Background: an optimization exercise with open tools, aiming at small area. Do not read the settings as production practice. The RTL was checked by simulation tests, not by an equivalence proof against the original design. Some runs may be left out. An edit can pass the tests and still lose a function that they never use.

==> flow/constraint.sdc <==
create_clock -name core_clock -period 20.0 [get_ports {clk}]
set_input_delay 4.0000 -clock core_clock [delete_from_list [all_inputs] [get_ports {clk}]]
set_output_delay 4.0000 -clock core_clock [all_outputs]
set_load 0.01 [all_outputs]
==> flow/design.v <==
module mac5 (
    input [59:0] x,
    input [59:0] w,
    output [11:0] y
);
wire n0 = w[1] & ~(w[0] & 1'b0);
wire n1 = w[0] ^ 1'b0;
wire n2 = (w[1] & ~w[0] & ~1'b0) | (~w[1] & w[0] & 1'b0);
wire n3 = (n1 & x[0]) ^ n0;
wire n4 = ((n1 & x[1]) | (n2 & x[0])) ^ n0;
wire n5 = ((n1 & x[2]) | (n2 & x[1])) ^ n0;
wire n6 = ((n1 & x[3]) | (n2 & x[2])) ^ n0;
wire n7 = ((n1 & x[4]) | (n2 & x[3])) ^ n0;
wire n8 = ((n1 & x[5]) | (n2 & x[4])) ^ n0;
wire n9 = ((n1 & x[6]) | (n2 & x[5])) ^ n0;
wire n10 = ((n1 & x[7]) | (n2 & x[6])) ^ n0;
wire n11 = ((n1 & x[8]) | (n2 & x[7])) ^ n0;
wire n12 = ((n1 & x[9]) | (n2 & x[8])) ^ n0;
wire n13 = ((n1 & x[10]) | (n2 & x[9])) ^ n0;
wire n14 = ((n1 & x[11]) | (n2 & x[10])) ^ n0;
wire n15 = ((n1 & x[11]) | (n2 & x[11])) ^ n0;
wire n16 = ~n15;
wire n17 = w[3] & ~(w[2] & w[1]);
wire n18 = w[2] ^ w[1];
wire n19 = (w[3] & ~w[2] & ~w[1]) | (~w[3] & w[2] & w[1]);
wire n20 = (n18 & x[0]) ^ n17;
wire n21 = ((n18 & x[1]) | (n19 & x[0])) ^ n17;
wire n22 = ((n18 & x[2]) | (n19 & x[1])) ^ n17;
wire n23 = ((n18 & x[3]) | (n19 & x[2])) ^ n17;
wire n24 = ((n18 & x[4]) | (n19 & x[3])) ^ n17;
wire n25 = ((n18 & x[5]) | (n19 & x[4])) ^ n17;
wire n26 = ((n18 & x[6]) | (n19 & x[5])) ^ n17;
wire n27 = ((n18 & x[7]) | (n19 & x[6])) ^ n17;
wire n28 = ((n18 & x[8]) | (n19 & x[7])) ^ n17;
wire n29 = ((n18 & x[9]) | (n19 & x[8])) ^ n17;
wire n30 = ((n18 & x[10]) | (n19 & x[9])) ^ n17;
wire n31 = ((n18 & x[11]) | (n19 & x[10])) ^ n17;
wire n32 = ((n18 & x[11]) | (n19 & x[11])) ^ n17;
wire n33 = ~n32;
wire n34 = w[5] & ~(w[4] & w[3]);
wire n35 = w[4] ^ w[3];
wire n36 = (w[5] & ~w[4] & ~w[3]) | (~w[5] & w[4] & w[3]);
wire n37 = (n35 & x[0]) ^ n34;
wire n38 = ((n35 & x[1]) | (n36 & x[0])) ^ n34;
wire n39 = ((n35 & x[2]) | (n36 & x[1])) ^ n34;
wire n40 = ((n35 & x[3]) | (n36 & x[2])) ^ n34;
wire n41 = ((n35 & x[4]) | (n36 & x[3])) ^ n34;
wire n42 = ((n35 & x[5]) | (n36 & x[4])) ^ n34;
wire n43 = ((n35 & x[6]) | (n36 & x[5])) ^ n34;
wire n44 = ((n35 & x[7]) | (n36 & x[6])) ^ n34;
wire n45 = ((n35 & x[8]) | (n36 & x[7])) ^ n34;
wire n46 = ((n35 & x[9]) | (n36 & x[8])) ^ n34;
wire n47 = ((n35 & x[10]) | (n36 & x[9])) ^ n34;
wire n48 = ((n35 & x[11]) | (n36 & x[10])) ^ n34;
wire n49 = ((n35 & x[11]) | (n36 & x[11])) ^ n34;
wire n50 = ~n49;
wire n51 = w[7] & ~(w[6] & w[5]);
wire n52 = w[6] ^ w[5];
wire n53 = (w[7] & ~w[6] & ~w[5]) | (~w[7] & w[6] & w[5]);
wire n54 = (n52 & x[0]) ^ n51;
wire n55 = ((n52 & x[1]) | (n53 & x[0])) ^ n51;
wire n56 = ((n52 & x[2]) | (n53 & x[1])) ^ n51;
wire n57 = ((n52 & x[3]) | (n53 & x[2])) ^ n51;
wire n58 = ((n52 & x[4]) | (n53 & x[3])) ^ n51;
wire n59 = ((n52 & x[5]) | (n53 & x[4])) ^ n51;
wire n60 = ((n52 & x[6]) | (n53 & x[5])) ^ n51;
wire n61 = ((n52 & x[7]) | (n53 & x[6])) ^ n51;
wire n62 = ((n52 & x[8]) | (n53 & x[7])) ^ n51;
wire n63 = ((n52 & x[9]) | (n53 & x[8])) ^ n51;
wire n64 = ((n52 & x[10]) | (n53 & x[9])) ^ n51;
wire n65 = ((n52 & x[11]) | (n53 & x[10])) ^ n51;
wire n66 = ((n52 & x[11]) | (n53 & x[11])) ^ n51;
wire n67 = ~n66;
wire n68 = w[9] & ~(w[8] & w[7]);
wire n69 = w[8] ^ w[7];
wire n70 = (w[9] & ~w[8] & ~w[7]) | (~w[9] & w[8] & w[7]);
wire n71 = (n69 & x[0]) ^ n68;
wire n72 = ((n69 & x[1]) | (n70 & x[0])) ^ n68;
wire n73 = ((n69 & x[2]) | (n70 & x[1])) ^ n68;
wire n74 = ((n69 & x[3]) | (n70 & x[2])) ^ n68;
wire n75 = ((n69 & x[4]) | (n70 & x[3])) ^ n68;
wire n76 = ((n69 & x[5]) | (n70 & x[4])) ^ n68;
wire n77 = ((n69 & x[6]) | (n70 & x[5])) ^ n68;
wire n78 = ((n69 & x[7]) | (n70 & x[6])) ^ n68;
wire n79 = ((n69 & x[8]) | (n70 & x[7])) ^ n68;
wire n80 = ((n69 & x[9]) | (n70 & x[8])) ^ n68;
wire n81 = ((n69 & x[10]) | (n70 & x[9])) ^ n68;
wire n82 = ((n69 & x[11]) | (n70 & x[10])) ^ n68;
wire n83 = ((n69 & x[11]) | (n70 & x[11])) ^ n68;
wire n84 = ~n83;
wire n85 = w[11] & ~(w[10] & w[9]);
wire n86 = w[10] ^ w[9];
wire n87 = (w[11] & ~w[10] & ~w[9]) | (~w[11] & w[10] & w[9]);
wire n88 = (n86 & x[0]) ^ n85;
wire n89 = ((n86 & x[1]) | (n87 & x[0])) ^ n85;
wire n90 = ((n86 & x[2]) | (n87 & x[1])) ^ n85;
wire n91 = ((n86 & x[3]) | (n87 & x[2])) ^ n85;
wire n92 = ((n86 & x[4]) | (n87 & x[3])) ^ n85;
wire n93 = ((n86 & x[5]) | (n87 & x[4])) ^ n85;
wire n94 = ((n86 & x[6]) | (n87 & x[5])) ^ n85;
wire n95 = ((n86 & x[7]) | (n87 & x[6])) ^ n85;
wire n96 = ((n86 & x[8]) | (n87 & x[7])) ^ n85;
wire n97 = ((n86 & x[9]) | (n87 & x[8])) ^ n85;
wire n98 = ((n86 & x[10]) | (n87 & x[9])) ^ n85;
wire n99 = ((n86 & x[11]) | (n87 & x[10])) ^ n85;
wire n100 = ((n86 & x[11]) | (n87 & x[11])) ^ n85;
wire n101 = ~n100;
wire n102 = w[13] & ~(w[12] & 1'b0);
wire n103 = w[12] ^ 1'b0;
wire n104 = (w[13] & ~w[12] & ~1'b0) | (~w[13] & w[12] & 1'b0);
wire n105 = (n103 & x[12]) ^ n102;
wire n106 = ((n103 & x[13]) | (n104 & x[12])) ^ n102;
wire n107 = ((n103 & x[14]) | (n104 & x[13])) ^ n102;
wire n108 = ((n103 & x[15]) | (n104 & x[14])) ^ n102;
wire n109 = ((n103 & x[16]) | (n104 & x[15])) ^ n102;
wire n110 = ((n103 & x[17]) | (n104 & x[16])) ^ n102;
wire n111 = ((n103 & x[18]) | (n104 & x[17])) ^ n102;
wire n112 = ((n103 & x[19]) | (n104 & x[18])) ^ n102;
wire n113 = ((n103 & x[20]) | (n104 & x[19])) ^ n102;
wire n114 = ((n103 & x[21]) | (n104 & x[20])) ^ n102;
wire n115 = ((n103 & x[22]) | (n104 & x[21])) ^ n102;
wire n116 = ((n103 & x[23]) | (n104 & x[22])) ^ n102;
wire n117 = ((n103 & x[23]) | (n104 & x[23])) ^ n102;
wire n118 = ~n117;
wire n119 = w[15] & ~(w[14] & w[13]);
wire n120 = w[14] ^ w[13];
wire n121 = (w[15] & ~w[14] & ~w[13]) | (~w[15] & w[14] & w[13]);
wire n122 = (n120 & x[12]) ^ n119;
wire n123 = ((n120 & x[13]) | (n121 & x[12])) ^ n119;
wire n124 = ((n120 & x[14]) | (n121 & x[13])) ^ n119;
wire n125 = ((n120 & x[15]) | (n121 & x[14])) ^ n119;
wire n126 = ((n120 & x[16]) | (n121 & x[15])) ^ n119;
wire n127 = ((n120 & x[17]) | (n121 & x[16])) ^ n119;
wire n128 = ((n120 & x[18]) | (n121 & x[17])) ^ n119;
wire n129 = ((n120 & x[19]) | (n121 & x[18])) ^ n119;
wire n130 = ((n120 & x[20]) | (n121 & x[19])) ^ n119;
wire n131 = ((n120 & x[21]) | (n121 & x[20])) ^ n119;
wire n132 = ((n120 & x[22]) | (n121 & x[21])) ^ n119;
wire n133 = ((n120 & x[23]) | (n121 & x[22])) ^ n119;
wire n134 = ((n120 & x[23]) | (n121 & x[23])) ^ n119;
wire n135 = ~n134;
wire n136 = w[17] & ~(w[16] & w[15]);
wire n137 = w[16] ^ w[15];
wire n138 = (w[17] & ~w[16] & ~w[15]) | (~w[17] & w[16] & w[15]);
wire n139 = (n137 & x[12]) ^ n136;
wire n140 = ((n137 & x[13]) | (n138 & x[12])) ^ n136;
wire n141 = ((n137 & x[14]) | (n138 & x[13])) ^ n136;
wire n142 = ((n137 & x[15]) | (n138 & x[14])) ^ n136;
wire n143 = ((n137 & x[16]) | (n138 & x[15])) ^ n136;
wire n144 = ((n137 & x[17]) | (n138 & x[16])) ^ n136;
wire n145 = ((n137 & x[18]) | (n138 & x[17])) ^ n136;
wire n146 = ((n137 & x[19]) | (n138 & x[18])) ^ n136;
wire n147 = ((n137 & x[20]) | (n138 & x[19])) ^ n136;
wire n148 = ((n137 & x[21]) | (n138 & x[20])) ^ n136;
wire n149 = ((n137 & x[22]) | (n138 & x[21])) ^ n136;
wire n150 = ((n137 & x[23]) | (n138 & x[22])) ^ n136;
wire n151 = ((n137 & x[23]) | (n138 & x[23])) ^ n136;
wire n152 = ~n151;
wire n153 = w[19] & ~(w[18] & w[17]);
wire n154 = w[18] ^ w[17];
wire n155 = (w[19] & ~w[18] & ~w[17]) | (~w[19] & w[18] & w[17]);
wire n156 = (n154 & x[12]) ^ n153;
wire n157 = ((n154 & x[13]) | (n155 & x[12])) ^ n153;
wire n158 = ((n154 & x[14]) | (n155 & x[13])) ^ n153;
wire n159 = ((n154 & x[15]) | (n155 & x[14])) ^ n153;
wire n160 = ((n154 & x[16]) | (n155 & x[15])) ^ n153;
wire n161 = ((n154 & x[17]) | (n155 & x[16])) ^ n153;
wire n162 = ((n154 & x[18]) | (n155 & x[17])) ^ n153;
wire n163 = ((n154 & x[19]) | (n155 & x[18])) ^ n153;
wire n164 = ((n154 & x[20]) | (n155 & x[19])) ^ n153;
wire n165 = ((n154 & x[21]) | (n155 & x[20])) ^ n153;
wire n166 = ((n154 & x[22]) | (n155 & x[21])) ^ n153;
wire n167 = ((n154 & x[23]) | (n155 & x[22])) ^ n153;
wire n168 = ((n154 & x[23]) | (n155 & x[23])) ^ n153;
wire n169 = ~n168;
wire n170 = w[21] & ~(w[20] & w[19]);
wire n171 = w[20] ^ w[19];
wire n172 = (w[21] & ~w[20] & ~w[19]) | (~w[21] & w[20] & w[19]);
wire n173 = (n171 & x[12]) ^ n170;
wire n174 = ((n171 & x[13]) | (n172 & x[12])) ^ n170;
wire n175 = ((n171 & x[14]) | (n172 & x[13])) ^ n170;
wire n176 = ((n171 & x[15]) | (n172 & x[14])) ^ n170;
wire n177 = ((n171 & x[16]) | (n172 & x[15])) ^ n170;
wire n178 = ((n171 & x[17]) | (n172 & x[16])) ^ n170;
wire n179 = ((n171 & x[18]) | (n172 & x[17])) ^ n170;
wire n180 = ((n171 & x[19]) | (n172 & x[18])) ^ n170;
wire n181 = ((n171 & x[20]) | (n172 & x[19])) ^ n170;
wire n182 = ((n171 & x[21]) | (n172 & x[20])) ^ n170;
wire n183 = ((n171 & x[22]) | (n172 & x[21])) ^ n170;
wire n184 = ((n171 & x[23]) | (n172 & x[22])) ^ n170;
wire n185 = ((n171 & x[23]) | (n172 & x[23])) ^ n170;
wire n186 = ~n185;
wire n187 = w[23] & ~(w[22] & w[21]);
wire n188 = w[22] ^ w[21];
wire n189 = (w[23] & ~w[22] & ~w[21]) | (~w[23] & w[22] & w[21]);
wire n190 = (n188 & x[12]) ^ n187;
wire n191 = ((n188 & x[13]) | (n189 & x[12])) ^ n187;
wire n192 = ((n188 & x[14]) | (n189 & x[13])) ^ n187;
wire n193 = ((n188 & x[15]) | (n189 & x[14])) ^ n187;
wire n194 = ((n188 & x[16]) | (n189 & x[15])) ^ n187;
wire n195 = ((n188 & x[17]) | (n189 & x[16])) ^ n187;
wire n196 = ((n188 & x[18]) | (n189 & x[17])) ^ n187;
wire n197 = ((n188 & x[19]) | (n189 & x[18])) ^ n187;
wire n198 = ((n188 & x[20]) | (n189 & x[19])) ^ n187;
wire n199 = ((n188 & x[21]) | (n189 & x[20])) ^ n187;
wire n200 = ((n188 & x[22]) | (n189 & x[21])) ^ n187;
wire n201 = ((n188 & x[23]) | (n189 & x[22])) ^ n187;
wire n202 = ((n188 & x[23]) | (n189 & x[23])) ^ n187;
wire n203 = ~n202;
wire n204 = w[25] & ~(w[24] & 1'b0);
wire n205 = w[24] ^ 1'b0;
wire n206 = (w[25] & ~w[24] & ~1'b0) | (~w[25] & w[24] & 1'b0);
wire n207 = (n205 & x[24]) ^ n204;
wire n208 = ((n205 & x[25]) | (n206 & x[24])) ^ n204;
wire n209 = ((n205 & x[26]) | (n206 & x[25])) ^ n204;
wire n210 = ((n205 & x[27]) | (n206 & x[26])) ^ n204;
wire n211 = ((n205 & x[28]) | (n206 & x[27])) ^ n204;
wire n212 = ((n205 & x[29]) | (n206 & x[28])) ^ n204;
wire n213 = ((n205 & x[30]) | (n206 & x[29])) ^ n204;
wire n214 = ((n205 & x[31]) | (n206 & x[30])) ^ n204;
wire n215 = ((n205 & x[32]) | (n206 & x[31])) ^ n204;
wire n216 = ((n205 & x[33]) | (n206 & x[32])) ^ n204;
wire n217 = ((n205 & x[34]) | (n206 & x[33])) ^ n204;
wire n218 = ((n205 & x[35]) | (n206 & x[34])) ^ n204;
wire n219 = ((n205 & x[35]) | (n206 & x[35])) ^ n204;
wire n220 = ~n219;
wire n221 = w[27] & ~(w[26] & w[25]);
wire n222 = w[26] ^ w[25];
wire n223 = (w[27] & ~w[26] & ~w[25]) | (~w[27] & w[26] & w[25]);
wire n224 = (n222 & x[24]) ^ n221;
wire n225 = ((n222 & x[25]) | (n223 & x[24])) ^ n221;
wire n226 = ((n222 & x[26]) | (n223 & x[25])) ^ n221;
wire n227 = ((n222 & x[27]) | (n223 & x[26])) ^ n221;
wire n228 = ((n222 & x[28]) | (n223 & x[27])) ^ n221;
wire n229 = ((n222 & x[29]) | (n223 & x[28])) ^ n221;
wire n230 = ((n222 & x[30]) | (n223 & x[29])) ^ n221;
wire n231 = ((n222 & x[31]) | (n223 & x[30])) ^ n221;
wire n232 = ((n222 & x[32]) | (n223 & x[31])) ^ n221;
wire n233 = ((n222 & x[33]) | (n223 & x[32])) ^ n221;
wire n234 = ((n222 & x[34]) | (n223 & x[33])) ^ n221;
wire n235 = ((n222 & x[35]) | (n223 & x[34])) ^ n221;
wire n236 = ((n222 & x[35]) | (n223 & x[35])) ^ n221;
wire n237 = ~n236;
wire n238 = w[29] & ~(w[28] & w[27]);
wire n239 = w[28] ^ w[27];
wire n240 = (w[29] & ~w[28] & ~w[27]) | (~w[29] & w[28] & w[27]);
wire n241 = (n239 & x[24]) ^ n238;
wire n242 = ((n239 & x[25]) | (n240 & x[24])) ^ n238;
wire n243 = ((n239 & x[26]) | (n240 & x[25])) ^ n238;
wire n244 = ((n239 & x[27]) | (n240 & x[26])) ^ n238;
wire n245 = ((n239 & x[28]) | (n240 & x[27])) ^ n238;
wire n246 = ((n239 & x[29]) | (n240 & x[28])) ^ n238;
wire n247 = ((n239 & x[30]) | (n240 & x[29])) ^ n238;
wire n248 = ((n239 & x[31]) | (n240 & x[30])) ^ n238;
wire n249 = ((n239 & x[32]) | (n240 & x[31])) ^ n238;
wire n250 = ((n239 & x[33]) | (n240 & x[32])) ^ n238;
wire n251 = ((n239 & x[34]) | (n240 & x[33])) ^ n238;
wire n252 = ((n239 & x[35]) | (n240 & x[34])) ^ n238;
wire n253 = ((n239 & x[35]) | (n240 & x[35])) ^ n238;
wire n254 = ~n253;
wire n255 = w[31] & ~(w[30] & w[29]);
wire n256 = w[30] ^ w[29];
wire n257 = (w[31] & ~w[30] & ~w[29]) | (~w[31] & w[30] & w[29]);
wire n258 = (n256 & x[24]) ^ n255;
wire n259 = ((n256 & x[25]) | (n257 & x[24])) ^ n255;
wire n260 = ((n256 & x[26]) | (n257 & x[25])) ^ n255;
wire n261 = ((n256 & x[27]) | (n257 & x[26])) ^ n255;
wire n262 = ((n256 & x[28]) | (n257 & x[27])) ^ n255;
wire n263 = ((n256 & x[29]) | (n257 & x[28])) ^ n255;
wire n264 = ((n256 & x[30]) | (n257 & x[29])) ^ n255;
wire n265 = ((n256 & x[31]) | (n257 & x[30])) ^ n255;
wire n266 = ((n256 & x[32]) | (n257 & x[31])) ^ n255;
wire n267 = ((n256 & x[33]) | (n257 & x[32])) ^ n255;
wire n268 = ((n256 & x[34]) | (n257 & x[33])) ^ n255;
wire n269 = ((n256 & x[35]) | (n257 & x[34])) ^ n255;
wire n270 = ((n256 & x[35]) | (n257 & x[35])) ^ n255;
wire n271 = ~n270;
wire n272 = w[33] & ~(w[32] & w[31]);
wire n273 = w[32] ^ w[31];
wire n274 = (w[33] & ~w[32] & ~w[31]) | (~w[33] & w[32] & w[31]);
wire n275 = (n273 & x[24]) ^ n272;
wire n276 = ((n273 & x[25]) | (n274 & x[24])) ^ n272;
wire n277 = ((n273 & x[26]) | (n274 & x[25])) ^ n272;
wire n278 = ((n273 & x[27]) | (n274 & x[26])) ^ n272;
wire n279 = ((n273 & x[28]) | (n274 & x[27])) ^ n272;
wire n280 = ((n273 & x[29]) | (n274 & x[28])) ^ n272;
wire n281 = ((n273 & x[30]) | (n274 & x[29])) ^ n272;
wire n282 = ((n273 & x[31]) | (n274 & x[30])) ^ n272;
wire n283 = ((n273 & x[32]) | (n274 & x[31])) ^ n272;
wire n284 = ((n273 & x[33]) | (n274 & x[32])) ^ n272;
wire n285 = ((n273 & x[34]) | (n274 & x[33])) ^ n272;
wire n286 = ((n273 & x[35]) | (n274 & x[34])) ^ n272;
wire n287 = ((n273 & x[35]) | (n274 & x[35])) ^ n272;
wire n288 = ~n287;
wire n289 = w[35] & ~(w[34] & w[33]);
wire n290 = w[34] ^ w[33];
wire n291 = (w[35] & ~w[34] & ~w[33]) | (~w[35] & w[34] & w[33]);
wire n292 = (n290 & x[24]) ^ n289;
wire n293 = ((n290 & x[25]) | (n291 & x[24])) ^ n289;
wire n294 = ((n290 & x[26]) | (n291 & x[25])) ^ n289;
wire n295 = ((n290 & x[27]) | (n291 & x[26])) ^ n289;
wire n296 = ((n290 & x[28]) | (n291 & x[27])) ^ n289;
wire n297 = ((n290 & x[29]) | (n291 & x[28])) ^ n289;
wire n298 = ((n290 & x[30]) | (n291 & x[29])) ^ n289;
wire n299 = ((n290 & x[31]) | (n291 & x[30])) ^ n289;
wire n300 = ((n290 & x[32]) | (n291 & x[31])) ^ n289;
wire n301 = ((n290 & x[33]) | (n291 & x[32])) ^ n289;
wire n302 = ((n290 & x[34]) | (n291 & x[33])) ^ n289;
wire n303 = ((n290 & x[35]) | (n291 & x[34])) ^ n289;
wire n304 = ((n290 & x[35]) | (n291 & x[35])) ^ n289;
wire n305 = ~n304;
wire n306 = w[37] & ~(w[36] & 1'b0);
wire n307 = w[36] ^ 1'b0;
wire n308 = (w[37] & ~w[36] & ~1'b0) | (~w[37] & w[36] & 1'b0);
wire n309 = (n307 & x[36]) ^ n306;
wire n310 = ((n307 & x[37]) | (n308 & x[36])) ^ n306;
wire n311 = ((n307 & x[38]) | (n308 & x[37])) ^ n306;
wire n312 = ((n307 & x[39]) | (n308 & x[38])) ^ n306;
wire n313 = ((n307 & x[40]) | (n308 & x[39])) ^ n306;
wire n314 = ((n307 & x[41]) | (n308 & x[40])) ^ n306;
wire n315 = ((n307 & x[42]) | (n308 & x[41])) ^ n306;
wire n316 = ((n307 & x[43]) | (n308 & x[42])) ^ n306;
wire n317 = ((n307 & x[44]) | (n308 & x[43])) ^ n306;
wire n318 = ((n307 & x[45]) | (n308 & x[44])) ^ n306;
wire n319 = ((n307 & x[46]) | (n308 & x[45])) ^ n306;
wire n320 = ((n307 & x[47]) | (n308 & x[46])) ^ n306;
wire n321 = ((n307 & x[47]) | (n308 & x[47])) ^ n306;
wire n322 = ~n321;
wire n323 = w[39] & ~(w[38] & w[37]);
wire n324 = w[38] ^ w[37];
wire n325 = (w[39] & ~w[38] & ~w[37]) | (~w[39] & w[38] & w[37]);
wire n326 = (n324 & x[36]) ^ n323;
wire n327 = ((n324 & x[37]) | (n325 & x[36])) ^ n323;
wire n328 = ((n324 & x[38]) | (n325 & x[37])) ^ n323;
wire n329 = ((n324 & x[39]) | (n325 & x[38])) ^ n323;
wire n330 = ((n324 & x[40]) | (n325 & x[39])) ^ n323;
wire n331 = ((n324 & x[41]) | (n325 & x[40])) ^ n323;
wire n332 = ((n324 & x[42]) | (n325 & x[41])) ^ n323;
wire n333 = ((n324 & x[43]) | (n325 & x[42])) ^ n323;
wire n334 = ((n324 & x[44]) | (n325 & x[43])) ^ n323;
wire n335 = ((n324 & x[45]) | (n325 & x[44])) ^ n323;
wire n336 = ((n324 & x[46]) | (n325 & x[45])) ^ n323;
wire n337 = ((n324 & x[47]) | (n325 & x[46])) ^ n323;
wire n338 = ((n324 & x[47]) | (n325 & x[47])) ^ n323;
wire n339 = ~n338;
wire n340 = w[41] & ~(w[40] & w[39]);
wire n341 = w[40] ^ w[39];
wire n342 = (w[41] & ~w[40] & ~w[39]) | (~w[41] & w[40] & w[39]);
wire n343 = (n341 & x[36]) ^ n340;
wire n344 = ((n341 & x[37]) | (n342 & x[36])) ^ n340;
wire n345 = ((n341 & x[38]) | (n342 & x[37])) ^ n340;
wire n346 = ((n341 & x[39]) | (n342 & x[38])) ^ n340;
wire n347 = ((n341 & x[40]) | (n342 & x[39])) ^ n340;
wire n348 = ((n341 & x[41]) | (n342 & x[40])) ^ n340;
wire n349 = ((n341 & x[42]) | (n342 & x[41])) ^ n340;
wire n350 = ((n341 & x[43]) | (n342 & x[42])) ^ n340;
wire n351 = ((n341 & x[44]) | (n342 & x[43])) ^ n340;
wire n352 = ((n341 & x[45]) | (n342 & x[44])) ^ n340;
wire n353 = ((n341 & x[46]) | (n342 & x[45])) ^ n340;
wire n354 = ((n341 & x[47]) | (n342 & x[46])) ^ n340;
wire n355 = ((n341 & x[47]) | (n342 & x[47])) ^ n340;
wire n356 = ~n355;
wire n357 = w[43] & ~(w[42] & w[41]);
wire n358 = w[42] ^ w[41];
wire n359 = (w[43] & ~w[42] & ~w[41]) | (~w[43] & w[42] & w[41]);
wire n360 = (n358 & x[36]) ^ n357;
wire n361 = ((n358 & x[37]) | (n359 & x[36])) ^ n357;
wire n362 = ((n358 & x[38]) | (n359 & x[37])) ^ n357;
wire n363 = ((n358 & x[39]) | (n359 & x[38])) ^ n357;
wire n364 = ((n358 & x[40]) | (n359 & x[39])) ^ n357;
wire n365 = ((n358 & x[41]) | (n359 & x[40])) ^ n357;
wire n366 = ((n358 & x[42]) | (n359 & x[41])) ^ n357;
wire n367 = ((n358 & x[43]) | (n359 & x[42])) ^ n357;
wire n368 = ((n358 & x[44]) | (n359 & x[43])) ^ n357;
wire n369 = ((n358 & x[45]) | (n359 & x[44])) ^ n357;
wire n370 = ((n358 & x[46]) | (n359 & x[45])) ^ n357;
wire n371 = ((n358 & x[47]) | (n359 & x[46])) ^ n357;
wire n372 = ((n358 & x[47]) | (n359 & x[47])) ^ n357;
wire n373 = ~n372;
wire n374 = w[45] & ~(w[44] & w[43]);
wire n375 = w[44] ^ w[43];
wire n376 = (w[45] & ~w[44] & ~w[43]) | (~w[45] & w[44] & w[43]);
wire n377 = (n375 & x[36]) ^ n374;
wire n378 = ((n375 & x[37]) | (n376 & x[36])) ^ n374;
wire n379 = ((n375 & x[38]) | (n376 & x[37])) ^ n374;
wire n380 = ((n375 & x[39]) | (n376 & x[38])) ^ n374;
wire n381 = ((n375 & x[40]) | (n376 & x[39])) ^ n374;
wire n382 = ((n375 & x[41]) | (n376 & x[40])) ^ n374;
wire n383 = ((n375 & x[42]) | (n376 & x[41])) ^ n374;
wire n384 = ((n375 & x[43]) | (n376 & x[42])) ^ n374;
wire n385 = ((n375 & x[44]) | (n376 & x[43])) ^ n374;
wire n386 = ((n375 & x[45]) | (n376 & x[44])) ^ n374;
wire n387 = ((n375 & x[46]) | (n376 & x[45])) ^ n374;
wire n388 = ((n375 & x[47]) | (n376 & x[46])) ^ n374;
wire n389 = ((n375 & x[47]) | (n376 & x[47])) ^ n374;
wire n390 = ~n389;
wire n391 = w[47] & ~(w[46] & w[45]);
wire n392 = w[46] ^ w[45];
wire n393 = (w[47] & ~w[46] & ~w[45]) | (~w[47] & w[46] & w[45]);
wire n394 = (n392 & x[36]) ^ n391;
wire n395 = ((n392 & x[37]) | (n393 & x[36])) ^ n391;
wire n396 = ((n392 & x[38]) | (n393 & x[37])) ^ n391;
wire n397 = ((n392 & x[39]) | (n393 & x[38])) ^ n391;
wire n398 = ((n392 & x[40]) | (n393 & x[39])) ^ n391;
wire n399 = ((n392 & x[41]) | (n393 & x[40])) ^ n391;
wire n400 = ((n392 & x[42]) | (n393 & x[41])) ^ n391;
wire n401 = ((n392 & x[43]) | (n393 & x[42])) ^ n391;
wire n402 = ((n392 & x[44]) | (n393 & x[43])) ^ n391;
wire n403 = ((n392 & x[45]) | (n393 & x[44])) ^ n391;
wire n404 = ((n392 & x[46]) | (n393 & x[45])) ^ n391;
wire n405 = ((n392 & x[47]) | (n393 & x[46])) ^ n391;
wire n406 = ((n392 & x[47]) | (n393 & x[47])) ^ n391;
wire n407 = ~n406;
wire n408 = w[49] & ~(w[48] & 1'b0);
wire n409 = w[48] ^ 1'b0;
wire n410 = (w[49] & ~w[48] & ~1'b0) | (~w[49] & w[48] & 1'b0);
wire n411 = (n409 & x[48]) ^ n408;
wire n412 = ((n409 & x[49]) | (n410 & x[48])) ^ n408;
wire n413 = ((n409 & x[50]) | (n410 & x[49])) ^ n408;
wire n414 = ((n409 & x[51]) | (n410 & x[50])) ^ n408;
wire n415 = ((n409 & x[52]) | (n410 & x[51])) ^ n408;
wire n416 = ((n409 & x[53]) | (n410 & x[52])) ^ n408;
wire n417 = ((n409 & x[54]) | (n410 & x[53])) ^ n408;
wire n418 = ((n409 & x[55]) | (n410 & x[54])) ^ n408;
wire n419 = ((n409 & x[56]) | (n410 & x[55])) ^ n408;
wire n420 = ((n409 & x[57]) | (n410 & x[56])) ^ n408;
wire n421 = ((n409 & x[58]) | (n410 & x[57])) ^ n408;
wire n422 = ((n409 & x[59]) | (n410 & x[58])) ^ n408;
wire n423 = ((n409 & x[59]) | (n410 & x[59])) ^ n408;
wire n424 = ~n423;
wire n425 = w[51] & ~(w[50] & w[49]);
wire n426 = w[50] ^ w[49];
wire n427 = (w[51] & ~w[50] & ~w[49]) | (~w[51] & w[50] & w[49]);
wire n428 = (n426 & x[48]) ^ n425;
wire n429 = ((n426 & x[49]) | (n427 & x[48])) ^ n425;
wire n430 = ((n426 & x[50]) | (n427 & x[49])) ^ n425;
wire n431 = ((n426 & x[51]) | (n427 & x[50])) ^ n425;
wire n432 = ((n426 & x[52]) | (n427 & x[51])) ^ n425;
wire n433 = ((n426 & x[53]) | (n427 & x[52])) ^ n425;
wire n434 = ((n426 & x[54]) | (n427 & x[53])) ^ n425;
wire n435 = ((n426 & x[55]) | (n427 & x[54])) ^ n425;
wire n436 = ((n426 & x[56]) | (n427 & x[55])) ^ n425;
wire n437 = ((n426 & x[57]) | (n427 & x[56])) ^ n425;
wire n438 = ((n426 & x[58]) | (n427 & x[57])) ^ n425;
wire n439 = ((n426 & x[59]) | (n427 & x[58])) ^ n425;
wire n440 = ((n426 & x[59]) | (n427 & x[59])) ^ n425;
wire n441 = ~n440;
wire n442 = w[53] & ~(w[52] & w[51]);
wire n443 = w[52] ^ w[51];
wire n444 = (w[53] & ~w[52] & ~w[51]) | (~w[53] & w[52] & w[51]);
wire n445 = (n443 & x[48]) ^ n442;
wire n446 = ((n443 & x[49]) | (n444 & x[48])) ^ n442;
wire n447 = ((n443 & x[50]) | (n444 & x[49])) ^ n442;
wire n448 = ((n443 & x[51]) | (n444 & x[50])) ^ n442;
wire n449 = ((n443 & x[52]) | (n444 & x[51])) ^ n442;
wire n450 = ((n443 & x[53]) | (n444 & x[52])) ^ n442;
wire n451 = ((n443 & x[54]) | (n444 & x[53])) ^ n442;
wire n452 = ((n443 & x[55]) | (n444 & x[54])) ^ n442;
wire n453 = ((n443 & x[56]) | (n444 & x[55])) ^ n442;
wire n454 = ((n443 & x[57]) | (n444 & x[56])) ^ n442;
wire n455 = ((n443 & x[58]) | (n444 & x[57])) ^ n442;
wire n456 = ((n443 & x[59]) | (n444 & x[58])) ^ n442;
wire n457 = ((n443 & x[59]) | (n444 & x[59])) ^ n442;
wire n458 = ~n457;
wire n459 = w[55] & ~(w[54] & w[53]);
wire n460 = w[54] ^ w[53];
wire n461 = (w[55] & ~w[54] & ~w[53]) | (~w[55] & w[54] & w[53]);
wire n462 = (n460 & x[48]) ^ n459;
wire n463 = ((n460 & x[49]) | (n461 & x[48])) ^ n459;
wire n464 = ((n460 & x[50]) | (n461 & x[49])) ^ n459;
wire n465 = ((n460 & x[51]) | (n461 & x[50])) ^ n459;
wire n466 = ((n460 & x[52]) | (n461 & x[51])) ^ n459;
wire n467 = ((n460 & x[53]) | (n461 & x[52])) ^ n459;
wire n468 = ((n460 & x[54]) | (n461 & x[53])) ^ n459;
wire n469 = ((n460 & x[55]) | (n461 & x[54])) ^ n459;
wire n470 = ((n460 & x[56]) | (n461 & x[55])) ^ n459;
wire n471 = ((n460 & x[57]) | (n461 & x[56])) ^ n459;
wire n472 = ((n460 & x[58]) | (n461 & x[57])) ^ n459;
wire n473 = ((n460 & x[59]) | (n461 & x[58])) ^ n459;
wire n474 = ((n460 & x[59]) | (n461 & x[59])) ^ n459;
wire n475 = ~n474;
wire n476 = w[57] & ~(w[56] & w[55]);
wire n477 = w[56] ^ w[55];
wire n478 = (w[57] & ~w[56] & ~w[55]) | (~w[57] & w[56] & w[55]);
wire n479 = (n477 & x[48]) ^ n476;
wire n480 = ((n477 & x[49]) | (n478 & x[48])) ^ n476;
wire n481 = ((n477 & x[50]) | (n478 & x[49])) ^ n476;
wire n482 = ((n477 & x[51]) | (n478 & x[50])) ^ n476;
wire n483 = ((n477 & x[52]) | (n478 & x[51])) ^ n476;
wire n484 = ((n477 & x[53]) | (n478 & x[52])) ^ n476;
wire n485 = ((n477 & x[54]) | (n478 & x[53])) ^ n476;
wire n486 = ((n477 & x[55]) | (n478 & x[54])) ^ n476;
wire n487 = ((n477 & x[56]) | (n478 & x[55])) ^ n476;
wire n488 = ((n477 & x[57]) | (n478 & x[56])) ^ n476;
wire n489 = ((n477 & x[58]) | (n478 & x[57])) ^ n476;
wire n490 = ((n477 & x[59]) | (n478 & x[58])) ^ n476;
wire n491 = ((n477 & x[59]) | (n478 & x[59])) ^ n476;
wire n492 = ~n491;
wire n493 = w[59] & ~(w[58] & w[57]);
wire n494 = w[58] ^ w[57];
wire n495 = (w[59] & ~w[58] & ~w[57]) | (~w[59] & w[58] & w[57]);
wire n496 = (n494 & x[48]) ^ n493;
wire n497 = ((n494 & x[49]) | (n495 & x[48])) ^ n493;
wire n498 = ((n494 & x[50]) | (n495 & x[49])) ^ n493;
wire n499 = ((n494 & x[51]) | (n495 & x[50])) ^ n493;
wire n500 = ((n494 & x[52]) | (n495 & x[51])) ^ n493;
wire n501 = ((n494 & x[53]) | (n495 & x[52])) ^ n493;
wire n502 = ((n494 & x[54]) | (n495 & x[53])) ^ n493;
wire n503 = ((n494 & x[55]) | (n495 & x[54])) ^ n493;
wire n504 = ((n494 & x[56]) | (n495 & x[55])) ^ n493;
wire n505 = ((n494 & x[57]) | (n495 & x[56])) ^ n493;
wire n506 = ((n494 & x[58]) | (n495 & x[57])) ^ n493;
wire n507 = ((n494 & x[59]) | (n495 & x[58])) ^ n493;
wire n508 = ((n494 & x[59]) | (n495 & x[59])) ^ n493;
wire n509 = ~n508;
wire n510 = n11 ^ n26 ^ n41;
wire n511 = (n11 & n26) | (n11 & n41) | (n26 & n41);
wire n512 = n13 ^ n28 ^ n43;
wire n513 = (n13 & n28) | (n13 & n43) | (n28 & n43);
wire n514 = n58 ^ n73 ^ n88;
wire n515 = (n58 & n73) | (n58 & n88) | (n73 & n88);
wire n516 = n85 ^ n115 ^ n130;
wire n517 = (n85 & n115) | (n85 & n130) | (n115 & n130);
wire n518 = n145 ^ n160;
wire n519 = n145 & n160;
wire n520 = n14 ^ n29 ^ n44;
wire n521 = (n14 & n29) | (n14 & n44) | (n29 & n44);
wire n522 = n59 ^ n74 ^ n89;
wire n523 = (n59 & n74) | (n59 & n89) | (n74 & n89);
wire n524 = n116 ^ n131 ^ n146;
wire n525 = (n116 & n131) | (n116 & n146) | (n131 & n146);
wire n526 = n16 ^ n30 ^ n45;
wire n527 = (n16 & n30) | (n16 & n45) | (n30 & n45);
wire n528 = n60 ^ n75 ^ n90;
wire n529 = (n60 & n75) | (n60 & n90) | (n75 & n90);
wire n530 = n118 ^ n132 ^ n147;
wire n531 = (n118 & n132) | (n118 & n147) | (n132 & n147);
wire n532 = n31 ^ n46;
wire n533 = n31 & n46;
wire n534 = n7 ^ n22;
wire n535 = n7 & n22;
wire n536 = n9 ^ n24 ^ n39;
wire n537 = (n9 & n24) | (n9 & n39) | (n24 & n39);
wire n538 = n54 ^ n51 ^ n111;
wire n539 = (n54 & n51) | (n54 & n111) | (n51 & n111);
wire n540 = n126 ^ n141 ^ n156;
wire n541 = (n126 & n141) | (n126 & n156) | (n141 & n156);
wire n542 = n10 ^ n25 ^ n40;
wire n543 = (n10 & n25) | (n10 & n40) | (n25 & n40);
wire n544 = n55 ^ n112 ^ n127;
wire n545 = (n55 & n112) | (n55 & n127) | (n112 & n127);
wire n546 = n142 ^ n157;
wire n547 = n142 & n157;
wire n548 = n510 ^ n56 ^ n71;
wire n549 = (n510 & n56) | (n510 & n71) | (n56 & n71);
wire n550 = n68 ^ n113 ^ n128;
wire n551 = (n68 & n113) | (n68 & n128) | (n113 & n128);
wire n552 = n143 ^ n158 ^ n173;
wire n553 = (n143 & n158) | (n143 & n173) | (n158 & n173);
wire n554 = n170 ^ n215 ^ n230;
wire n555 = (n170 & n215) | (n170 & n230) | (n215 & n230);
wire n556 = n245 ^ n260 ^ n275;
wire n557 = (n245 & n260) | (n245 & n275) | (n260 & n275);
wire n558 = n272 ^ n317 ^ n332;
wire n559 = (n272 & n317) | (n272 & n332) | (n317 & n332);
wire n560 = n511 ^ n12 ^ n27;
wire n561 = (n511 & n12) | (n511 & n27) | (n12 & n27);
wire n562 = n42 ^ n57 ^ n72;
wire n563 = (n42 & n57) | (n42 & n72) | (n57 & n72);
wire n564 = n114 ^ n129 ^ n144;
wire n565 = (n114 & n129) | (n114 & n144) | (n129 & n144);
wire n566 = n159 ^ n174 ^ n216;
wire n567 = (n159 & n174) | (n159 & n216) | (n174 & n216);
wire n568 = n231 ^ n246 ^ n261;
wire n569 = (n231 & n246) | (n231 & n261) | (n246 & n261);
wire n570 = n276 ^ n318 ^ n333;
wire n571 = (n276 & n318) | (n276 & n333) | (n318 & n333);
wire n572 = n348 ^ n363;
wire n573 = n348 & n363;
wire n574 = n512 ^ n514 ^ n516;
wire n575 = (n512 & n514) | (n512 & n516) | (n514 & n516);
wire n576 = n518 ^ n175 ^ n190;
wire n577 = (n518 & n175) | (n518 & n190) | (n175 & n190);
wire n578 = n187 ^ n217 ^ n232;
wire n579 = (n187 & n217) | (n187 & n232) | (n217 & n232);
wire n580 = n247 ^ n262 ^ n277;
wire n581 = (n247 & n262) | (n247 & n277) | (n262 & n277);
wire n582 = n292 ^ n289 ^ n319;
wire n583 = (n292 & n289) | (n292 & n319) | (n289 & n319);
wire n584 = n334 ^ n349 ^ n364;
wire n585 = (n334 & n349) | (n334 & n364) | (n349 & n364);
wire n586 = n379 ^ n394 ^ n391;
wire n587 = (n379 & n394) | (n379 & n391) | (n394 & n391);
wire n588 = n421 ^ n436 ^ n451;
wire n589 = (n421 & n436) | (n421 & n451) | (n436 & n451);
wire n590 = n513 ^ n515 ^ n517;
wire n591 = (n513 & n515) | (n513 & n517) | (n515 & n517);
wire n592 = n519 ^ n520 ^ n522;
wire n593 = (n519 & n520) | (n519 & n522) | (n520 & n522);
wire n594 = n524 ^ n161 ^ n176;
wire n595 = (n524 & n161) | (n524 & n176) | (n161 & n176);
wire n596 = n191 ^ n218 ^ n233;
wire n597 = (n191 & n218) | (n191 & n233) | (n218 & n233);
wire n598 = n248 ^ n263 ^ n278;
wire n599 = (n248 & n263) | (n248 & n278) | (n263 & n278);
wire n600 = n293 ^ n320 ^ n335;
wire n601 = (n293 & n320) | (n293 & n335) | (n320 & n335);
wire n602 = n350 ^ n365 ^ n380;
wire n603 = (n350 & n365) | (n350 & n380) | (n365 & n380);
wire n604 = n395 ^ n422 ^ n437;
wire n605 = (n395 & n422) | (n395 & n437) | (n422 & n437);
wire n606 = n452 ^ n467;
wire n607 = n452 & n467;
wire n608 = n521 ^ n523 ^ n525;
wire n609 = (n521 & n523) | (n521 & n525) | (n523 & n525);
wire n610 = n526 ^ n528 ^ n530;
wire n611 = (n526 & n528) | (n526 & n530) | (n528 & n530);
wire n612 = n162 ^ n177 ^ n192;
wire n613 = (n162 & n177) | (n162 & n192) | (n177 & n192);
wire n614 = n220 ^ n234 ^ n249;
wire n615 = (n220 & n234) | (n220 & n249) | (n234 & n249);
wire n616 = n264 ^ n279 ^ n294;
wire n617 = (n264 & n279) | (n264 & n294) | (n279 & n294);
wire n618 = n322 ^ n336 ^ n351;
wire n619 = (n322 & n336) | (n322 & n351) | (n336 & n351);
wire n620 = n366 ^ n381 ^ n396;
wire n621 = (n366 & n381) | (n366 & n396) | (n381 & n396);
wire n622 = n424 ^ n438 ^ n453;
wire n623 = (n424 & n438) | (n424 & n453) | (n438 & n453);
wire n624 = n468 ^ n483 ^ n498;
wire n625 = (n468 & n483) | (n468 & n498) | (n483 & n498);
wire n626 = n527 ^ n529 ^ n531;
wire n627 = (n527 & n529) | (n527 & n531) | (n529 & n531);
wire n628 = n532 ^ n61 ^ n76;
wire n629 = (n532 & n61) | (n532 & n76) | (n61 & n76);
wire n630 = n91 ^ n133 ^ n148;
wire n631 = (n91 & n133) | (n91 & n148) | (n133 & n148);
wire n632 = n163 ^ n178 ^ n193;
wire n633 = (n163 & n178) | (n163 & n193) | (n178 & n193);
wire n634 = n235 ^ n250 ^ n265;
wire n635 = (n235 & n250) | (n235 & n265) | (n250 & n265);
wire n636 = n280 ^ n295 ^ n337;
wire n637 = (n280 & n295) | (n280 & n337) | (n295 & n337);
wire n638 = n352 ^ n367 ^ n382;
wire n639 = (n352 & n367) | (n352 & n382) | (n367 & n382);
wire n640 = n397 ^ n439 ^ n454;
wire n641 = (n397 & n439) | (n397 & n454) | (n439 & n454);
wire n642 = n469 ^ n484 ^ n499;
wire n643 = (n469 & n484) | (n469 & n499) | (n484 & n499);
wire n644 = n533 ^ n33 ^ n47;
wire n645 = (n533 & n33) | (n533 & n47) | (n33 & n47);
wire n646 = n62 ^ n77 ^ n92;
wire n647 = (n62 & n77) | (n62 & n92) | (n77 & n92);
wire n648 = n135 ^ n149 ^ n164;
wire n649 = (n135 & n149) | (n135 & n164) | (n149 & n164);
wire n650 = n179 ^ n194 ^ n237;
wire n651 = (n179 & n194) | (n179 & n237) | (n194 & n237);
wire n652 = n251 ^ n266 ^ n281;
wire n653 = (n251 & n266) | (n251 & n281) | (n266 & n281);
wire n654 = n296 ^ n339 ^ n353;
wire n655 = (n296 & n339) | (n296 & n353) | (n339 & n353);
wire n656 = n368 ^ n383 ^ n398;
wire n657 = (n368 & n383) | (n368 & n398) | (n383 & n398);
wire n658 = n441 ^ n455 ^ n470;
wire n659 = (n441 & n455) | (n441 & n470) | (n455 & n470);
wire n660 = n485 ^ n500;
wire n661 = n485 & n500;
wire n662 = n48 ^ n63 ^ n78;
wire n663 = (n48 & n63) | (n48 & n78) | (n63 & n78);
wire n664 = n93 ^ n150 ^ n165;
wire n665 = (n93 & n150) | (n93 & n165) | (n150 & n165);
wire n666 = n180 ^ n195 ^ n252;
wire n667 = (n180 & n195) | (n180 & n252) | (n195 & n252);
wire n668 = n267 ^ n282 ^ n297;
wire n669 = (n267 & n282) | (n267 & n297) | (n282 & n297);
wire n670 = n354 ^ n369 ^ n384;
wire n671 = (n354 & n369) | (n354 & n384) | (n369 & n384);
wire n672 = n50 ^ n64 ^ n79;
wire n673 = (n50 & n64) | (n50 & n79) | (n64 & n79);
wire n674 = n94 ^ n152 ^ n166;
wire n675 = (n94 & n152) | (n94 & n166) | (n152 & n166);
wire n676 = n181 ^ n196 ^ n254;
wire n677 = (n181 & n196) | (n181 & n254) | (n196 & n254);
wire n678 = n268 ^ n283;
wire n679 = n268 & n283;
wire n680 = n5 ^ n20 ^ n17;
wire n681 = (n5 & n20) | (n5 & n17) | (n20 & n17);
wire n682 = n534 ^ n37 ^ n34;
wire n683 = (n534 & n37) | (n534 & n34) | (n37 & n34);
wire n684 = n109 ^ n124 ^ n139;
wire n685 = (n109 & n124) | (n109 & n139) | (n124 & n139);
wire n686 = n136 ^ n211 ^ n226;
wire n687 = (n136 & n211) | (n136 & n226) | (n211 & n226);
wire n688 = n535 ^ n8 ^ n23;
wire n689 = (n535 & n8) | (n535 & n23) | (n8 & n23);
wire n690 = n38 ^ n110 ^ n125;
wire n691 = (n38 & n110) | (n38 & n125) | (n110 & n125);
wire n692 = n140 ^ n212 ^ n227;
wire n693 = (n140 & n212) | (n140 & n227) | (n212 & n227);
wire n694 = n536 ^ n538 ^ n540;
wire n695 = (n536 & n538) | (n536 & n540) | (n538 & n540);
wire n696 = n153 ^ n213 ^ n228;
wire n697 = (n153 & n213) | (n153 & n228) | (n213 & n228);
wire n698 = n243 ^ n258 ^ n255;
wire n699 = (n243 & n258) | (n243 & n255) | (n258 & n255);
wire n700 = n315 ^ n330 ^ n345;
wire n701 = (n315 & n330) | (n315 & n345) | (n330 & n345);
wire n702 = n360 ^ n357;
wire n703 = n360 & n357;
wire n704 = n537 ^ n539 ^ n541;
wire n705 = (n537 & n539) | (n537 & n541) | (n539 & n541);
wire n706 = n542 ^ n544 ^ n546;
wire n707 = (n542 & n544) | (n542 & n546) | (n544 & n546);
wire n708 = n214 ^ n229 ^ n244;
wire n709 = (n214 & n229) | (n214 & n244) | (n229 & n244);
wire n710 = n259 ^ n316 ^ n331;
wire n711 = (n259 & n316) | (n259 & n331) | (n316 & n331);
wire n712 = n346 ^ n361 ^ n418;
wire n713 = (n346 & n361) | (n346 & n418) | (n361 & n418);
wire n714 = n433 ^ n448;
wire n715 = n433 & n448;
wire n716 = n543 ^ n545 ^ n547;
wire n717 = (n543 & n545) | (n543 & n547) | (n545 & n547);
wire n718 = n548 ^ n550 ^ n552;
wire n719 = (n548 & n550) | (n548 & n552) | (n550 & n552);
wire n720 = n554 ^ n556 ^ n558;
wire n721 = (n554 & n556) | (n554 & n558) | (n556 & n558);
wire n722 = n347 ^ n362 ^ n377;
wire n723 = (n347 & n362) | (n347 & n377) | (n362 & n377);
wire n724 = n374 ^ n419 ^ n434;
wire n725 = (n374 & n419) | (n374 & n434) | (n419 & n434);
wire n726 = n449 ^ n464 ^ n479;
wire n727 = (n449 & n464) | (n449 & n479) | (n464 & n479);
wire n728 = n549 ^ n551 ^ n553;
wire n729 = (n549 & n551) | (n549 & n553) | (n551 & n553);
wire n730 = n555 ^ n557 ^ n559;
wire n731 = (n555 & n557) | (n555 & n559) | (n557 & n559);
wire n732 = n560 ^ n562 ^ n564;
wire n733 = (n560 & n562) | (n560 & n564) | (n562 & n564);
wire n734 = n566 ^ n568 ^ n570;
wire n735 = (n566 & n568) | (n566 & n570) | (n568 & n570);
wire n736 = n572 ^ n378 ^ n420;
wire n737 = (n572 & n378) | (n572 & n420) | (n378 & n420);
wire n738 = n435 ^ n450 ^ n465;
wire n739 = (n435 & n450) | (n435 & n465) | (n450 & n465);
wire n740 = n561 ^ n563 ^ n565;
wire n741 = (n561 & n563) | (n561 & n565) | (n563 & n565);
wire n742 = n567 ^ n569 ^ n571;
wire n743 = (n567 & n569) | (n567 & n571) | (n569 & n571);
wire n744 = n573 ^ n574 ^ n576;
wire n745 = (n573 & n574) | (n573 & n576) | (n574 & n576);
wire n746 = n578 ^ n580 ^ n582;
wire n747 = (n578 & n580) | (n578 & n582) | (n580 & n582);
wire n748 = n584 ^ n586 ^ n588;
wire n749 = (n584 & n586) | (n584 & n588) | (n586 & n588);
wire n750 = n466 ^ n481 ^ n496;
wire n751 = (n466 & n481) | (n466 & n496) | (n481 & n496);
wire n752 = n575 ^ n577 ^ n579;
wire n753 = (n575 & n577) | (n575 & n579) | (n577 & n579);
wire n754 = n581 ^ n583 ^ n585;
wire n755 = (n581 & n583) | (n581 & n585) | (n583 & n585);
wire n756 = n587 ^ n589 ^ n590;
wire n757 = (n587 & n589) | (n587 & n590) | (n589 & n590);
wire n758 = n592 ^ n594 ^ n596;
wire n759 = (n592 & n594) | (n592 & n596) | (n594 & n596);
wire n760 = n598 ^ n600 ^ n602;
wire n761 = (n598 & n600) | (n598 & n602) | (n600 & n602);
wire n762 = n604 ^ n606 ^ n482;
wire n763 = (n604 & n606) | (n604 & n482) | (n606 & n482);
wire n764 = n591 ^ n593 ^ n595;
wire n765 = (n591 & n593) | (n591 & n595) | (n593 & n595);
wire n766 = n597 ^ n599 ^ n601;
wire n767 = (n597 & n599) | (n597 & n601) | (n599 & n601);
wire n768 = n603 ^ n605 ^ n607;
wire n769 = (n603 & n605) | (n603 & n607) | (n605 & n607);
wire n770 = n608 ^ n610 ^ n612;
wire n771 = (n608 & n610) | (n608 & n612) | (n610 & n612);
wire n772 = n614 ^ n616 ^ n618;
wire n773 = (n614 & n616) | (n614 & n618) | (n616 & n618);
wire n774 = n620 ^ n622 ^ n624;
wire n775 = (n620 & n622) | (n620 & n624) | (n622 & n624);
wire n776 = n609 ^ n611 ^ n613;
wire n777 = (n609 & n611) | (n609 & n613) | (n611 & n613);
wire n778 = n615 ^ n617 ^ n619;
wire n779 = (n615 & n617) | (n615 & n619) | (n617 & n619);
wire n780 = n621 ^ n623 ^ n625;
wire n781 = (n621 & n623) | (n621 & n625) | (n623 & n625);
wire n782 = n626 ^ n628 ^ n630;
wire n783 = (n626 & n628) | (n626 & n630) | (n628 & n630);
wire n784 = n632 ^ n634 ^ n636;
wire n785 = (n632 & n634) | (n632 & n636) | (n634 & n636);
wire n786 = n638 ^ n640 ^ n642;
wire n787 = (n638 & n640) | (n638 & n642) | (n640 & n642);
wire n788 = n627 ^ n629 ^ n631;
wire n789 = (n627 & n629) | (n627 & n631) | (n629 & n631);
wire n790 = n633 ^ n635 ^ n637;
wire n791 = (n633 & n635) | (n633 & n637) | (n635 & n637);
wire n792 = n639 ^ n641 ^ n643;
wire n793 = (n639 & n641) | (n639 & n643) | (n641 & n643);
wire n794 = n644 ^ n646 ^ n648;
wire n795 = (n644 & n646) | (n644 & n648) | (n646 & n648);
wire n796 = n650 ^ n652 ^ n654;
wire n797 = (n650 & n652) | (n650 & n654) | (n652 & n654);
wire n798 = n656 ^ n658 ^ n660;
wire n799 = (n656 & n658) | (n656 & n660) | (n658 & n660);
wire n800 = n645 ^ n647 ^ n649;
wire n801 = (n645 & n647) | (n645 & n649) | (n647 & n649);
wire n802 = n651 ^ n653 ^ n655;
wire n803 = (n651 & n653) | (n651 & n655) | (n653 & n655);
wire n804 = n657 ^ n659 ^ n661;
wire n805 = (n657 & n659) | (n657 & n661) | (n659 & n661);
wire n806 = n662 ^ n664 ^ n666;
wire n807 = (n662 & n664) | (n662 & n666) | (n664 & n666);
wire n808 = n668 ^ n670 ^ n399;
wire n809 = (n668 & n670) | (n668 & n399) | (n670 & n399);
wire n810 = n456 ^ n471 ^ n486;
wire n811 = (n456 & n471) | (n456 & n486) | (n471 & n486);
wire n812 = n663 ^ n665 ^ n667;
wire n813 = (n663 & n665) | (n663 & n667) | (n665 & n667);
wire n814 = n669 ^ n671 ^ n672;
wire n815 = (n669 & n671) | (n669 & n672) | (n671 & n672);
wire n816 = n674 ^ n676 ^ n678;
wire n817 = (n674 & n676) | (n674 & n678) | (n676 & n678);
wire n818 = n298 ^ n356 ^ n370;
wire n819 = (n298 & n356) | (n298 & n370) | (n356 & n370);
wire n820 = n385 ^ n400 ^ n458;
wire n821 = (n385 & n400) | (n385 & n458) | (n400 & n458);
wire n822 = n472 ^ n487 ^ n502;
wire n823 = (n472 & n487) | (n472 & n502) | (n487 & n502);
wire n824 = n673 ^ n675 ^ n677;
wire n825 = (n673 & n675) | (n673 & n677) | (n675 & n677);
wire n826 = n679 ^ n65 ^ n80;
wire n827 = (n679 & n65) | (n679 & n80) | (n65 & n80);
wire n828 = n95 ^ n167 ^ n182;
wire n829 = (n95 & n167) | (n95 & n182) | (n167 & n182);
wire n830 = n197 ^ n269 ^ n284;
wire n831 = (n197 & n269) | (n197 & n284) | (n269 & n284);
wire n832 = n299 ^ n371 ^ n386;
wire n833 = (n299 & n371) | (n299 & n386) | (n371 & n386);
wire n834 = n401 ^ n473 ^ n488;
wire n835 = (n401 & n473) | (n401 & n488) | (n473 & n488);
wire n836 = n67 ^ n81 ^ n96;
wire n837 = (n67 & n81) | (n67 & n96) | (n81 & n96);
wire n838 = n169 ^ n183 ^ n198;
wire n839 = (n169 & n183) | (n169 & n198) | (n183 & n198);
wire n840 = n271 ^ n285 ^ n300;
wire n841 = (n271 & n285) | (n271 & n300) | (n285 & n300);
wire n842 = n373 ^ n387 ^ n402;
wire n843 = (n373 & n387) | (n373 & n402) | (n387 & n402);
wire n844 = n475 ^ n489;
wire n845 = n475 & n489;
wire n846 = n82 ^ n97 ^ n184;
wire n847 = (n82 & n97) | (n82 & n184) | (n97 & n184);
wire n848 = n3 ^ n0;
wire n849 = n3 & n0;
wire n850 = n680 ^ n107 ^ n122;
wire n851 = (n680 & n107) | (n680 & n122) | (n107 & n122);
wire n852 = n119 ^ n209 ^ n224;
wire n853 = (n119 & n209) | (n119 & n224) | (n209 & n224);
wire n854 = n681 ^ n6 ^ n21;
wire n855 = (n681 & n6) | (n681 & n21) | (n6 & n21);
wire n856 = n108 ^ n123 ^ n210;
wire n857 = (n108 & n123) | (n108 & n210) | (n123 & n210);
wire n858 = n682 ^ n684 ^ n686;
wire n859 = (n682 & n684) | (n682 & n686) | (n684 & n686);
wire n860 = n241 ^ n238 ^ n313;
wire n861 = (n241 & n238) | (n241 & n313) | (n238 & n313);
wire n862 = n328 ^ n343 ^ n340;
wire n863 = (n328 & n343) | (n328 & n340) | (n343 & n340);
wire n864 = n683 ^ n685 ^ n687;
wire n865 = (n683 & n685) | (n683 & n687) | (n685 & n687);
wire n866 = n688 ^ n690 ^ n692;
wire n867 = (n688 & n690) | (n688 & n692) | (n690 & n692);
wire n868 = n242 ^ n314 ^ n329;
wire n869 = (n242 & n314) | (n242 & n329) | (n314 & n329);
wire n870 = n344 ^ n416;
wire n871 = n344 & n416;
wire n872 = n689 ^ n691 ^ n693;
wire n873 = (n689 & n691) | (n689 & n693) | (n691 & n693);
wire n874 = n694 ^ n696 ^ n698;
wire n875 = (n694 & n696) | (n694 & n698) | (n696 & n698);
wire n876 = n700 ^ n702 ^ n417;
wire n877 = (n700 & n702) | (n700 & n417) | (n702 & n417);
wire n878 = n432 ^ n447 ^ n462;
wire n879 = (n432 & n447) | (n432 & n462) | (n447 & n462);
wire n880 = n695 ^ n697 ^ n699;
wire n881 = (n695 & n697) | (n695 & n699) | (n697 & n699);
wire n882 = n701 ^ n703 ^ n704;
wire n883 = (n701 & n703) | (n701 & n704) | (n703 & n704);
wire n884 = n706 ^ n708 ^ n710;
wire n885 = (n706 & n708) | (n706 & n710) | (n708 & n710);
wire n886 = n712 ^ n714 ^ n463;
wire n887 = (n712 & n714) | (n712 & n463) | (n714 & n463);
wire n888 = n705 ^ n707 ^ n709;
wire n889 = (n705 & n707) | (n705 & n709) | (n707 & n709);
wire n890 = n711 ^ n713 ^ n715;
wire n891 = (n711 & n713) | (n711 & n715) | (n713 & n715);
wire n892 = n716 ^ n718 ^ n720;
wire n893 = (n716 & n718) | (n716 & n720) | (n718 & n720);
wire n894 = n722 ^ n724 ^ n726;
wire n895 = (n722 & n724) | (n722 & n726) | (n724 & n726);
wire n896 = n717 ^ n719 ^ n721;
wire n897 = (n717 & n719) | (n717 & n721) | (n719 & n721);
wire n898 = n723 ^ n725 ^ n727;
wire n899 = (n723 & n725) | (n723 & n727) | (n725 & n727);
wire n900 = n728 ^ n730 ^ n732;
wire n901 = (n728 & n730) | (n728 & n732) | (n730 & n732);
wire n902 = n734 ^ n736 ^ n738;
wire n903 = (n734 & n736) | (n734 & n738) | (n736 & n738);
wire n904 = n729 ^ n731 ^ n733;
wire n905 = (n729 & n731) | (n729 & n733) | (n731 & n733);
wire n906 = n735 ^ n737 ^ n739;
wire n907 = (n735 & n737) | (n735 & n739) | (n737 & n739);
wire n908 = n740 ^ n742 ^ n744;
wire n909 = (n740 & n742) | (n740 & n744) | (n742 & n744);
wire n910 = n746 ^ n748 ^ n750;
wire n911 = (n746 & n748) | (n746 & n750) | (n748 & n750);
wire n912 = n741 ^ n743 ^ n745;
wire n913 = (n741 & n743) | (n741 & n745) | (n743 & n745);
wire n914 = n747 ^ n749 ^ n751;
wire n915 = (n747 & n749) | (n747 & n751) | (n749 & n751);
wire n916 = n752 ^ n754 ^ n756;
wire n917 = (n752 & n754) | (n752 & n756) | (n754 & n756);
wire n918 = n758 ^ n760 ^ n762;
wire n919 = (n758 & n760) | (n758 & n762) | (n760 & n762);
wire n920 = n753 ^ n755 ^ n757;
wire n921 = (n753 & n755) | (n753 & n757) | (n755 & n757);
wire n922 = n759 ^ n761 ^ n763;
wire n923 = (n759 & n761) | (n759 & n763) | (n761 & n763);
wire n924 = n764 ^ n766 ^ n768;
wire n925 = (n764 & n766) | (n764 & n768) | (n766 & n768);
wire n926 = n770 ^ n772 ^ n774;
wire n927 = (n770 & n772) | (n770 & n774) | (n772 & n774);
wire n928 = n765 ^ n767 ^ n769;
wire n929 = (n765 & n767) | (n765 & n769) | (n767 & n769);
wire n930 = n771 ^ n773 ^ n775;
wire n931 = (n771 & n773) | (n771 & n775) | (n773 & n775);
wire n932 = n776 ^ n778 ^ n780;
wire n933 = (n776 & n778) | (n776 & n780) | (n778 & n780);
wire n934 = n782 ^ n784 ^ n786;
wire n935 = (n782 & n784) | (n782 & n786) | (n784 & n786);
wire n936 = n777 ^ n779 ^ n781;
wire n937 = (n777 & n779) | (n777 & n781) | (n779 & n781);
wire n938 = n783 ^ n785 ^ n787;
wire n939 = (n783 & n785) | (n783 & n787) | (n785 & n787);
wire n940 = n788 ^ n790 ^ n792;
wire n941 = (n788 & n790) | (n788 & n792) | (n790 & n792);
wire n942 = n794 ^ n796 ^ n798;
wire n943 = (n794 & n796) | (n794 & n798) | (n796 & n798);
wire n944 = n789 ^ n791 ^ n793;
wire n945 = (n789 & n791) | (n789 & n793) | (n791 & n793);
wire n946 = n795 ^ n797 ^ n799;
wire n947 = (n795 & n797) | (n795 & n799) | (n797 & n799);
wire n948 = n800 ^ n802 ^ n804;
wire n949 = (n800 & n802) | (n800 & n804) | (n802 & n804);
wire n950 = n806 ^ n808 ^ n810;
wire n951 = (n806 & n808) | (n806 & n810) | (n808 & n810);
wire n952 = n801 ^ n803 ^ n805;
wire n953 = (n801 & n803) | (n801 & n805) | (n803 & n805);
wire n954 = n807 ^ n809 ^ n811;
wire n955 = (n807 & n809) | (n807 & n811) | (n809 & n811);
wire n956 = n812 ^ n814 ^ n816;
wire n957 = (n812 & n814) | (n812 & n816) | (n814 & n816);
wire n958 = n818 ^ n820 ^ n822;
wire n959 = (n818 & n820) | (n818 & n822) | (n820 & n822);
wire n960 = n813 ^ n815 ^ n817;
wire n961 = (n813 & n815) | (n813 & n817) | (n815 & n817);
wire n962 = n819 ^ n821 ^ n823;
wire n963 = (n819 & n821) | (n819 & n823) | (n821 & n823);
wire n964 = n824 ^ n826 ^ n828;
wire n965 = (n824 & n826) | (n824 & n828) | (n826 & n828);
wire n966 = n830 ^ n832 ^ n834;
wire n967 = (n830 & n832) | (n830 & n834) | (n832 & n834);
wire n968 = n825 ^ n827 ^ n829;
wire n969 = (n825 & n827) | (n825 & n829) | (n827 & n829);
wire n970 = n831 ^ n833 ^ n835;
wire n971 = (n831 & n833) | (n831 & n835) | (n833 & n835);
wire n972 = n836 ^ n838 ^ n840;
wire n973 = (n836 & n838) | (n836 & n840) | (n838 & n840);
wire n974 = n842 ^ n844 ^ n504;
wire n975 = (n842 & n844) | (n842 & n504) | (n844 & n504);
wire n976 = n837 ^ n839 ^ n841;
wire n977 = (n837 & n839) | (n837 & n841) | (n839 & n841);
wire n978 = n843 ^ n845 ^ n846;
wire n979 = (n843 & n845) | (n843 & n846) | (n845 & n846);
wire n980 = n199 ^ n286 ^ n301;
wire n981 = (n199 & n286) | (n199 & n301) | (n286 & n301);
wire n982 = n388 ^ n403 ^ n490;
wire n983 = (n388 & n403) | (n388 & n490) | (n403 & n490);
wire n984 = n848 ^ n105 ^ n102;
wire n985 = (n848 & n105) | (n848 & n102) | (n105 & n102);
wire n986 = n207 ^ n204;
wire n987 = n207 & n204;
wire n988 = n849 ^ n4 ^ n106;
wire n989 = (n849 & n4) | (n849 & n106) | (n4 & n106);
wire n990 = n850 ^ n852 ^ n221;
wire n991 = (n850 & n852) | (n850 & n221) | (n852 & n221);
wire n992 = n311 ^ n326 ^ n323;
wire n993 = (n311 & n326) | (n311 & n323) | (n326 & n323);
wire n994 = n851 ^ n853 ^ n854;
wire n995 = (n851 & n853) | (n851 & n854) | (n853 & n854);
wire n996 = n856 ^ n225 ^ n312;
wire n997 = (n856 & n225) | (n856 & n312) | (n225 & n312);
wire n998 = n327 ^ n414;
wire n999 = n327 & n414;
wire n1000 = n855 ^ n857 ^ n858;
wire n1001 = (n855 & n857) | (n855 & n858) | (n857 & n858);
wire n1002 = n860 ^ n862 ^ n415;
wire n1003 = (n860 & n862) | (n860 & n415) | (n862 & n415);
wire n1004 = n430 ^ n445 ^ n442;
wire n1005 = (n430 & n445) | (n430 & n442) | (n445 & n442);
wire n1006 = n859 ^ n861 ^ n863;
wire n1007 = (n859 & n861) | (n859 & n863) | (n861 & n863);
wire n1008 = n864 ^ n866 ^ n868;
wire n1009 = (n864 & n866) | (n864 & n868) | (n866 & n868);
wire n1010 = n870 ^ n431 ^ n446;
wire n1011 = (n870 & n431) | (n870 & n446) | (n431 & n446);
wire n1012 = n865 ^ n867 ^ n869;
wire n1013 = (n865 & n867) | (n865 & n869) | (n867 & n869);
wire n1014 = n871 ^ n872 ^ n874;
wire n1015 = (n871 & n872) | (n871 & n874) | (n872 & n874);
wire n1016 = n876 ^ n878 ^ n459;
wire n1017 = (n876 & n878) | (n876 & n459) | (n878 & n459);
wire n1018 = n873 ^ n875 ^ n877;
wire n1019 = (n873 & n875) | (n873 & n877) | (n875 & n877);
wire n1020 = n879 ^ n880 ^ n882;
wire n1021 = (n879 & n880) | (n879 & n882) | (n880 & n882);
wire n1022 = n884 ^ n886 ^ 1'b1;
wire n1023 = (n884 & n886) | (n884 & 1'b1) | (n886 & 1'b1);
wire n1024 = n881 ^ n883 ^ n885;
wire n1025 = (n881 & n883) | (n881 & n885) | (n883 & n885);
wire n1026 = n887 ^ n888 ^ n890;
wire n1027 = (n887 & n888) | (n887 & n890) | (n888 & n890);
wire n1028 = n892 ^ n894 ^ n476;
wire n1029 = (n892 & n894) | (n892 & n476) | (n894 & n476);
wire n1030 = n889 ^ n891 ^ n893;
wire n1031 = (n889 & n891) | (n889 & n893) | (n891 & n893);
wire n1032 = n895 ^ n896 ^ n898;
wire n1033 = (n895 & n896) | (n895 & n898) | (n896 & n898);
wire n1034 = n900 ^ n902 ^ n480;
wire n1035 = (n900 & n902) | (n900 & n480) | (n902 & n480);
wire n1036 = n897 ^ n899 ^ n901;
wire n1037 = (n897 & n899) | (n897 & n901) | (n899 & n901);
wire n1038 = n903 ^ n904 ^ n906;
wire n1039 = (n903 & n904) | (n903 & n906) | (n904 & n906);
wire n1040 = n908 ^ n910 ^ n493;
wire n1041 = (n908 & n910) | (n908 & n493) | (n910 & n493);
wire n1042 = n905 ^ n907 ^ n909;
wire n1043 = (n905 & n907) | (n905 & n909) | (n907 & n909);
wire n1044 = n911 ^ n912 ^ n914;
wire n1045 = (n911 & n912) | (n911 & n914) | (n912 & n914);
wire n1046 = n916 ^ n918 ^ n497;
wire n1047 = (n916 & n918) | (n916 & n497) | (n918 & n497);
wire n1048 = n913 ^ n915 ^ n917;
wire n1049 = (n913 & n915) | (n913 & n917) | (n915 & n917);
wire n1050 = n919 ^ n920 ^ n922;
wire n1051 = (n919 & n920) | (n919 & n922) | (n920 & n922);
wire n1052 = n924 ^ n926 ^ 1'b1;
wire n1053 = (n924 & n926) | (n924 & 1'b1) | (n926 & 1'b1);
wire n1054 = n921 ^ n923 ^ n925;
wire n1055 = (n921 & n923) | (n921 & n925) | (n923 & n925);
wire n1056 = n927 ^ n928 ^ n930;
wire n1057 = (n927 & n928) | (n927 & n930) | (n928 & n930);
wire n1058 = n932 ^ n934 ^ 1'b1;
wire n1059 = (n932 & n934) | (n932 & 1'b1) | (n934 & 1'b1);
wire n1060 = n929 ^ n931 ^ n933;
wire n1061 = (n929 & n931) | (n929 & n933) | (n931 & n933);
wire n1062 = n935 ^ n936 ^ n938;
wire n1063 = (n935 & n936) | (n935 & n938) | (n936 & n938);
wire n1064 = n940 ^ n942 ^ 1'b1;
wire n1065 = (n940 & n942) | (n940 & 1'b1) | (n942 & 1'b1);
wire n1066 = n937 ^ n939 ^ n941;
wire n1067 = (n937 & n939) | (n937 & n941) | (n939 & n941);
wire n1068 = n943 ^ n944 ^ n946;
wire n1069 = (n943 & n944) | (n943 & n946) | (n944 & n946);
wire n1070 = n948 ^ n950 ^ n501;
wire n1071 = (n948 & n950) | (n948 & n501) | (n950 & n501);
wire n1072 = n945 ^ n947 ^ n949;
wire n1073 = (n945 & n947) | (n945 & n949) | (n947 & n949);
wire n1074 = n951 ^ n952 ^ n954;
wire n1075 = (n951 & n952) | (n951 & n954) | (n952 & n954);
wire n1076 = n956 ^ n958 ^ 1'b1;
wire n1077 = (n956 & n958) | (n956 & 1'b1) | (n958 & 1'b1);
wire n1078 = n953 ^ n955 ^ n957;
wire n1079 = (n953 & n955) | (n953 & n957) | (n955 & n957);
wire n1080 = n959 ^ n960 ^ n962;
wire n1081 = (n959 & n960) | (n959 & n962) | (n960 & n962);
wire n1082 = n964 ^ n966 ^ n503;
wire n1083 = (n964 & n966) | (n964 & n503) | (n966 & n503);
wire n1084 = n961 ^ n963 ^ n965;
wire n1085 = (n961 & n963) | (n961 & n965) | (n963 & n965);
wire n1086 = n967 ^ n968 ^ n970;
wire n1087 = (n967 & n968) | (n967 & n970) | (n968 & n970);
wire n1088 = n972 ^ n974 ^ 1'b1;
wire n1089 = (n972 & n974) | (n972 & 1'b1) | (n974 & 1'b1);
wire n1090 = n969 ^ n971 ^ n973;
wire n1091 = (n969 & n971) | (n969 & n973) | (n971 & n973);
wire n1092 = n975 ^ n976 ^ n978;
wire n1093 = (n975 & n976) | (n975 & n978) | (n976 & n978);
wire n1094 = n980 ^ n982 ^ n505;
wire n1095 = (n980 & n982) | (n980 & n505) | (n982 & n505);
wire n1096 = n984 ^ n986 ^ n309;
wire n1097 = (n984 & n986) | (n984 & n309) | (n986 & n309);
wire n1098 = n985 ^ n987 ^ n988;
wire n1099 = (n985 & n987) | (n985 & n988) | (n987 & n988);
wire n1100 = n208 ^ n310;
wire n1101 = n208 & n310;
wire n1102 = n989 ^ n990 ^ n992;
wire n1103 = (n989 & n990) | (n989 & n992) | (n990 & n992);
wire n1104 = n413 ^ n428 ^ n425;
wire n1105 = (n413 & n428) | (n413 & n425) | (n428 & n425);
wire n1106 = n991 ^ n993 ^ n994;
wire n1107 = (n991 & n993) | (n991 & n994) | (n993 & n994);
wire n1108 = n996 ^ n998 ^ n429;
wire n1109 = (n996 & n998) | (n996 & n429) | (n998 & n429);
wire n1110 = n995 ^ n997 ^ n999;
wire n1111 = (n995 & n997) | (n995 & n999) | (n997 & n999);
wire n1112 = n1000 ^ n1002 ^ n1004;
wire n1113 = (n1000 & n1002) | (n1000 & n1004) | (n1002 & n1004);
wire n1114 = n1001 ^ n1003 ^ n1005;
wire n1115 = (n1001 & n1003) | (n1001 & n1005) | (n1003 & n1005);
wire n1116 = n1006 ^ n1008 ^ n1010;
wire n1117 = (n1006 & n1008) | (n1006 & n1010) | (n1008 & n1010);
wire n1118 = n1007 ^ n1009 ^ n1011;
wire n1119 = (n1007 & n1009) | (n1007 & n1011) | (n1009 & n1011);
wire n1120 = n1012 ^ n1014 ^ n1016;
wire n1121 = (n1012 & n1014) | (n1012 & n1016) | (n1014 & n1016);
wire n1122 = n1013 ^ n1015 ^ n1017;
wire n1123 = (n1013 & n1015) | (n1013 & n1017) | (n1015 & n1017);
wire n1124 = n1018 ^ n1020 ^ n1022;
wire n1125 = (n1018 & n1020) | (n1018 & n1022) | (n1020 & n1022);
wire n1126 = n1019 ^ n1021 ^ n1023;
wire n1127 = (n1019 & n1021) | (n1019 & n1023) | (n1021 & n1023);
wire n1128 = n1024 ^ n1026 ^ n1028;
wire n1129 = (n1024 & n1026) | (n1024 & n1028) | (n1026 & n1028);
wire n1130 = n1025 ^ n1027 ^ n1029;
wire n1131 = (n1025 & n1027) | (n1025 & n1029) | (n1027 & n1029);
wire n1132 = n1030 ^ n1032 ^ n1034;
wire n1133 = (n1030 & n1032) | (n1030 & n1034) | (n1032 & n1034);
wire n1134 = n1031 ^ n1033 ^ n1035;
wire n1135 = (n1031 & n1033) | (n1031 & n1035) | (n1033 & n1035);
wire n1136 = n1036 ^ n1038 ^ n1040;
wire n1137 = (n1036 & n1038) | (n1036 & n1040) | (n1038 & n1040);
wire n1138 = n1037 ^ n1039 ^ n1041;
wire n1139 = (n1037 & n1039) | (n1037 & n1041) | (n1039 & n1041);
wire n1140 = n1042 ^ n1044 ^ n1046;
wire n1141 = (n1042 & n1044) | (n1042 & n1046) | (n1044 & n1046);
wire n1142 = n1043 ^ n1045 ^ n1047;
wire n1143 = (n1043 & n1045) | (n1043 & n1047) | (n1045 & n1047);
wire n1144 = n1048 ^ n1050 ^ n1052;
wire n1145 = (n1048 & n1050) | (n1048 & n1052) | (n1050 & n1052);
wire n1146 = n1049 ^ n1051 ^ n1053;
wire n1147 = (n1049 & n1051) | (n1049 & n1053) | (n1051 & n1053);
wire n1148 = n1054 ^ n1056 ^ n1058;
wire n1149 = (n1054 & n1056) | (n1054 & n1058) | (n1056 & n1058);
wire n1150 = n1055 ^ n1057 ^ n1059;
wire n1151 = (n1055 & n1057) | (n1055 & n1059) | (n1057 & n1059);
wire n1152 = n1060 ^ n1062 ^ n1064;
wire n1153 = (n1060 & n1062) | (n1060 & n1064) | (n1062 & n1064);
wire n1154 = n1061 ^ n1063 ^ n1065;
wire n1155 = (n1061 & n1063) | (n1061 & n1065) | (n1063 & n1065);
wire n1156 = n1066 ^ n1068 ^ n1070;
wire n1157 = (n1066 & n1068) | (n1066 & n1070) | (n1068 & n1070);
wire n1158 = n1067 ^ n1069 ^ n1071;
wire n1159 = (n1067 & n1069) | (n1067 & n1071) | (n1069 & n1071);
wire n1160 = n1072 ^ n1074 ^ n1076;
wire n1161 = (n1072 & n1074) | (n1072 & n1076) | (n1074 & n1076);
wire n1162 = n1073 ^ n1075 ^ n1077;
wire n1163 = (n1073 & n1075) | (n1073 & n1077) | (n1075 & n1077);
wire n1164 = n1078 ^ n1080 ^ n1082;
wire n1165 = (n1078 & n1080) | (n1078 & n1082) | (n1080 & n1082);
wire n1166 = n1079 ^ n1081 ^ n1083;
wire n1167 = (n1079 & n1081) | (n1079 & n1083) | (n1081 & n1083);
wire n1168 = n1084 ^ n1086 ^ n1088;
wire n1169 = (n1084 & n1086) | (n1084 & n1088) | (n1086 & n1088);
wire n1170 = n1085 ^ n1087 ^ n1089;
wire n1171 = (n1085 & n1087) | (n1085 & n1089) | (n1087 & n1089);
wire n1172 = n1090 ^ n1092 ^ n1094;
wire n1173 = (n1090 & n1092) | (n1090 & n1094) | (n1092 & n1094);
wire n1174 = n1096 ^ n306;
wire n1175 = n1096 & n306;
wire n1176 = n1097 ^ n1098 ^ n1100;
wire n1177 = (n1097 & n1098) | (n1097 & n1100) | (n1098 & n1100);
wire n1178 = n1099 ^ n1101 ^ n1102;
wire n1179 = (n1099 & n1101) | (n1099 & n1102) | (n1101 & n1102);
wire n1180 = n1103 ^ n1105 ^ n1106;
wire n1181 = (n1103 & n1105) | (n1103 & n1106) | (n1105 & n1106);
wire n1182 = n1107 ^ n1109 ^ n1110;
wire n1183 = (n1107 & n1109) | (n1107 & n1110) | (n1109 & n1110);
wire n1184 = n1111 ^ n1113 ^ n1114;
wire n1185 = (n1111 & n1113) | (n1111 & n1114) | (n1113 & n1114);
wire n1186 = n1115 ^ n1117 ^ n1118;
wire n1187 = (n1115 & n1117) | (n1115 & n1118) | (n1117 & n1118);
wire n1188 = n1119 ^ n1121 ^ n1122;
wire n1189 = (n1119 & n1121) | (n1119 & n1122) | (n1121 & n1122);
wire n1190 = n1123 ^ n1125 ^ n1126;
wire n1191 = (n1123 & n1125) | (n1123 & n1126) | (n1125 & n1126);
wire n1192 = n1127 ^ n1129 ^ n1130;
wire n1193 = (n1127 & n1129) | (n1127 & n1130) | (n1129 & n1130);
wire n1194 = n1131 ^ n1133 ^ n1134;
wire n1195 = (n1131 & n1133) | (n1131 & n1134) | (n1133 & n1134);
wire n1196 = n1135 ^ n1137 ^ n1138;
wire n1197 = (n1135 & n1137) | (n1135 & n1138) | (n1137 & n1138);
wire n1198 = n1139 ^ n1141 ^ n1142;
wire n1199 = (n1139 & n1141) | (n1139 & n1142) | (n1141 & n1142);
wire n1200 = n1143 ^ n1145 ^ n1146;
wire n1201 = (n1143 & n1145) | (n1143 & n1146) | (n1145 & n1146);
wire n1202 = n1147 ^ n1149 ^ n1150;
wire n1203 = (n1147 & n1149) | (n1147 & n1150) | (n1149 & n1150);
wire n1204 = n1151 ^ n1153 ^ n1154;
wire n1205 = (n1151 & n1153) | (n1151 & n1154) | (n1153 & n1154);
wire n1206 = n1155 ^ n1157 ^ n1158;
wire n1207 = (n1155 & n1157) | (n1155 & n1158) | (n1157 & n1158);
wire n1208 = n1159 ^ n1161 ^ n1162;
wire n1209 = (n1159 & n1161) | (n1159 & n1162) | (n1161 & n1162);
wire n1210 = n1163 ^ n1165 ^ n1166;
wire n1211 = (n1163 & n1165) | (n1163 & n1166) | (n1165 & n1166);
wire n1212 = n1167 ^ n1169 ^ n1170;
wire n1213 = (n1167 & n1169) | (n1167 & n1170) | (n1169 & n1170);
wire n1214 = n1174 ^ n411;
wire n1215 = n1174 & n411;
wire n1216 = n1175 ^ n1176 ^ n412;
wire n1217 = (n1175 & n1176) | (n1175 & n412) | (n1176 & n412);
wire n1218 = n1177 ^ n1178 ^ n1104;
wire n1219 = (n1177 & n1178) | (n1177 & n1104) | (n1178 & n1104);
wire n1220 = n1179 ^ n1180 ^ n1108;
wire n1221 = (n1179 & n1180) | (n1179 & n1108) | (n1180 & n1108);
wire n1222 = n1181 ^ n1182 ^ n1112;
wire n1223 = (n1181 & n1182) | (n1181 & n1112) | (n1182 & n1112);
wire n1224 = n1183 ^ n1184 ^ n1116;
wire n1225 = (n1183 & n1184) | (n1183 & n1116) | (n1184 & n1116);
wire n1226 = n1185 ^ n1186 ^ n1120;
wire n1227 = (n1185 & n1186) | (n1185 & n1120) | (n1186 & n1120);
wire n1228 = n1187 ^ n1188 ^ n1124;
wire n1229 = (n1187 & n1188) | (n1187 & n1124) | (n1188 & n1124);
wire n1230 = n1189 ^ n1190 ^ n1128;
wire n1231 = (n1189 & n1190) | (n1189 & n1128) | (n1190 & n1128);
wire n1232 = n1191 ^ n1192 ^ n1132;
wire n1233 = (n1191 & n1192) | (n1191 & n1132) | (n1192 & n1132);
wire n1234 = n1193 ^ n1194 ^ n1136;
wire n1235 = (n1193 & n1194) | (n1193 & n1136) | (n1194 & n1136);
wire n1236 = n1195 ^ n1196 ^ n1140;
wire n1237 = (n1195 & n1196) | (n1195 & n1140) | (n1196 & n1140);
wire n1238 = n1197 ^ n1198 ^ n1144;
wire n1239 = (n1197 & n1198) | (n1197 & n1144) | (n1198 & n1144);
wire n1240 = n1199 ^ n1200 ^ n1148;
wire n1241 = (n1199 & n1200) | (n1199 & n1148) | (n1200 & n1148);
wire n1242 = n1201 ^ n1202 ^ n1152;
wire n1243 = (n1201 & n1202) | (n1201 & n1152) | (n1202 & n1152);
wire n1244 = n1203 ^ n1204 ^ n1156;
wire n1245 = (n1203 & n1204) | (n1203 & n1156) | (n1204 & n1156);
wire n1246 = n1205 ^ n1206 ^ n1160;
wire n1247 = (n1205 & n1206) | (n1205 & n1160) | (n1206 & n1160);
wire n1248 = n1207 ^ n1208 ^ n1164;
wire n1249 = (n1207 & n1208) | (n1207 & n1164) | (n1208 & n1164);
wire n1250 = n1209 ^ n1210 ^ n1168;
wire n1251 = (n1209 & n1210) | (n1209 & n1168) | (n1210 & n1168);
wire n1252 = n1211 ^ n1212 ^ n1172;
wire n1253 = (n1211 & n1212) | (n1211 & n1172) | (n1212 & n1172);
wire n1254 = n1214 ^ n408;
wire n1255 = n1214 & n408;
wire n1256 = n1215 ^ n1216 ^ n1255;
wire n1257 = (n1215 & n1216) | (n1215 & n1255) | (n1216 & n1255);
wire n1258 = n1217 ^ n1218 ^ n1257;
wire n1259 = (n1217 & n1218) | (n1217 & n1257) | (n1218 & n1257);
wire n1260 = n1219 ^ n1220 ^ n1259;
wire n1261 = (n1219 & n1220) | (n1219 & n1259) | (n1220 & n1259);
wire n1262 = n1221 ^ n1222 ^ n1261;
wire n1263 = (n1221 & n1222) | (n1221 & n1261) | (n1222 & n1261);
wire n1264 = n1223 ^ n1224 ^ n1263;
wire n1265 = (n1223 & n1224) | (n1223 & n1263) | (n1224 & n1263);
wire n1266 = n1225 ^ n1226 ^ n1265;
wire n1267 = (n1225 & n1226) | (n1225 & n1265) | (n1226 & n1265);
wire n1268 = n1227 ^ n1228 ^ n1267;
wire n1269 = (n1227 & n1228) | (n1227 & n1267) | (n1228 & n1267);
wire n1270 = n1229 ^ n1230 ^ n1269;
wire n1271 = (n1229 & n1230) | (n1229 & n1269) | (n1230 & n1269);
wire n1272 = n1231 ^ n1232 ^ n1271;
wire n1273 = (n1231 & n1232) | (n1231 & n1271) | (n1232 & n1271);
wire n1274 = n1233 ^ n1234 ^ n1273;
wire n1275 = (n1233 & n1234) | (n1233 & n1273) | (n1234 & n1273);
wire n1276 = n1235 ^ n1236 ^ n1275;
wire n1277 = (n1235 & n1236) | (n1235 & n1275) | (n1236 & n1275);
wire n1278 = n1237 ^ n1238 ^ n1277;
wire n1279 = (n1237 & n1238) | (n1237 & n1277) | (n1238 & n1277);
wire n1280 = n1239 ^ n1240 ^ n1279;
wire n1281 = (n1239 & n1240) | (n1239 & n1279) | (n1240 & n1279);
wire n1282 = n1241 ^ n1242 ^ n1281;
wire n1283 = (n1241 & n1242) | (n1241 & n1281) | (n1242 & n1281);
wire n1284 = n1243 ^ n1244 ^ n1283;
wire n1285 = (n1243 & n1244) | (n1243 & n1283) | (n1244 & n1283);
wire n1286 = n1245 ^ n1246 ^ n1285;
wire n1287 = (n1245 & n1246) | (n1245 & n1285) | (n1246 & n1285);
wire n1288 = n1247 ^ n1248 ^ n1287;
wire n1289 = (n1247 & n1248) | (n1247 & n1287) | (n1248 & n1287);
wire n1290 = n1249 ^ n1250 ^ n1289;
wire n1291 = (n1249 & n1250) | (n1249 & n1289) | (n1250 & n1289);
wire n1292 = n1251 ^ n1252 ^ n1291;
wire n1293 = (n1251 & n1252) | (n1251 & n1291) | (n1252 & n1291);
assign y = {n1292, n1290, n1288, n1286, n1284, n1282, n1280, n1278, n1276, n1274, n1272, n1270};
endmodule
module cnn_top (
    input clk,
    input rst_n,
    input mode_i,
    input mem_ram_dest_i,
    input [12:0] mem_ram_adr_i,
    input [4:0] mem_ram_adr_offset_i,
    input mem_ram_data_en_i,
    input [11:0] mem_ram_data_i,
    input ecg_ready_i,
    output ecg_predict_en_o,
    input signed [11:0] ecg_data_i,
    output [1:0] ecg_predict_label_o,
    output [23:0] ecg_predict_score_o
);
localparam NW = 48;      
integer k, t, e;
function [20:0] radd;        
    input [20:0] a, b;
    input ci;
    integer i;
    reg c;
    begin
        c = ci;
        for (i = 0; i < 21; i = i + 1) begin
            radd[i] = a[i] ^ b[i] ^ c;
            c = (a[i] & b[i]) | (a[i] & c) | (b[i] & c);
        end
    end
endfunction
function gt12;               
    input [11:0] a, b;
    integer i;
    reg c;
    begin
        c = 1'b1;            
        for (i = 0; i < 12; i = i + 1)
            c = (b[i] & ~a[i]) | (b[i] & c) | (~a[i] & c);
        gt12 = ~c;
    end
endfunction
reg [6:0] ph;
always @(posedge clk or negedge rst_n) begin
    if (!rst_n)
        ph <= 7'd0;
    else
        ph <= (ph == NW-1) ? 7'd0 : ph + 7'd1;
end
wire wr    = mode_i & mem_ram_data_en_i;
wire wr_w  = wr & mem_ram_dest_i;
wire wr_b  = wr & ~mem_ram_dest_i;
wire [7:0] tgt_raw = {1'b0, mem_ram_adr_i[6:0]} + 8'd47 - {1'b0, ph};
wire [6:0] tgt = (tgt_raw >= 8'd48) ? (tgt_raw - 8'd48) : tgt_raw[6:0];
wire in_ring = (mem_ram_adr_i[6:0] < 7'd48);
reg [4:0] tap_dec;
always @(*) begin
    for (t = 0; t < 5; t = t + 1)
        tap_dec[t] = (mem_ram_adr_offset_i == t);
end
reg [NW/2-1:0] pos_dec;
always @(*) begin
    for (k = 0; k < NW/2; k = k + 1)
        pos_dec[k] = wr_w & in_ring & (tgt == 2*k);
end
reg [NW*60-1:0] ring;
always @(posedge clk) begin
    for (k = 0; k < NW; k = k + 1)
        for (t = 0; t < 5; t = t + 1)
            if ((k % 2 == 0) && pos_dec[k/2] && tap_dec[t])
                ring[(k*5+t)*12 +: 12] <= mem_ram_data_i;
            else
                ring[(k*5+t)*12 +: 12] <= ring[(((k+1)%NW)*5+t)*12 +: 12];
end
wire [59:0] wword = ring[59:0];
function [3:0] bslot;
    input [3:0] b;
    begin
        case (b)
            4'd0:  bslot = 4'd0;
            4'd1:  bslot = 4'd2;
            4'd2:  bslot = 4'd4;
            4'd3:  bslot = 4'd6;
            4'd4:  bslot = 4'd8;
            4'd5:  bslot = 4'd12;
            4'd6:  bslot = 4'd1;
            4'd7:  bslot = 4'd5;
            4'd8:  bslot = 4'd9;
            4'd9:  bslot = 4'd13;
            4'd10: bslot = 4'd3;
            4'd11: bslot = 4'd7;
            4'd12: bslot = 4'd10;
            4'd13: bslot = 4'd14;
            default: bslot = 4'd15;
        endcase
    end
endfunction
wire [3:0] btgt = bslot(mem_ram_adr_i[3:0]) + ~ph[3:0];    
wire bwr = wr_b & (mem_ram_adr_i[6:0] < 7'd14);
reg [16*12-1:0] bring;
always @(posedge clk) begin
    for (k = 0; k < 16; k = k + 1)
        if ((k % 2 == 0) && bwr && (btgt == k))
            bring[k*12 +: 12] <= mem_ram_data_i;
        else
            bring[k*12 +: 12] <= bring[((k+1)%16)*12 +: 12];
end
wire [11:0] cbias = bring[11:0];
reg [2:0] ph6;
always @(posedge clk or negedge rst_n) begin
    if (!rst_n)
        ph6 <= 3'd0;
    else
        ph6 <= (ph6 == 3'd5) ? 3'd0 : ph6 + 3'd1;
end
reg [2:0] fslot;
reg fwr;
always @(*) begin
    fwr = 1'b0;
    fslot = 3'd0;
    if (wr_w && mem_ram_adr_offset_i == 5'd4) begin
        if (mem_ram_adr_i[6:0] == 7'd60) begin fwr = 1'b1; fslot = 3'd0; end
        if (mem_ram_adr_i[6:0] == 7'd61) begin fwr = 1'b1; fslot = 3'd1; end
        if (mem_ram_adr_i[6:0] == 7'd63) begin fwr = 1'b1; fslot = 3'd2; end
        if (mem_ram_adr_i[6:0] == 7'd64) begin fwr = 1'b1; fslot = 3'd3; end
    end
    if (wr_b) begin
        if (mem_ram_adr_i[6:0] == 7'd17) begin fwr = 1'b1; fslot = 3'd4; end
        if (mem_ram_adr_i[6:0] == 7'd18) begin fwr = 1'b1; fslot = 3'd5; end
    end
end
wire [3:0] ftgt_raw = {1'b0, fslot} + 4'd5 - {1'b0, ph6};
wire [2:0] ftgt = (ftgt_raw >= 4'd6) ? (ftgt_raw[2:0] - 3'd6) : ftgt_raw[2:0];
reg [6*12-1:0] fring;
always @(posedge clk) begin
    for (k = 0; k < 6; k = k + 1)
        if ((k % 2 == 0) && fwr && (ftgt == k))
            fring[k*12 +: 12] <= mem_ram_data_i;
        else
            fring[k*12 +: 12] <= fring[((k+1)%6)*12 +: 12];
end
wire [11:0] fcw_now = fring[11:0];
wire [11:0] fcb_now = fring[36 +: 12];
reg run, fcrun;             
wire mac_free = ~run & ~fcrun;
reg [11:0] dt [0:15];       
reg [2:0]  dvc [0:3];       
reg [3:0]  dcnt;            
reg        dbusy;           
reg [2:0]  des;             
reg [11:0] sq [0:3];
reg [1:0]  sq_wr, sq_rd;
reg [2:0]  sq_n;
wire din_en = ecg_ready_i & ~mode_i;
wire sq_pop = ~dbusy & (sq_n != 3'd0);
wire deval = dbusy & mac_free;          
wire [11:0] dy;                         
wire [3:0] dev;
assign dev[0] = sq_pop;
assign dev[1] = deval & (des == 3'd0);
assign dev[2] = deval & (des == 3'd1);
assign dev[3] = deval & (des == 3'd2);
wire a_out_en = deval & (des == 3'd3);
wire d_out_en = deval & (des == 3'd4);
always @(posedge clk) begin
    if (din_en)
        sq[sq_wr] <= ecg_data_i;
    for (k = 0; k < 4; k = k + 1)
        if (dev[k]) begin
            dt[4*k+3] <= dt[4*k+2];
            dt[4*k+2] <= dt[4*k+1];
            dt[4*k+1] <= dt[4*k+0];
            dt[4*k+0] <= (k == 0) ? sq[sq_rd] : dy;
        end
end
always @(posedge clk or negedge rst_n) begin
    if (!rst_n) begin
        for (k = 0; k < 4; k = k + 1)
            dvc[k] <= 3'd0;
        dcnt  <= 4'b0010;
        dbusy <= 1'b0;
        des   <= 3'd0;
        sq_wr <= 2'd0;
        sq_rd <= 2'd0;
        sq_n  <= 3'd0;
    end
    else begin
        for (k = 0; k < 4; k = k + 1)
            if (dev[k]) begin
                dcnt[k] <= ~dcnt[k];
                if (dvc[k] != 3'd4)
                    dvc[k] <= dvc[k] + 3'd1;
            end
        if (din_en)
            sq_wr <= sq_wr + 2'd1;
        if (sq_pop)
            sq_rd <= sq_rd + 2'd1;
        sq_n <= sq_n + {2'd0, din_en} - {2'd0, sq_pop};
        if (sq_pop) begin
            if (dcnt[0]) begin
                dbusy <= 1'b1;
                des   <= 3'd0;
            end
        end
        else if (deval) begin
            if (des == 3'd3)
                des <= 3'd4;
            else if (des == 3'd4)
                dbusy <= 1'b0;
            else if (dcnt[des+1])
                des <= des + 3'd1;
            else
                dbusy <= 1'b0;
        end
    end
end
reg [11:0] f1 [0:9];        
reg [10:0] f2 [0:19];       
reg [10:0] f3 [0:19];
reg [10:0] f4 [0:19];
reg [10:0] f5 [0:3];        
reg [2:0] c1, c2, c3, c4;   
reg [1:0] c5;               
reg [1:0] pc1, pc2, pc3, pc4;
reg pend, fc_out, u4b, pdone;
reg fpass;
wire start = (ph == NW-1) & (pend | d_out_en);
wire act2 = (pc1 == 2'd1);
wire act3 = act2 & (pc2 == 2'd1);
wire act4 = act3 & (pc3 == 2'd1);
wire act5 = act4 & (pc4 == 2'd1);
always @(posedge clk or negedge rst_n) begin
    if (!rst_n) begin
        pend <= 1'b0;
        run <= 1'b0;
        fcrun <= 1'b0;
        fc_out <= 1'b0;
        u4b <= 1'b0;
        pdone <= 1'b0;
        fpass <= 1'b1;
        pc1 <= 2'd2;
        pc2 <= 2'd2;
        pc3 <= 2'd2;
        pc4 <= 2'd2;
    end
    else begin
        pend <= (pend | d_out_en) & ~start;
        fc_out <= fcrun & (ph == 7'd3);
        u4b <= run & (ph == NW-1) & act4;
        pdone <= run & (ph == NW-1);
        if (ph == NW-1) begin
            run <= start;
            fcrun <= run & act5;
        end
        else if (ph == 7'd3)
            fcrun <= 1'b0;
        if (pdone)
            fpass <= 1'b0;
        if (pdone) begin
            pc1 <= (pc1 == 2'd2) ? 2'd0 : pc1 + 2'd1;
            if (act2) pc2 <= (pc2 == 2'd2) ? 2'd0 : pc2 + 2'd1;
            if (act3) pc3 <= (pc3 == 2'd2) ? 2'd0 : pc3 + 2'd1;
            if (act4) pc4 <= (pc4 == 2'd2) ? 2'd0 : pc4 + 2'd1;
        end
    end
end
wire l1 = (ph < 7'd8);
wire l2 = (ph >= 7'd8)  & (ph < 7'd24);
wire l3 = (ph >= 7'd24) & (ph < 7'd40);
wire first = fcrun ? ~ph[0] : l1 ? ~ph[0] : (ph[1:0] == 2'd0);
wire cbadd = run & ((ph == 7'd0) | (ph == 7'd2) | (ph == 7'd4) | (ph == 7'd6) | (ph == 7'd8) | (ph == 7'd12) |
                    (ph == 7'd17) | (ph == 7'd21) | (ph == 7'd25) | (ph == 7'd29) | (ph == 7'd35) | (ph == 7'd39) |
                    (ph == 7'd42) | (ph == 7'd46));
wire [11:0] bterm = fcrun ? (((ph[1:0] == 2'd1) | (ph[1:0] == 2'd2)) ? fcb_now : 12'd0) : (cbadd ? cbias : 12'd0);
reg [11:0] xl [0:4];
wire [11:0] fcx = ph[0] ? f5[3] : ((c5 == 2'd3) ? f5[2] : 12'd0);
wire l4 = ~l1 & ~l2 & ~l3;
reg [13:0] xs;
wire [1:0] dline = (des == 3'd4) ? 2'd3 : des[1:0];
always @(*) begin
    xs[0] = run & l1 & ~ph[0];
    xs[1] = run & l1 &  ph[0];
    for (k = 0; k < 4; k = k + 1) begin
        xs[2+k]  = run & l2 & (ph[1:0] == k);
        xs[6+k]  = run & l3 & (ph[1:0] == k);
        xs[10+k] = run & l4 & (ph[1:0] == k);
    end
end
always @(*) begin
    for (e = 0; e < 5; e = e + 1) begin
        xl[e] = (e == 0 && fcrun) ? fcx : 12'd0;
        for (k = 0; k < 2; k = k + 1)
            xl[e] = xl[e] | (f1[5*k+e] & {12{xs[k] & (e < c1)}});
        for (k = 0; k < 4; k = k + 1) begin
            xl[e] = xl[e] | (f2[5*k+e] & {12{xs[2+k] & (e < c2)}});
            xl[e] = xl[e] | (f3[5*k+e] & {12{xs[6+k] & (e < c3)}});
            xl[e] = xl[e] | (f4[5*k+e] & {12{xs[10+k] & (e < c4)}});
            if (e < 4)
                xl[e] = xl[e] | (dt[4*k+e] & {12{deval & (dline == k) & (e < dvc[k])}});
        end
    end
end
wire [11:0] w4 = fcrun ? fcw_now : wword[48 +: 12];
wire dhp = (des == 3'd4);
wire [11:0] mw0 = ~deval ? w4              : dhp ? -12'sd124 : -12'sd33;
wire [11:0] mw1 = ~deval ? wword[36 +: 12] : dhp ?  12'sd214 :  12'sd57;
wire [11:0] mw2 = ~deval ? wword[24 +: 12] : dhp ? -12'sd57  :  12'sd214;
wire [11:0] mw3 = ~deval ? wword[12 +: 12] : dhp ? -12'sd33  :  12'sd124;
wire [11:0] my;
assign dy = my;
mac5 u_mac (.x({xl[4], xl[3], xl[2], xl[1], xl[0]}),
            .w({wword[0 +: 12], mw3, mw2, mw1, mw0}),
            .y(my));
reg signed [14:0] acc;
always @(posedge clk) begin
        acc <= (fpass & (ph == 7'd0)) ? 15'd0 :
               radd(radd(first ? 21'd0 : {{6{acc[14]}}, acc}, {{9{my[11]}}, my}, 1'b0), {{9{bterm[11]}}, bterm}, 1'b0);
end
wire [11:0] relu = acc[14] ? 12'd0 : (|acc[13:11]) ? 12'h7FF : {1'b0, acc[10:0]};
wire u1 = run & (ph >= 7'd2)  & (ph <= 7'd8)  & ~ph[0];                   
wire u2 = run & act2 & (ph >= 7'd12) & (ph <= 7'd24) & (ph[1:0] == 2'd0);  
wire u3 = run & act3 & (ph >= 7'd28) & (ph <= 7'd40) & (ph[1:0] == 2'd0);  
wire u4a = run & act4 & (ph == 7'd44);                                    
wire u4 = u4a | u4b;                                                       
wire u5 = fcrun & (ph == 7'd2);                                            
wire [1:0] uo = u1 ? (ph[2:1] - 2'd1) : u2 ? (ph[3:2] - 2'd3) : u3 ? (ph[3:2] - 2'd3) : {1'b0, u4b};
wire [1:0] upc = u1 ? pc1 : u2 ? pc2 : u3 ? pc3 : pc4;
wire ustart = (upc == 2'd2);
reg [11:0] ucur;
always @(*) begin
    ucur = u4b ? f5[3] : f5[0];
    for (k = 0; k < 4; k = k + 1) begin
        if (u1 && uo == k) ucur = f2[5*k];
        if (u2 && uo == k) ucur = f3[5*k];
        if (u3 && uo == k) ucur = f4[5*k];
    end
end
wire [11:0] umax = (ustart || gt12(relu, ucur)) ? relu : ucur;
always @(posedge clk) begin
    for (k = 0; k < 4; k = k + 1) begin
        if (u1 && uo == k) begin
            if (ustart)
                for (e = 4; e > 0; e = e - 1)
                    f2[5*k+e] <= f2[5*k+e-1];
            f2[5*k] <= umax;
        end
        if (u2 && uo == k) begin
            if (ustart)
                for (e = 4; e > 0; e = e - 1)
                    f3[5*k+e] <= f3[5*k+e-1];
            f3[5*k] <= umax;
        end
        if (u3 && uo == k) begin
            if (ustart)
                for (e = 4; e > 0; e = e - 1)
                    f4[5*k+e] <= f4[5*k+e-1];
            f4[5*k] <= umax;
        end
    end
    if (u4a) begin
        if (ustart) begin
            f5[2] <= f5[1];
            f5[1] <= f5[0];
        end
        f5[0] <= umax;
    end
    if (u4b)
        f5[3] <= umax;
    if (a_out_en) begin
        for (e = 4; e > 0; e = e - 1)
            f1[e] <= f1[e-1];
        f1[0] <= dy;
    end
    if (d_out_en) begin
        for (e = 4; e > 0; e = e - 1)
            f1[5+e] <= f1[5+e-1];
        f1[5] <= dy;
    end
end
always @(posedge clk or negedge rst_n) begin
    if (!rst_n) begin
        c1 <= 3'd0; c2 <= 3'd0; c3 <= 3'd0; c4 <= 3'd0; c5 <= 2'd0;
    end
    else begin
        if (d_out_en && c1 != 3'd5) c1 <= c1 + 3'd1;
        if (u1 && uo == 2'd0 && ustart && c2 != 3'd5) c2 <= c2 + 3'd1;
        if (u2 && uo == 2'd0 && ustart && c3 != 3'd5) c3 <= c3 + 3'd1;
        if (u3 && uo == 2'd0 && ustart && c4 != 3'd5) c4 <= c4 + 3'd1;
        if (u4a && ustart && c5 != 2'd3) c5 <= c5 + 2'd1;
    end
end
reg [10:0] pred0;
always @(posedge clk) begin
    if (u5)
        pred0 <= relu;
end
assign ecg_predict_en_o = fc_out;
assign ecg_predict_score_o = {relu, 1'b0, pred0};
assign ecg_predict_label_o[0] = gt12(pred0, relu);
assign ecg_predict_label_o[1] = gt12(relu, pred0);
endmodule
==> flow/run.sh <==
#!/bin/bash
# synth_recipe.tcl (not shown) runs the flow's synth.tcl, then flattens the netlist and writes it again
# the make line also repeats each setting of config.mk as NAME=value (left out here)
make -C /OpenROAD-flow-scripts/flow DESIGN_CONFIG=/design/flow/config.mk WORK_HOME=/design/flow/orfs CLKGATE_MAP_FILE= SYNTH_SCRIPT=/design/flow/synth_recipe.tcl finish
==> flow/config.mk <==
export PLATFORM = sky130hd
export DESIGN_NAME = cnn_top
export DESIGN_NICKNAME = cnn_top
export VERILOG_FILES = /design/flow/design.v
export SDC_FILE = /design/flow/constraint.sdc
export NUM_CORES = 4
export LEC_CHECK = 0
export ABC_AREA = 1
export CAP_MARGIN = 20
export CORE_MARGIN = 2
export CORE_UTILIZATION = 55
export CTS_CLUSTER_DIAMETER = 100
export CTS_CLUSTER_SIZE = 25
export PLACE_DENSITY = 0.7
export SLEW_MARGIN = 20
==> results_tabular.tex, run 1 <==
\begin{tabular}{lr}
\hline
Metric & Value \\
\hline
\multicolumn{2}{l}{\textbf{Min path}} \\
Min-Delay Path Class & reg2reg \\
\multicolumn{2}{l}{\textbf{Timing}} \\
Unrepaired setup endpoints after global routing & no \\
Worst clock skew on the final layout & 94.7 ps \\
Fin Hold WS & 244 ps \\
Total count of max-transition violations in the final report & 0 \\
Maximum clock frequency & 58.0 MHz \\
\multicolumn{2}{l}{\textbf{Setup path}} \\
Register-to-Register Path Depth & between 50 and 60 \\
Crit end category & flop \\
Peak per-stage delay on the critical path & 880 ps \\
\multicolumn{2}{l}{\textbf{Routing}} \\
TritonRoute pass-1 iters & 6 \\
DRC Markers & 0 \\
Uppermost signal routing layer after detailed routing & met5 \\
Initial DRC count & 11647 \\
\multicolumn{2}{l}{\textbf{Yosys}} \\
Share of Yosys cell area claimed by the top area cell type & 43.9\% \\
XOR/XNOR share of the synthesized area & 2.53\% \\
Compound-Gate Fraction of Synth Area & 9.76\% \\
\multicolumn{2}{l}{\textbf{Status}} \\
Outcome & complete, no violations \\
\multicolumn{2}{l}{\textbf{Clock tree}} \\
Post-CTS setup buffer count & 0 \\
Clock insertion delay at the later pin of the skew report & 950 ps \\
CTS root buffer & clkbuf\_16 \\
\multicolumn{2}{l}{\textbf{Global route}} \\
Global route total overflow & 0 \\
Wire length of the first global-routing pass & 610000 um \\
\multicolumn{2}{l}{\textbf{Die}} \\
Die boundary height & 516 um \\
\multicolumn{2}{l}{\textbf{Layout}} \\
Clock network share of area & 3.53\% \\
\hline
\end{tabular}
run_1/cts_layout.png
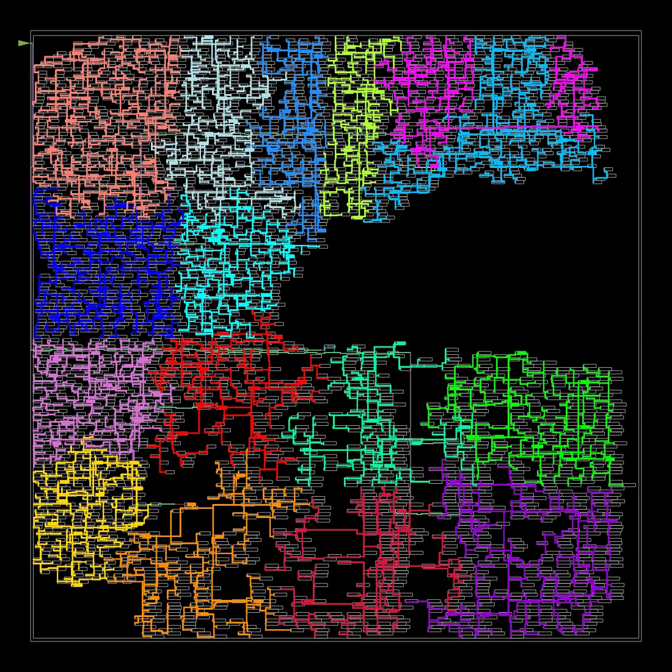
number of clock buffers inserted by TritonCTS: 191
sequential cell count of the final layout: 4300
clock net sink count: 4300
number of H-tree branching levels: 4

run_1/cell_classes.png
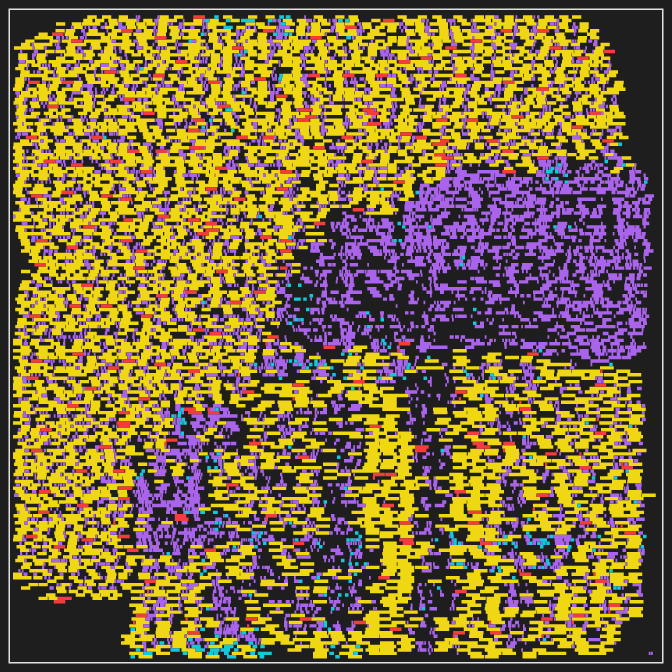
| class | color | cells | share of their area |
|---|---|---|---|
| clock drivers and dummy loads | red | 246 | 3.6% |
| other buffers and delay cells | cyan | 282 | 1.5% |
| flops | yellow | 4300 | 65% |
| all other logic | purple | 7822 | 30% |
core box area: 260000 um2
Post-Route Utilization: 59.2%
std cell rows: 187
cell area after layout: 154000 um2
register share of the cell area: 63.1%

run_1/met4.png
Supply wires on this layer in gray. Cells faint in the background.
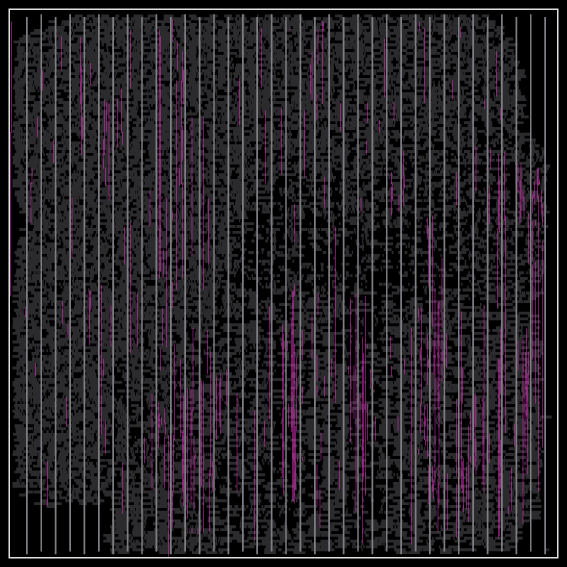
main direction: vertical
share of all routed wire: 3.4%
wire length on this layer: 14400 um
total vias in the final route: 91727
final WL: 424000 um

run_1/met3.png
The bar under the picture is 200 um long. Cells faint in the background.
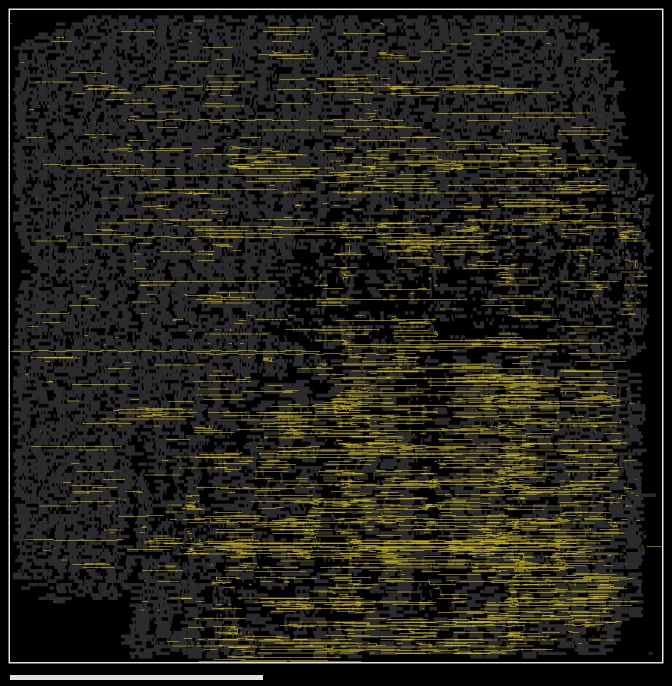
main direction: horizontal
share of all routed wire: 9.8%
longest straight run: 214 um
nets with wire on the layer: 1187
wire length on this layer: 41.3 mm
routing usage on met3: 6.73%

--- run 2 (diff from run 1) ---
--- a/flow/config.mk
+++ b/flow/config.mk
@@ -8,8 +8,8 @@
 export ABC_AREA = 1
 export CAP_MARGIN = 20
 export CORE_MARGIN = 2
-export CORE_UTILIZATION = 55
+export CORE_UTILIZATION = 65
 export CTS_CLUSTER_DIAMETER = 100
 export CTS_CLUSTER_SIZE = 25
-export PLACE_DENSITY = 0.7
+export PLACE_DENSITY = 0.8
 export SLEW_MARGIN = 20
run_2/met3.png
The bar under the picture is 100 um long. Cells faint in the background.
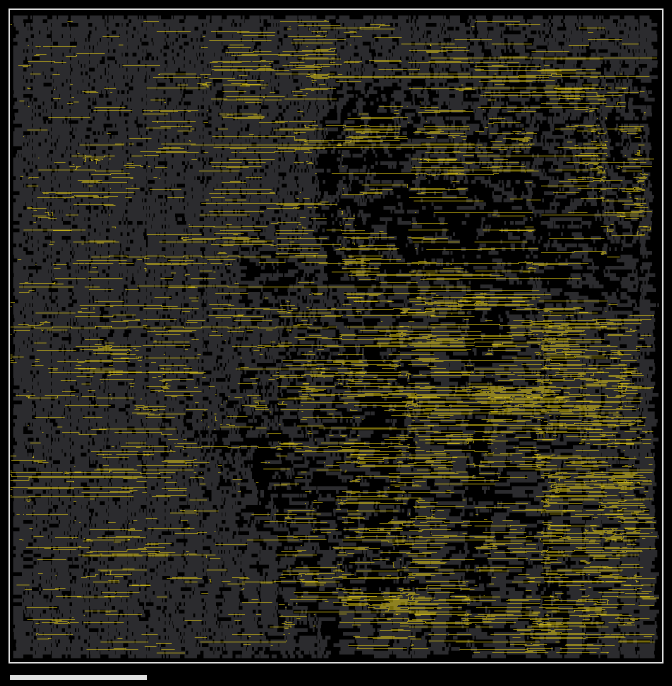
main direction: horizontal
nets with wire on the layer: 1291
routing usage on met3: 7.30%
final WL: 431000 um
total vias in the final route: 93869

run_2/cell_classes.png
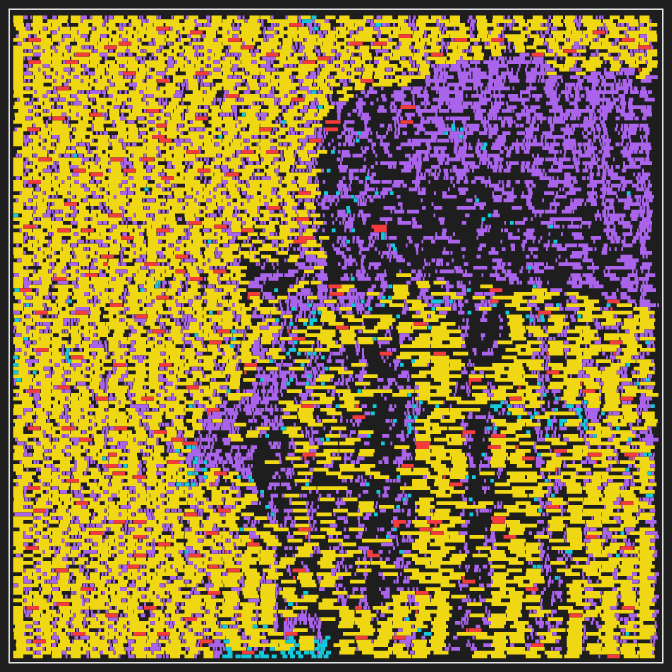
| class | color | cells | share of their area |
|---|---|---|---|
| flops | yellow | 4300 | 65% |
| other buffers and delay cells | cyan | 300 | 1.6% |
| all other logic | purple | 7822 | 30% |
| clock drivers and dummy loads | red | 246 | 3.6% |
cell area after layout: 153000 um2
std cell rows: 172

==> results_tabular.tex, run 2 <==
\begin{tabular}{lr}
\hline
Metric & Value \\
\hline
\multicolumn{2}{l}{\textbf{Timing}} \\
TNS Setup & 0 ps \\
Minimum setup slack in the final design & 2910 ps \\
Worst clock skew on the final layout & 68.4 ps \\
Total count of max-transition violations in the final report & 0 \\
Final worst path period share & 85.5\% \\
Fin Hold WS & 284 ps \\
Maximum clock frequency & 58.5 MHz \\
Unrepaired setup endpoints after global routing & no \\
\multicolumn{2}{l}{\textbf{Global route}} \\
Global route total overflow & 0 \\
Initial antenna violation count & 27 \\
Number of global-route vias before repair & around 91000 \\
Wire length of the first global-routing pass & 620000 um \\
Largest net degree at the start of global routing & 93 \\
\multicolumn{2}{l}{\textbf{Die}} \\
Core box area & 220000 um2 \\
Die boundary height & $\sim$470 um \\
\multicolumn{2}{l}{\textbf{Yosys}} \\
Compound-Gate Fraction of Synth Area & 9.76\% \\
XOR/XNOR share of the synthesized area & around 2.5\% \\
Post-synthesis cell area & 144000 um2 \\
Share of Yosys cell area claimed by the top area cell type & between 40\% and 50\% \\
Main synth FF type & dfxtp\_1 \\
\multicolumn{2}{l}{\textbf{Routing}} \\
Met2 wire length & around 190000 um \\
TritonRoute pass-1 iters & 9 \\
Avg Vias per Cell & 6.00 \\
DRC Markers & 0 \\
Uppermost signal routing layer after detailed routing & met5 \\
Initial DRC count & 12058 \\
\multicolumn{2}{l}{\textbf{Setup path}} \\
Register-to-Register Path Depth & roughly 50 \\
Peak per-stage delay on the critical path & 930 ps \\
Last element of the critical path & acc[14] \\
Crit end category & flop \\
Top delay family on crit path & adder cells \\
Capture point of the worst reg-to-reg path & acc[14] \\
Number of buffer and inverter stages on the critical path & 12 \\
\multicolumn{2}{l}{\textbf{Clock tree}} \\
Clock insertion delay at the later pin of the skew report & approximately 900 ps \\
Number of H-tree branching levels & 4 \\
Number of clock buffers inserted by TritonCTS & 191 \\
Clock net sink count & 4300 \\
Post-CTS setup buffer count & 0 \\
\multicolumn{2}{l}{\textbf{Layout}} \\
Sequential cell count of the final layout & 4300 \\
Register share of the cell area & 63.4\% \\
Flip-flop count of the largest register, all copies and words added & 2880 \\
Commonest non-fill, non-tap cell in the layout & dfxtp\_1 \\
Clock network share of area & 3.51\% \\
Antenna diode count & 11 \\
Count of filler cells inserted in the layout & 14848 \\
Post-Route Utilization & 69.7\% \\
Most frequent cells in the layout & 3159 x dfxtp\_1, 2559 x nand2\_1, 1817 x o21ai\_0 \\
\multicolumn{2}{l}{\textbf{Status}} \\
Outcome & complete, no violations \\
\multicolumn{2}{l}{\textbf{Placed design}} \\
Count of input and output buffers & 66 \\
Final Wtd Congestion & 1.02 \\
\multicolumn{2}{l}{\textbf{Min path}} \\
Min-Delay Path Class & reg2reg \\
\hline
\end{tabular}
run_2/cts_layout.png
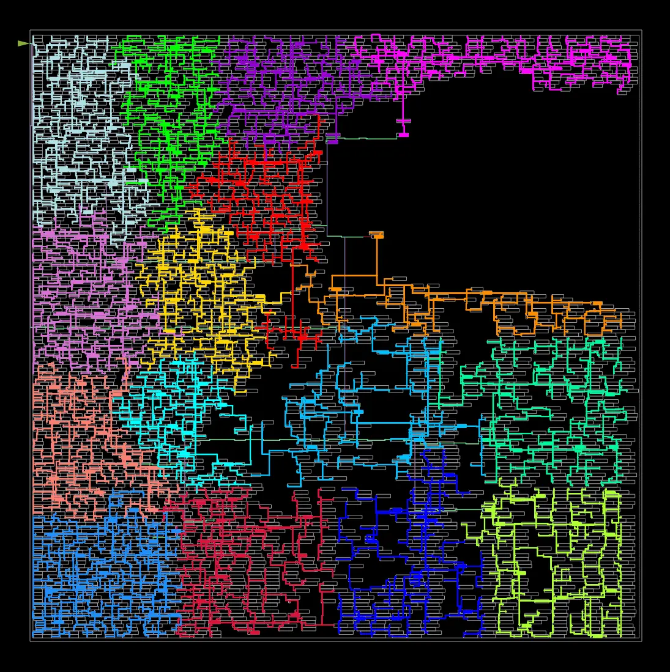
CTS root buffer: clkbuf_16

--- run 3 (diff from run 2) ---
--- a/flow/config.mk
+++ b/flow/config.mk
@@ -8,8 +8,8 @@
 export ABC_AREA = 1
 export CAP_MARGIN = 20
 export CORE_MARGIN = 2
-export CORE_UTILIZATION = 65
+export CORE_UTILIZATION = 45
 export CTS_CLUSTER_DIAMETER = 100
 export CTS_CLUSTER_SIZE = 25
-export PLACE_DENSITY = 0.8
+export PLACE_DENSITY = 0.6
 export SLEW_MARGIN = 20
run_3/cts_layout.png
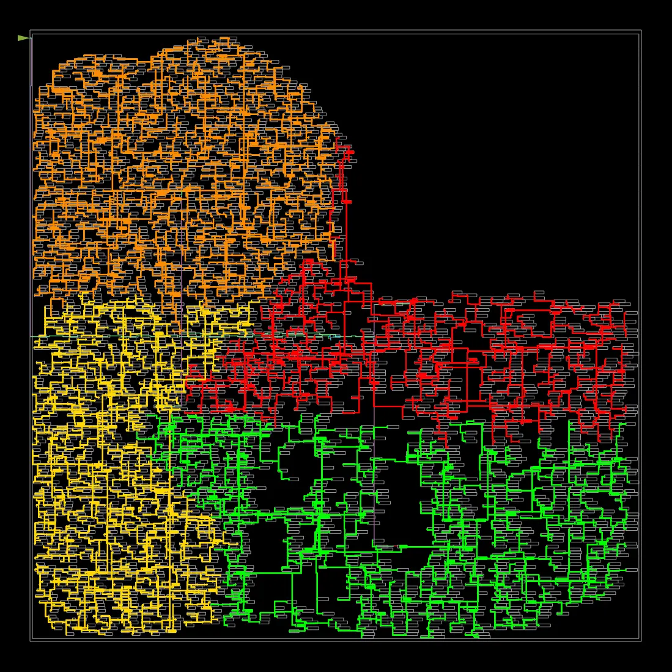
number of clock buffers inserted by TritonCTS: 197

run_3/cell_classes.png
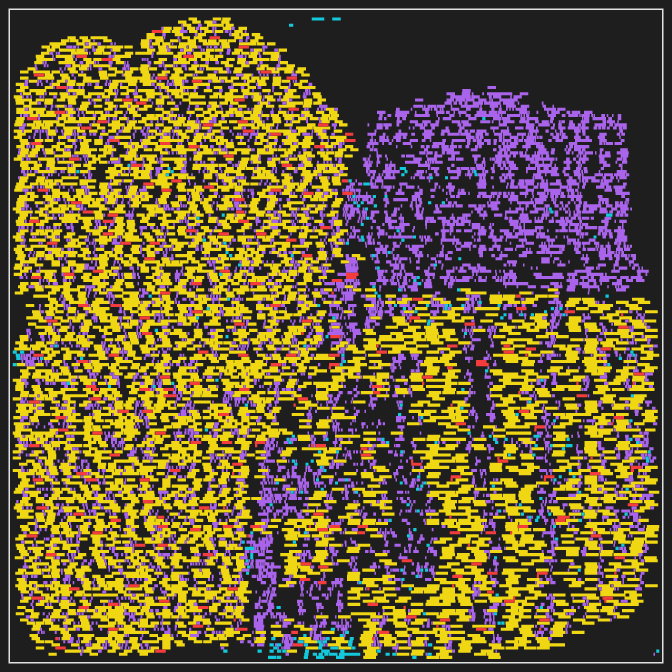
| class | color | cells | share of their area |
|---|---|---|---|
| clock drivers and dummy loads | red | 262 | 3.7% |
| all other logic | purple | 7822 | 30% |
| other buffers and delay cells | cyan | 298 | 1.6% |
| flops | yellow | 4300 | 65% |
register share of the cell area: 62.7%
core box area: 318000 um2

==> results_tabular.tex, run 3 <==
\begin{tabular}{lr}
\hline
Metric & Value \\
\hline
\multicolumn{2}{l}{\textbf{Status}} \\
Outcome & complete, no violations \\
\multicolumn{2}{l}{\textbf{Timing}} \\
Minimum setup slack in the final design & 2350 ps \\
Worst clock skew on the final layout & 82.7 ps \\
Final worst path period share & 88.3\% \\
Total count of max-transition violations in the final report & 0 \\
Maximum clock frequency & 56.7 MHz \\
TNS Setup & 0 ps \\
Fin Hold WS & between 200 and 300 ps \\
\multicolumn{2}{l}{\textbf{Placed design}} \\
Final Wtd Congestion & $\sim$1.1 \\
Count of input and output buffers & 66 \\
\multicolumn{2}{l}{\textbf{Setup path}} \\
Peak per-stage delay on the critical path & $\sim$870 ps \\
Top delay family on crit path & adder cells \\
Crit end category & flop \\
Number of buffer and inverter stages on the critical path & 10 \\
Register-to-Register Path Depth & 52 \\
Capture point of the worst reg-to-reg path & acc[14] \\
Last element of the critical path & acc[14] \\
\multicolumn{2}{l}{\textbf{Layout}} \\
Commonest non-fill, non-tap cell in the layout & dfxtp\_1 \\
Antenna diode count & 8 \\
Most frequent cells in the layout & 3159 x dfxtp\_1, 2559 x nand2\_1, 1814 x o21ai\_0 \\
Count of filler cells inserted in the layout & approximately 28000 \\
Sequential cell count of the final layout & 4300 \\
Cell area after layout & 155000 um2 \\
Post-Route Utilization & 48.7\% \\
Sequential cell area in the final layout & 97200 um2 \\
Clock network share of area & about 3.6\% \\
Fin nets & 13143 \\
\multicolumn{2}{l}{\textbf{Global route}} \\
Initial antenna violation count & 12 \\
Largest net degree at the start of global routing & 93 \\
Wire length of the first global-routing pass & 643000 um \\
\multicolumn{2}{l}{\textbf{Yosys}} \\
Main synth FF type & dfxtp\_1 \\
Share of synthesized cell area in and, or, nand and nor gates & 9.98\% \\
Compound-Gate Fraction of Synth Area & 9.76\% \\
Post-synthesis cell area & 144000 um2 \\
\multicolumn{2}{l}{\textbf{Clock tree}} \\
Post-CTS setup buffer count & 0 \\
Clock insertion delay at the later pin of the skew report & 930 ps \\
Number of H-tree branching levels & 4 \\
CTS root buffer & clkbuf\_16 \\
Clock net sink count & 4300 \\
Clock Path Buffers & 4 \\
\multicolumn{2}{l}{\textbf{Routing}} \\
Uppermost signal routing layer after detailed routing & met5 \\
Met2 wire length & 200000 um \\
Avg Vias per Cell & 5.41 \\
TritonRoute pass-1 iters & 8 \\
DRC Markers & 0 \\
Routed length per placed instance & 26.7 um \\
\multicolumn{2}{l}{\textbf{Die}} \\
Effective utilization at floorplan & 45.3\% \\
Die boundary height & 570 um \\
\multicolumn{2}{l}{\textbf{Min path}} \\
Min-Delay Path Class & reg2reg \\
\hline
\end{tabular}
run_3/met3.png
The bar under the picture is 200 um long. Cells faint in the background.
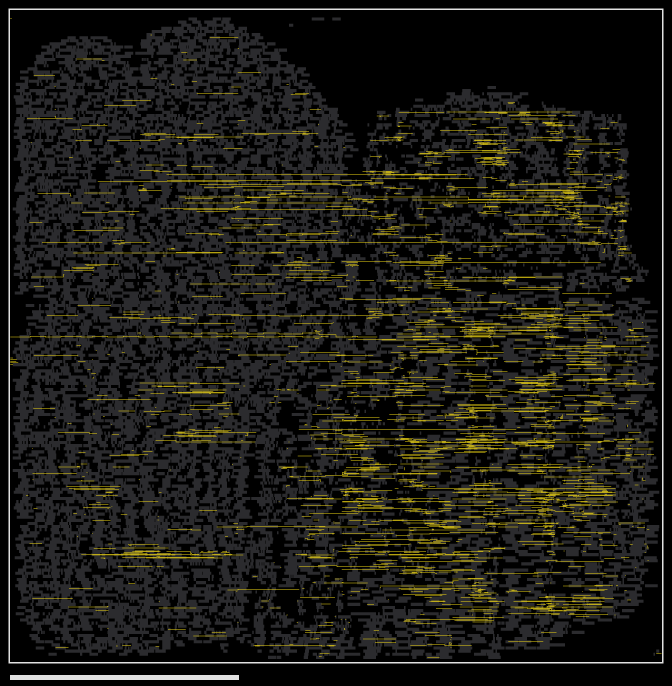
longest straight run: 328 um
nets with wire on the layer: 1023
main direction: horizontal
share of all routed wire: 6.6%
routing usage on met3: 3.73%
final WL: 450000 um
total vias in the final route: 91306

--- run 4 (diff from run 3) ---
--- a/flow/design.v
+++ b/flow/design.v
@@ -1374,29 +1374,30 @@
 end
 wire [59:0] wword = ring[59:0];
 function [3:0] bslot;
-    input [3:0] b;
+    input [4:0] b;
     begin
         case (b)
-            4'd0:  bslot = 4'd0;
-            4'd1:  bslot = 4'd2;
-            4'd2:  bslot = 4'd4;
-            4'd3:  bslot = 4'd6;
-            4'd4:  bslot = 4'd8;
-            4'd5:  bslot = 4'd12;
-            4'd6:  bslot = 4'd1;
-            4'd7:  bslot = 4'd5;
-            4'd8:  bslot = 4'd9;
-            4'd9:  bslot = 4'd13;
-            4'd10: bslot = 4'd3;
-            4'd11: bslot = 4'd7;
-            4'd12: bslot = 4'd10;
-            4'd13: bslot = 4'd14;
-            default: bslot = 4'd15;
+            5'd0:  bslot = 4'd0;
+            5'd1:  bslot = 4'd2;
+            5'd2:  bslot = 4'd4;
+            5'd3:  bslot = 4'd6;
+            5'd4:  bslot = 4'd8;
+            5'd5:  bslot = 4'd13;
+            5'd6:  bslot = 4'd1;
+            5'd7:  bslot = 4'd5;
+            5'd8:  bslot = 4'd9;
+            5'd9:  bslot = 4'd14;
+            5'd10: bslot = 4'd3;
+            5'd11: bslot = 4'd7;
+            5'd12: bslot = 4'd10;
+            5'd13: bslot = 4'd15;
+            5'd17: bslot = 4'd11;
+            default: bslot = 4'd12;     
         endcase
     end
 endfunction
-wire [3:0] btgt = bslot(mem_ram_adr_i[3:0]) + ~ph[3:0];    
-wire bwr = wr_b & (mem_ram_adr_i[6:0] < 7'd14);
+wire [3:0] btgt = bslot(mem_ram_adr_i[4:0]) + ~ph[3:0];    
+wire bwr = wr_b & ((mem_ram_adr_i[6:0] < 7'd14) | (mem_ram_adr_i[6:0] == 7'd17) | (mem_ram_adr_i[6:0] == 7'd18));
 reg [16*12-1:0] bring;
 always @(posedge clk) begin
     for (k = 0; k < 16; k = k + 1)
@@ -1406,41 +1407,29 @@
             bring[k*12 +: 12] <= bring[((k+1)%16)*12 +: 12];
 end
 wire [11:0] cbias = bring[11:0];
-reg [2:0] ph6;
-always @(posedge clk or negedge rst_n) begin
-    if (!rst_n)
-        ph6 <= 3'd0;
-    else
-        ph6 <= (ph6 == 3'd5) ? 3'd0 : ph6 + 3'd1;
-end
-reg [2:0] fslot;
+wire [11:0] fcb_now = bring[10*12 +: 12];
+reg [1:0] fslot;
 reg fwr;
 always @(*) begin
     fwr = 1'b0;
-    fslot = 3'd0;
+    fslot = 2'd0;
     if (wr_w && mem_ram_adr_offset_i == 5'd4) begin
-        if (mem_ram_adr_i[6:0] == 7'd60) begin fwr = 1'b1; fslot = 3'd0; end
-        if (mem_ram_adr_i[6:0] == 7'd61) begin fwr = 1'b1; fslot = 3'd1; end
-        if (mem_ram_adr_i[6:0] == 7'd63) begin fwr = 1'b1; fslot = 3'd2; end
-        if (mem_ram_adr_i[6:0] == 7'd64) begin fwr = 1'b1; fslot = 3'd3; end
-    end
-    if (wr_b) begin
-        if (mem_ram_adr_i[6:0] == 7'd17) begin fwr = 1'b1; fslot = 3'd4; end
-        if (mem_ram_adr_i[6:0] == 7'd18) begin fwr = 1'b1; fslot = 3'd5; end
+        if (mem_ram_adr_i[6:0] == 7'd60) begin fwr = 1'b1; fslot = 2'd0; end
+        if (mem_ram_adr_i[6:0] == 7'd61) begin fwr = 1'b1; fslot = 2'd1; end
+        if (mem_ram_adr_i[6:0] == 7'd63) begin fwr = 1'b1; fslot = 2'd2; end
+        if (mem_ram_adr_i[6:0] == 7'd64) begin fwr = 1'b1; fslot = 2'd3; end
     end
 end
-wire [3:0] ftgt_raw = {1'b0, fslot} + 4'd5 - {1'b0, ph6};
-wire [2:0] ftgt = (ftgt_raw >= 4'd6) ? (ftgt_raw[2:0] - 3'd6) : ftgt_raw[2:0];
-reg [6*12-1:0] fring;
+wire [1:0] ftgt = fslot + ~ph[1:0];
+reg [4*12-1:0] fring;
 always @(posedge clk) begin
-    for (k = 0; k < 6; k = k + 1)
+    for (k = 0; k < 4; k = k + 1)
         if ((k % 2 == 0) && fwr && (ftgt == k))
             fring[k*12 +: 12] <= mem_ram_data_i;
         else
-            fring[k*12 +: 12] <= fring[((k+1)%6)*12 +: 12];
+            fring[k*12 +: 12] <= fring[((k+1)%4)*12 +: 12];
 end
 wire [11:0] fcw_now = fring[11:0];
-wire [11:0] fcb_now = fring[36 +: 12];
 reg run, fcrun;             
 wire mac_free = ~run & ~fcrun;
 reg [11:0] dt [0:15];       
@@ -1568,9 +1557,9 @@
 wire l2 = (ph >= 7'd8)  & (ph < 7'd24);
 wire l3 = (ph >= 7'd24) & (ph < 7'd40);
 wire first = fcrun ? ~ph[0] : l1 ? ~ph[0] : (ph[1:0] == 2'd0);
-wire cbadd = run & ((ph == 7'd0) | (ph == 7'd2) | (ph == 7'd4) | (ph == 7'd6) | (ph == 7'd8) | (ph == 7'd12) |
-                    (ph == 7'd17) | (ph == 7'd21) | (ph == 7'd25) | (ph == 7'd29) | (ph == 7'd35) | (ph == 7'd39) |
-                    (ph == 7'd42) | (ph == 7'd46));
+wire cbadd = run & ((ph == 7'd0) | (ph == 7'd2) | (ph == 7'd4) | (ph == 7'd6) | (ph == 7'd8) | (ph == 7'd13) |
+                    (ph == 7'd17) | (ph == 7'd21) | (ph == 7'd25) | (ph == 7'd30) | (ph == 7'd35) | (ph == 7'd39) |
+                    (ph == 7'd42) | (ph == 7'd47));
 wire [11:0] bterm = fcrun ? (((ph[1:0] == 2'd1) | (ph[1:0] == 2'd2)) ? fcb_now : 12'd0) : (cbadd ? cbias : 12'd0);
 reg [11:0] xl [0:4];
 wire [11:0] fcx = ph[0] ? f5[3] : ((c5 == 2'd3) ? f5[2] : 12'd0);
--- a/flow/config.mk
+++ b/flow/config.mk
@@ -8,8 +8,8 @@
 export ABC_AREA = 1
 export CAP_MARGIN = 20
 export CORE_MARGIN = 2
-export CORE_UTILIZATION = 45
+export CORE_UTILIZATION = 55
 export CTS_CLUSTER_DIAMETER = 100
 export CTS_CLUSTER_SIZE = 25
-export PLACE_DENSITY = 0.6
+export PLACE_DENSITY = 0.7
 export SLEW_MARGIN = 20
run_4/cell_classes.png
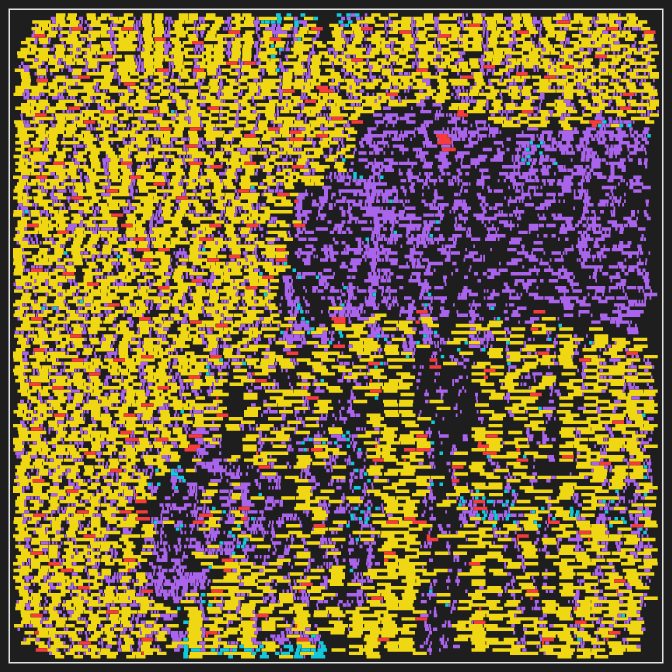
| class | color | cells | share of their area |
|---|---|---|---|
| other buffers and delay cells | cyan | 271 | 1.5% |
| flops | yellow | 4273 | 65% |
| all other logic | purple | 7703 | 30% |
| clock drivers and dummy loads | red | 253 | 3.8% |
register share of the cell area: 63.2%
cell area after layout: 153000 um2
std cell rows: 187

run_4/met4.png
Supply wires on this layer in gray. Cells faint in the background.
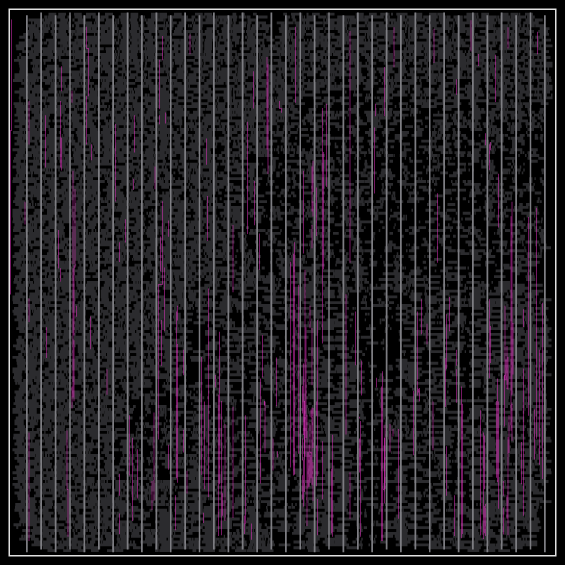
share of all routed wire: 3.0%
wire length on this layer: 12700 um
main direction: vertical
nets with wire on the layer: 137
total vias in the final route: 89553
final WL: 420000 um

==> results_tabular.tex, run 4 <==
\begin{tabular}{lr}
\hline
Metric & Value \\
\hline
\multicolumn{2}{l}{\textbf{Timing}} \\
Unrepaired setup endpoints after global routing & no \\
Final worst path period share & between 80\% and 90\% \\
Fin Hold WS & 271 ps \\
\multicolumn{2}{l}{\textbf{Die}} \\
Core box area & 259000 um2 \\
Die boundary height & between 500 and 600 um \\
\multicolumn{2}{l}{\textbf{Routing}} \\
Met2 wire length & approximately 180000 um \\
Avg Vias per Cell & 5.63 \\
Initial DRC count & around 11000 \\
\multicolumn{2}{l}{\textbf{Clock tree}} \\
Clock Path Buffers & 3 \\
CTS root buffer & clkbuf\_16 \\
Post-CTS setup buffer count & 0 \\
Number of H-tree branching levels & 4 \\
\multicolumn{2}{l}{\textbf{Placed design}} \\
Final Wtd Congestion & 1.02 \\
\multicolumn{2}{l}{\textbf{Global route}} \\
Global route total overflow & 0 \\
\multicolumn{2}{l}{\textbf{Yosys}} \\
Share of Yosys cell area claimed by the top area cell type & 43.9\% \\
\multicolumn{2}{l}{\textbf{Setup path}} \\
Capture point of the worst reg-to-reg path & acc[14] \\
\multicolumn{2}{l}{\textbf{Layout}} \\
Sequential cell area in the final layout & 96600 um2 \\
Flip-flop count of the largest register, all copies and words added & 2880 \\
Antenna diode count & 5 \\
\multicolumn{2}{l}{\textbf{Min path}} \\
Min-Delay Path Class & reg2reg \\
\multicolumn{2}{l}{\textbf{Status}} \\
Outcome & complete, no violations \\
\hline
\end{tabular}
run_4/met3.png
The bar under the picture is 200 um long. Cells faint in the background.
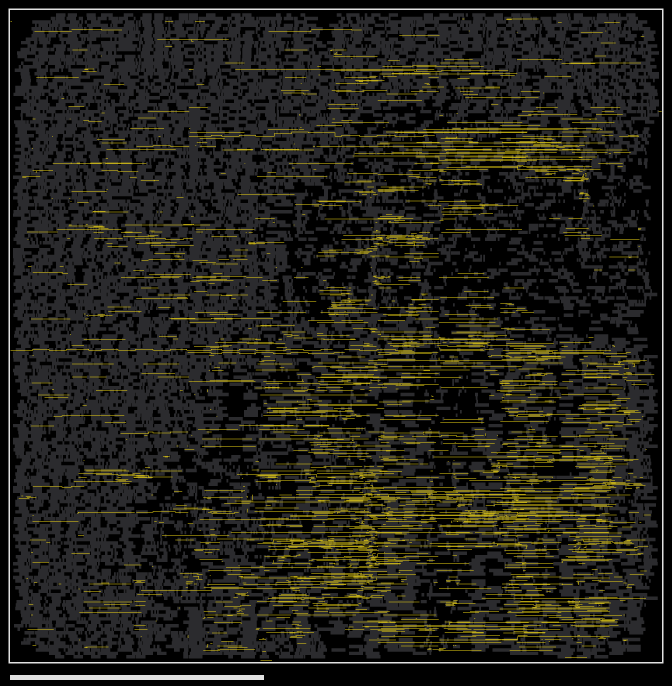
longest straight run: 188 um
nets with wire on the layer: 1035
routing usage on met3: 5.24%

--- run 5 (diff from run 4) ---
--- a/flow/design.v
+++ b/flow/design.v
@@ -1503,10 +1503,16 @@
         end
     end
 end
-reg [11:0] f1 [0:9];        
-reg [10:0] f2 [0:19];       
-reg [10:0] f3 [0:19];
-reg [10:0] f4 [0:19];
+reg [11:0] f1 [0:1];        
+reg [10:0] f2 [0:3];        
+reg [10:0] f3 [0:3];
+reg [10:0] f4 [0:3];
+reg [11:0] r1 [0:7];        
+reg [10:0] r2 [0:15];
+reg [10:0] r3 [0:15];
+reg [10:0] r4 [0:15];
+reg [1:0] kp1, kp2, kp3, kp4;   
+reg [3:0] pw;               
 reg [10:0] f5 [0:3];        
 reg [2:0] c1, c2, c3, c4;   
 reg [1:0] c5;               
@@ -1575,18 +1581,35 @@
         xs[10+k] = run & l4 & (ph[1:0] == k);
     end
 end
+reg [11:0] xq [0:3];
+reg [11:0] xe0;
+always @(*) begin
+    xe0 = 12'd0;
+    for (e = 0; e < 4; e = e + 1)
+        xq[e] = 12'd0;
+    for (k = 0; k < 2; k = k + 1) begin
+        xe0 = xe0 | (f1[k] & {12{xs[k]}});
+        for (e = 0; e < 4; e = e + 1)
+            xq[e] = xq[e] | (r1[4*k+e] & {12{xs[k]}});
+    end
+    for (k = 0; k < 4; k = k + 1) begin
+        xe0 = xe0 | (f2[k] & {12{xs[2+k]}}) | (f3[k] & {12{xs[6+k]}}) | (f4[k] & {12{xs[10+k]}});
+        for (e = 0; e < 4; e = e + 1)
+            xq[e] = xq[e] | (r2[4*k+e] & {12{xs[2+k]}}) | (r3[4*k+e] & {12{xs[6+k]}}) | (r4[4*k+e] & {12{xs[10+k]}});
+    end
+end
+wire [1:0] ksel = l1 ? kp1 : l2 ? kp2 : l3 ? kp3 : kp4;
+wire [1:0] rsel = ksel - ph[1:0];
+wire [2:0] csel = l1 ? c1 : l2 ? c2 : l3 ? c3 : c4;
 always @(*) begin
     for (e = 0; e < 5; e = e + 1) begin
-        xl[e] = (e == 0 && fcrun) ? fcx : 12'd0;
-        for (k = 0; k < 2; k = k + 1)
-            xl[e] = xl[e] | (f1[5*k+e] & {12{xs[k] & (e < c1)}});
-        for (k = 0; k < 4; k = k + 1) begin
-            xl[e] = xl[e] | (f2[5*k+e] & {12{xs[2+k] & (e < c2)}});
-            xl[e] = xl[e] | (f3[5*k+e] & {12{xs[6+k] & (e < c3)}});
-            xl[e] = xl[e] | (f4[5*k+e] & {12{xs[10+k] & (e < c4)}});
+        if (e == 0)
+            xl[e] = ((csel != 3'd0) ? xe0 : 12'd0) | (fcrun ? fcx : 12'd0);
+        else
+            xl[e] = (e < csel) ? xq[(rsel - e) & 3] : 12'd0;
+        for (k = 0; k < 4; k = k + 1)
             if (e < 4)
                 xl[e] = xl[e] | (dt[4*k+e] & {12{deval & (dline == k) & (e < dvc[k])}});
-        end
     end
 end
 wire [11:0] w4 = fcrun ? fcw_now : wword[48 +: 12];
@@ -1619,32 +1642,24 @@
 always @(*) begin
     ucur = u4b ? f5[3] : f5[0];
     for (k = 0; k < 4; k = k + 1) begin
-        if (u1 && uo == k) ucur = f2[5*k];
-        if (u2 && uo == k) ucur = f3[5*k];
-        if (u3 && uo == k) ucur = f4[5*k];
+        if (u1 && uo == k) ucur = f2[k];
+        if (u2 && uo == k) ucur = f3[k];
+        if (u3 && uo == k) ucur = f4[k];
     end
 end
 wire [11:0] umax = (ustart || gt12(relu, ucur)) ? relu : ucur;
+wire push1 = pw[0] & (ph[1:0] == kp1);
+wire push2 = pw[1] & (ph[1:0] == kp2);
+wire push3 = pw[2] & (ph[1:0] == kp3);
+wire push4 = pw[3] & (ph[1:0] == kp4);
 always @(posedge clk) begin
     for (k = 0; k < 4; k = k + 1) begin
-        if (u1 && uo == k) begin
-            if (ustart)
-                for (e = 4; e > 0; e = e - 1)
-                    f2[5*k+e] <= f2[5*k+e-1];
-            f2[5*k] <= umax;
-        end
-        if (u2 && uo == k) begin
-            if (ustart)
-                for (e = 4; e > 0; e = e - 1)
-                    f3[5*k+e] <= f3[5*k+e-1];
-            f3[5*k] <= umax;
-        end
-        if (u3 && uo == k) begin
-            if (ustart)
-                for (e = 4; e > 0; e = e - 1)
-                    f4[5*k+e] <= f4[5*k+e-1];
-            f4[5*k] <= umax;
-        end
+        if (u1 && uo == k)
+            f2[k] <= umax;
+        if (u2 && uo == k)
+            f3[k] <= umax;
+        if (u3 && uo == k)
+            f4[k] <= umax;
     end
     if (u4a) begin
         if (ustart) begin
@@ -1655,15 +1670,43 @@
     end
     if (u4b)
         f5[3] <= umax;
-    if (a_out_en) begin
-        for (e = 4; e > 0; e = e - 1)
-            f1[e] <= f1[e-1];
+    if (a_out_en)
         f1[0] <= dy;
+    if (d_out_en)
+        f1[1] <= dy;
+    for (k = 0; k < 2; k = k + 1) begin
+        for (e = 0; e < 3; e = e + 1)
+            r1[4*k+e] <= r1[4*k+e+1];
+        r1[4*k+3] <= push1 ? f1[k] : r1[4*k];
+    end
+    for (k = 0; k < 4; k = k + 1) begin
+        for (e = 0; e < 3; e = e + 1) begin
+            r2[4*k+e] <= r2[4*k+e+1];
+            r3[4*k+e] <= r3[4*k+e+1];
+            r4[4*k+e] <= r4[4*k+e+1];
+        end
+        r2[4*k+3] <= push2 ? f2[k] : r2[4*k];
+        r3[4*k+3] <= push3 ? f3[k] : r3[4*k];
+        r4[4*k+3] <= push4 ? f4[k] : r4[4*k];
+    end
+end
+always @(posedge clk or negedge rst_n) begin
+    if (!rst_n) begin
+        pw <= 4'd0;
+        kp1 <= 2'd0;
+        kp2 <= 2'd0;
+        kp3 <= 2'd0;
+        kp4 <= 2'd0;
     end
-    if (d_out_en) begin
-        for (e = 4; e > 0; e = e - 1)
-            f1[5+e] <= f1[5+e-1];
-        f1[5] <= dy;
+    else begin
+        if (run & (ph == NW-1))
+            pw <= {act4, act3, act2, 1'b1};
+        else
+            pw <= pw & ~{push4, push3, push2, push1};    
+        if (push1) kp1 <= kp1 + 2'd1;
+        if (push2) kp2 <= kp2 + 2'd1;
+        if (push3) kp3 <= kp3 + 2'd1;
+        if (push4) kp4 <= kp4 + 2'd1;
     end
 end
 always @(posedge clk or negedge rst_n) begin
run_5/cts_layout.png
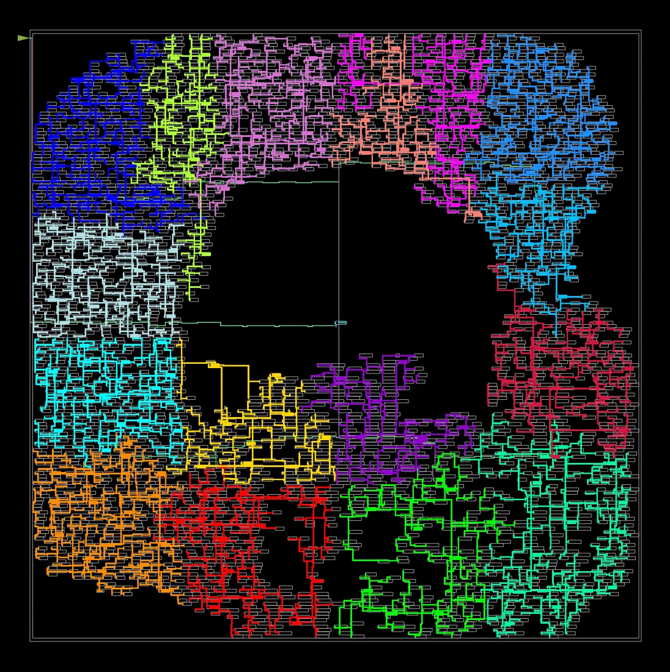
sequential cell count of the final layout: 4285
number of clock buffers inserted by TritonCTS: 194
clock net sink count: 4285

run_5/met3.png
The bar under the picture is 200 um long. Cells faint in the background.
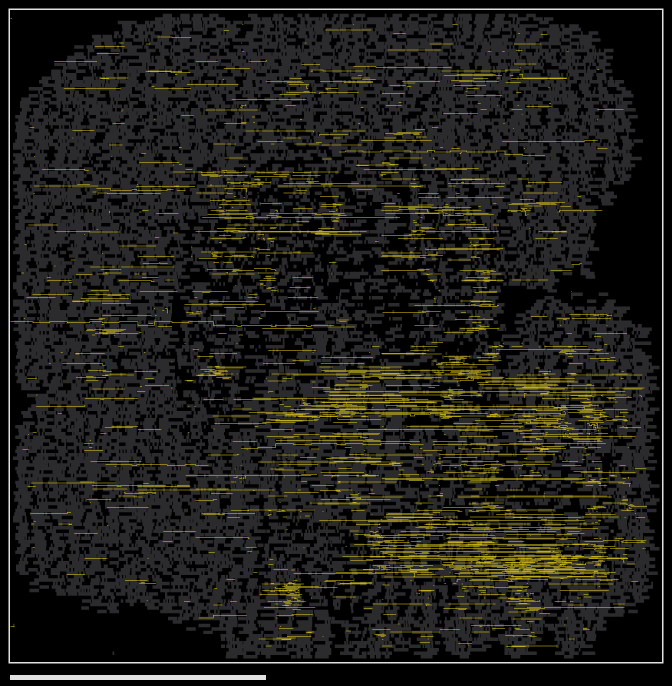
longest straight run: 207 um
wire length on this layer: 27.6 mm
final WL: 375000 um
total vias in the final route: 91624

==> results_tabular.tex, run 5 <==
\begin{tabular}{lr}
\hline
Metric & Value \\
\hline
\multicolumn{2}{l}{\textbf{Status}} \\
Outcome & complete, no violations \\
\multicolumn{2}{l}{\textbf{Die}} \\
Std cell rows & 185 \\
Effective utilization at floorplan & 55.2\% \\
\multicolumn{2}{l}{\textbf{Min path}} \\
Min-Delay Path Class & reg2reg \\
\multicolumn{2}{l}{\textbf{Layout}} \\
Flip-flop count of the largest register, all copies and words added & 2880 \\
Fin nets & 13616 \\
Post-Route Utilization & 58.8\% \\
\multicolumn{2}{l}{\textbf{Timing}} \\
Minimum setup slack in the final design & 2060 ps \\
\multicolumn{2}{l}{\textbf{Yosys}} \\
Share of Yosys cell area claimed by the top area cell type & 53.7\% \\
XOR/XNOR share of the synthesized area & 2.65\% \\
Share of synthesized cell area in and, or, nand and nor gates & 10.7\% \\
Main synth FF type & dfxtp\_1 \\
\multicolumn{2}{l}{\textbf{Global route}} \\
Global route total overflow & 0 \\
Wire length of the first global-routing pass & 559000 um \\
Initial antenna violation count & 16 \\
\multicolumn{2}{l}{\textbf{Clock tree}} \\
Post-CTS setup buffer count & 0 \\
\multicolumn{2}{l}{\textbf{Routing}} \\
DRC Markers & 0 \\
Met2 wire length & 169000 um \\
Initial DRC count & between 9000 and 10000 \\
TritonRoute pass-1 iters & 7 \\
Routed length per placed instance & 22.7 um \\
\multicolumn{2}{l}{\textbf{Setup path}} \\
Top delay family on crit path & adder cells \\
\multicolumn{2}{l}{\textbf{Placed design}} \\
Final Wtd Congestion & 0.978 \\
\hline
\end{tabular}
run_5/met4.png
Supply wires on this layer in gray. Cells faint in the background.
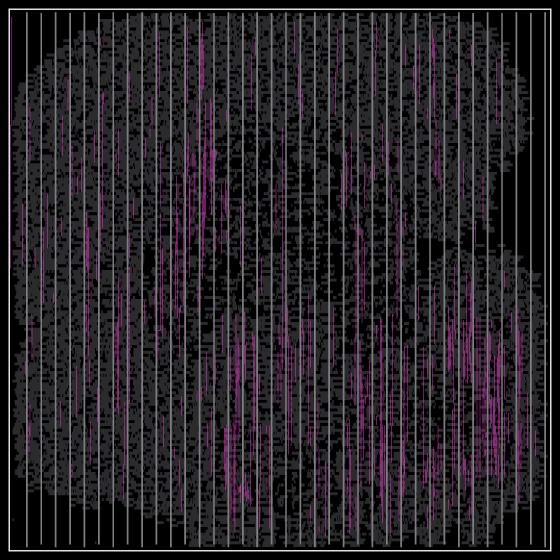
nets with wire on the layer: 206
wire length on this layer: 14100 um
longest straight run: 229 um
main direction: vertical

--- run 6 (diff from run 5) ---
--- a/flow/design.v
+++ b/flow/design.v
@@ -1508,11 +1508,12 @@
 reg [10:0] f3 [0:3];
 reg [10:0] f4 [0:3];
 reg [11:0] r1 [0:7];        
-reg [10:0] r2 [0:15];
+reg [10:0] r2 [0:15];       
 reg [10:0] r3 [0:15];
 reg [10:0] r4 [0:15];
 reg [1:0] kp1, kp2, kp3, kp4;   
 reg [3:0] pw;               
+reg pwin;                   
 reg [10:0] f5 [0:3];        
 reg [2:0] c1, c2, c3, c4;   
 reg [1:0] c5;               
@@ -1583,23 +1584,18 @@
 end
 reg [11:0] xq [0:3];
 reg [11:0] xe0;
+wire xr1 = run & l1, xr2 = run & l2, xr3 = run & l3, xr4 = run & l4;
 always @(*) begin
     xe0 = 12'd0;
-    for (e = 0; e < 4; e = e + 1)
-        xq[e] = 12'd0;
-    for (k = 0; k < 2; k = k + 1) begin
+    for (k = 0; k < 2; k = k + 1)
         xe0 = xe0 | (f1[k] & {12{xs[k]}});
-        for (e = 0; e < 4; e = e + 1)
-            xq[e] = xq[e] | (r1[4*k+e] & {12{xs[k]}});
-    end
-    for (k = 0; k < 4; k = k + 1) begin
+    for (k = 0; k < 4; k = k + 1)
         xe0 = xe0 | (f2[k] & {12{xs[2+k]}}) | (f3[k] & {12{xs[6+k]}}) | (f4[k] & {12{xs[10+k]}});
-        for (e = 0; e < 4; e = e + 1)
-            xq[e] = xq[e] | (r2[4*k+e] & {12{xs[2+k]}}) | (r3[4*k+e] & {12{xs[6+k]}}) | (r4[4*k+e] & {12{xs[10+k]}});
-    end
+    for (e = 0; e < 4; e = e + 1)
+        xq[e] = (r1[e] & {12{xr1}}) | (r2[e] & {12{xr2}}) | (r3[e] & {12{xr3}}) | (r4[e] & {12{xr4}});
 end
 wire [1:0] ksel = l1 ? kp1 : l2 ? kp2 : l3 ? kp3 : kp4;
-wire [1:0] rsel = ksel - ph[1:0];
+wire [1:0] rsel = ksel;
 wire [2:0] csel = l1 ? c1 : l2 ? c2 : l3 ? c3 : c4;
 always @(*) begin
     for (e = 0; e < 5; e = e + 1) begin
@@ -1648,10 +1644,15 @@
     end
 end
 wire [11:0] umax = (ustart || gt12(relu, ucur)) ? relu : ucur;
-wire push1 = pw[0] & (ph[1:0] == kp1);
-wire push2 = pw[1] & (ph[1:0] == kp2);
-wire push3 = pw[2] & (ph[1:0] == kp3);
-wire push4 = pw[3] & (ph[1:0] == kp4);
+wire push1 = pwin & pw[0] & ~ph[1];         
+wire push2 = pwin & pw[1];
+wire push3 = pwin & pw[2];
+wire push4 = pwin & pw[3];
+wire [11:0] pv1 = f1[~ph[0]];
+wire [1:0] pch = ph[1:0] + 2'd1;
+wire [10:0] pv2 = f2[pch];
+wire [10:0] pv3 = f3[pch];
+wire [10:0] pv4 = f4[pch];
 always @(posedge clk) begin
     for (k = 0; k < 4; k = k + 1) begin
         if (u1 && uo == k)
@@ -1674,39 +1675,34 @@
         f1[0] <= dy;
     if (d_out_en)
         f1[1] <= dy;
-    for (k = 0; k < 2; k = k + 1) begin
-        for (e = 0; e < 3; e = e + 1)
-            r1[4*k+e] <= r1[4*k+e+1];
-        r1[4*k+3] <= push1 ? f1[k] : r1[4*k];
-    end
-    for (k = 0; k < 4; k = k + 1) begin
-        for (e = 0; e < 3; e = e + 1) begin
-            r2[4*k+e] <= r2[4*k+e+1];
-            r3[4*k+e] <= r3[4*k+e+1];
-            r4[4*k+e] <= r4[4*k+e+1];
-        end
-        r2[4*k+3] <= push2 ? f2[k] : r2[4*k];
-        r3[4*k+3] <= push3 ? f3[k] : r3[4*k];
-        r4[4*k+3] <= push4 ? f4[k] : r4[4*k];
+    for (k = 0; k < 8; k = k + 1)
+        r1[k] <= (k < 4 && push1 && kp1 == k) ? pv1 : r1[(k+4)%8];
+    for (k = 0; k < 16; k = k + 1) begin
+        r2[k] <= (k < 4 && push2 && kp2 == k) ? pv2 : r2[(k+4)%16];
+        r3[k] <= (k < 4 && push3 && kp3 == k) ? pv3 : r3[(k+4)%16];
+        r4[k] <= (k < 4 && push4 && kp4 == k) ? pv4 : r4[(k+4)%16];
     end
 end
 always @(posedge clk or negedge rst_n) begin
     if (!rst_n) begin
         pw <= 4'd0;
+        pwin <= 1'b0;
         kp1 <= 2'd0;
         kp2 <= 2'd0;
         kp3 <= 2'd0;
         kp4 <= 2'd0;
     end
     else begin
-        if (run & (ph == NW-1))
+        if (run & (ph == NW-1)) begin
             pw <= {act4, act3, act2, 1'b1};
-        else
-            pw <= pw & ~{push4, push3, push2, push1};    
-        if (push1) kp1 <= kp1 + 2'd1;
-        if (push2) kp2 <= kp2 + 2'd1;
-        if (push3) kp3 <= kp3 + 2'd1;
-        if (push4) kp4 <= kp4 + 2'd1;
+            pwin <= 1'b1;
+        end
+        else if (ph == 7'd3)
+            pwin <= 1'b0;
+        if (push1 & (ph[1:0] == 2'd1)) kp1 <= kp1 + 2'd1;
+        if (push2 & (ph[1:0] == 2'd3)) kp2 <= kp2 + 2'd1;
+        if (push3 & (ph[1:0] == 2'd3)) kp3 <= kp3 + 2'd1;
+        if (push4 & (ph[1:0] == 2'd3)) kp4 <= kp4 + 2'd1;
     end
 end
 always @(posedge clk or negedge rst_n) begin
run_6/met3.png
The bar under the picture is 200 um long. Cells faint in the background.
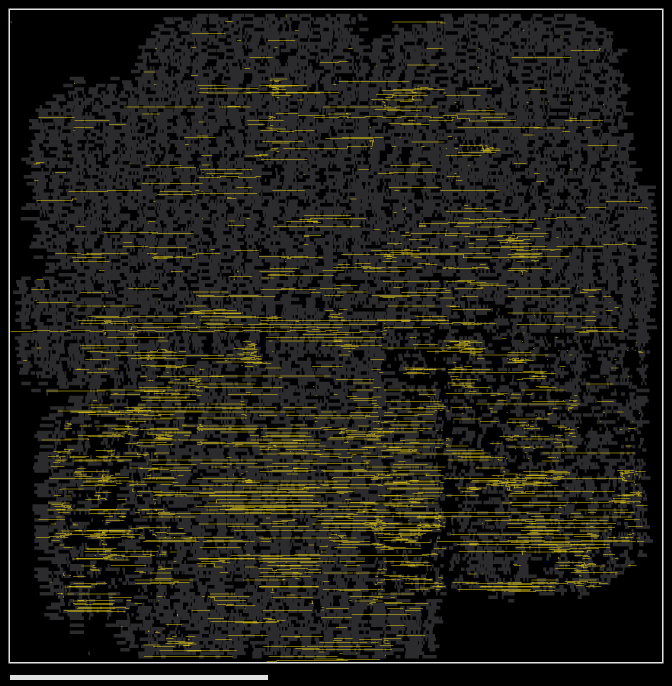
main direction: horizontal
share of all routed wire: 7.8%
longest straight run: 154 um
total vias in the final route: 90090
final WL: 371000 um

run_6/met4.png
Supply wires on this layer in gray. Cells faint in the background.
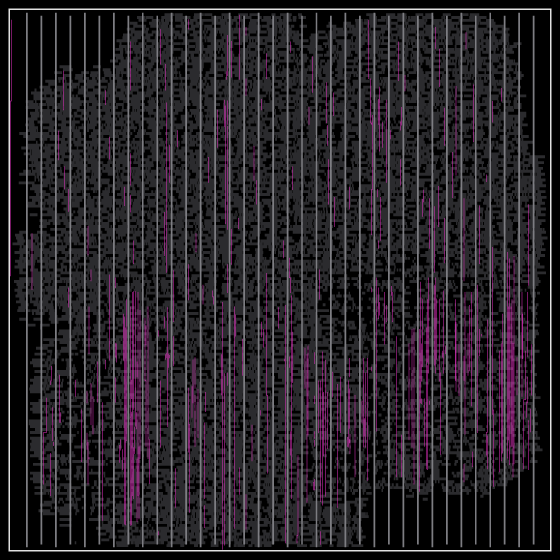
wire length on this layer: 15500 um
share of all routed wire: 4.2%
main direction: vertical
nets with wire on the layer: 211
longest straight run: 232 um

==> results_tabular.tex, run 6 <==
\begin{tabular}{lr}
\hline
Metric & Value \\
\hline
\multicolumn{2}{l}{\textbf{Global route}} \\
Initial antenna violation count & 21 \\
Routing usage on met3 & 4.52\% \\
Wire length of the first global-routing pass & 551000 um \\
Number of global-route vias before repair & 87012 \\
Largest net degree at the start of global routing & 86 \\
\multicolumn{2}{l}{\textbf{Status}} \\
Outcome & complete, no violations \\
\multicolumn{2}{l}{\textbf{Layout}} \\
Most frequent cells in the layout & 3759 x dfxtp\_1, 2616 x nand2\_1, 2042 x o21ai\_0 \\
Antenna diode count & 11 \\
Post-Route Utilization & 58.9\% \\
Flip-flop count of the largest register, all copies and words added & around 2900 \\
Sequential cell area in the final layout & 90700 um2 \\
Area of the multi-input gates & approximately 42000 um2 \\
Fin nets & 13258 \\
Count of filler cells inserted in the layout & 20643 \\
Register share of the cell area & 61.4\% \\
Sequential cell count of the final layout & approximately 4300 \\
Commonest non-fill, non-tap cell in the layout & dfxtp\_1 \\
\multicolumn{2}{l}{\textbf{Die}} \\
Core box area & 251000 um2 \\
Effective utilization at floorplan & 55.3\% \\
\multicolumn{2}{l}{\textbf{Timing}} \\
Total count of max-transition violations in the final report & 0 \\
Maximum clock frequency & 54.8 MHz \\
Worst clock skew on the final layout & 87.0 ps \\
Final critical path time including I/O delays and setup & 18250 ps \\
Fin Hold WS & roughly 280 ps \\
Unrepaired setup endpoints after global routing & no \\
Final worst path period share & 91.3\% \\
Minimum setup slack in the final design & 1750 ps \\
TNS Setup & 0 ps \\
\multicolumn{2}{l}{\textbf{Routing}} \\
DRC Markers & 0 \\
Initial DRC count & 9872 \\
Number of antenna-violating nets in the routed design & 0 \\
TritonRoute pass-1 iters & 6 \\
Met2 wire length & 163000 um \\
Uppermost signal routing layer after detailed routing & met5 \\
Routed length per placed instance & 23.0 um \\
\multicolumn{2}{l}{\textbf{Clock tree}} \\
Post-CTS setup buffer count & 0 \\
Clock insertion delay at the later pin of the skew report & 920 ps \\
CTS root buffer & clkbuf\_16 \\
Clock net sink count & 4286 \\
Number of H-tree branching levels & 4 \\
\multicolumn{2}{l}{\textbf{Yosys}} \\
Main synth FF type & dfxtp\_1 \\
Share of Yosys cell area claimed by the top area cell type & about 54\% \\
Share of synthesized cell area in and, or, nand and nor gates & around a tenth \\
\multicolumn{2}{l}{\textbf{Min path}} \\
Min-Delay Path Class & reg2reg \\
\multicolumn{2}{l}{\textbf{Setup path}} \\
Top delay family on crit path & adder cells \\
Register-to-Register Path Depth & around 50 \\
Capture point of the worst reg-to-reg path & acc[14] \\
Crit end category & flop \\
Number of buffer and inverter stages on the critical path & 12 \\
\multicolumn{2}{l}{\textbf{Placed design}} \\
Count of input and output buffers & 66 \\
\hline
\end{tabular}
run_6/cell_classes.png
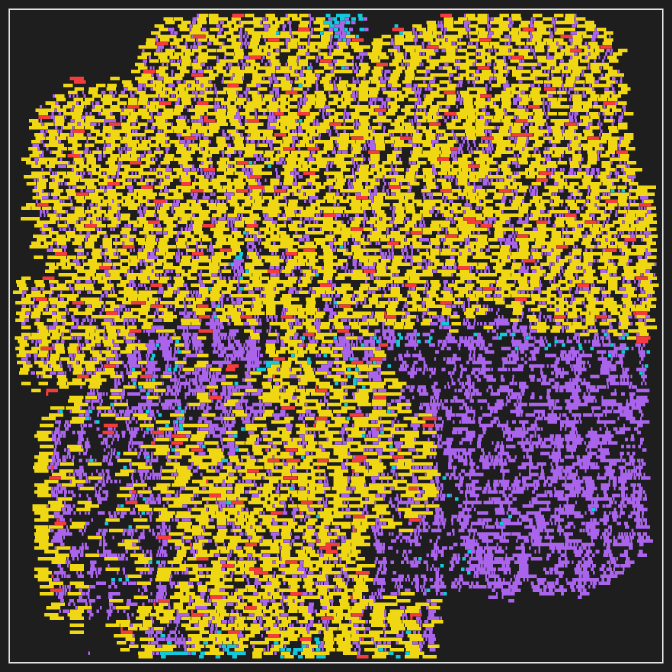
| class | color | cells | share of their area |
|---|---|---|---|
| other buffers and delay cells | cyan | 223 | 1.3% |
| clock drivers and dummy loads | red | 250 | 3.8% |
| flops | yellow | 4286 | 63% |
| all other logic | purple | 8015 | 32% |
std cell rows: 184
cell area after layout: 148000 um2

--- run 7 (diff from run 6) ---
--- a/flow/design.v
+++ b/flow/design.v
@@ -1437,11 +1437,11 @@
 reg [3:0]  dcnt;            
 reg        dbusy;           
 reg [2:0]  des;             
-reg [11:0] sq [0:3];
+reg [11:0] sq [0:2];
 reg [1:0]  sq_wr, sq_rd;
-reg [2:0]  sq_n;
+reg [1:0]  sq_n;
 wire din_en = ecg_ready_i & ~mode_i;
-wire sq_pop = ~dbusy & (sq_n != 3'd0);
+wire sq_pop = ~dbusy & (sq_n != 2'd0);
 wire deval = dbusy & mac_free;          
 wire [11:0] dy;                         
 wire [3:0] dev;
@@ -1471,7 +1471,7 @@
         des   <= 3'd0;
         sq_wr <= 2'd0;
         sq_rd <= 2'd0;
-        sq_n  <= 3'd0;
+        sq_n  <= 2'd0;
     end
     else begin
         for (k = 0; k < 4; k = k + 1)
@@ -1481,10 +1481,10 @@
                     dvc[k] <= dvc[k] + 3'd1;
             end
         if (din_en)
-            sq_wr <= sq_wr + 2'd1;
+            sq_wr <= (sq_wr == 2'd2) ? 2'd0 : sq_wr + 2'd1;
         if (sq_pop)
-            sq_rd <= sq_rd + 2'd1;
-        sq_n <= sq_n + {2'd0, din_en} - {2'd0, sq_pop};
+            sq_rd <= (sq_rd == 2'd2) ? 2'd0 : sq_rd + 2'd1;
+        sq_n <= sq_n + {1'b0, din_en} - {1'b0, sq_pop};
         if (sq_pop) begin
             if (dcnt[0]) begin
                 dbusy <= 1'b1;
@@ -1586,11 +1586,7 @@
 reg [11:0] xe0;
 wire xr1 = run & l1, xr2 = run & l2, xr3 = run & l3, xr4 = run & l4;
 always @(*) begin
-    xe0 = 12'd0;
-    for (k = 0; k < 2; k = k + 1)
-        xe0 = xe0 | (f1[k] & {12{xs[k]}});
-    for (k = 0; k < 4; k = k + 1)
-        xe0 = xe0 | (f2[k] & {12{xs[2+k]}}) | (f3[k] & {12{xs[6+k]}}) | (f4[k] & {12{xs[10+k]}});
+    xe0 = (f1[0] & {12{xr1}}) | (f2[0] & {12{xr2}}) | (f3[0] & {12{xr3}}) | (f4[0] & {12{xr4}});
     for (e = 0; e < 4; e = e + 1)
         xq[e] = (r1[e] & {12{xr1}}) | (r2[e] & {12{xr2}}) | (r3[e] & {12{xr3}}) | (r4[e] & {12{xr4}});
 end
@@ -1638,9 +1634,9 @@
 always @(*) begin
     ucur = u4b ? f5[3] : f5[0];
     for (k = 0; k < 4; k = k + 1) begin
-        if (u1 && uo == k) ucur = f2[k];
-        if (u2 && uo == k) ucur = f3[k];
-        if (u3 && uo == k) ucur = f4[k];
+        if (u1 && ((uo - ph[1:0]) & 2'd3) == k) ucur = f2[k];
+        if (u2 && ((uo - ph[1:0]) & 2'd3) == k) ucur = f3[k];
+        if (u3 && ((uo - ph[1:0]) & 2'd3) == k) ucur = f4[k];
     end
 end
 wire [11:0] umax = (ustart || gt12(relu, ucur)) ? relu : ucur;
@@ -1648,19 +1644,16 @@
 wire push2 = pwin & pw[1];
 wire push3 = pwin & pw[2];
 wire push4 = pwin & pw[3];
-wire [11:0] pv1 = f1[~ph[0]];
-wire [1:0] pch = ph[1:0] + 2'd1;
-wire [10:0] pv2 = f2[pch];
-wire [10:0] pv3 = f3[pch];
-wire [10:0] pv4 = f4[pch];
+wire [11:0] pv1 = f1[1];         
+wire [10:0] pv2 = f2[1];
+wire [10:0] pv3 = f3[1];
+wire [10:0] pv4 = f4[1];
+wire [1:0] uj = uo - ph[1:0] - 2'd1;
 always @(posedge clk) begin
     for (k = 0; k < 4; k = k + 1) begin
-        if (u1 && uo == k)
-            f2[k] <= umax;
-        if (u2 && uo == k)
-            f3[k] <= umax;
-        if (u3 && uo == k)
-            f4[k] <= umax;
+        f2[k] <= (u1 && uj == k) ? umax : f2[(k+1)%4];
+        f3[k] <= (u2 && uj == k) ? umax : f3[(k+1)%4];
+        f4[k] <= (u3 && uj == k) ? umax : f4[(k+1)%4];
     end
     if (u4a) begin
         if (ustart) begin
@@ -1671,10 +1664,8 @@
     end
     if (u4b)
         f5[3] <= umax;
-    if (a_out_en)
-        f1[0] <= dy;
-    if (d_out_en)
-        f1[1] <= dy;
+    f1[0] <= ((a_out_en && ph[0]) || (d_out_en && !ph[0])) ? dy : f1[1];
+    f1[1] <= ((a_out_en && !ph[0]) || (d_out_en && ph[0])) ? dy : f1[0];
     for (k = 0; k < 8; k = k + 1)
         r1[k] <= (k < 4 && push1 && kp1 == k) ? pv1 : r1[(k+4)%8];
     for (k = 0; k < 16; k = k + 1) begin
run_7/cell_classes.png
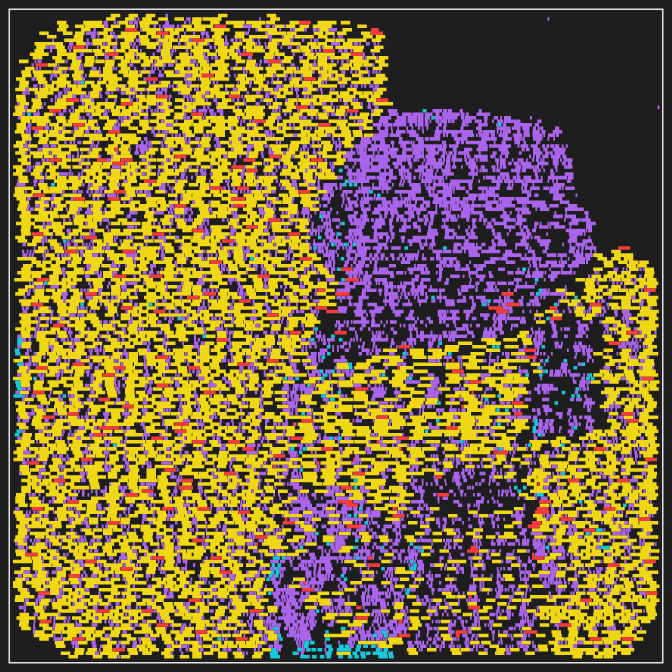
| class | color | cells | share of their area |
|---|---|---|---|
| all other logic | purple | 8246 | 32% |
| flops | yellow | 4273 | 63% |
| clock drivers and dummy loads | red | 241 | 3.9% |
| other buffers and delay cells | cyan | 231 | 1.4% |
std cell rows: 183
cell area after layout: 146000 um2
register share of the cell area: 60.7%

run_7/cts_layout.png
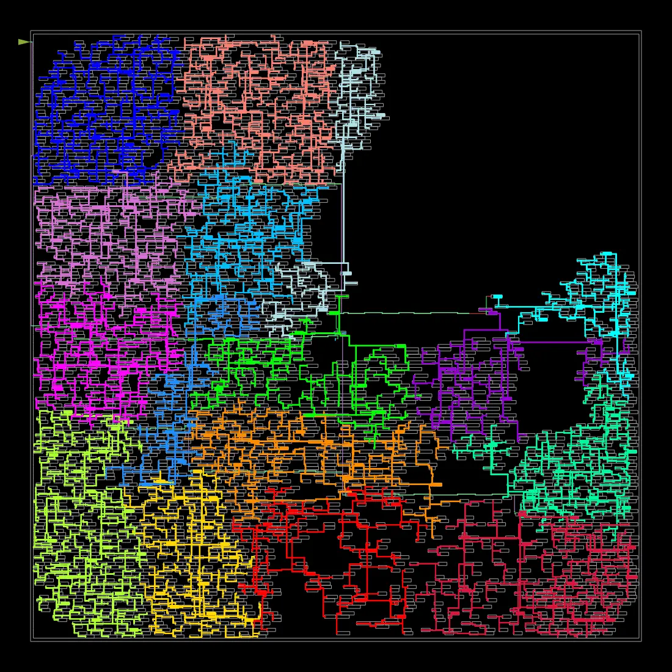
clock net sink count: 4273
sequential cell count of the final layout: 4273

==> results_tabular.tex, run 7 <==
\begin{tabular}{lr}
\hline
Metric & Value \\
\hline
\multicolumn{2}{l}{\textbf{Yosys}} \\
Share of Yosys cell area claimed by the top area cell type & 57.1\% \\
Share of synthesized cell area in and, or, nand and nor gates & 11.0\% \\
Main synth FF type & dfxtp\_1 \\
Compound-Gate Fraction of Synth Area & a little over a tenth \\
XOR/XNOR share of the synthesized area & roughly 2.7\% \\
\multicolumn{2}{l}{\textbf{Routing}} \\
Routed length per placed instance & $\sim$22 um \\
Initial DRC count & approximately 8700 \\
TritonRoute pass-1 iters & 9 \\
\multicolumn{2}{l}{\textbf{Timing}} \\
Total count of max-transition violations in the final report & 0 \\
Final critical path time including I/O delays and setup & 17790 ps \\
Final worst path period share & 89.0\% \\
Maximum clock frequency & 56.2 MHz \\
Fin Hold WS & 252 ps \\
Worst clock skew on the final layout & 104 ps \\
\multicolumn{2}{l}{\textbf{Placed design}} \\
Final Wtd Congestion & between 0.9 and 1 \\
\multicolumn{2}{l}{\textbf{Layout}} \\
Flip-flop count of the largest register, all copies and words added & around 2900 \\
Antenna diode count & 5 \\
Area of the multi-input gates & 42200 um2 \\
Post-Route Utilization & 58.8\% \\
\multicolumn{2}{l}{\textbf{Setup path}} \\
Peak per-stage delay on the critical path & 910 ps \\
Number of buffer and inverter stages on the critical path & 10 \\
Capture point of the worst reg-to-reg path & acc[14] \\
Last element of the critical path & acc[14] \\
Top delay family on crit path & adder cells \\
\multicolumn{2}{l}{\textbf{Clock tree}} \\
Clock Path Buffers & 3 \\
Post-CTS setup buffer count & 0 \\
\multicolumn{2}{l}{\textbf{Min path}} \\
Min-Delay Path Class & reg2reg \\
\multicolumn{2}{l}{\textbf{Global route}} \\
Routing usage on met3 & roughly 4.2\% \\
Number of global-route vias before repair & 86822 \\
\multicolumn{2}{l}{\textbf{Status}} \\
Outcome & complete, no violations \\
\hline
\end{tabular}
run_7/met4.png
Supply wires on this layer in gray. Cells faint in the background.
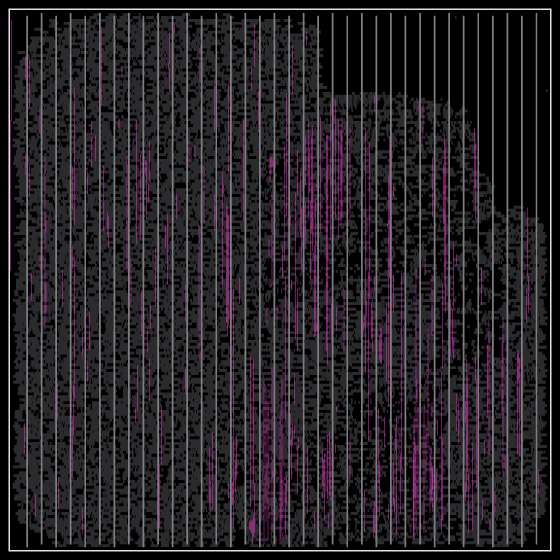
nets with wire on the layer: 183
main direction: vertical
longest straight run: 229 um
wire length on this layer: 14600 um
total vias in the final route: 88281
final WL: 357000 um

--- run 8 (diff from run 7) ---
--- a/flow/config.mk
+++ b/flow/config.mk
@@ -9,7 +9,7 @@
 export CAP_MARGIN = 20
 export CORE_MARGIN = 2
 export CORE_UTILIZATION = 55
-export CTS_CLUSTER_DIAMETER = 100
-export CTS_CLUSTER_SIZE = 25
+export CTS_CLUSTER_DIAMETER = 80
+export CTS_CLUSTER_SIZE = 32
 export PLACE_DENSITY = 0.7
 export SLEW_MARGIN = 20
run_8/cell_classes.png
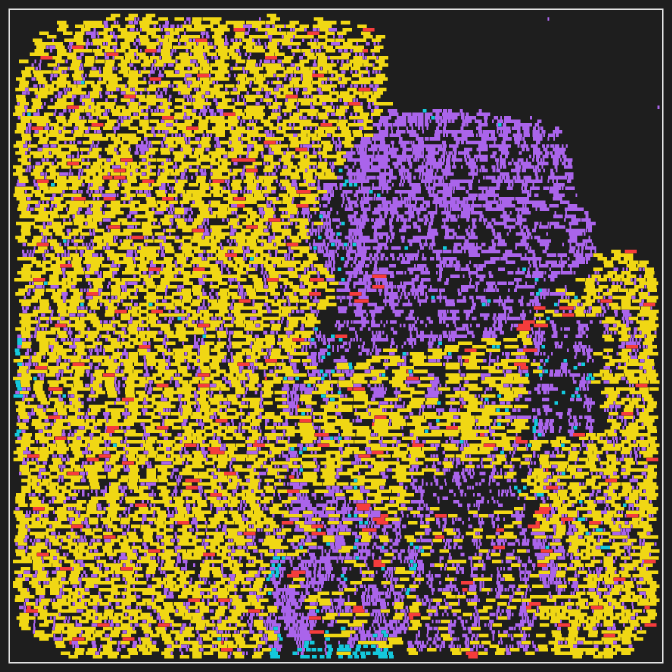
| class | color | cells | share of their area |
|---|---|---|---|
| clock drivers and dummy loads | red | 217 | 3.6% |
| all other logic | purple | 8246 | 32% |
| flops | yellow | 4273 | 63% |
| other buffers and delay cells | cyan | 232 | 1.4% |
core box area: 248000 um2
Post-Route Utilization: 58.6%
register share of the cell area: 60.9%
cell area after layout: 146000 um2

run_8/met3.png
The bar under the picture is 200 um long. Cells faint in the background.
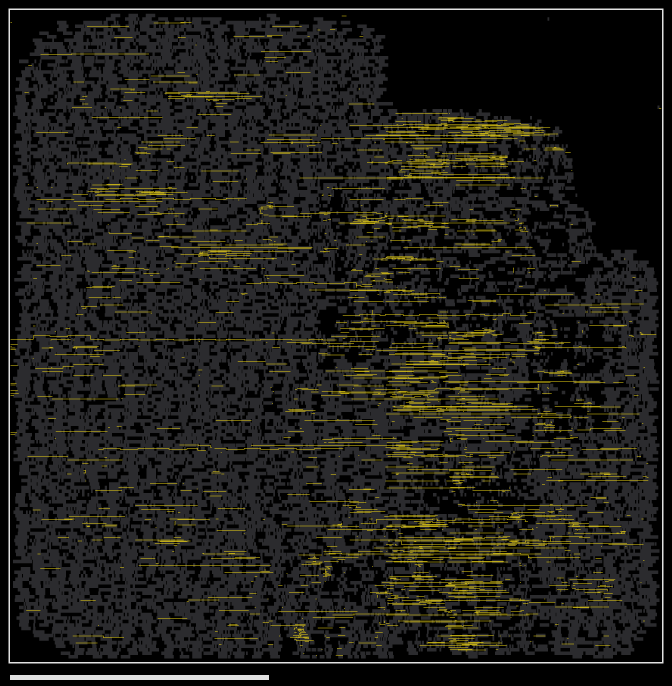
nets with wire on the layer: 833
wire length on this layer: 22.8 mm
share of all routed wire: 6.4%
longest straight run: 188 um
main direction: horizontal
routing usage on met3: 4.07%
total vias in the final route: 88150
final WL: 356000 um

==> results_tabular.tex, run 8 <==
\begin{tabular}{lr}
\hline
Metric & Value \\
\hline
\multicolumn{2}{l}{\textbf{Yosys}} \\
Main synth FF type & dfxtp\_1 \\
XOR/XNOR share of the synthesized area & under 10\% \\
Share of Yosys cell area claimed by the top area cell type & 57.1\% \\
Share of synthesized cell area in and, or, nand and nor gates & 11.0\% \\
\multicolumn{2}{l}{\textbf{Placed design}} \\
Count of input and output buffers & 66 \\
Final Wtd Congestion & 0.957 \\
\multicolumn{2}{l}{\textbf{Routing}} \\
Initial DRC count & just under 9000 \\
TritonRoute pass-1 iters & 7 \\
Avg Vias per Cell & 5.41 \\
Routed length per placed instance & 21.9 um \\
Number of antenna-violating nets in the routed design & 0 \\
DRC Markers & 0 \\
\multicolumn{2}{l}{\textbf{Clock tree}} \\
Number of clock buffers inserted by TritonCTS & 162 \\
Post-CTS setup buffer count & 0 \\
Clock Path Buffers & 3 \\
Number of H-tree branching levels & 4 \\
CTS root buffer & clkbuf\_16 \\
Clock insertion delay at the later pin of the skew report & 900 ps \\
\multicolumn{2}{l}{\textbf{Layout}} \\
Fin nets & 13450 \\
Area of the multi-input gates & 42200 um2 \\
Most frequent cells in the layout & 3915 x dfxtp\_1, 2882 x nand2\_1, 2027 x o21ai\_0 \\
Clock network share of area & under 10\% \\
Commonest non-fill, non-tap cell in the layout & dfxtp\_1 \\
Sequential cell area in the final layout & 88800 um2 \\
\multicolumn{2}{l}{\textbf{Setup path}} \\
Crit end category & flop \\
Register-to-Register Path Depth & 61 \\
Top delay family on crit path & adder cells \\
Last element of the critical path & acc[14] \\
Number of buffer and inverter stages on the critical path & 10 \\
Capture point of the worst reg-to-reg path & acc[14] \\
Peak per-stage delay on the critical path & approximately 950 ps \\
\multicolumn{2}{l}{\textbf{Global route}} \\
Largest net degree at the start of global routing & 87 \\
Wire length of the first global-routing pass & about 540000 um \\
Initial antenna violation count & 8 \\
Number of global-route vias before repair & about 86000 \\
\multicolumn{2}{l}{\textbf{Timing}} \\
Unrepaired setup endpoints after global routing & no \\
Maximum clock frequency & 55.8 MHz \\
Worst clock skew on the final layout & 126 ps \\
\multicolumn{2}{l}{\textbf{Die}} \\
Die boundary height & 503 um \\
Effective utilization at floorplan & 55.2\% \\
\multicolumn{2}{l}{\textbf{Min path}} \\
Min-Delay Path Class & reg2reg \\
\multicolumn{2}{l}{\textbf{Status}} \\
Outcome & complete, no violations \\
\hline
\end{tabular}
run_8/met4.png
Supply wires on this layer in gray. Cells faint in the background.
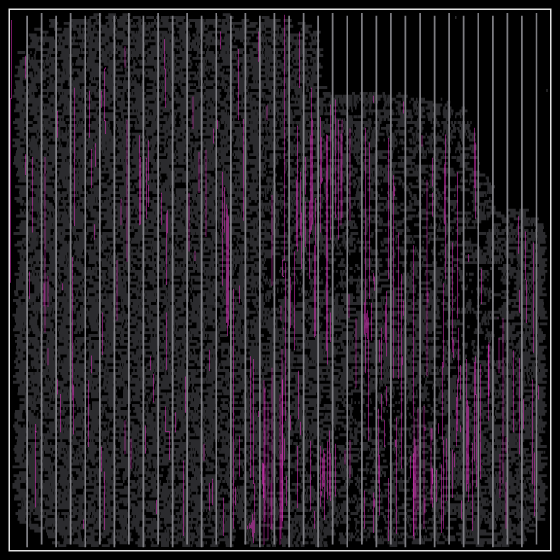
wire length on this layer: 15000 um
share of all routed wire: 4.2%

--- run 9 (diff from run 8) ---
--- a/flow/config.mk
+++ b/flow/config.mk
@@ -9,7 +9,7 @@
 export CAP_MARGIN = 20
 export CORE_MARGIN = 2
 export CORE_UTILIZATION = 55
-export CTS_CLUSTER_DIAMETER = 80
-export CTS_CLUSTER_SIZE = 32
+export CTS_CLUSTER_DIAMETER = 90
+export CTS_CLUSTER_SIZE = 28
 export PLACE_DENSITY = 0.7
 export SLEW_MARGIN = 20
run_9/met3.png
The bar under the picture is 200 um long. Cells faint in the background.
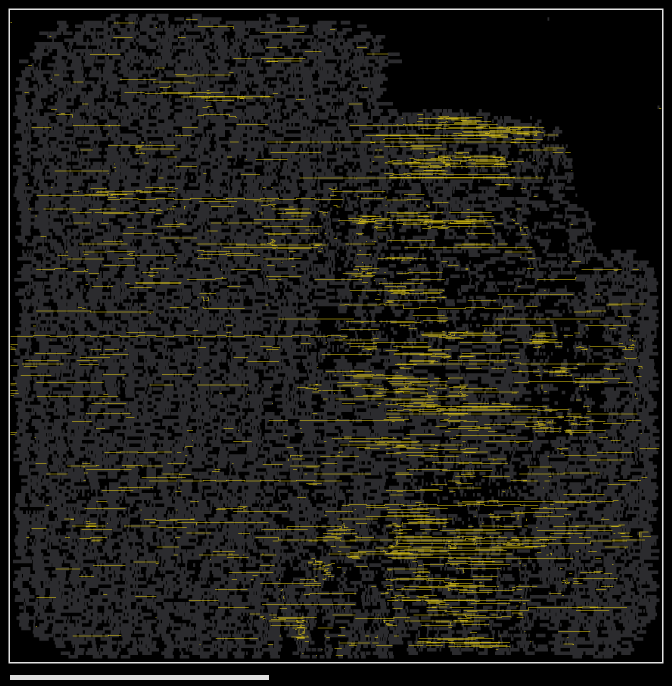
nets with wire on the layer: 836
longest straight run: 188 um
main direction: horizontal
final WL: 357000 um
total vias in the final route: 88292

run_9/cts_layout.png
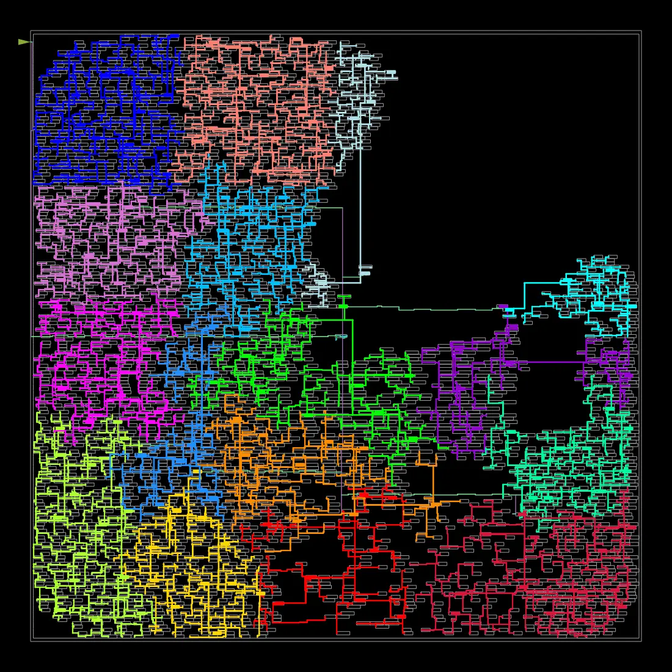
number of clock buffers inserted by TritonCTS: 177

==> results_tabular.tex, run 9 <==
\begin{tabular}{lr}
\hline
Metric & Value \\
\hline
\multicolumn{2}{l}{\textbf{Global route}} \\
Largest net degree at the start of global routing & 87 \\
Routing usage on met3 & 4.11\% \\
Initial antenna violation count & 10 \\
Global route total overflow & 0 \\
Wire length of the first global-routing pass & roughly 540000 um \\
Number of global-route vias before repair & 86726 \\
\multicolumn{2}{l}{\textbf{Routing}} \\
Avg Vias per Cell & 5.41 \\
Met2 wire length & around 160000 um \\
Routed length per placed instance & 21.9 um \\
TritonRoute pass-1 iters & 6 \\
Number of antenna-violating nets in the routed design & 0 \\
Initial DRC count & 8834 \\
DRC Markers & 0 \\
\multicolumn{2}{l}{\textbf{Status}} \\
Outcome & complete, no violations \\
\multicolumn{2}{l}{\textbf{Die}} \\
Effective utilization at floorplan & 55.2\% \\
Std cell rows & 183 \\
Die boundary height & 503 um \\
Core box area & 248000 um2 \\
\multicolumn{2}{l}{\textbf{Setup path}} \\
Register-to-Register Path Depth & 61 \\
Top delay family on crit path & adder cells \\
Peak per-stage delay on the critical path & 890 ps \\
Last element of the critical path & acc[14] \\
Crit end category & flop \\
\multicolumn{2}{l}{\textbf{Layout}} \\
Count of filler cells inserted in the layout & 20629 \\
Most frequent cells in the layout & 3915 x dfxtp\_1, 2882 x nand2\_1, 2027 x o21ai\_0 \\
Sequential cell count of the final layout & roughly 4300 \\
Sequential cell area in the final layout & 88800 um2 \\
Antenna diode count & 4 \\
Commonest non-fill, non-tap cell in the layout & dfxtp\_1 \\
Area of the multi-input gates & roughly 42000 um2 \\
Clock network share of area & 3.52\% \\
Flip-flop count of the largest register, all copies and words added & 2880 \\
\multicolumn{2}{l}{\textbf{Timing}} \\
Fin Hold WS & between 200 and 300 ps \\
Total count of max-transition violations in the final report & 0 \\
Final worst path period share & 88.8\% \\
TNS Setup & 0 ps \\
Unrepaired setup endpoints after global routing & no \\
Worst clock skew on the final layout & about 110 ps \\
Maximum clock frequency & 56.3 MHz \\
Minimum setup slack in the final design & 2240 ps \\
Final critical path time including I/O delays and setup & 17760 ps \\
\multicolumn{2}{l}{\textbf{Clock tree}} \\
Post-CTS setup buffer count & 0 \\
Clock Path Buffers & 3 \\
Number of H-tree branching levels & 4 \\
Clock insertion delay at the later pin of the skew report & around 900 ps \\
\multicolumn{2}{l}{\textbf{Yosys}} \\
Main synth FF type & dfxtp\_1 \\
XOR/XNOR share of the synthesized area & 2.73\% \\
Compound-Gate Fraction of Synth Area & 10.4\% \\
Post-synthesis cell area & 137000 um2 \\
Share of Yosys cell area claimed by the top area cell type & between 50 and 60\% \\
\multicolumn{2}{l}{\textbf{Min path}} \\
Min-Delay Path Class & reg2reg \\
\multicolumn{2}{l}{\textbf{Placed design}} \\
Count of input and output buffers & between 60 and 70 \\
Final Wtd Congestion & approximately 0.96 \\
\hline
\end{tabular}
run_9/cell_classes.png
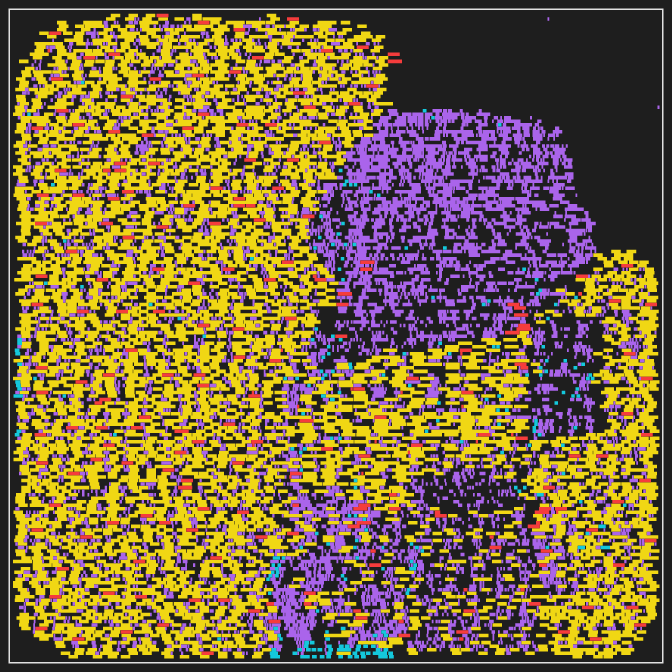
| class | color | cells | share of their area |
|---|---|---|---|
| clock drivers and dummy loads | red | 228 | 3.6% |
| other buffers and delay cells | cyan | 232 | 1.4% |
| flops | yellow | 4273 | 63% |
| all other logic | purple | 8246 | 32% |
register share of the cell area: 60.9%
cell area after layout: 146000 um2
Post-Route Utilization: 58.7%

--- run 10 (diff from run 9) ---
--- a/flow/design.v
+++ b/flow/design.v
@@ -1511,7 +1511,6 @@
 reg [10:0] r2 [0:15];       
 reg [10:0] r3 [0:15];
 reg [10:0] r4 [0:15];
-reg [1:0] kp1, kp2, kp3, kp4;   
 reg [3:0] pw;               
 reg pwin;                   
 reg [10:0] f5 [0:3];        
@@ -1590,15 +1589,13 @@
     for (e = 0; e < 4; e = e + 1)
         xq[e] = (r1[e] & {12{xr1}}) | (r2[e] & {12{xr2}}) | (r3[e] & {12{xr3}}) | (r4[e] & {12{xr4}});
 end
-wire [1:0] ksel = l1 ? kp1 : l2 ? kp2 : l3 ? kp3 : kp4;
-wire [1:0] rsel = ksel;
 wire [2:0] csel = l1 ? c1 : l2 ? c2 : l3 ? c3 : c4;
 always @(*) begin
     for (e = 0; e < 5; e = e + 1) begin
         if (e == 0)
             xl[e] = ((csel != 3'd0) ? xe0 : 12'd0) | (fcrun ? fcx : 12'd0);
         else
-            xl[e] = (e < csel) ? xq[(rsel - e) & 3] : 12'd0;
+            xl[e] = (e < csel) ? xq[e-1] : 12'd0;
         for (k = 0; k < 4; k = k + 1)
             if (e < 4)
                 xl[e] = xl[e] | (dt[4*k+e] & {12{deval & (dline == k) & (e < dvc[k])}});
@@ -1667,21 +1664,17 @@
     f1[0] <= ((a_out_en && ph[0]) || (d_out_en && !ph[0])) ? dy : f1[1];
     f1[1] <= ((a_out_en && !ph[0]) || (d_out_en && ph[0])) ? dy : f1[0];
     for (k = 0; k < 8; k = k + 1)
-        r1[k] <= (k < 4 && push1 && kp1 == k) ? pv1 : r1[(k+4)%8];
+        r1[k] <= (k == 0 && push1) ? pv1 : (k < 4 && push1) ? r1[k+3] : r1[(k+4)%8];
     for (k = 0; k < 16; k = k + 1) begin
-        r2[k] <= (k < 4 && push2 && kp2 == k) ? pv2 : r2[(k+4)%16];
-        r3[k] <= (k < 4 && push3 && kp3 == k) ? pv3 : r3[(k+4)%16];
-        r4[k] <= (k < 4 && push4 && kp4 == k) ? pv4 : r4[(k+4)%16];
+        r2[k] <= (k == 0 && push2) ? pv2 : (k < 4 && push2) ? r2[k+3] : r2[(k+4)%16];
+        r3[k] <= (k == 0 && push3) ? pv3 : (k < 4 && push3) ? r3[k+3] : r3[(k+4)%16];
+        r4[k] <= (k == 0 && push4) ? pv4 : (k < 4 && push4) ? r4[k+3] : r4[(k+4)%16];
     end
 end
 always @(posedge clk or negedge rst_n) begin
     if (!rst_n) begin
         pw <= 4'd0;
         pwin <= 1'b0;
-        kp1 <= 2'd0;
-        kp2 <= 2'd0;
-        kp3 <= 2'd0;
-        kp4 <= 2'd0;
     end
     else begin
         if (run & (ph == NW-1)) begin
@@ -1690,10 +1683,6 @@
         end
         else if (ph == 7'd3)
             pwin <= 1'b0;
-        if (push1 & (ph[1:0] == 2'd1)) kp1 <= kp1 + 2'd1;
-        if (push2 & (ph[1:0] == 2'd3)) kp2 <= kp2 + 2'd1;
-        if (push3 & (ph[1:0] == 2'd3)) kp3 <= kp3 + 2'd1;
-        if (push4 & (ph[1:0] == 2'd3)) kp4 <= kp4 + 2'd1;
     end
 end
 always @(posedge clk or negedge rst_n) begin
run_10/cts_layout.png
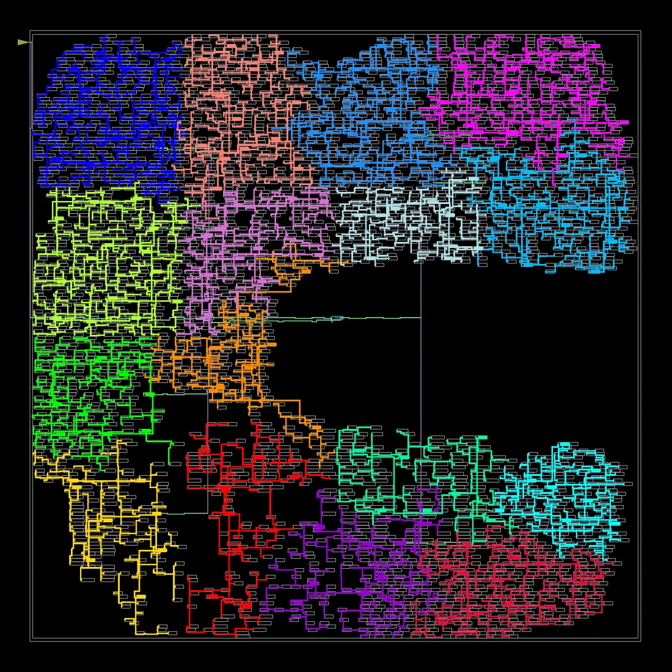
clock net sink count: 4265
number of clock buffers inserted by TritonCTS: 179

run_10/met3.png
The bar under the picture is 200 um long. Cells faint in the background.
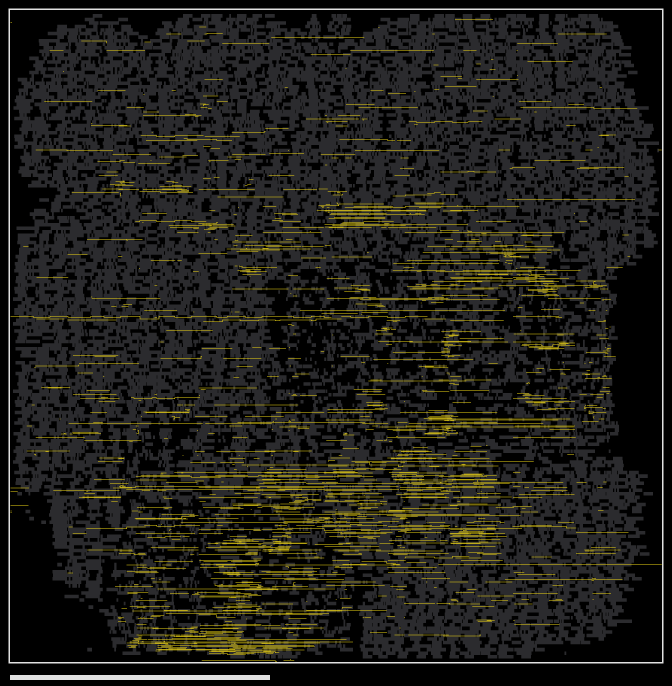
final WL: 343000 um
total vias in the final route: 85006
routing usage on met3: 4.47%

==> results_tabular.tex, run 10 <==
\begin{tabular}{lr}
\hline
Metric & Value \\
\hline
\multicolumn{2}{l}{\textbf{Routing}} \\
Number of antenna-violating nets in the routed design & 1 \\
DRC Markers & 0 \\
TritonRoute pass-1 iters & 6 \\
Initial DRC count & 8304 \\
Routed length per placed instance & around 22 um \\
Met2 wire length & 144000 um \\
\multicolumn{2}{l}{\textbf{Layout}} \\
Flip-flop count of the largest register, all copies and words added & 2880 \\
Antenna diode count & 16 \\
Count of filler cells inserted in the layout & 20224 \\
Clock network share of area & around 3.6\% \\
Area of the multi-input gates & about 41000 um2 \\
Most frequent cells in the layout & 3915 x dfxtp\_1, 2700 x nand2\_1, 1858 x o21ai\_0 \\
\multicolumn{2}{l}{\textbf{Clock tree}} \\
Number of H-tree branching levels & 4 \\
Clock insertion delay at the later pin of the skew report & approximately 880 ps \\
Post-CTS setup buffer count & 0 \\
CTS root buffer & clkbuf\_16 \\
\multicolumn{2}{l}{\textbf{Timing}} \\
Worst clock skew on the final layout & 44.8 ps \\
Final critical path time including I/O delays and setup & 17250 ps \\
Final worst path period share & a little under nine tenths \\
Minimum setup slack in the final design & between 2000 and 3000 ps \\
TNS Setup & 0 ps \\
Maximum clock frequency & 58.0 MHz \\
Total count of max-transition violations in the final report & 0 \\
Unrepaired setup endpoints after global routing & no \\
Fin Hold WS & between 300 and 400 ps \\
\multicolumn{2}{l}{\textbf{Global route}} \\
Global route total overflow & 0 \\
Largest net degree at the start of global routing & 90 \\
Wire length of the first global-routing pass & $\sim$510000 um \\
Initial antenna violation count & 23 \\
Number of global-route vias before repair & 81491 \\
\multicolumn{2}{l}{\textbf{Status}} \\
Violated checks & antenna violations \\
Outcome & finished with violations \\
\multicolumn{2}{l}{\textbf{Yosys}} \\
Share of synthesized cell area in and, or, nand and nor gates & 10.6\% \\
Post-synthesis cell area & 136000 um2 \\
XOR/XNOR share of the synthesized area & 2.75\% \\
Compound-Gate Fraction of Synth Area & 9.43\% \\
Share of Yosys cell area claimed by the top area cell type & 57.7\% \\
Main synth FF type & dfxtp\_1 \\
\multicolumn{2}{l}{\textbf{Setup path}} \\
Last element of the critical path & acc[14] \\
Capture point of the worst reg-to-reg path & acc[14] \\
Peak per-stage delay on the critical path & 790 ps \\
\multicolumn{2}{l}{\textbf{Placed design}} \\
Count of input and output buffers & 66 \\
Final Wtd Congestion & just under 1 \\
\multicolumn{2}{l}{\textbf{Min path}} \\
Min-Delay Path Class & reg2reg \\
\multicolumn{2}{l}{\textbf{Die}} \\
Effective utilization at floorplan & 55.3\% \\
Die boundary height & 501 um \\
Tap cells & approximately 3200 \\
\hline
\end{tabular}
run_10/cell_classes.png
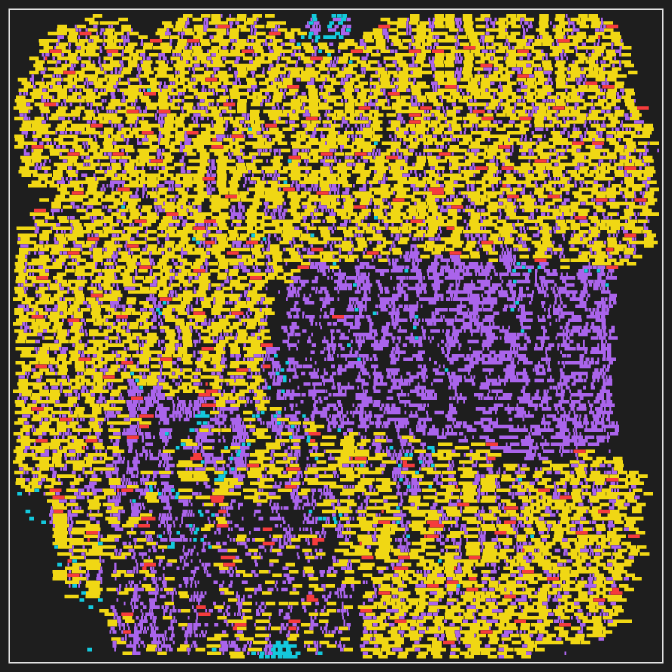
| class | color | cells | share of their area |
|---|---|---|---|
| other buffers and delay cells | cyan | 198 | 1.2% |
| flops | yellow | 4265 | 63% |
| all other logic | purple | 7889 | 32% |
| clock drivers and dummy loads | red | 227 | 3.7% |
Post-Route Utilization: 58.7%
core box area: 246000 um2
cell area after layout: 144000 um2
register share of the cell area: 61.4%
std cell rows: 182

--- run 11 (diff from run 10) ---
--- a/flow/design.v
+++ b/flow/design.v
@@ -1432,7 +1432,7 @@
 wire [11:0] fcw_now = fring[11:0];
 reg run, fcrun;             
 wire mac_free = ~run & ~fcrun;
-reg [11:0] dt [0:15];       
+reg [11:0] dt [0:15];
 reg [2:0]  dvc [0:3];       
 reg [3:0]  dcnt;            
 reg        dbusy;           
@@ -1441,8 +1441,9 @@
 reg [1:0]  sq_wr, sq_rd;
 reg [1:0]  sq_n;
 wire din_en = ecg_ready_i & ~mode_i;
-wire sq_pop = ~dbusy & (sq_n != 2'd0);
-wire deval = dbusy & mac_free;          
+wire sq_pop = ~dbusy & (sq_n != 2'd0) & (ph[1:0] == 2'd3);    
+wire [1:0] dln = (des == 3'd4) ? 2'd3 : des[1:0];                
+wire deval = dbusy & mac_free & (ph[1:0] == dln);   
 wire [11:0] dy;                         
 wire [3:0] dev;
 assign dev[0] = sq_pop;
@@ -1454,13 +1455,9 @@
 always @(posedge clk) begin
     if (din_en)
         sq[sq_wr] <= ecg_data_i;
-    for (k = 0; k < 4; k = k + 1)
-        if (dev[k]) begin
-            dt[4*k+3] <= dt[4*k+2];
-            dt[4*k+2] <= dt[4*k+1];
-            dt[4*k+1] <= dt[4*k+0];
-            dt[4*k+0] <= (k == 0) ? sq[sq_rd] : dy;
-        end
+    for (k = 0; k < 16; k = k + 1)
+        dt[k] <= (k == 0 && dev != 4'd0) ? (dev[0] ? sq[sq_rd] : dy) :
+                 (k < 4 && dev != 4'd0) ? dt[k+3] : dt[(k+4)%16];
 end
 always @(posedge clk or negedge rst_n) begin
     if (!rst_n) begin
@@ -1571,7 +1568,6 @@
 wire [11:0] fcx = ph[0] ? f5[3] : ((c5 == 2'd3) ? f5[2] : 12'd0);
 wire l4 = ~l1 & ~l2 & ~l3;
 reg [13:0] xs;
-wire [1:0] dline = (des == 3'd4) ? 2'd3 : des[1:0];
 always @(*) begin
     xs[0] = run & l1 & ~ph[0];
     xs[1] = run & l1 &  ph[0];
@@ -1596,9 +1592,8 @@
             xl[e] = ((csel != 3'd0) ? xe0 : 12'd0) | (fcrun ? fcx : 12'd0);
         else
             xl[e] = (e < csel) ? xq[e-1] : 12'd0;
-        for (k = 0; k < 4; k = k + 1)
-            if (e < 4)
-                xl[e] = xl[e] | (dt[4*k+e] & {12{deval & (dline == k) & (e < dvc[k])}});
+        if (e < 4)
+            xl[e] = xl[e] | (dt[e] & {12{deval & (e < dvc[dln])}});
     end
 end
 wire [11:0] w4 = fcrun ? fcw_now : wword[48 +: 12];
--- a/flow/config.mk
+++ b/flow/config.mk
@@ -8,8 +8,8 @@
 export ABC_AREA = 1
 export CAP_MARGIN = 20
 export CORE_MARGIN = 2
-export CORE_UTILIZATION = 55
+export CORE_UTILIZATION = 62
 export CTS_CLUSTER_DIAMETER = 90
 export CTS_CLUSTER_SIZE = 28
-export PLACE_DENSITY = 0.7
+export PLACE_DENSITY = 0.78
 export SLEW_MARGIN = 20
run_11/met3.png
The bar under the picture is 100 um long. Cells faint in the background.
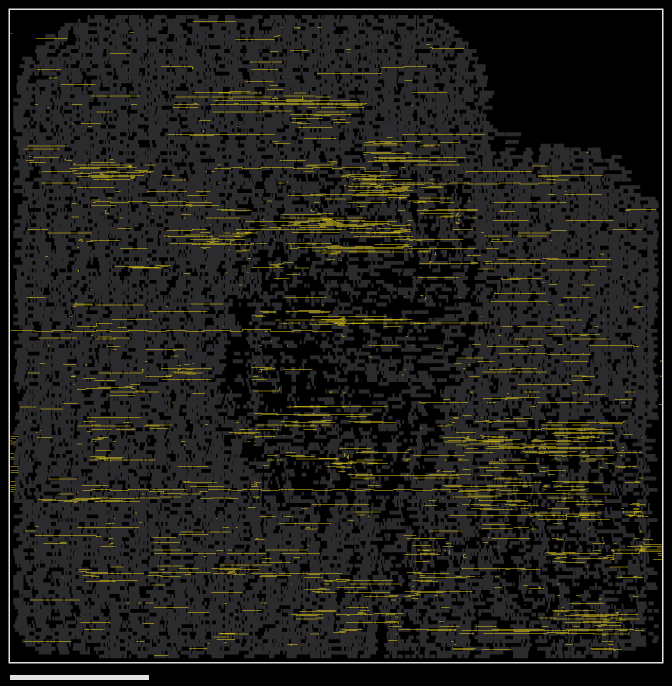
wire length on this layer: 17400 um
share of all routed wire: 5.4%
main direction: horizontal
longest straight run: 103 um
nets with wire on the layer: 721
routing usage on met3: 3.45%
total vias in the final route: 83845
final WL: 321000 um

run_11/met4.png
Supply wires on this layer in gray. Cells faint in the background.
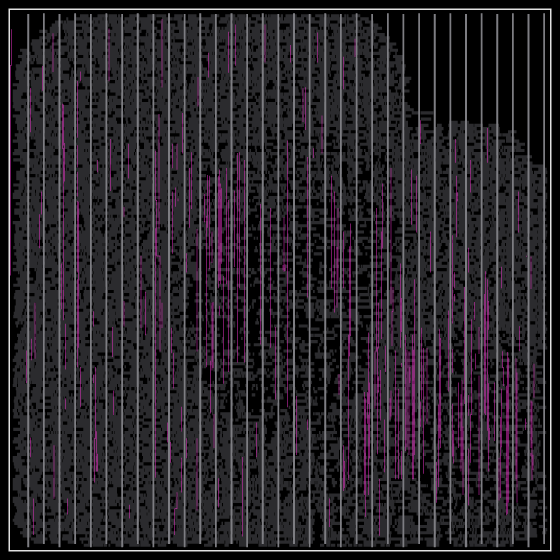
longest straight run: 231 um
main direction: vertical
nets with wire on the layer: 145

==> results_tabular.tex, run 11 <==
\begin{tabular}{lr}
\hline
Metric & Value \\
\hline
\multicolumn{2}{l}{\textbf{Clock tree}} \\
CTS root buffer & clkbuf\_16 \\
Clock net sink count & 4265 \\
Post-CTS setup buffer count & 0 \\
Clock Path Buffers & 3 \\
Number of clock buffers inserted by TritonCTS & 174 \\
\multicolumn{2}{l}{\textbf{Global route}} \\
Wire length of the first global-routing pass & 491000 um \\
Global route total overflow & 0 \\
Largest net degree at the start of global routing & 90 \\
Number of global-route vias before repair & 82810 \\
Initial antenna violation count & 8 \\
\multicolumn{2}{l}{\textbf{Yosys}} \\
Share of synthesized cell area in and, or, nand and nor gates & 10.7\% \\
Share of Yosys cell area claimed by the top area cell type & between 60\% and 70\% \\
Post-synthesis cell area & 134000 um2 \\
Main synth FF type & dfxtp\_1 \\
Compound-Gate Fraction of Synth Area & 9.73\% \\
XOR/XNOR share of the synthesized area & 2.81\% \\
\multicolumn{2}{l}{\textbf{Timing}} \\
Final worst path period share & 82.4\% \\
Minimum setup slack in the final design & roughly 3500 ps \\
Maximum clock frequency & 60.7 MHz \\
Worst clock skew on the final layout & slightly above 90 ps \\
Unrepaired setup endpoints after global routing & no \\
TNS Setup & 0 ps \\
Total count of max-transition violations in the final report & 0 \\
\multicolumn{2}{l}{\textbf{Routing}} \\
Routed length per placed instance & 21.0 um \\
Uppermost signal routing layer after detailed routing & met5 \\
TritonRoute pass-1 iters & 6 \\
DRC Markers & 0 \\
\multicolumn{2}{l}{\textbf{Setup path}} \\
Last element of the critical path & acc[14] \\
Number of buffer and inverter stages on the critical path & 12 \\
Capture point of the worst reg-to-reg path & acc[14] \\
Top delay family on crit path & adder cells \\
Crit end category & flop \\
Register-to-Register Path Depth & 52 \\
\multicolumn{2}{l}{\textbf{Status}} \\
Outcome & complete, no violations \\
\multicolumn{2}{l}{\textbf{Placed design}} \\
Count of input and output buffers & 66 \\
\multicolumn{2}{l}{\textbf{Layout}} \\
Antenna diode count & 7 \\
Clock network share of area & between 3 and 4\% \\
Fin nets & 12944 \\
Sequential cell count of the final layout & 4265 \\
Sequential cell area in the final layout & 86600 um2 \\
Flip-flop count of the largest register, all copies and words added & 2880 \\
\multicolumn{2}{l}{\textbf{Min path}} \\
Min-Delay Path Class & reg2reg \\
\multicolumn{2}{l}{\textbf{Die}} \\
Die boundary height & 469 um \\
Std cell rows & between 150 and 200 \\
Effective utilization at floorplan & 62.4\% \\
\hline
\end{tabular}
run_11/cell_classes.png
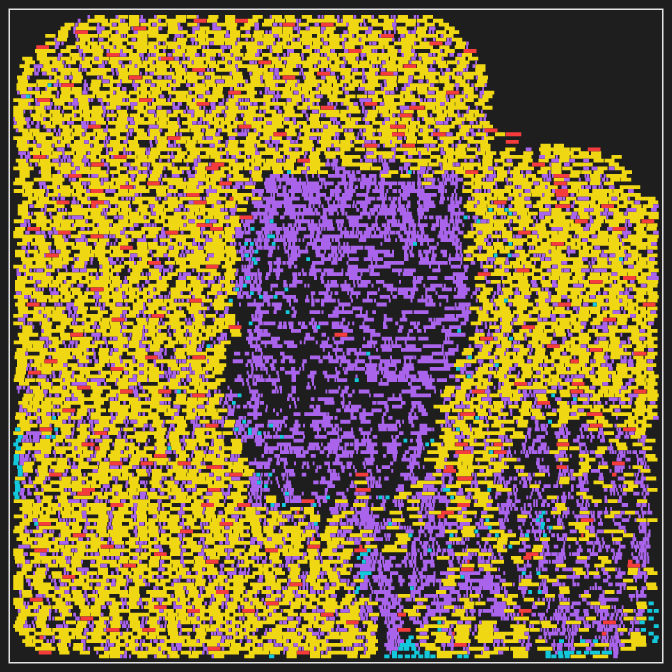
cell area after layout: 141000 um2
register share of the cell area: 61.2%
Post-Route Utilization: 65.9%

--- run 12 (diff from run 11) ---
--- a/flow/config.mk
+++ b/flow/config.mk
@@ -8,8 +8,8 @@
 export ABC_AREA = 1
 export CAP_MARGIN = 20
 export CORE_MARGIN = 2
-export CORE_UTILIZATION = 62
+export CORE_UTILIZATION = 55
 export CTS_CLUSTER_DIAMETER = 90
 export CTS_CLUSTER_SIZE = 28
-export PLACE_DENSITY = 0.78
+export PLACE_DENSITY = 0.7
 export SLEW_MARGIN = 20
run_12/cts_layout.png
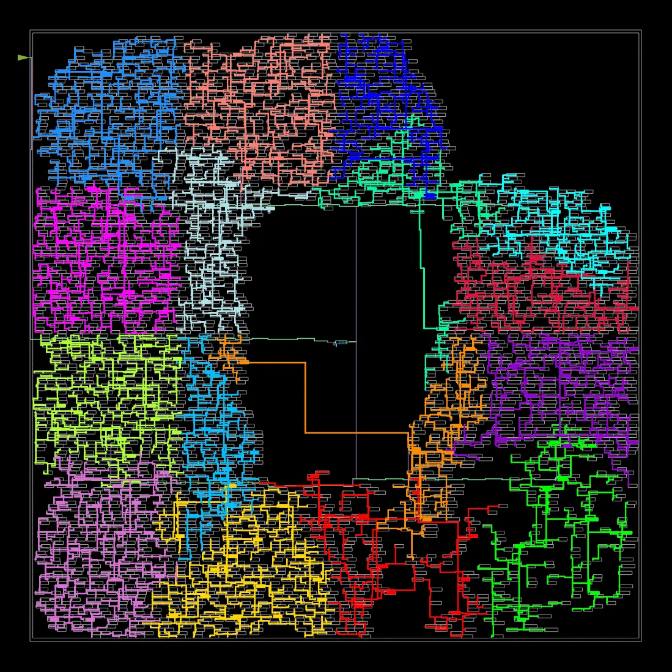
sequential cell count of the final layout: 4265
number of clock buffers inserted by TritonCTS: 178

run_12/cell_classes.png
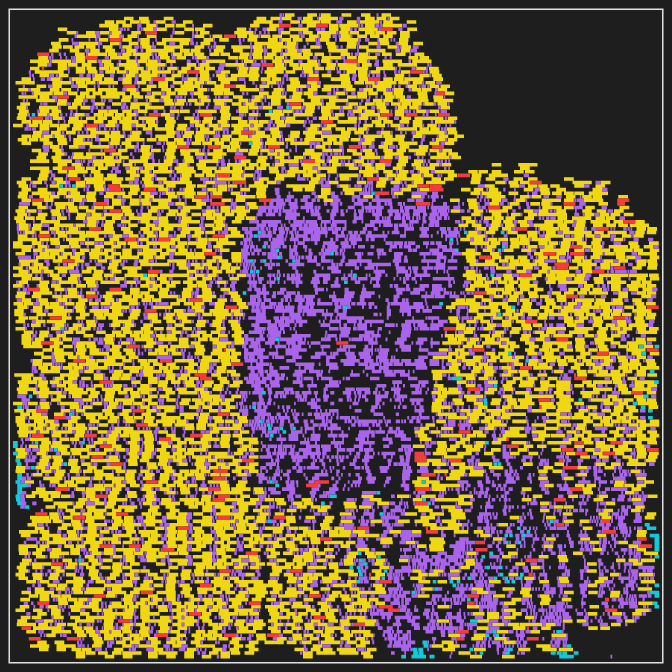
| class | color | cells | share of their area |
|---|---|---|---|
| other buffers and delay cells | cyan | 184 | 1.1% |
| clock drivers and dummy loads | red | 221 | 3.8% |
| flops | yellow | 4265 | 63% |
| all other logic | purple | 7794 | 32% |
std cell rows: 181
register share of the cell area: 61.0%
Post-Route Utilization: 58.5%
cell area after layout: 142000 um2

==> results_tabular.tex, run 12 <==
\begin{tabular}{lr}
\hline
Metric & Value \\
\hline
\multicolumn{2}{l}{\textbf{Status}} \\
Outcome & complete, no violations \\
\multicolumn{2}{l}{\textbf{Layout}} \\
Count of filler cells inserted in the layout & 20251 \\
Area of the multi-input gates & a little over 40000 um2 \\
Antenna diode count & 7 \\
Fin nets & approximately 13000 \\
Flip-flop count of the largest register, all copies and words added & 2880 \\
Sequential cell area in the final layout & about 87000 um2 \\
Clock network share of area & 3.65\% \\
\multicolumn{2}{l}{\textbf{Routing}} \\
Routed length per placed instance & 20.2 um \\
TritonRoute pass-1 iters & 8 \\
Number of antenna-violating nets in the routed design & 0 \\
Met2 wire length & 144000 um \\
DRC Markers & 0 \\
Avg Vias per Cell & 5.29 \\
Initial DRC count & 6928 \\
Uppermost signal routing layer after detailed routing & met4 \\
\multicolumn{2}{l}{\textbf{Clock tree}} \\
Number of H-tree branching levels & 4 \\
Clock insertion delay at the later pin of the skew report & 900 ps \\
CTS root buffer & clkbuf\_16 \\
Clock Path Buffers & 3 \\
Clock net sink count & 4265 \\
\multicolumn{2}{l}{\textbf{Setup path}} \\
Last element of the critical path & acc[14] \\
Register-to-Register Path Depth & 56 \\
\multicolumn{2}{l}{\textbf{Timing}} \\
Minimum setup slack in the final design & 2940 ps \\
Final worst path period share & between 80\% and 90\% \\
Maximum clock frequency & 58.6 MHz \\
Final critical path time including I/O delays and setup & between 15000 and 20000 ps \\
TNS Setup & 0 ps \\
Worst clock skew on the final layout & 66.5 ps \\
\multicolumn{2}{l}{\textbf{Die}} \\
Effective utilization at floorplan & around 55\% \\
Core box area & 243000 um2 \\
Die boundary height & 497 um \\
Tap cells & 3202 \\
\multicolumn{2}{l}{\textbf{Placed design}} \\
Count of input and output buffers & 66 \\
Final Wtd Congestion & 0.988 \\
\multicolumn{2}{l}{\textbf{Min path}} \\
Min-Delay Path Class & reg2reg \\
\multicolumn{2}{l}{\textbf{Yosys}} \\
Main synth FF type & dfxtp\_1 \\
Share of Yosys cell area claimed by the top area cell type & 61.4\% \\
Post-synthesis cell area & 134000 um2 \\
Compound-Gate Fraction of Synth Area & 9.73\% \\
Share of synthesized cell area in and, or, nand and nor gates & 10.7\% \\
\multicolumn{2}{l}{\textbf{Global route}} \\
Largest net degree at the start of global routing & 96 \\
Number of global-route vias before repair & about 82000 \\
Wire length of the first global-routing pass & roughly 500000 um \\
Global route total overflow & 0 \\
\hline
\end{tabular}
run_12/met4.png
Supply wires on this layer in gray. Cells faint in the background.
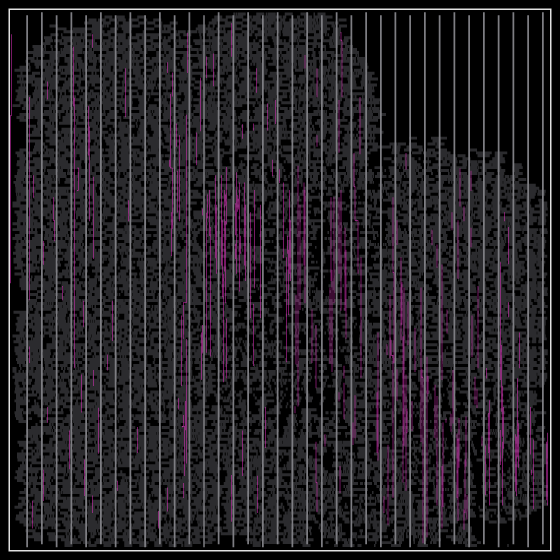
wire length on this layer: 11100 um
longest straight run: 249 um
total vias in the final route: 82836
final WL: 317000 um

--- run 13 (diff from run 12) ---
--- a/flow/config.mk
+++ b/flow/config.mk
@@ -9,7 +9,7 @@
 export CAP_MARGIN = 20
 export CORE_MARGIN = 2
 export CORE_UTILIZATION = 55
-export CTS_CLUSTER_DIAMETER = 90
-export CTS_CLUSTER_SIZE = 28
+export CTS_CLUSTER_DIAMETER = 100
+export CTS_CLUSTER_SIZE = 25
 export PLACE_DENSITY = 0.7
 export SLEW_MARGIN = 20
run_13/cts_layout.png
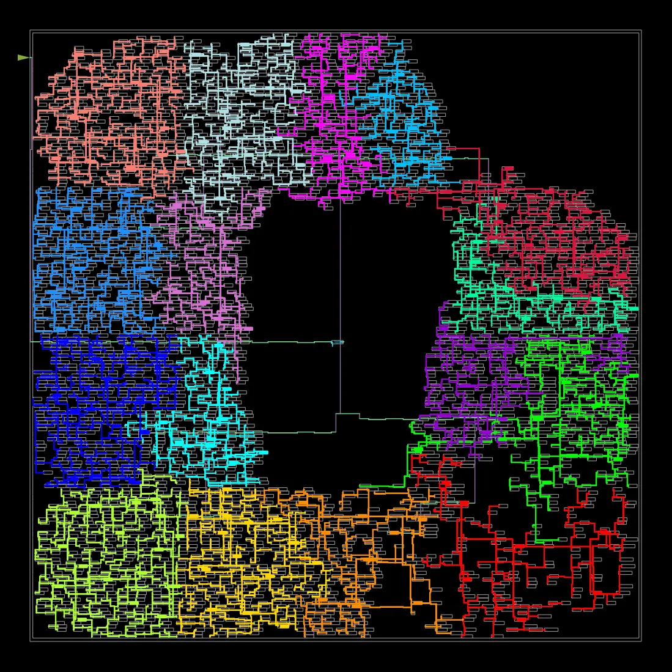
number of clock buffers inserted by TritonCTS: 189

run_13/cell_classes.png
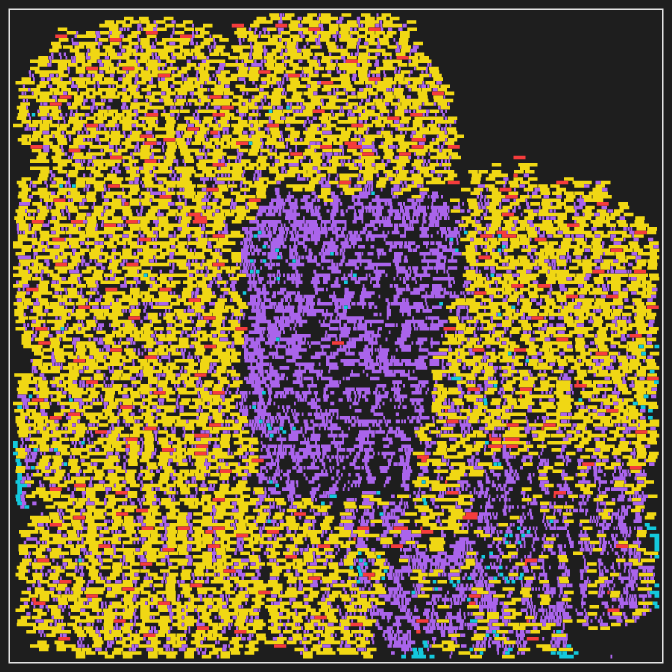
| class | color | cells | share of their area |
|---|---|---|---|
| all other logic | purple | 7794 | 32% |
| clock drivers and dummy loads | red | 222 | 3.8% |
| other buffers and delay cells | cyan | 184 | 1.1% |
| flops | yellow | 4265 | 63% |
register share of the cell area: 61.0%
cell area after layout: 142000 um2
Post-Route Utilization: 58.5%
core box area: 243000 um2

==> results_tabular.tex, run 13 <==
\begin{tabular}{lr}
\hline
Metric & Value \\
\hline
\multicolumn{2}{l}{\textbf{Clock tree}} \\
Clock Path Buffers & 3 \\
Post-CTS setup buffer count & 0 \\
Clock net sink count & 4265 \\
\multicolumn{2}{l}{\textbf{Timing}} \\
Minimum setup slack in the final design & 2920 ps \\
Total count of max-transition violations in the final report & 0 \\
Worst clock skew on the final layout & 90.5 ps \\
TNS Setup & 0 ps \\
\multicolumn{2}{l}{\textbf{Placed design}} \\
Final Wtd Congestion & 0.988 \\
\multicolumn{2}{l}{\textbf{Routing}} \\
Initial DRC count & 7064 \\
Routed length per placed instance & 20.2 um \\
Number of antenna-violating nets in the routed design & 0 \\
Met2 wire length & 145000 um \\
Avg Vias per Cell & 5.30 \\
Uppermost signal routing layer after detailed routing & met4 \\
\multicolumn{2}{l}{\textbf{Die}} \\
Tap cells & 3202 \\
Std cell rows & 181 \\
\multicolumn{2}{l}{\textbf{Layout}} \\
Most frequent cells in the layout & 4107 x dfxtp\_1, 2585 x nand2\_1, 1921 x o21ai\_0 \\
Antenna diode count & 3 \\
\multicolumn{2}{l}{\textbf{Yosys}} \\
Share of synthesized cell area in and, or, nand and nor gates & 10.7\% \\
Main synth FF type & dfxtp\_1 \\
\multicolumn{2}{l}{\textbf{Setup path}} \\
Top delay family on crit path & adder cells \\
\multicolumn{2}{l}{\textbf{Global route}} \\
Initial antenna violation count & 6 \\
Wire length of the first global-routing pass & 487000 um \\
Number of global-route vias before repair & 82021 \\
Largest net degree at the start of global routing & 96 \\
\multicolumn{2}{l}{\textbf{Status}} \\
Outcome & complete, no violations \\
\multicolumn{2}{l}{\textbf{Min path}} \\
Min-Delay Path Class & reg2reg \\
\hline
\end{tabular}
run_13/met3.png
The bar under the picture is 100 um long. Cells faint in the background.
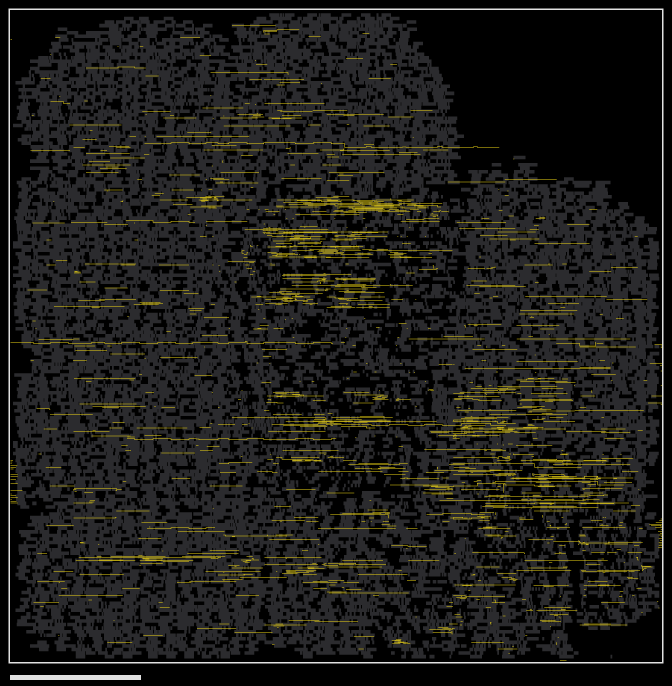
longest straight run: 115 um
wire length on this layer: 17400 um
total vias in the final route: 83053
routing usage on met3: 3.41%
final WL: 316000 um


==> notes/layouts.md <==
Pictures saved along the way, in no particular order.

M4 wires.
Supply wires on this layer in gray. Cells faint in the background.
image #1
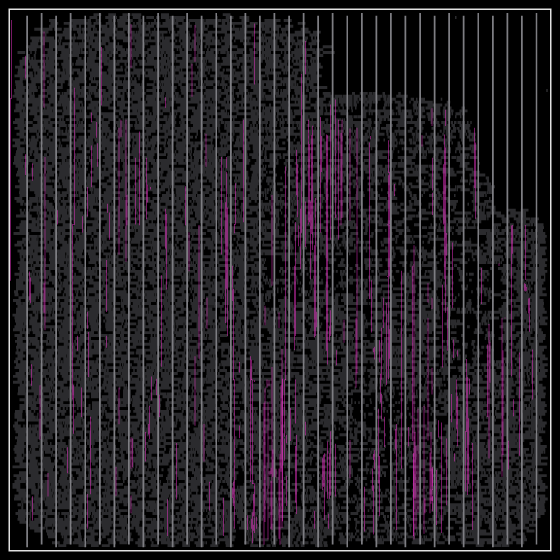
image #2
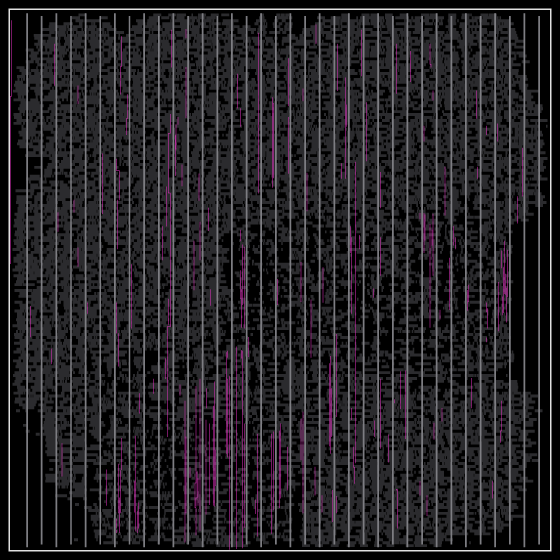
image #3
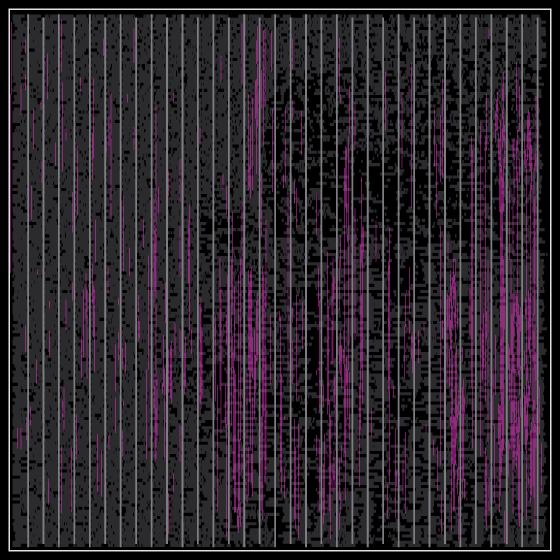
image #4
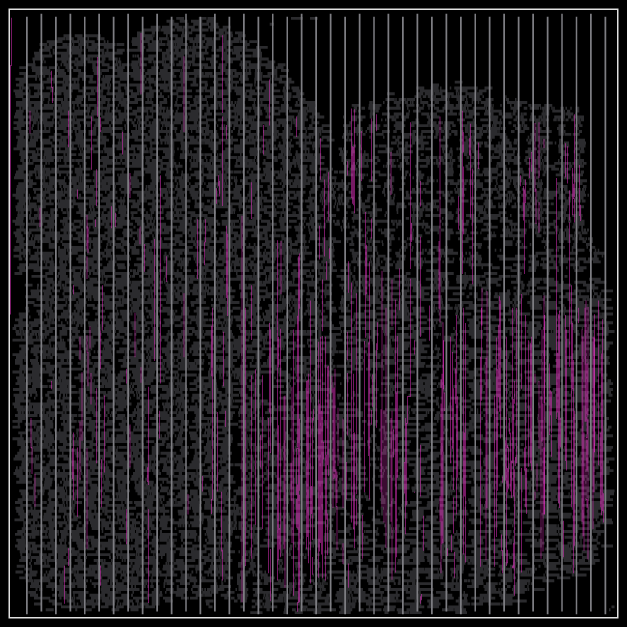
| picture | from |
|---|---|
| image #1 | run 9 |
| image #3 | run 2 |
| image #2 | run 10 |
| image #4 | run 3 |


## Gallery

Clock tree after CTS.
panel A
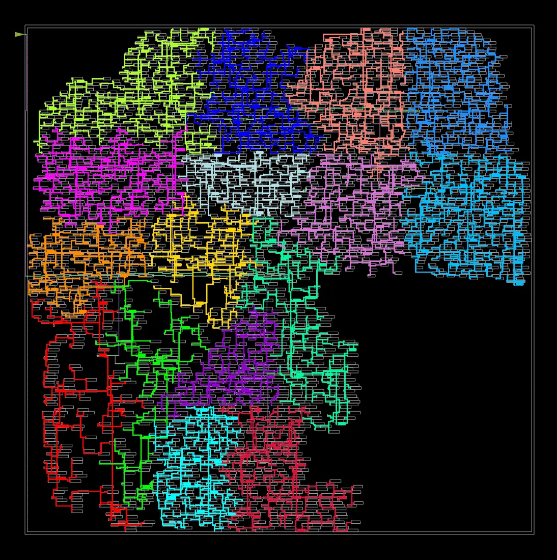
panel B
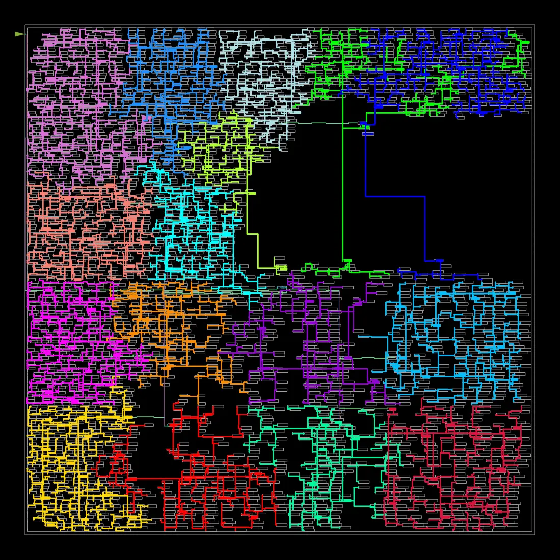
panel C
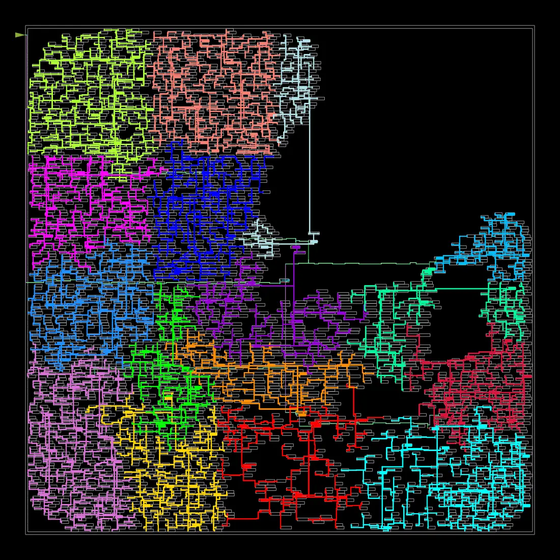
panel D
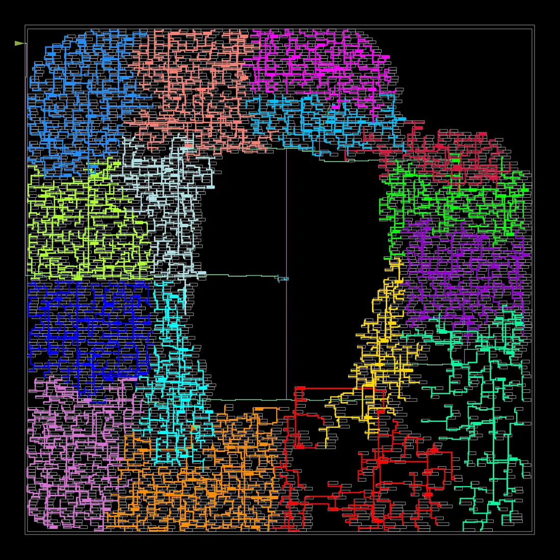
| picture | from |
|---|---|
| panel D | run 11 |
| panel C | run 8 |
| panel B | run 4 |
| panel A | run 6 |

-- port drivers added, routing unchanged --
In the flow no input, the clock included, has a driving cell. The finished layouts below were timed again as built, in two steps.
Step 1 assumes that a clkbuf_16 drives the clock port and a buf_2 every other input.
Step 2, shift: input delay + t, output delay - t, t = (earliest + latest rising clock arrival at the registers) / 2. This alone moves slack from input paths to output paths.
Slacks: ideal ports / drivers / drivers and shift; pairs: ideal ports / drivers.
run | shift t [ns] | setup slack, ns | worst hold slack (ns) | slew at the worst register clock pin (ns)
run 1 | 0.989 | 2.747 / 2.747 / 2.747 | 0.244 / 0.244 / 0.244 | 0.11 / 0.11
run 2 | 0.973 | 2.907 / 2.907 / 2.907 | 0.284 / 0.284 / 0.284 | 0.11 / 0.11
run 3 | 0.984 | 2.348 / 2.348 / 2.348 | 0.268 / 0.268 / 0.268 | 0.11 / 0.11
run 4 | 0.978 | 2.121 / 2.121 / 2.121 | 0.271 / 0.271 / 0.271 | 0.11 / 0.11
run 5 | 0.958 | 2.064 / 2.064 / 2.064 | 0.291 / 0.291 / 0.291 | 0.11 / 0.11
run 6 | 0.972 | 1.748 / 1.748 / 1.748 | 0.276 / 0.276 / 0.276 | 0.11 / 0.11
run 7 | 0.948 | 2.209 / 2.209 / 2.209 | 0.252 / 0.252 / 0.252 | 0.11 / 0.11
run 8 | 0.938 | 2.087 / 2.087 / 2.087 | 0.289 / 0.289 / 0.289 | 0.12 / 0.12
run 9 | 0.936 | 2.242 / 2.242 / 2.242 | 0.272 / 0.272 / 0.272 | 0.11 / 0.11
run 10 | 0.955 | 2.748 / 2.748 / 2.748 | 0.307 / 0.307 / 0.307 | 0.11 / 0.11
run 11 | 0.958 | 3.521 / 3.521 / 3.521 | 0.273 / 0.273 / 0.273 | 0.12 / 0.12
run 12 | 0.964 | 2.941 / 2.941 / 2.941 | 0.276 / 0.276 / 0.276 | 0.11 / 0.11
run 13 | 0.970 | 2.920 / 2.920 / 2.920 | 0.263 / 0.263 / 0.263 | 0.11 / 0.11
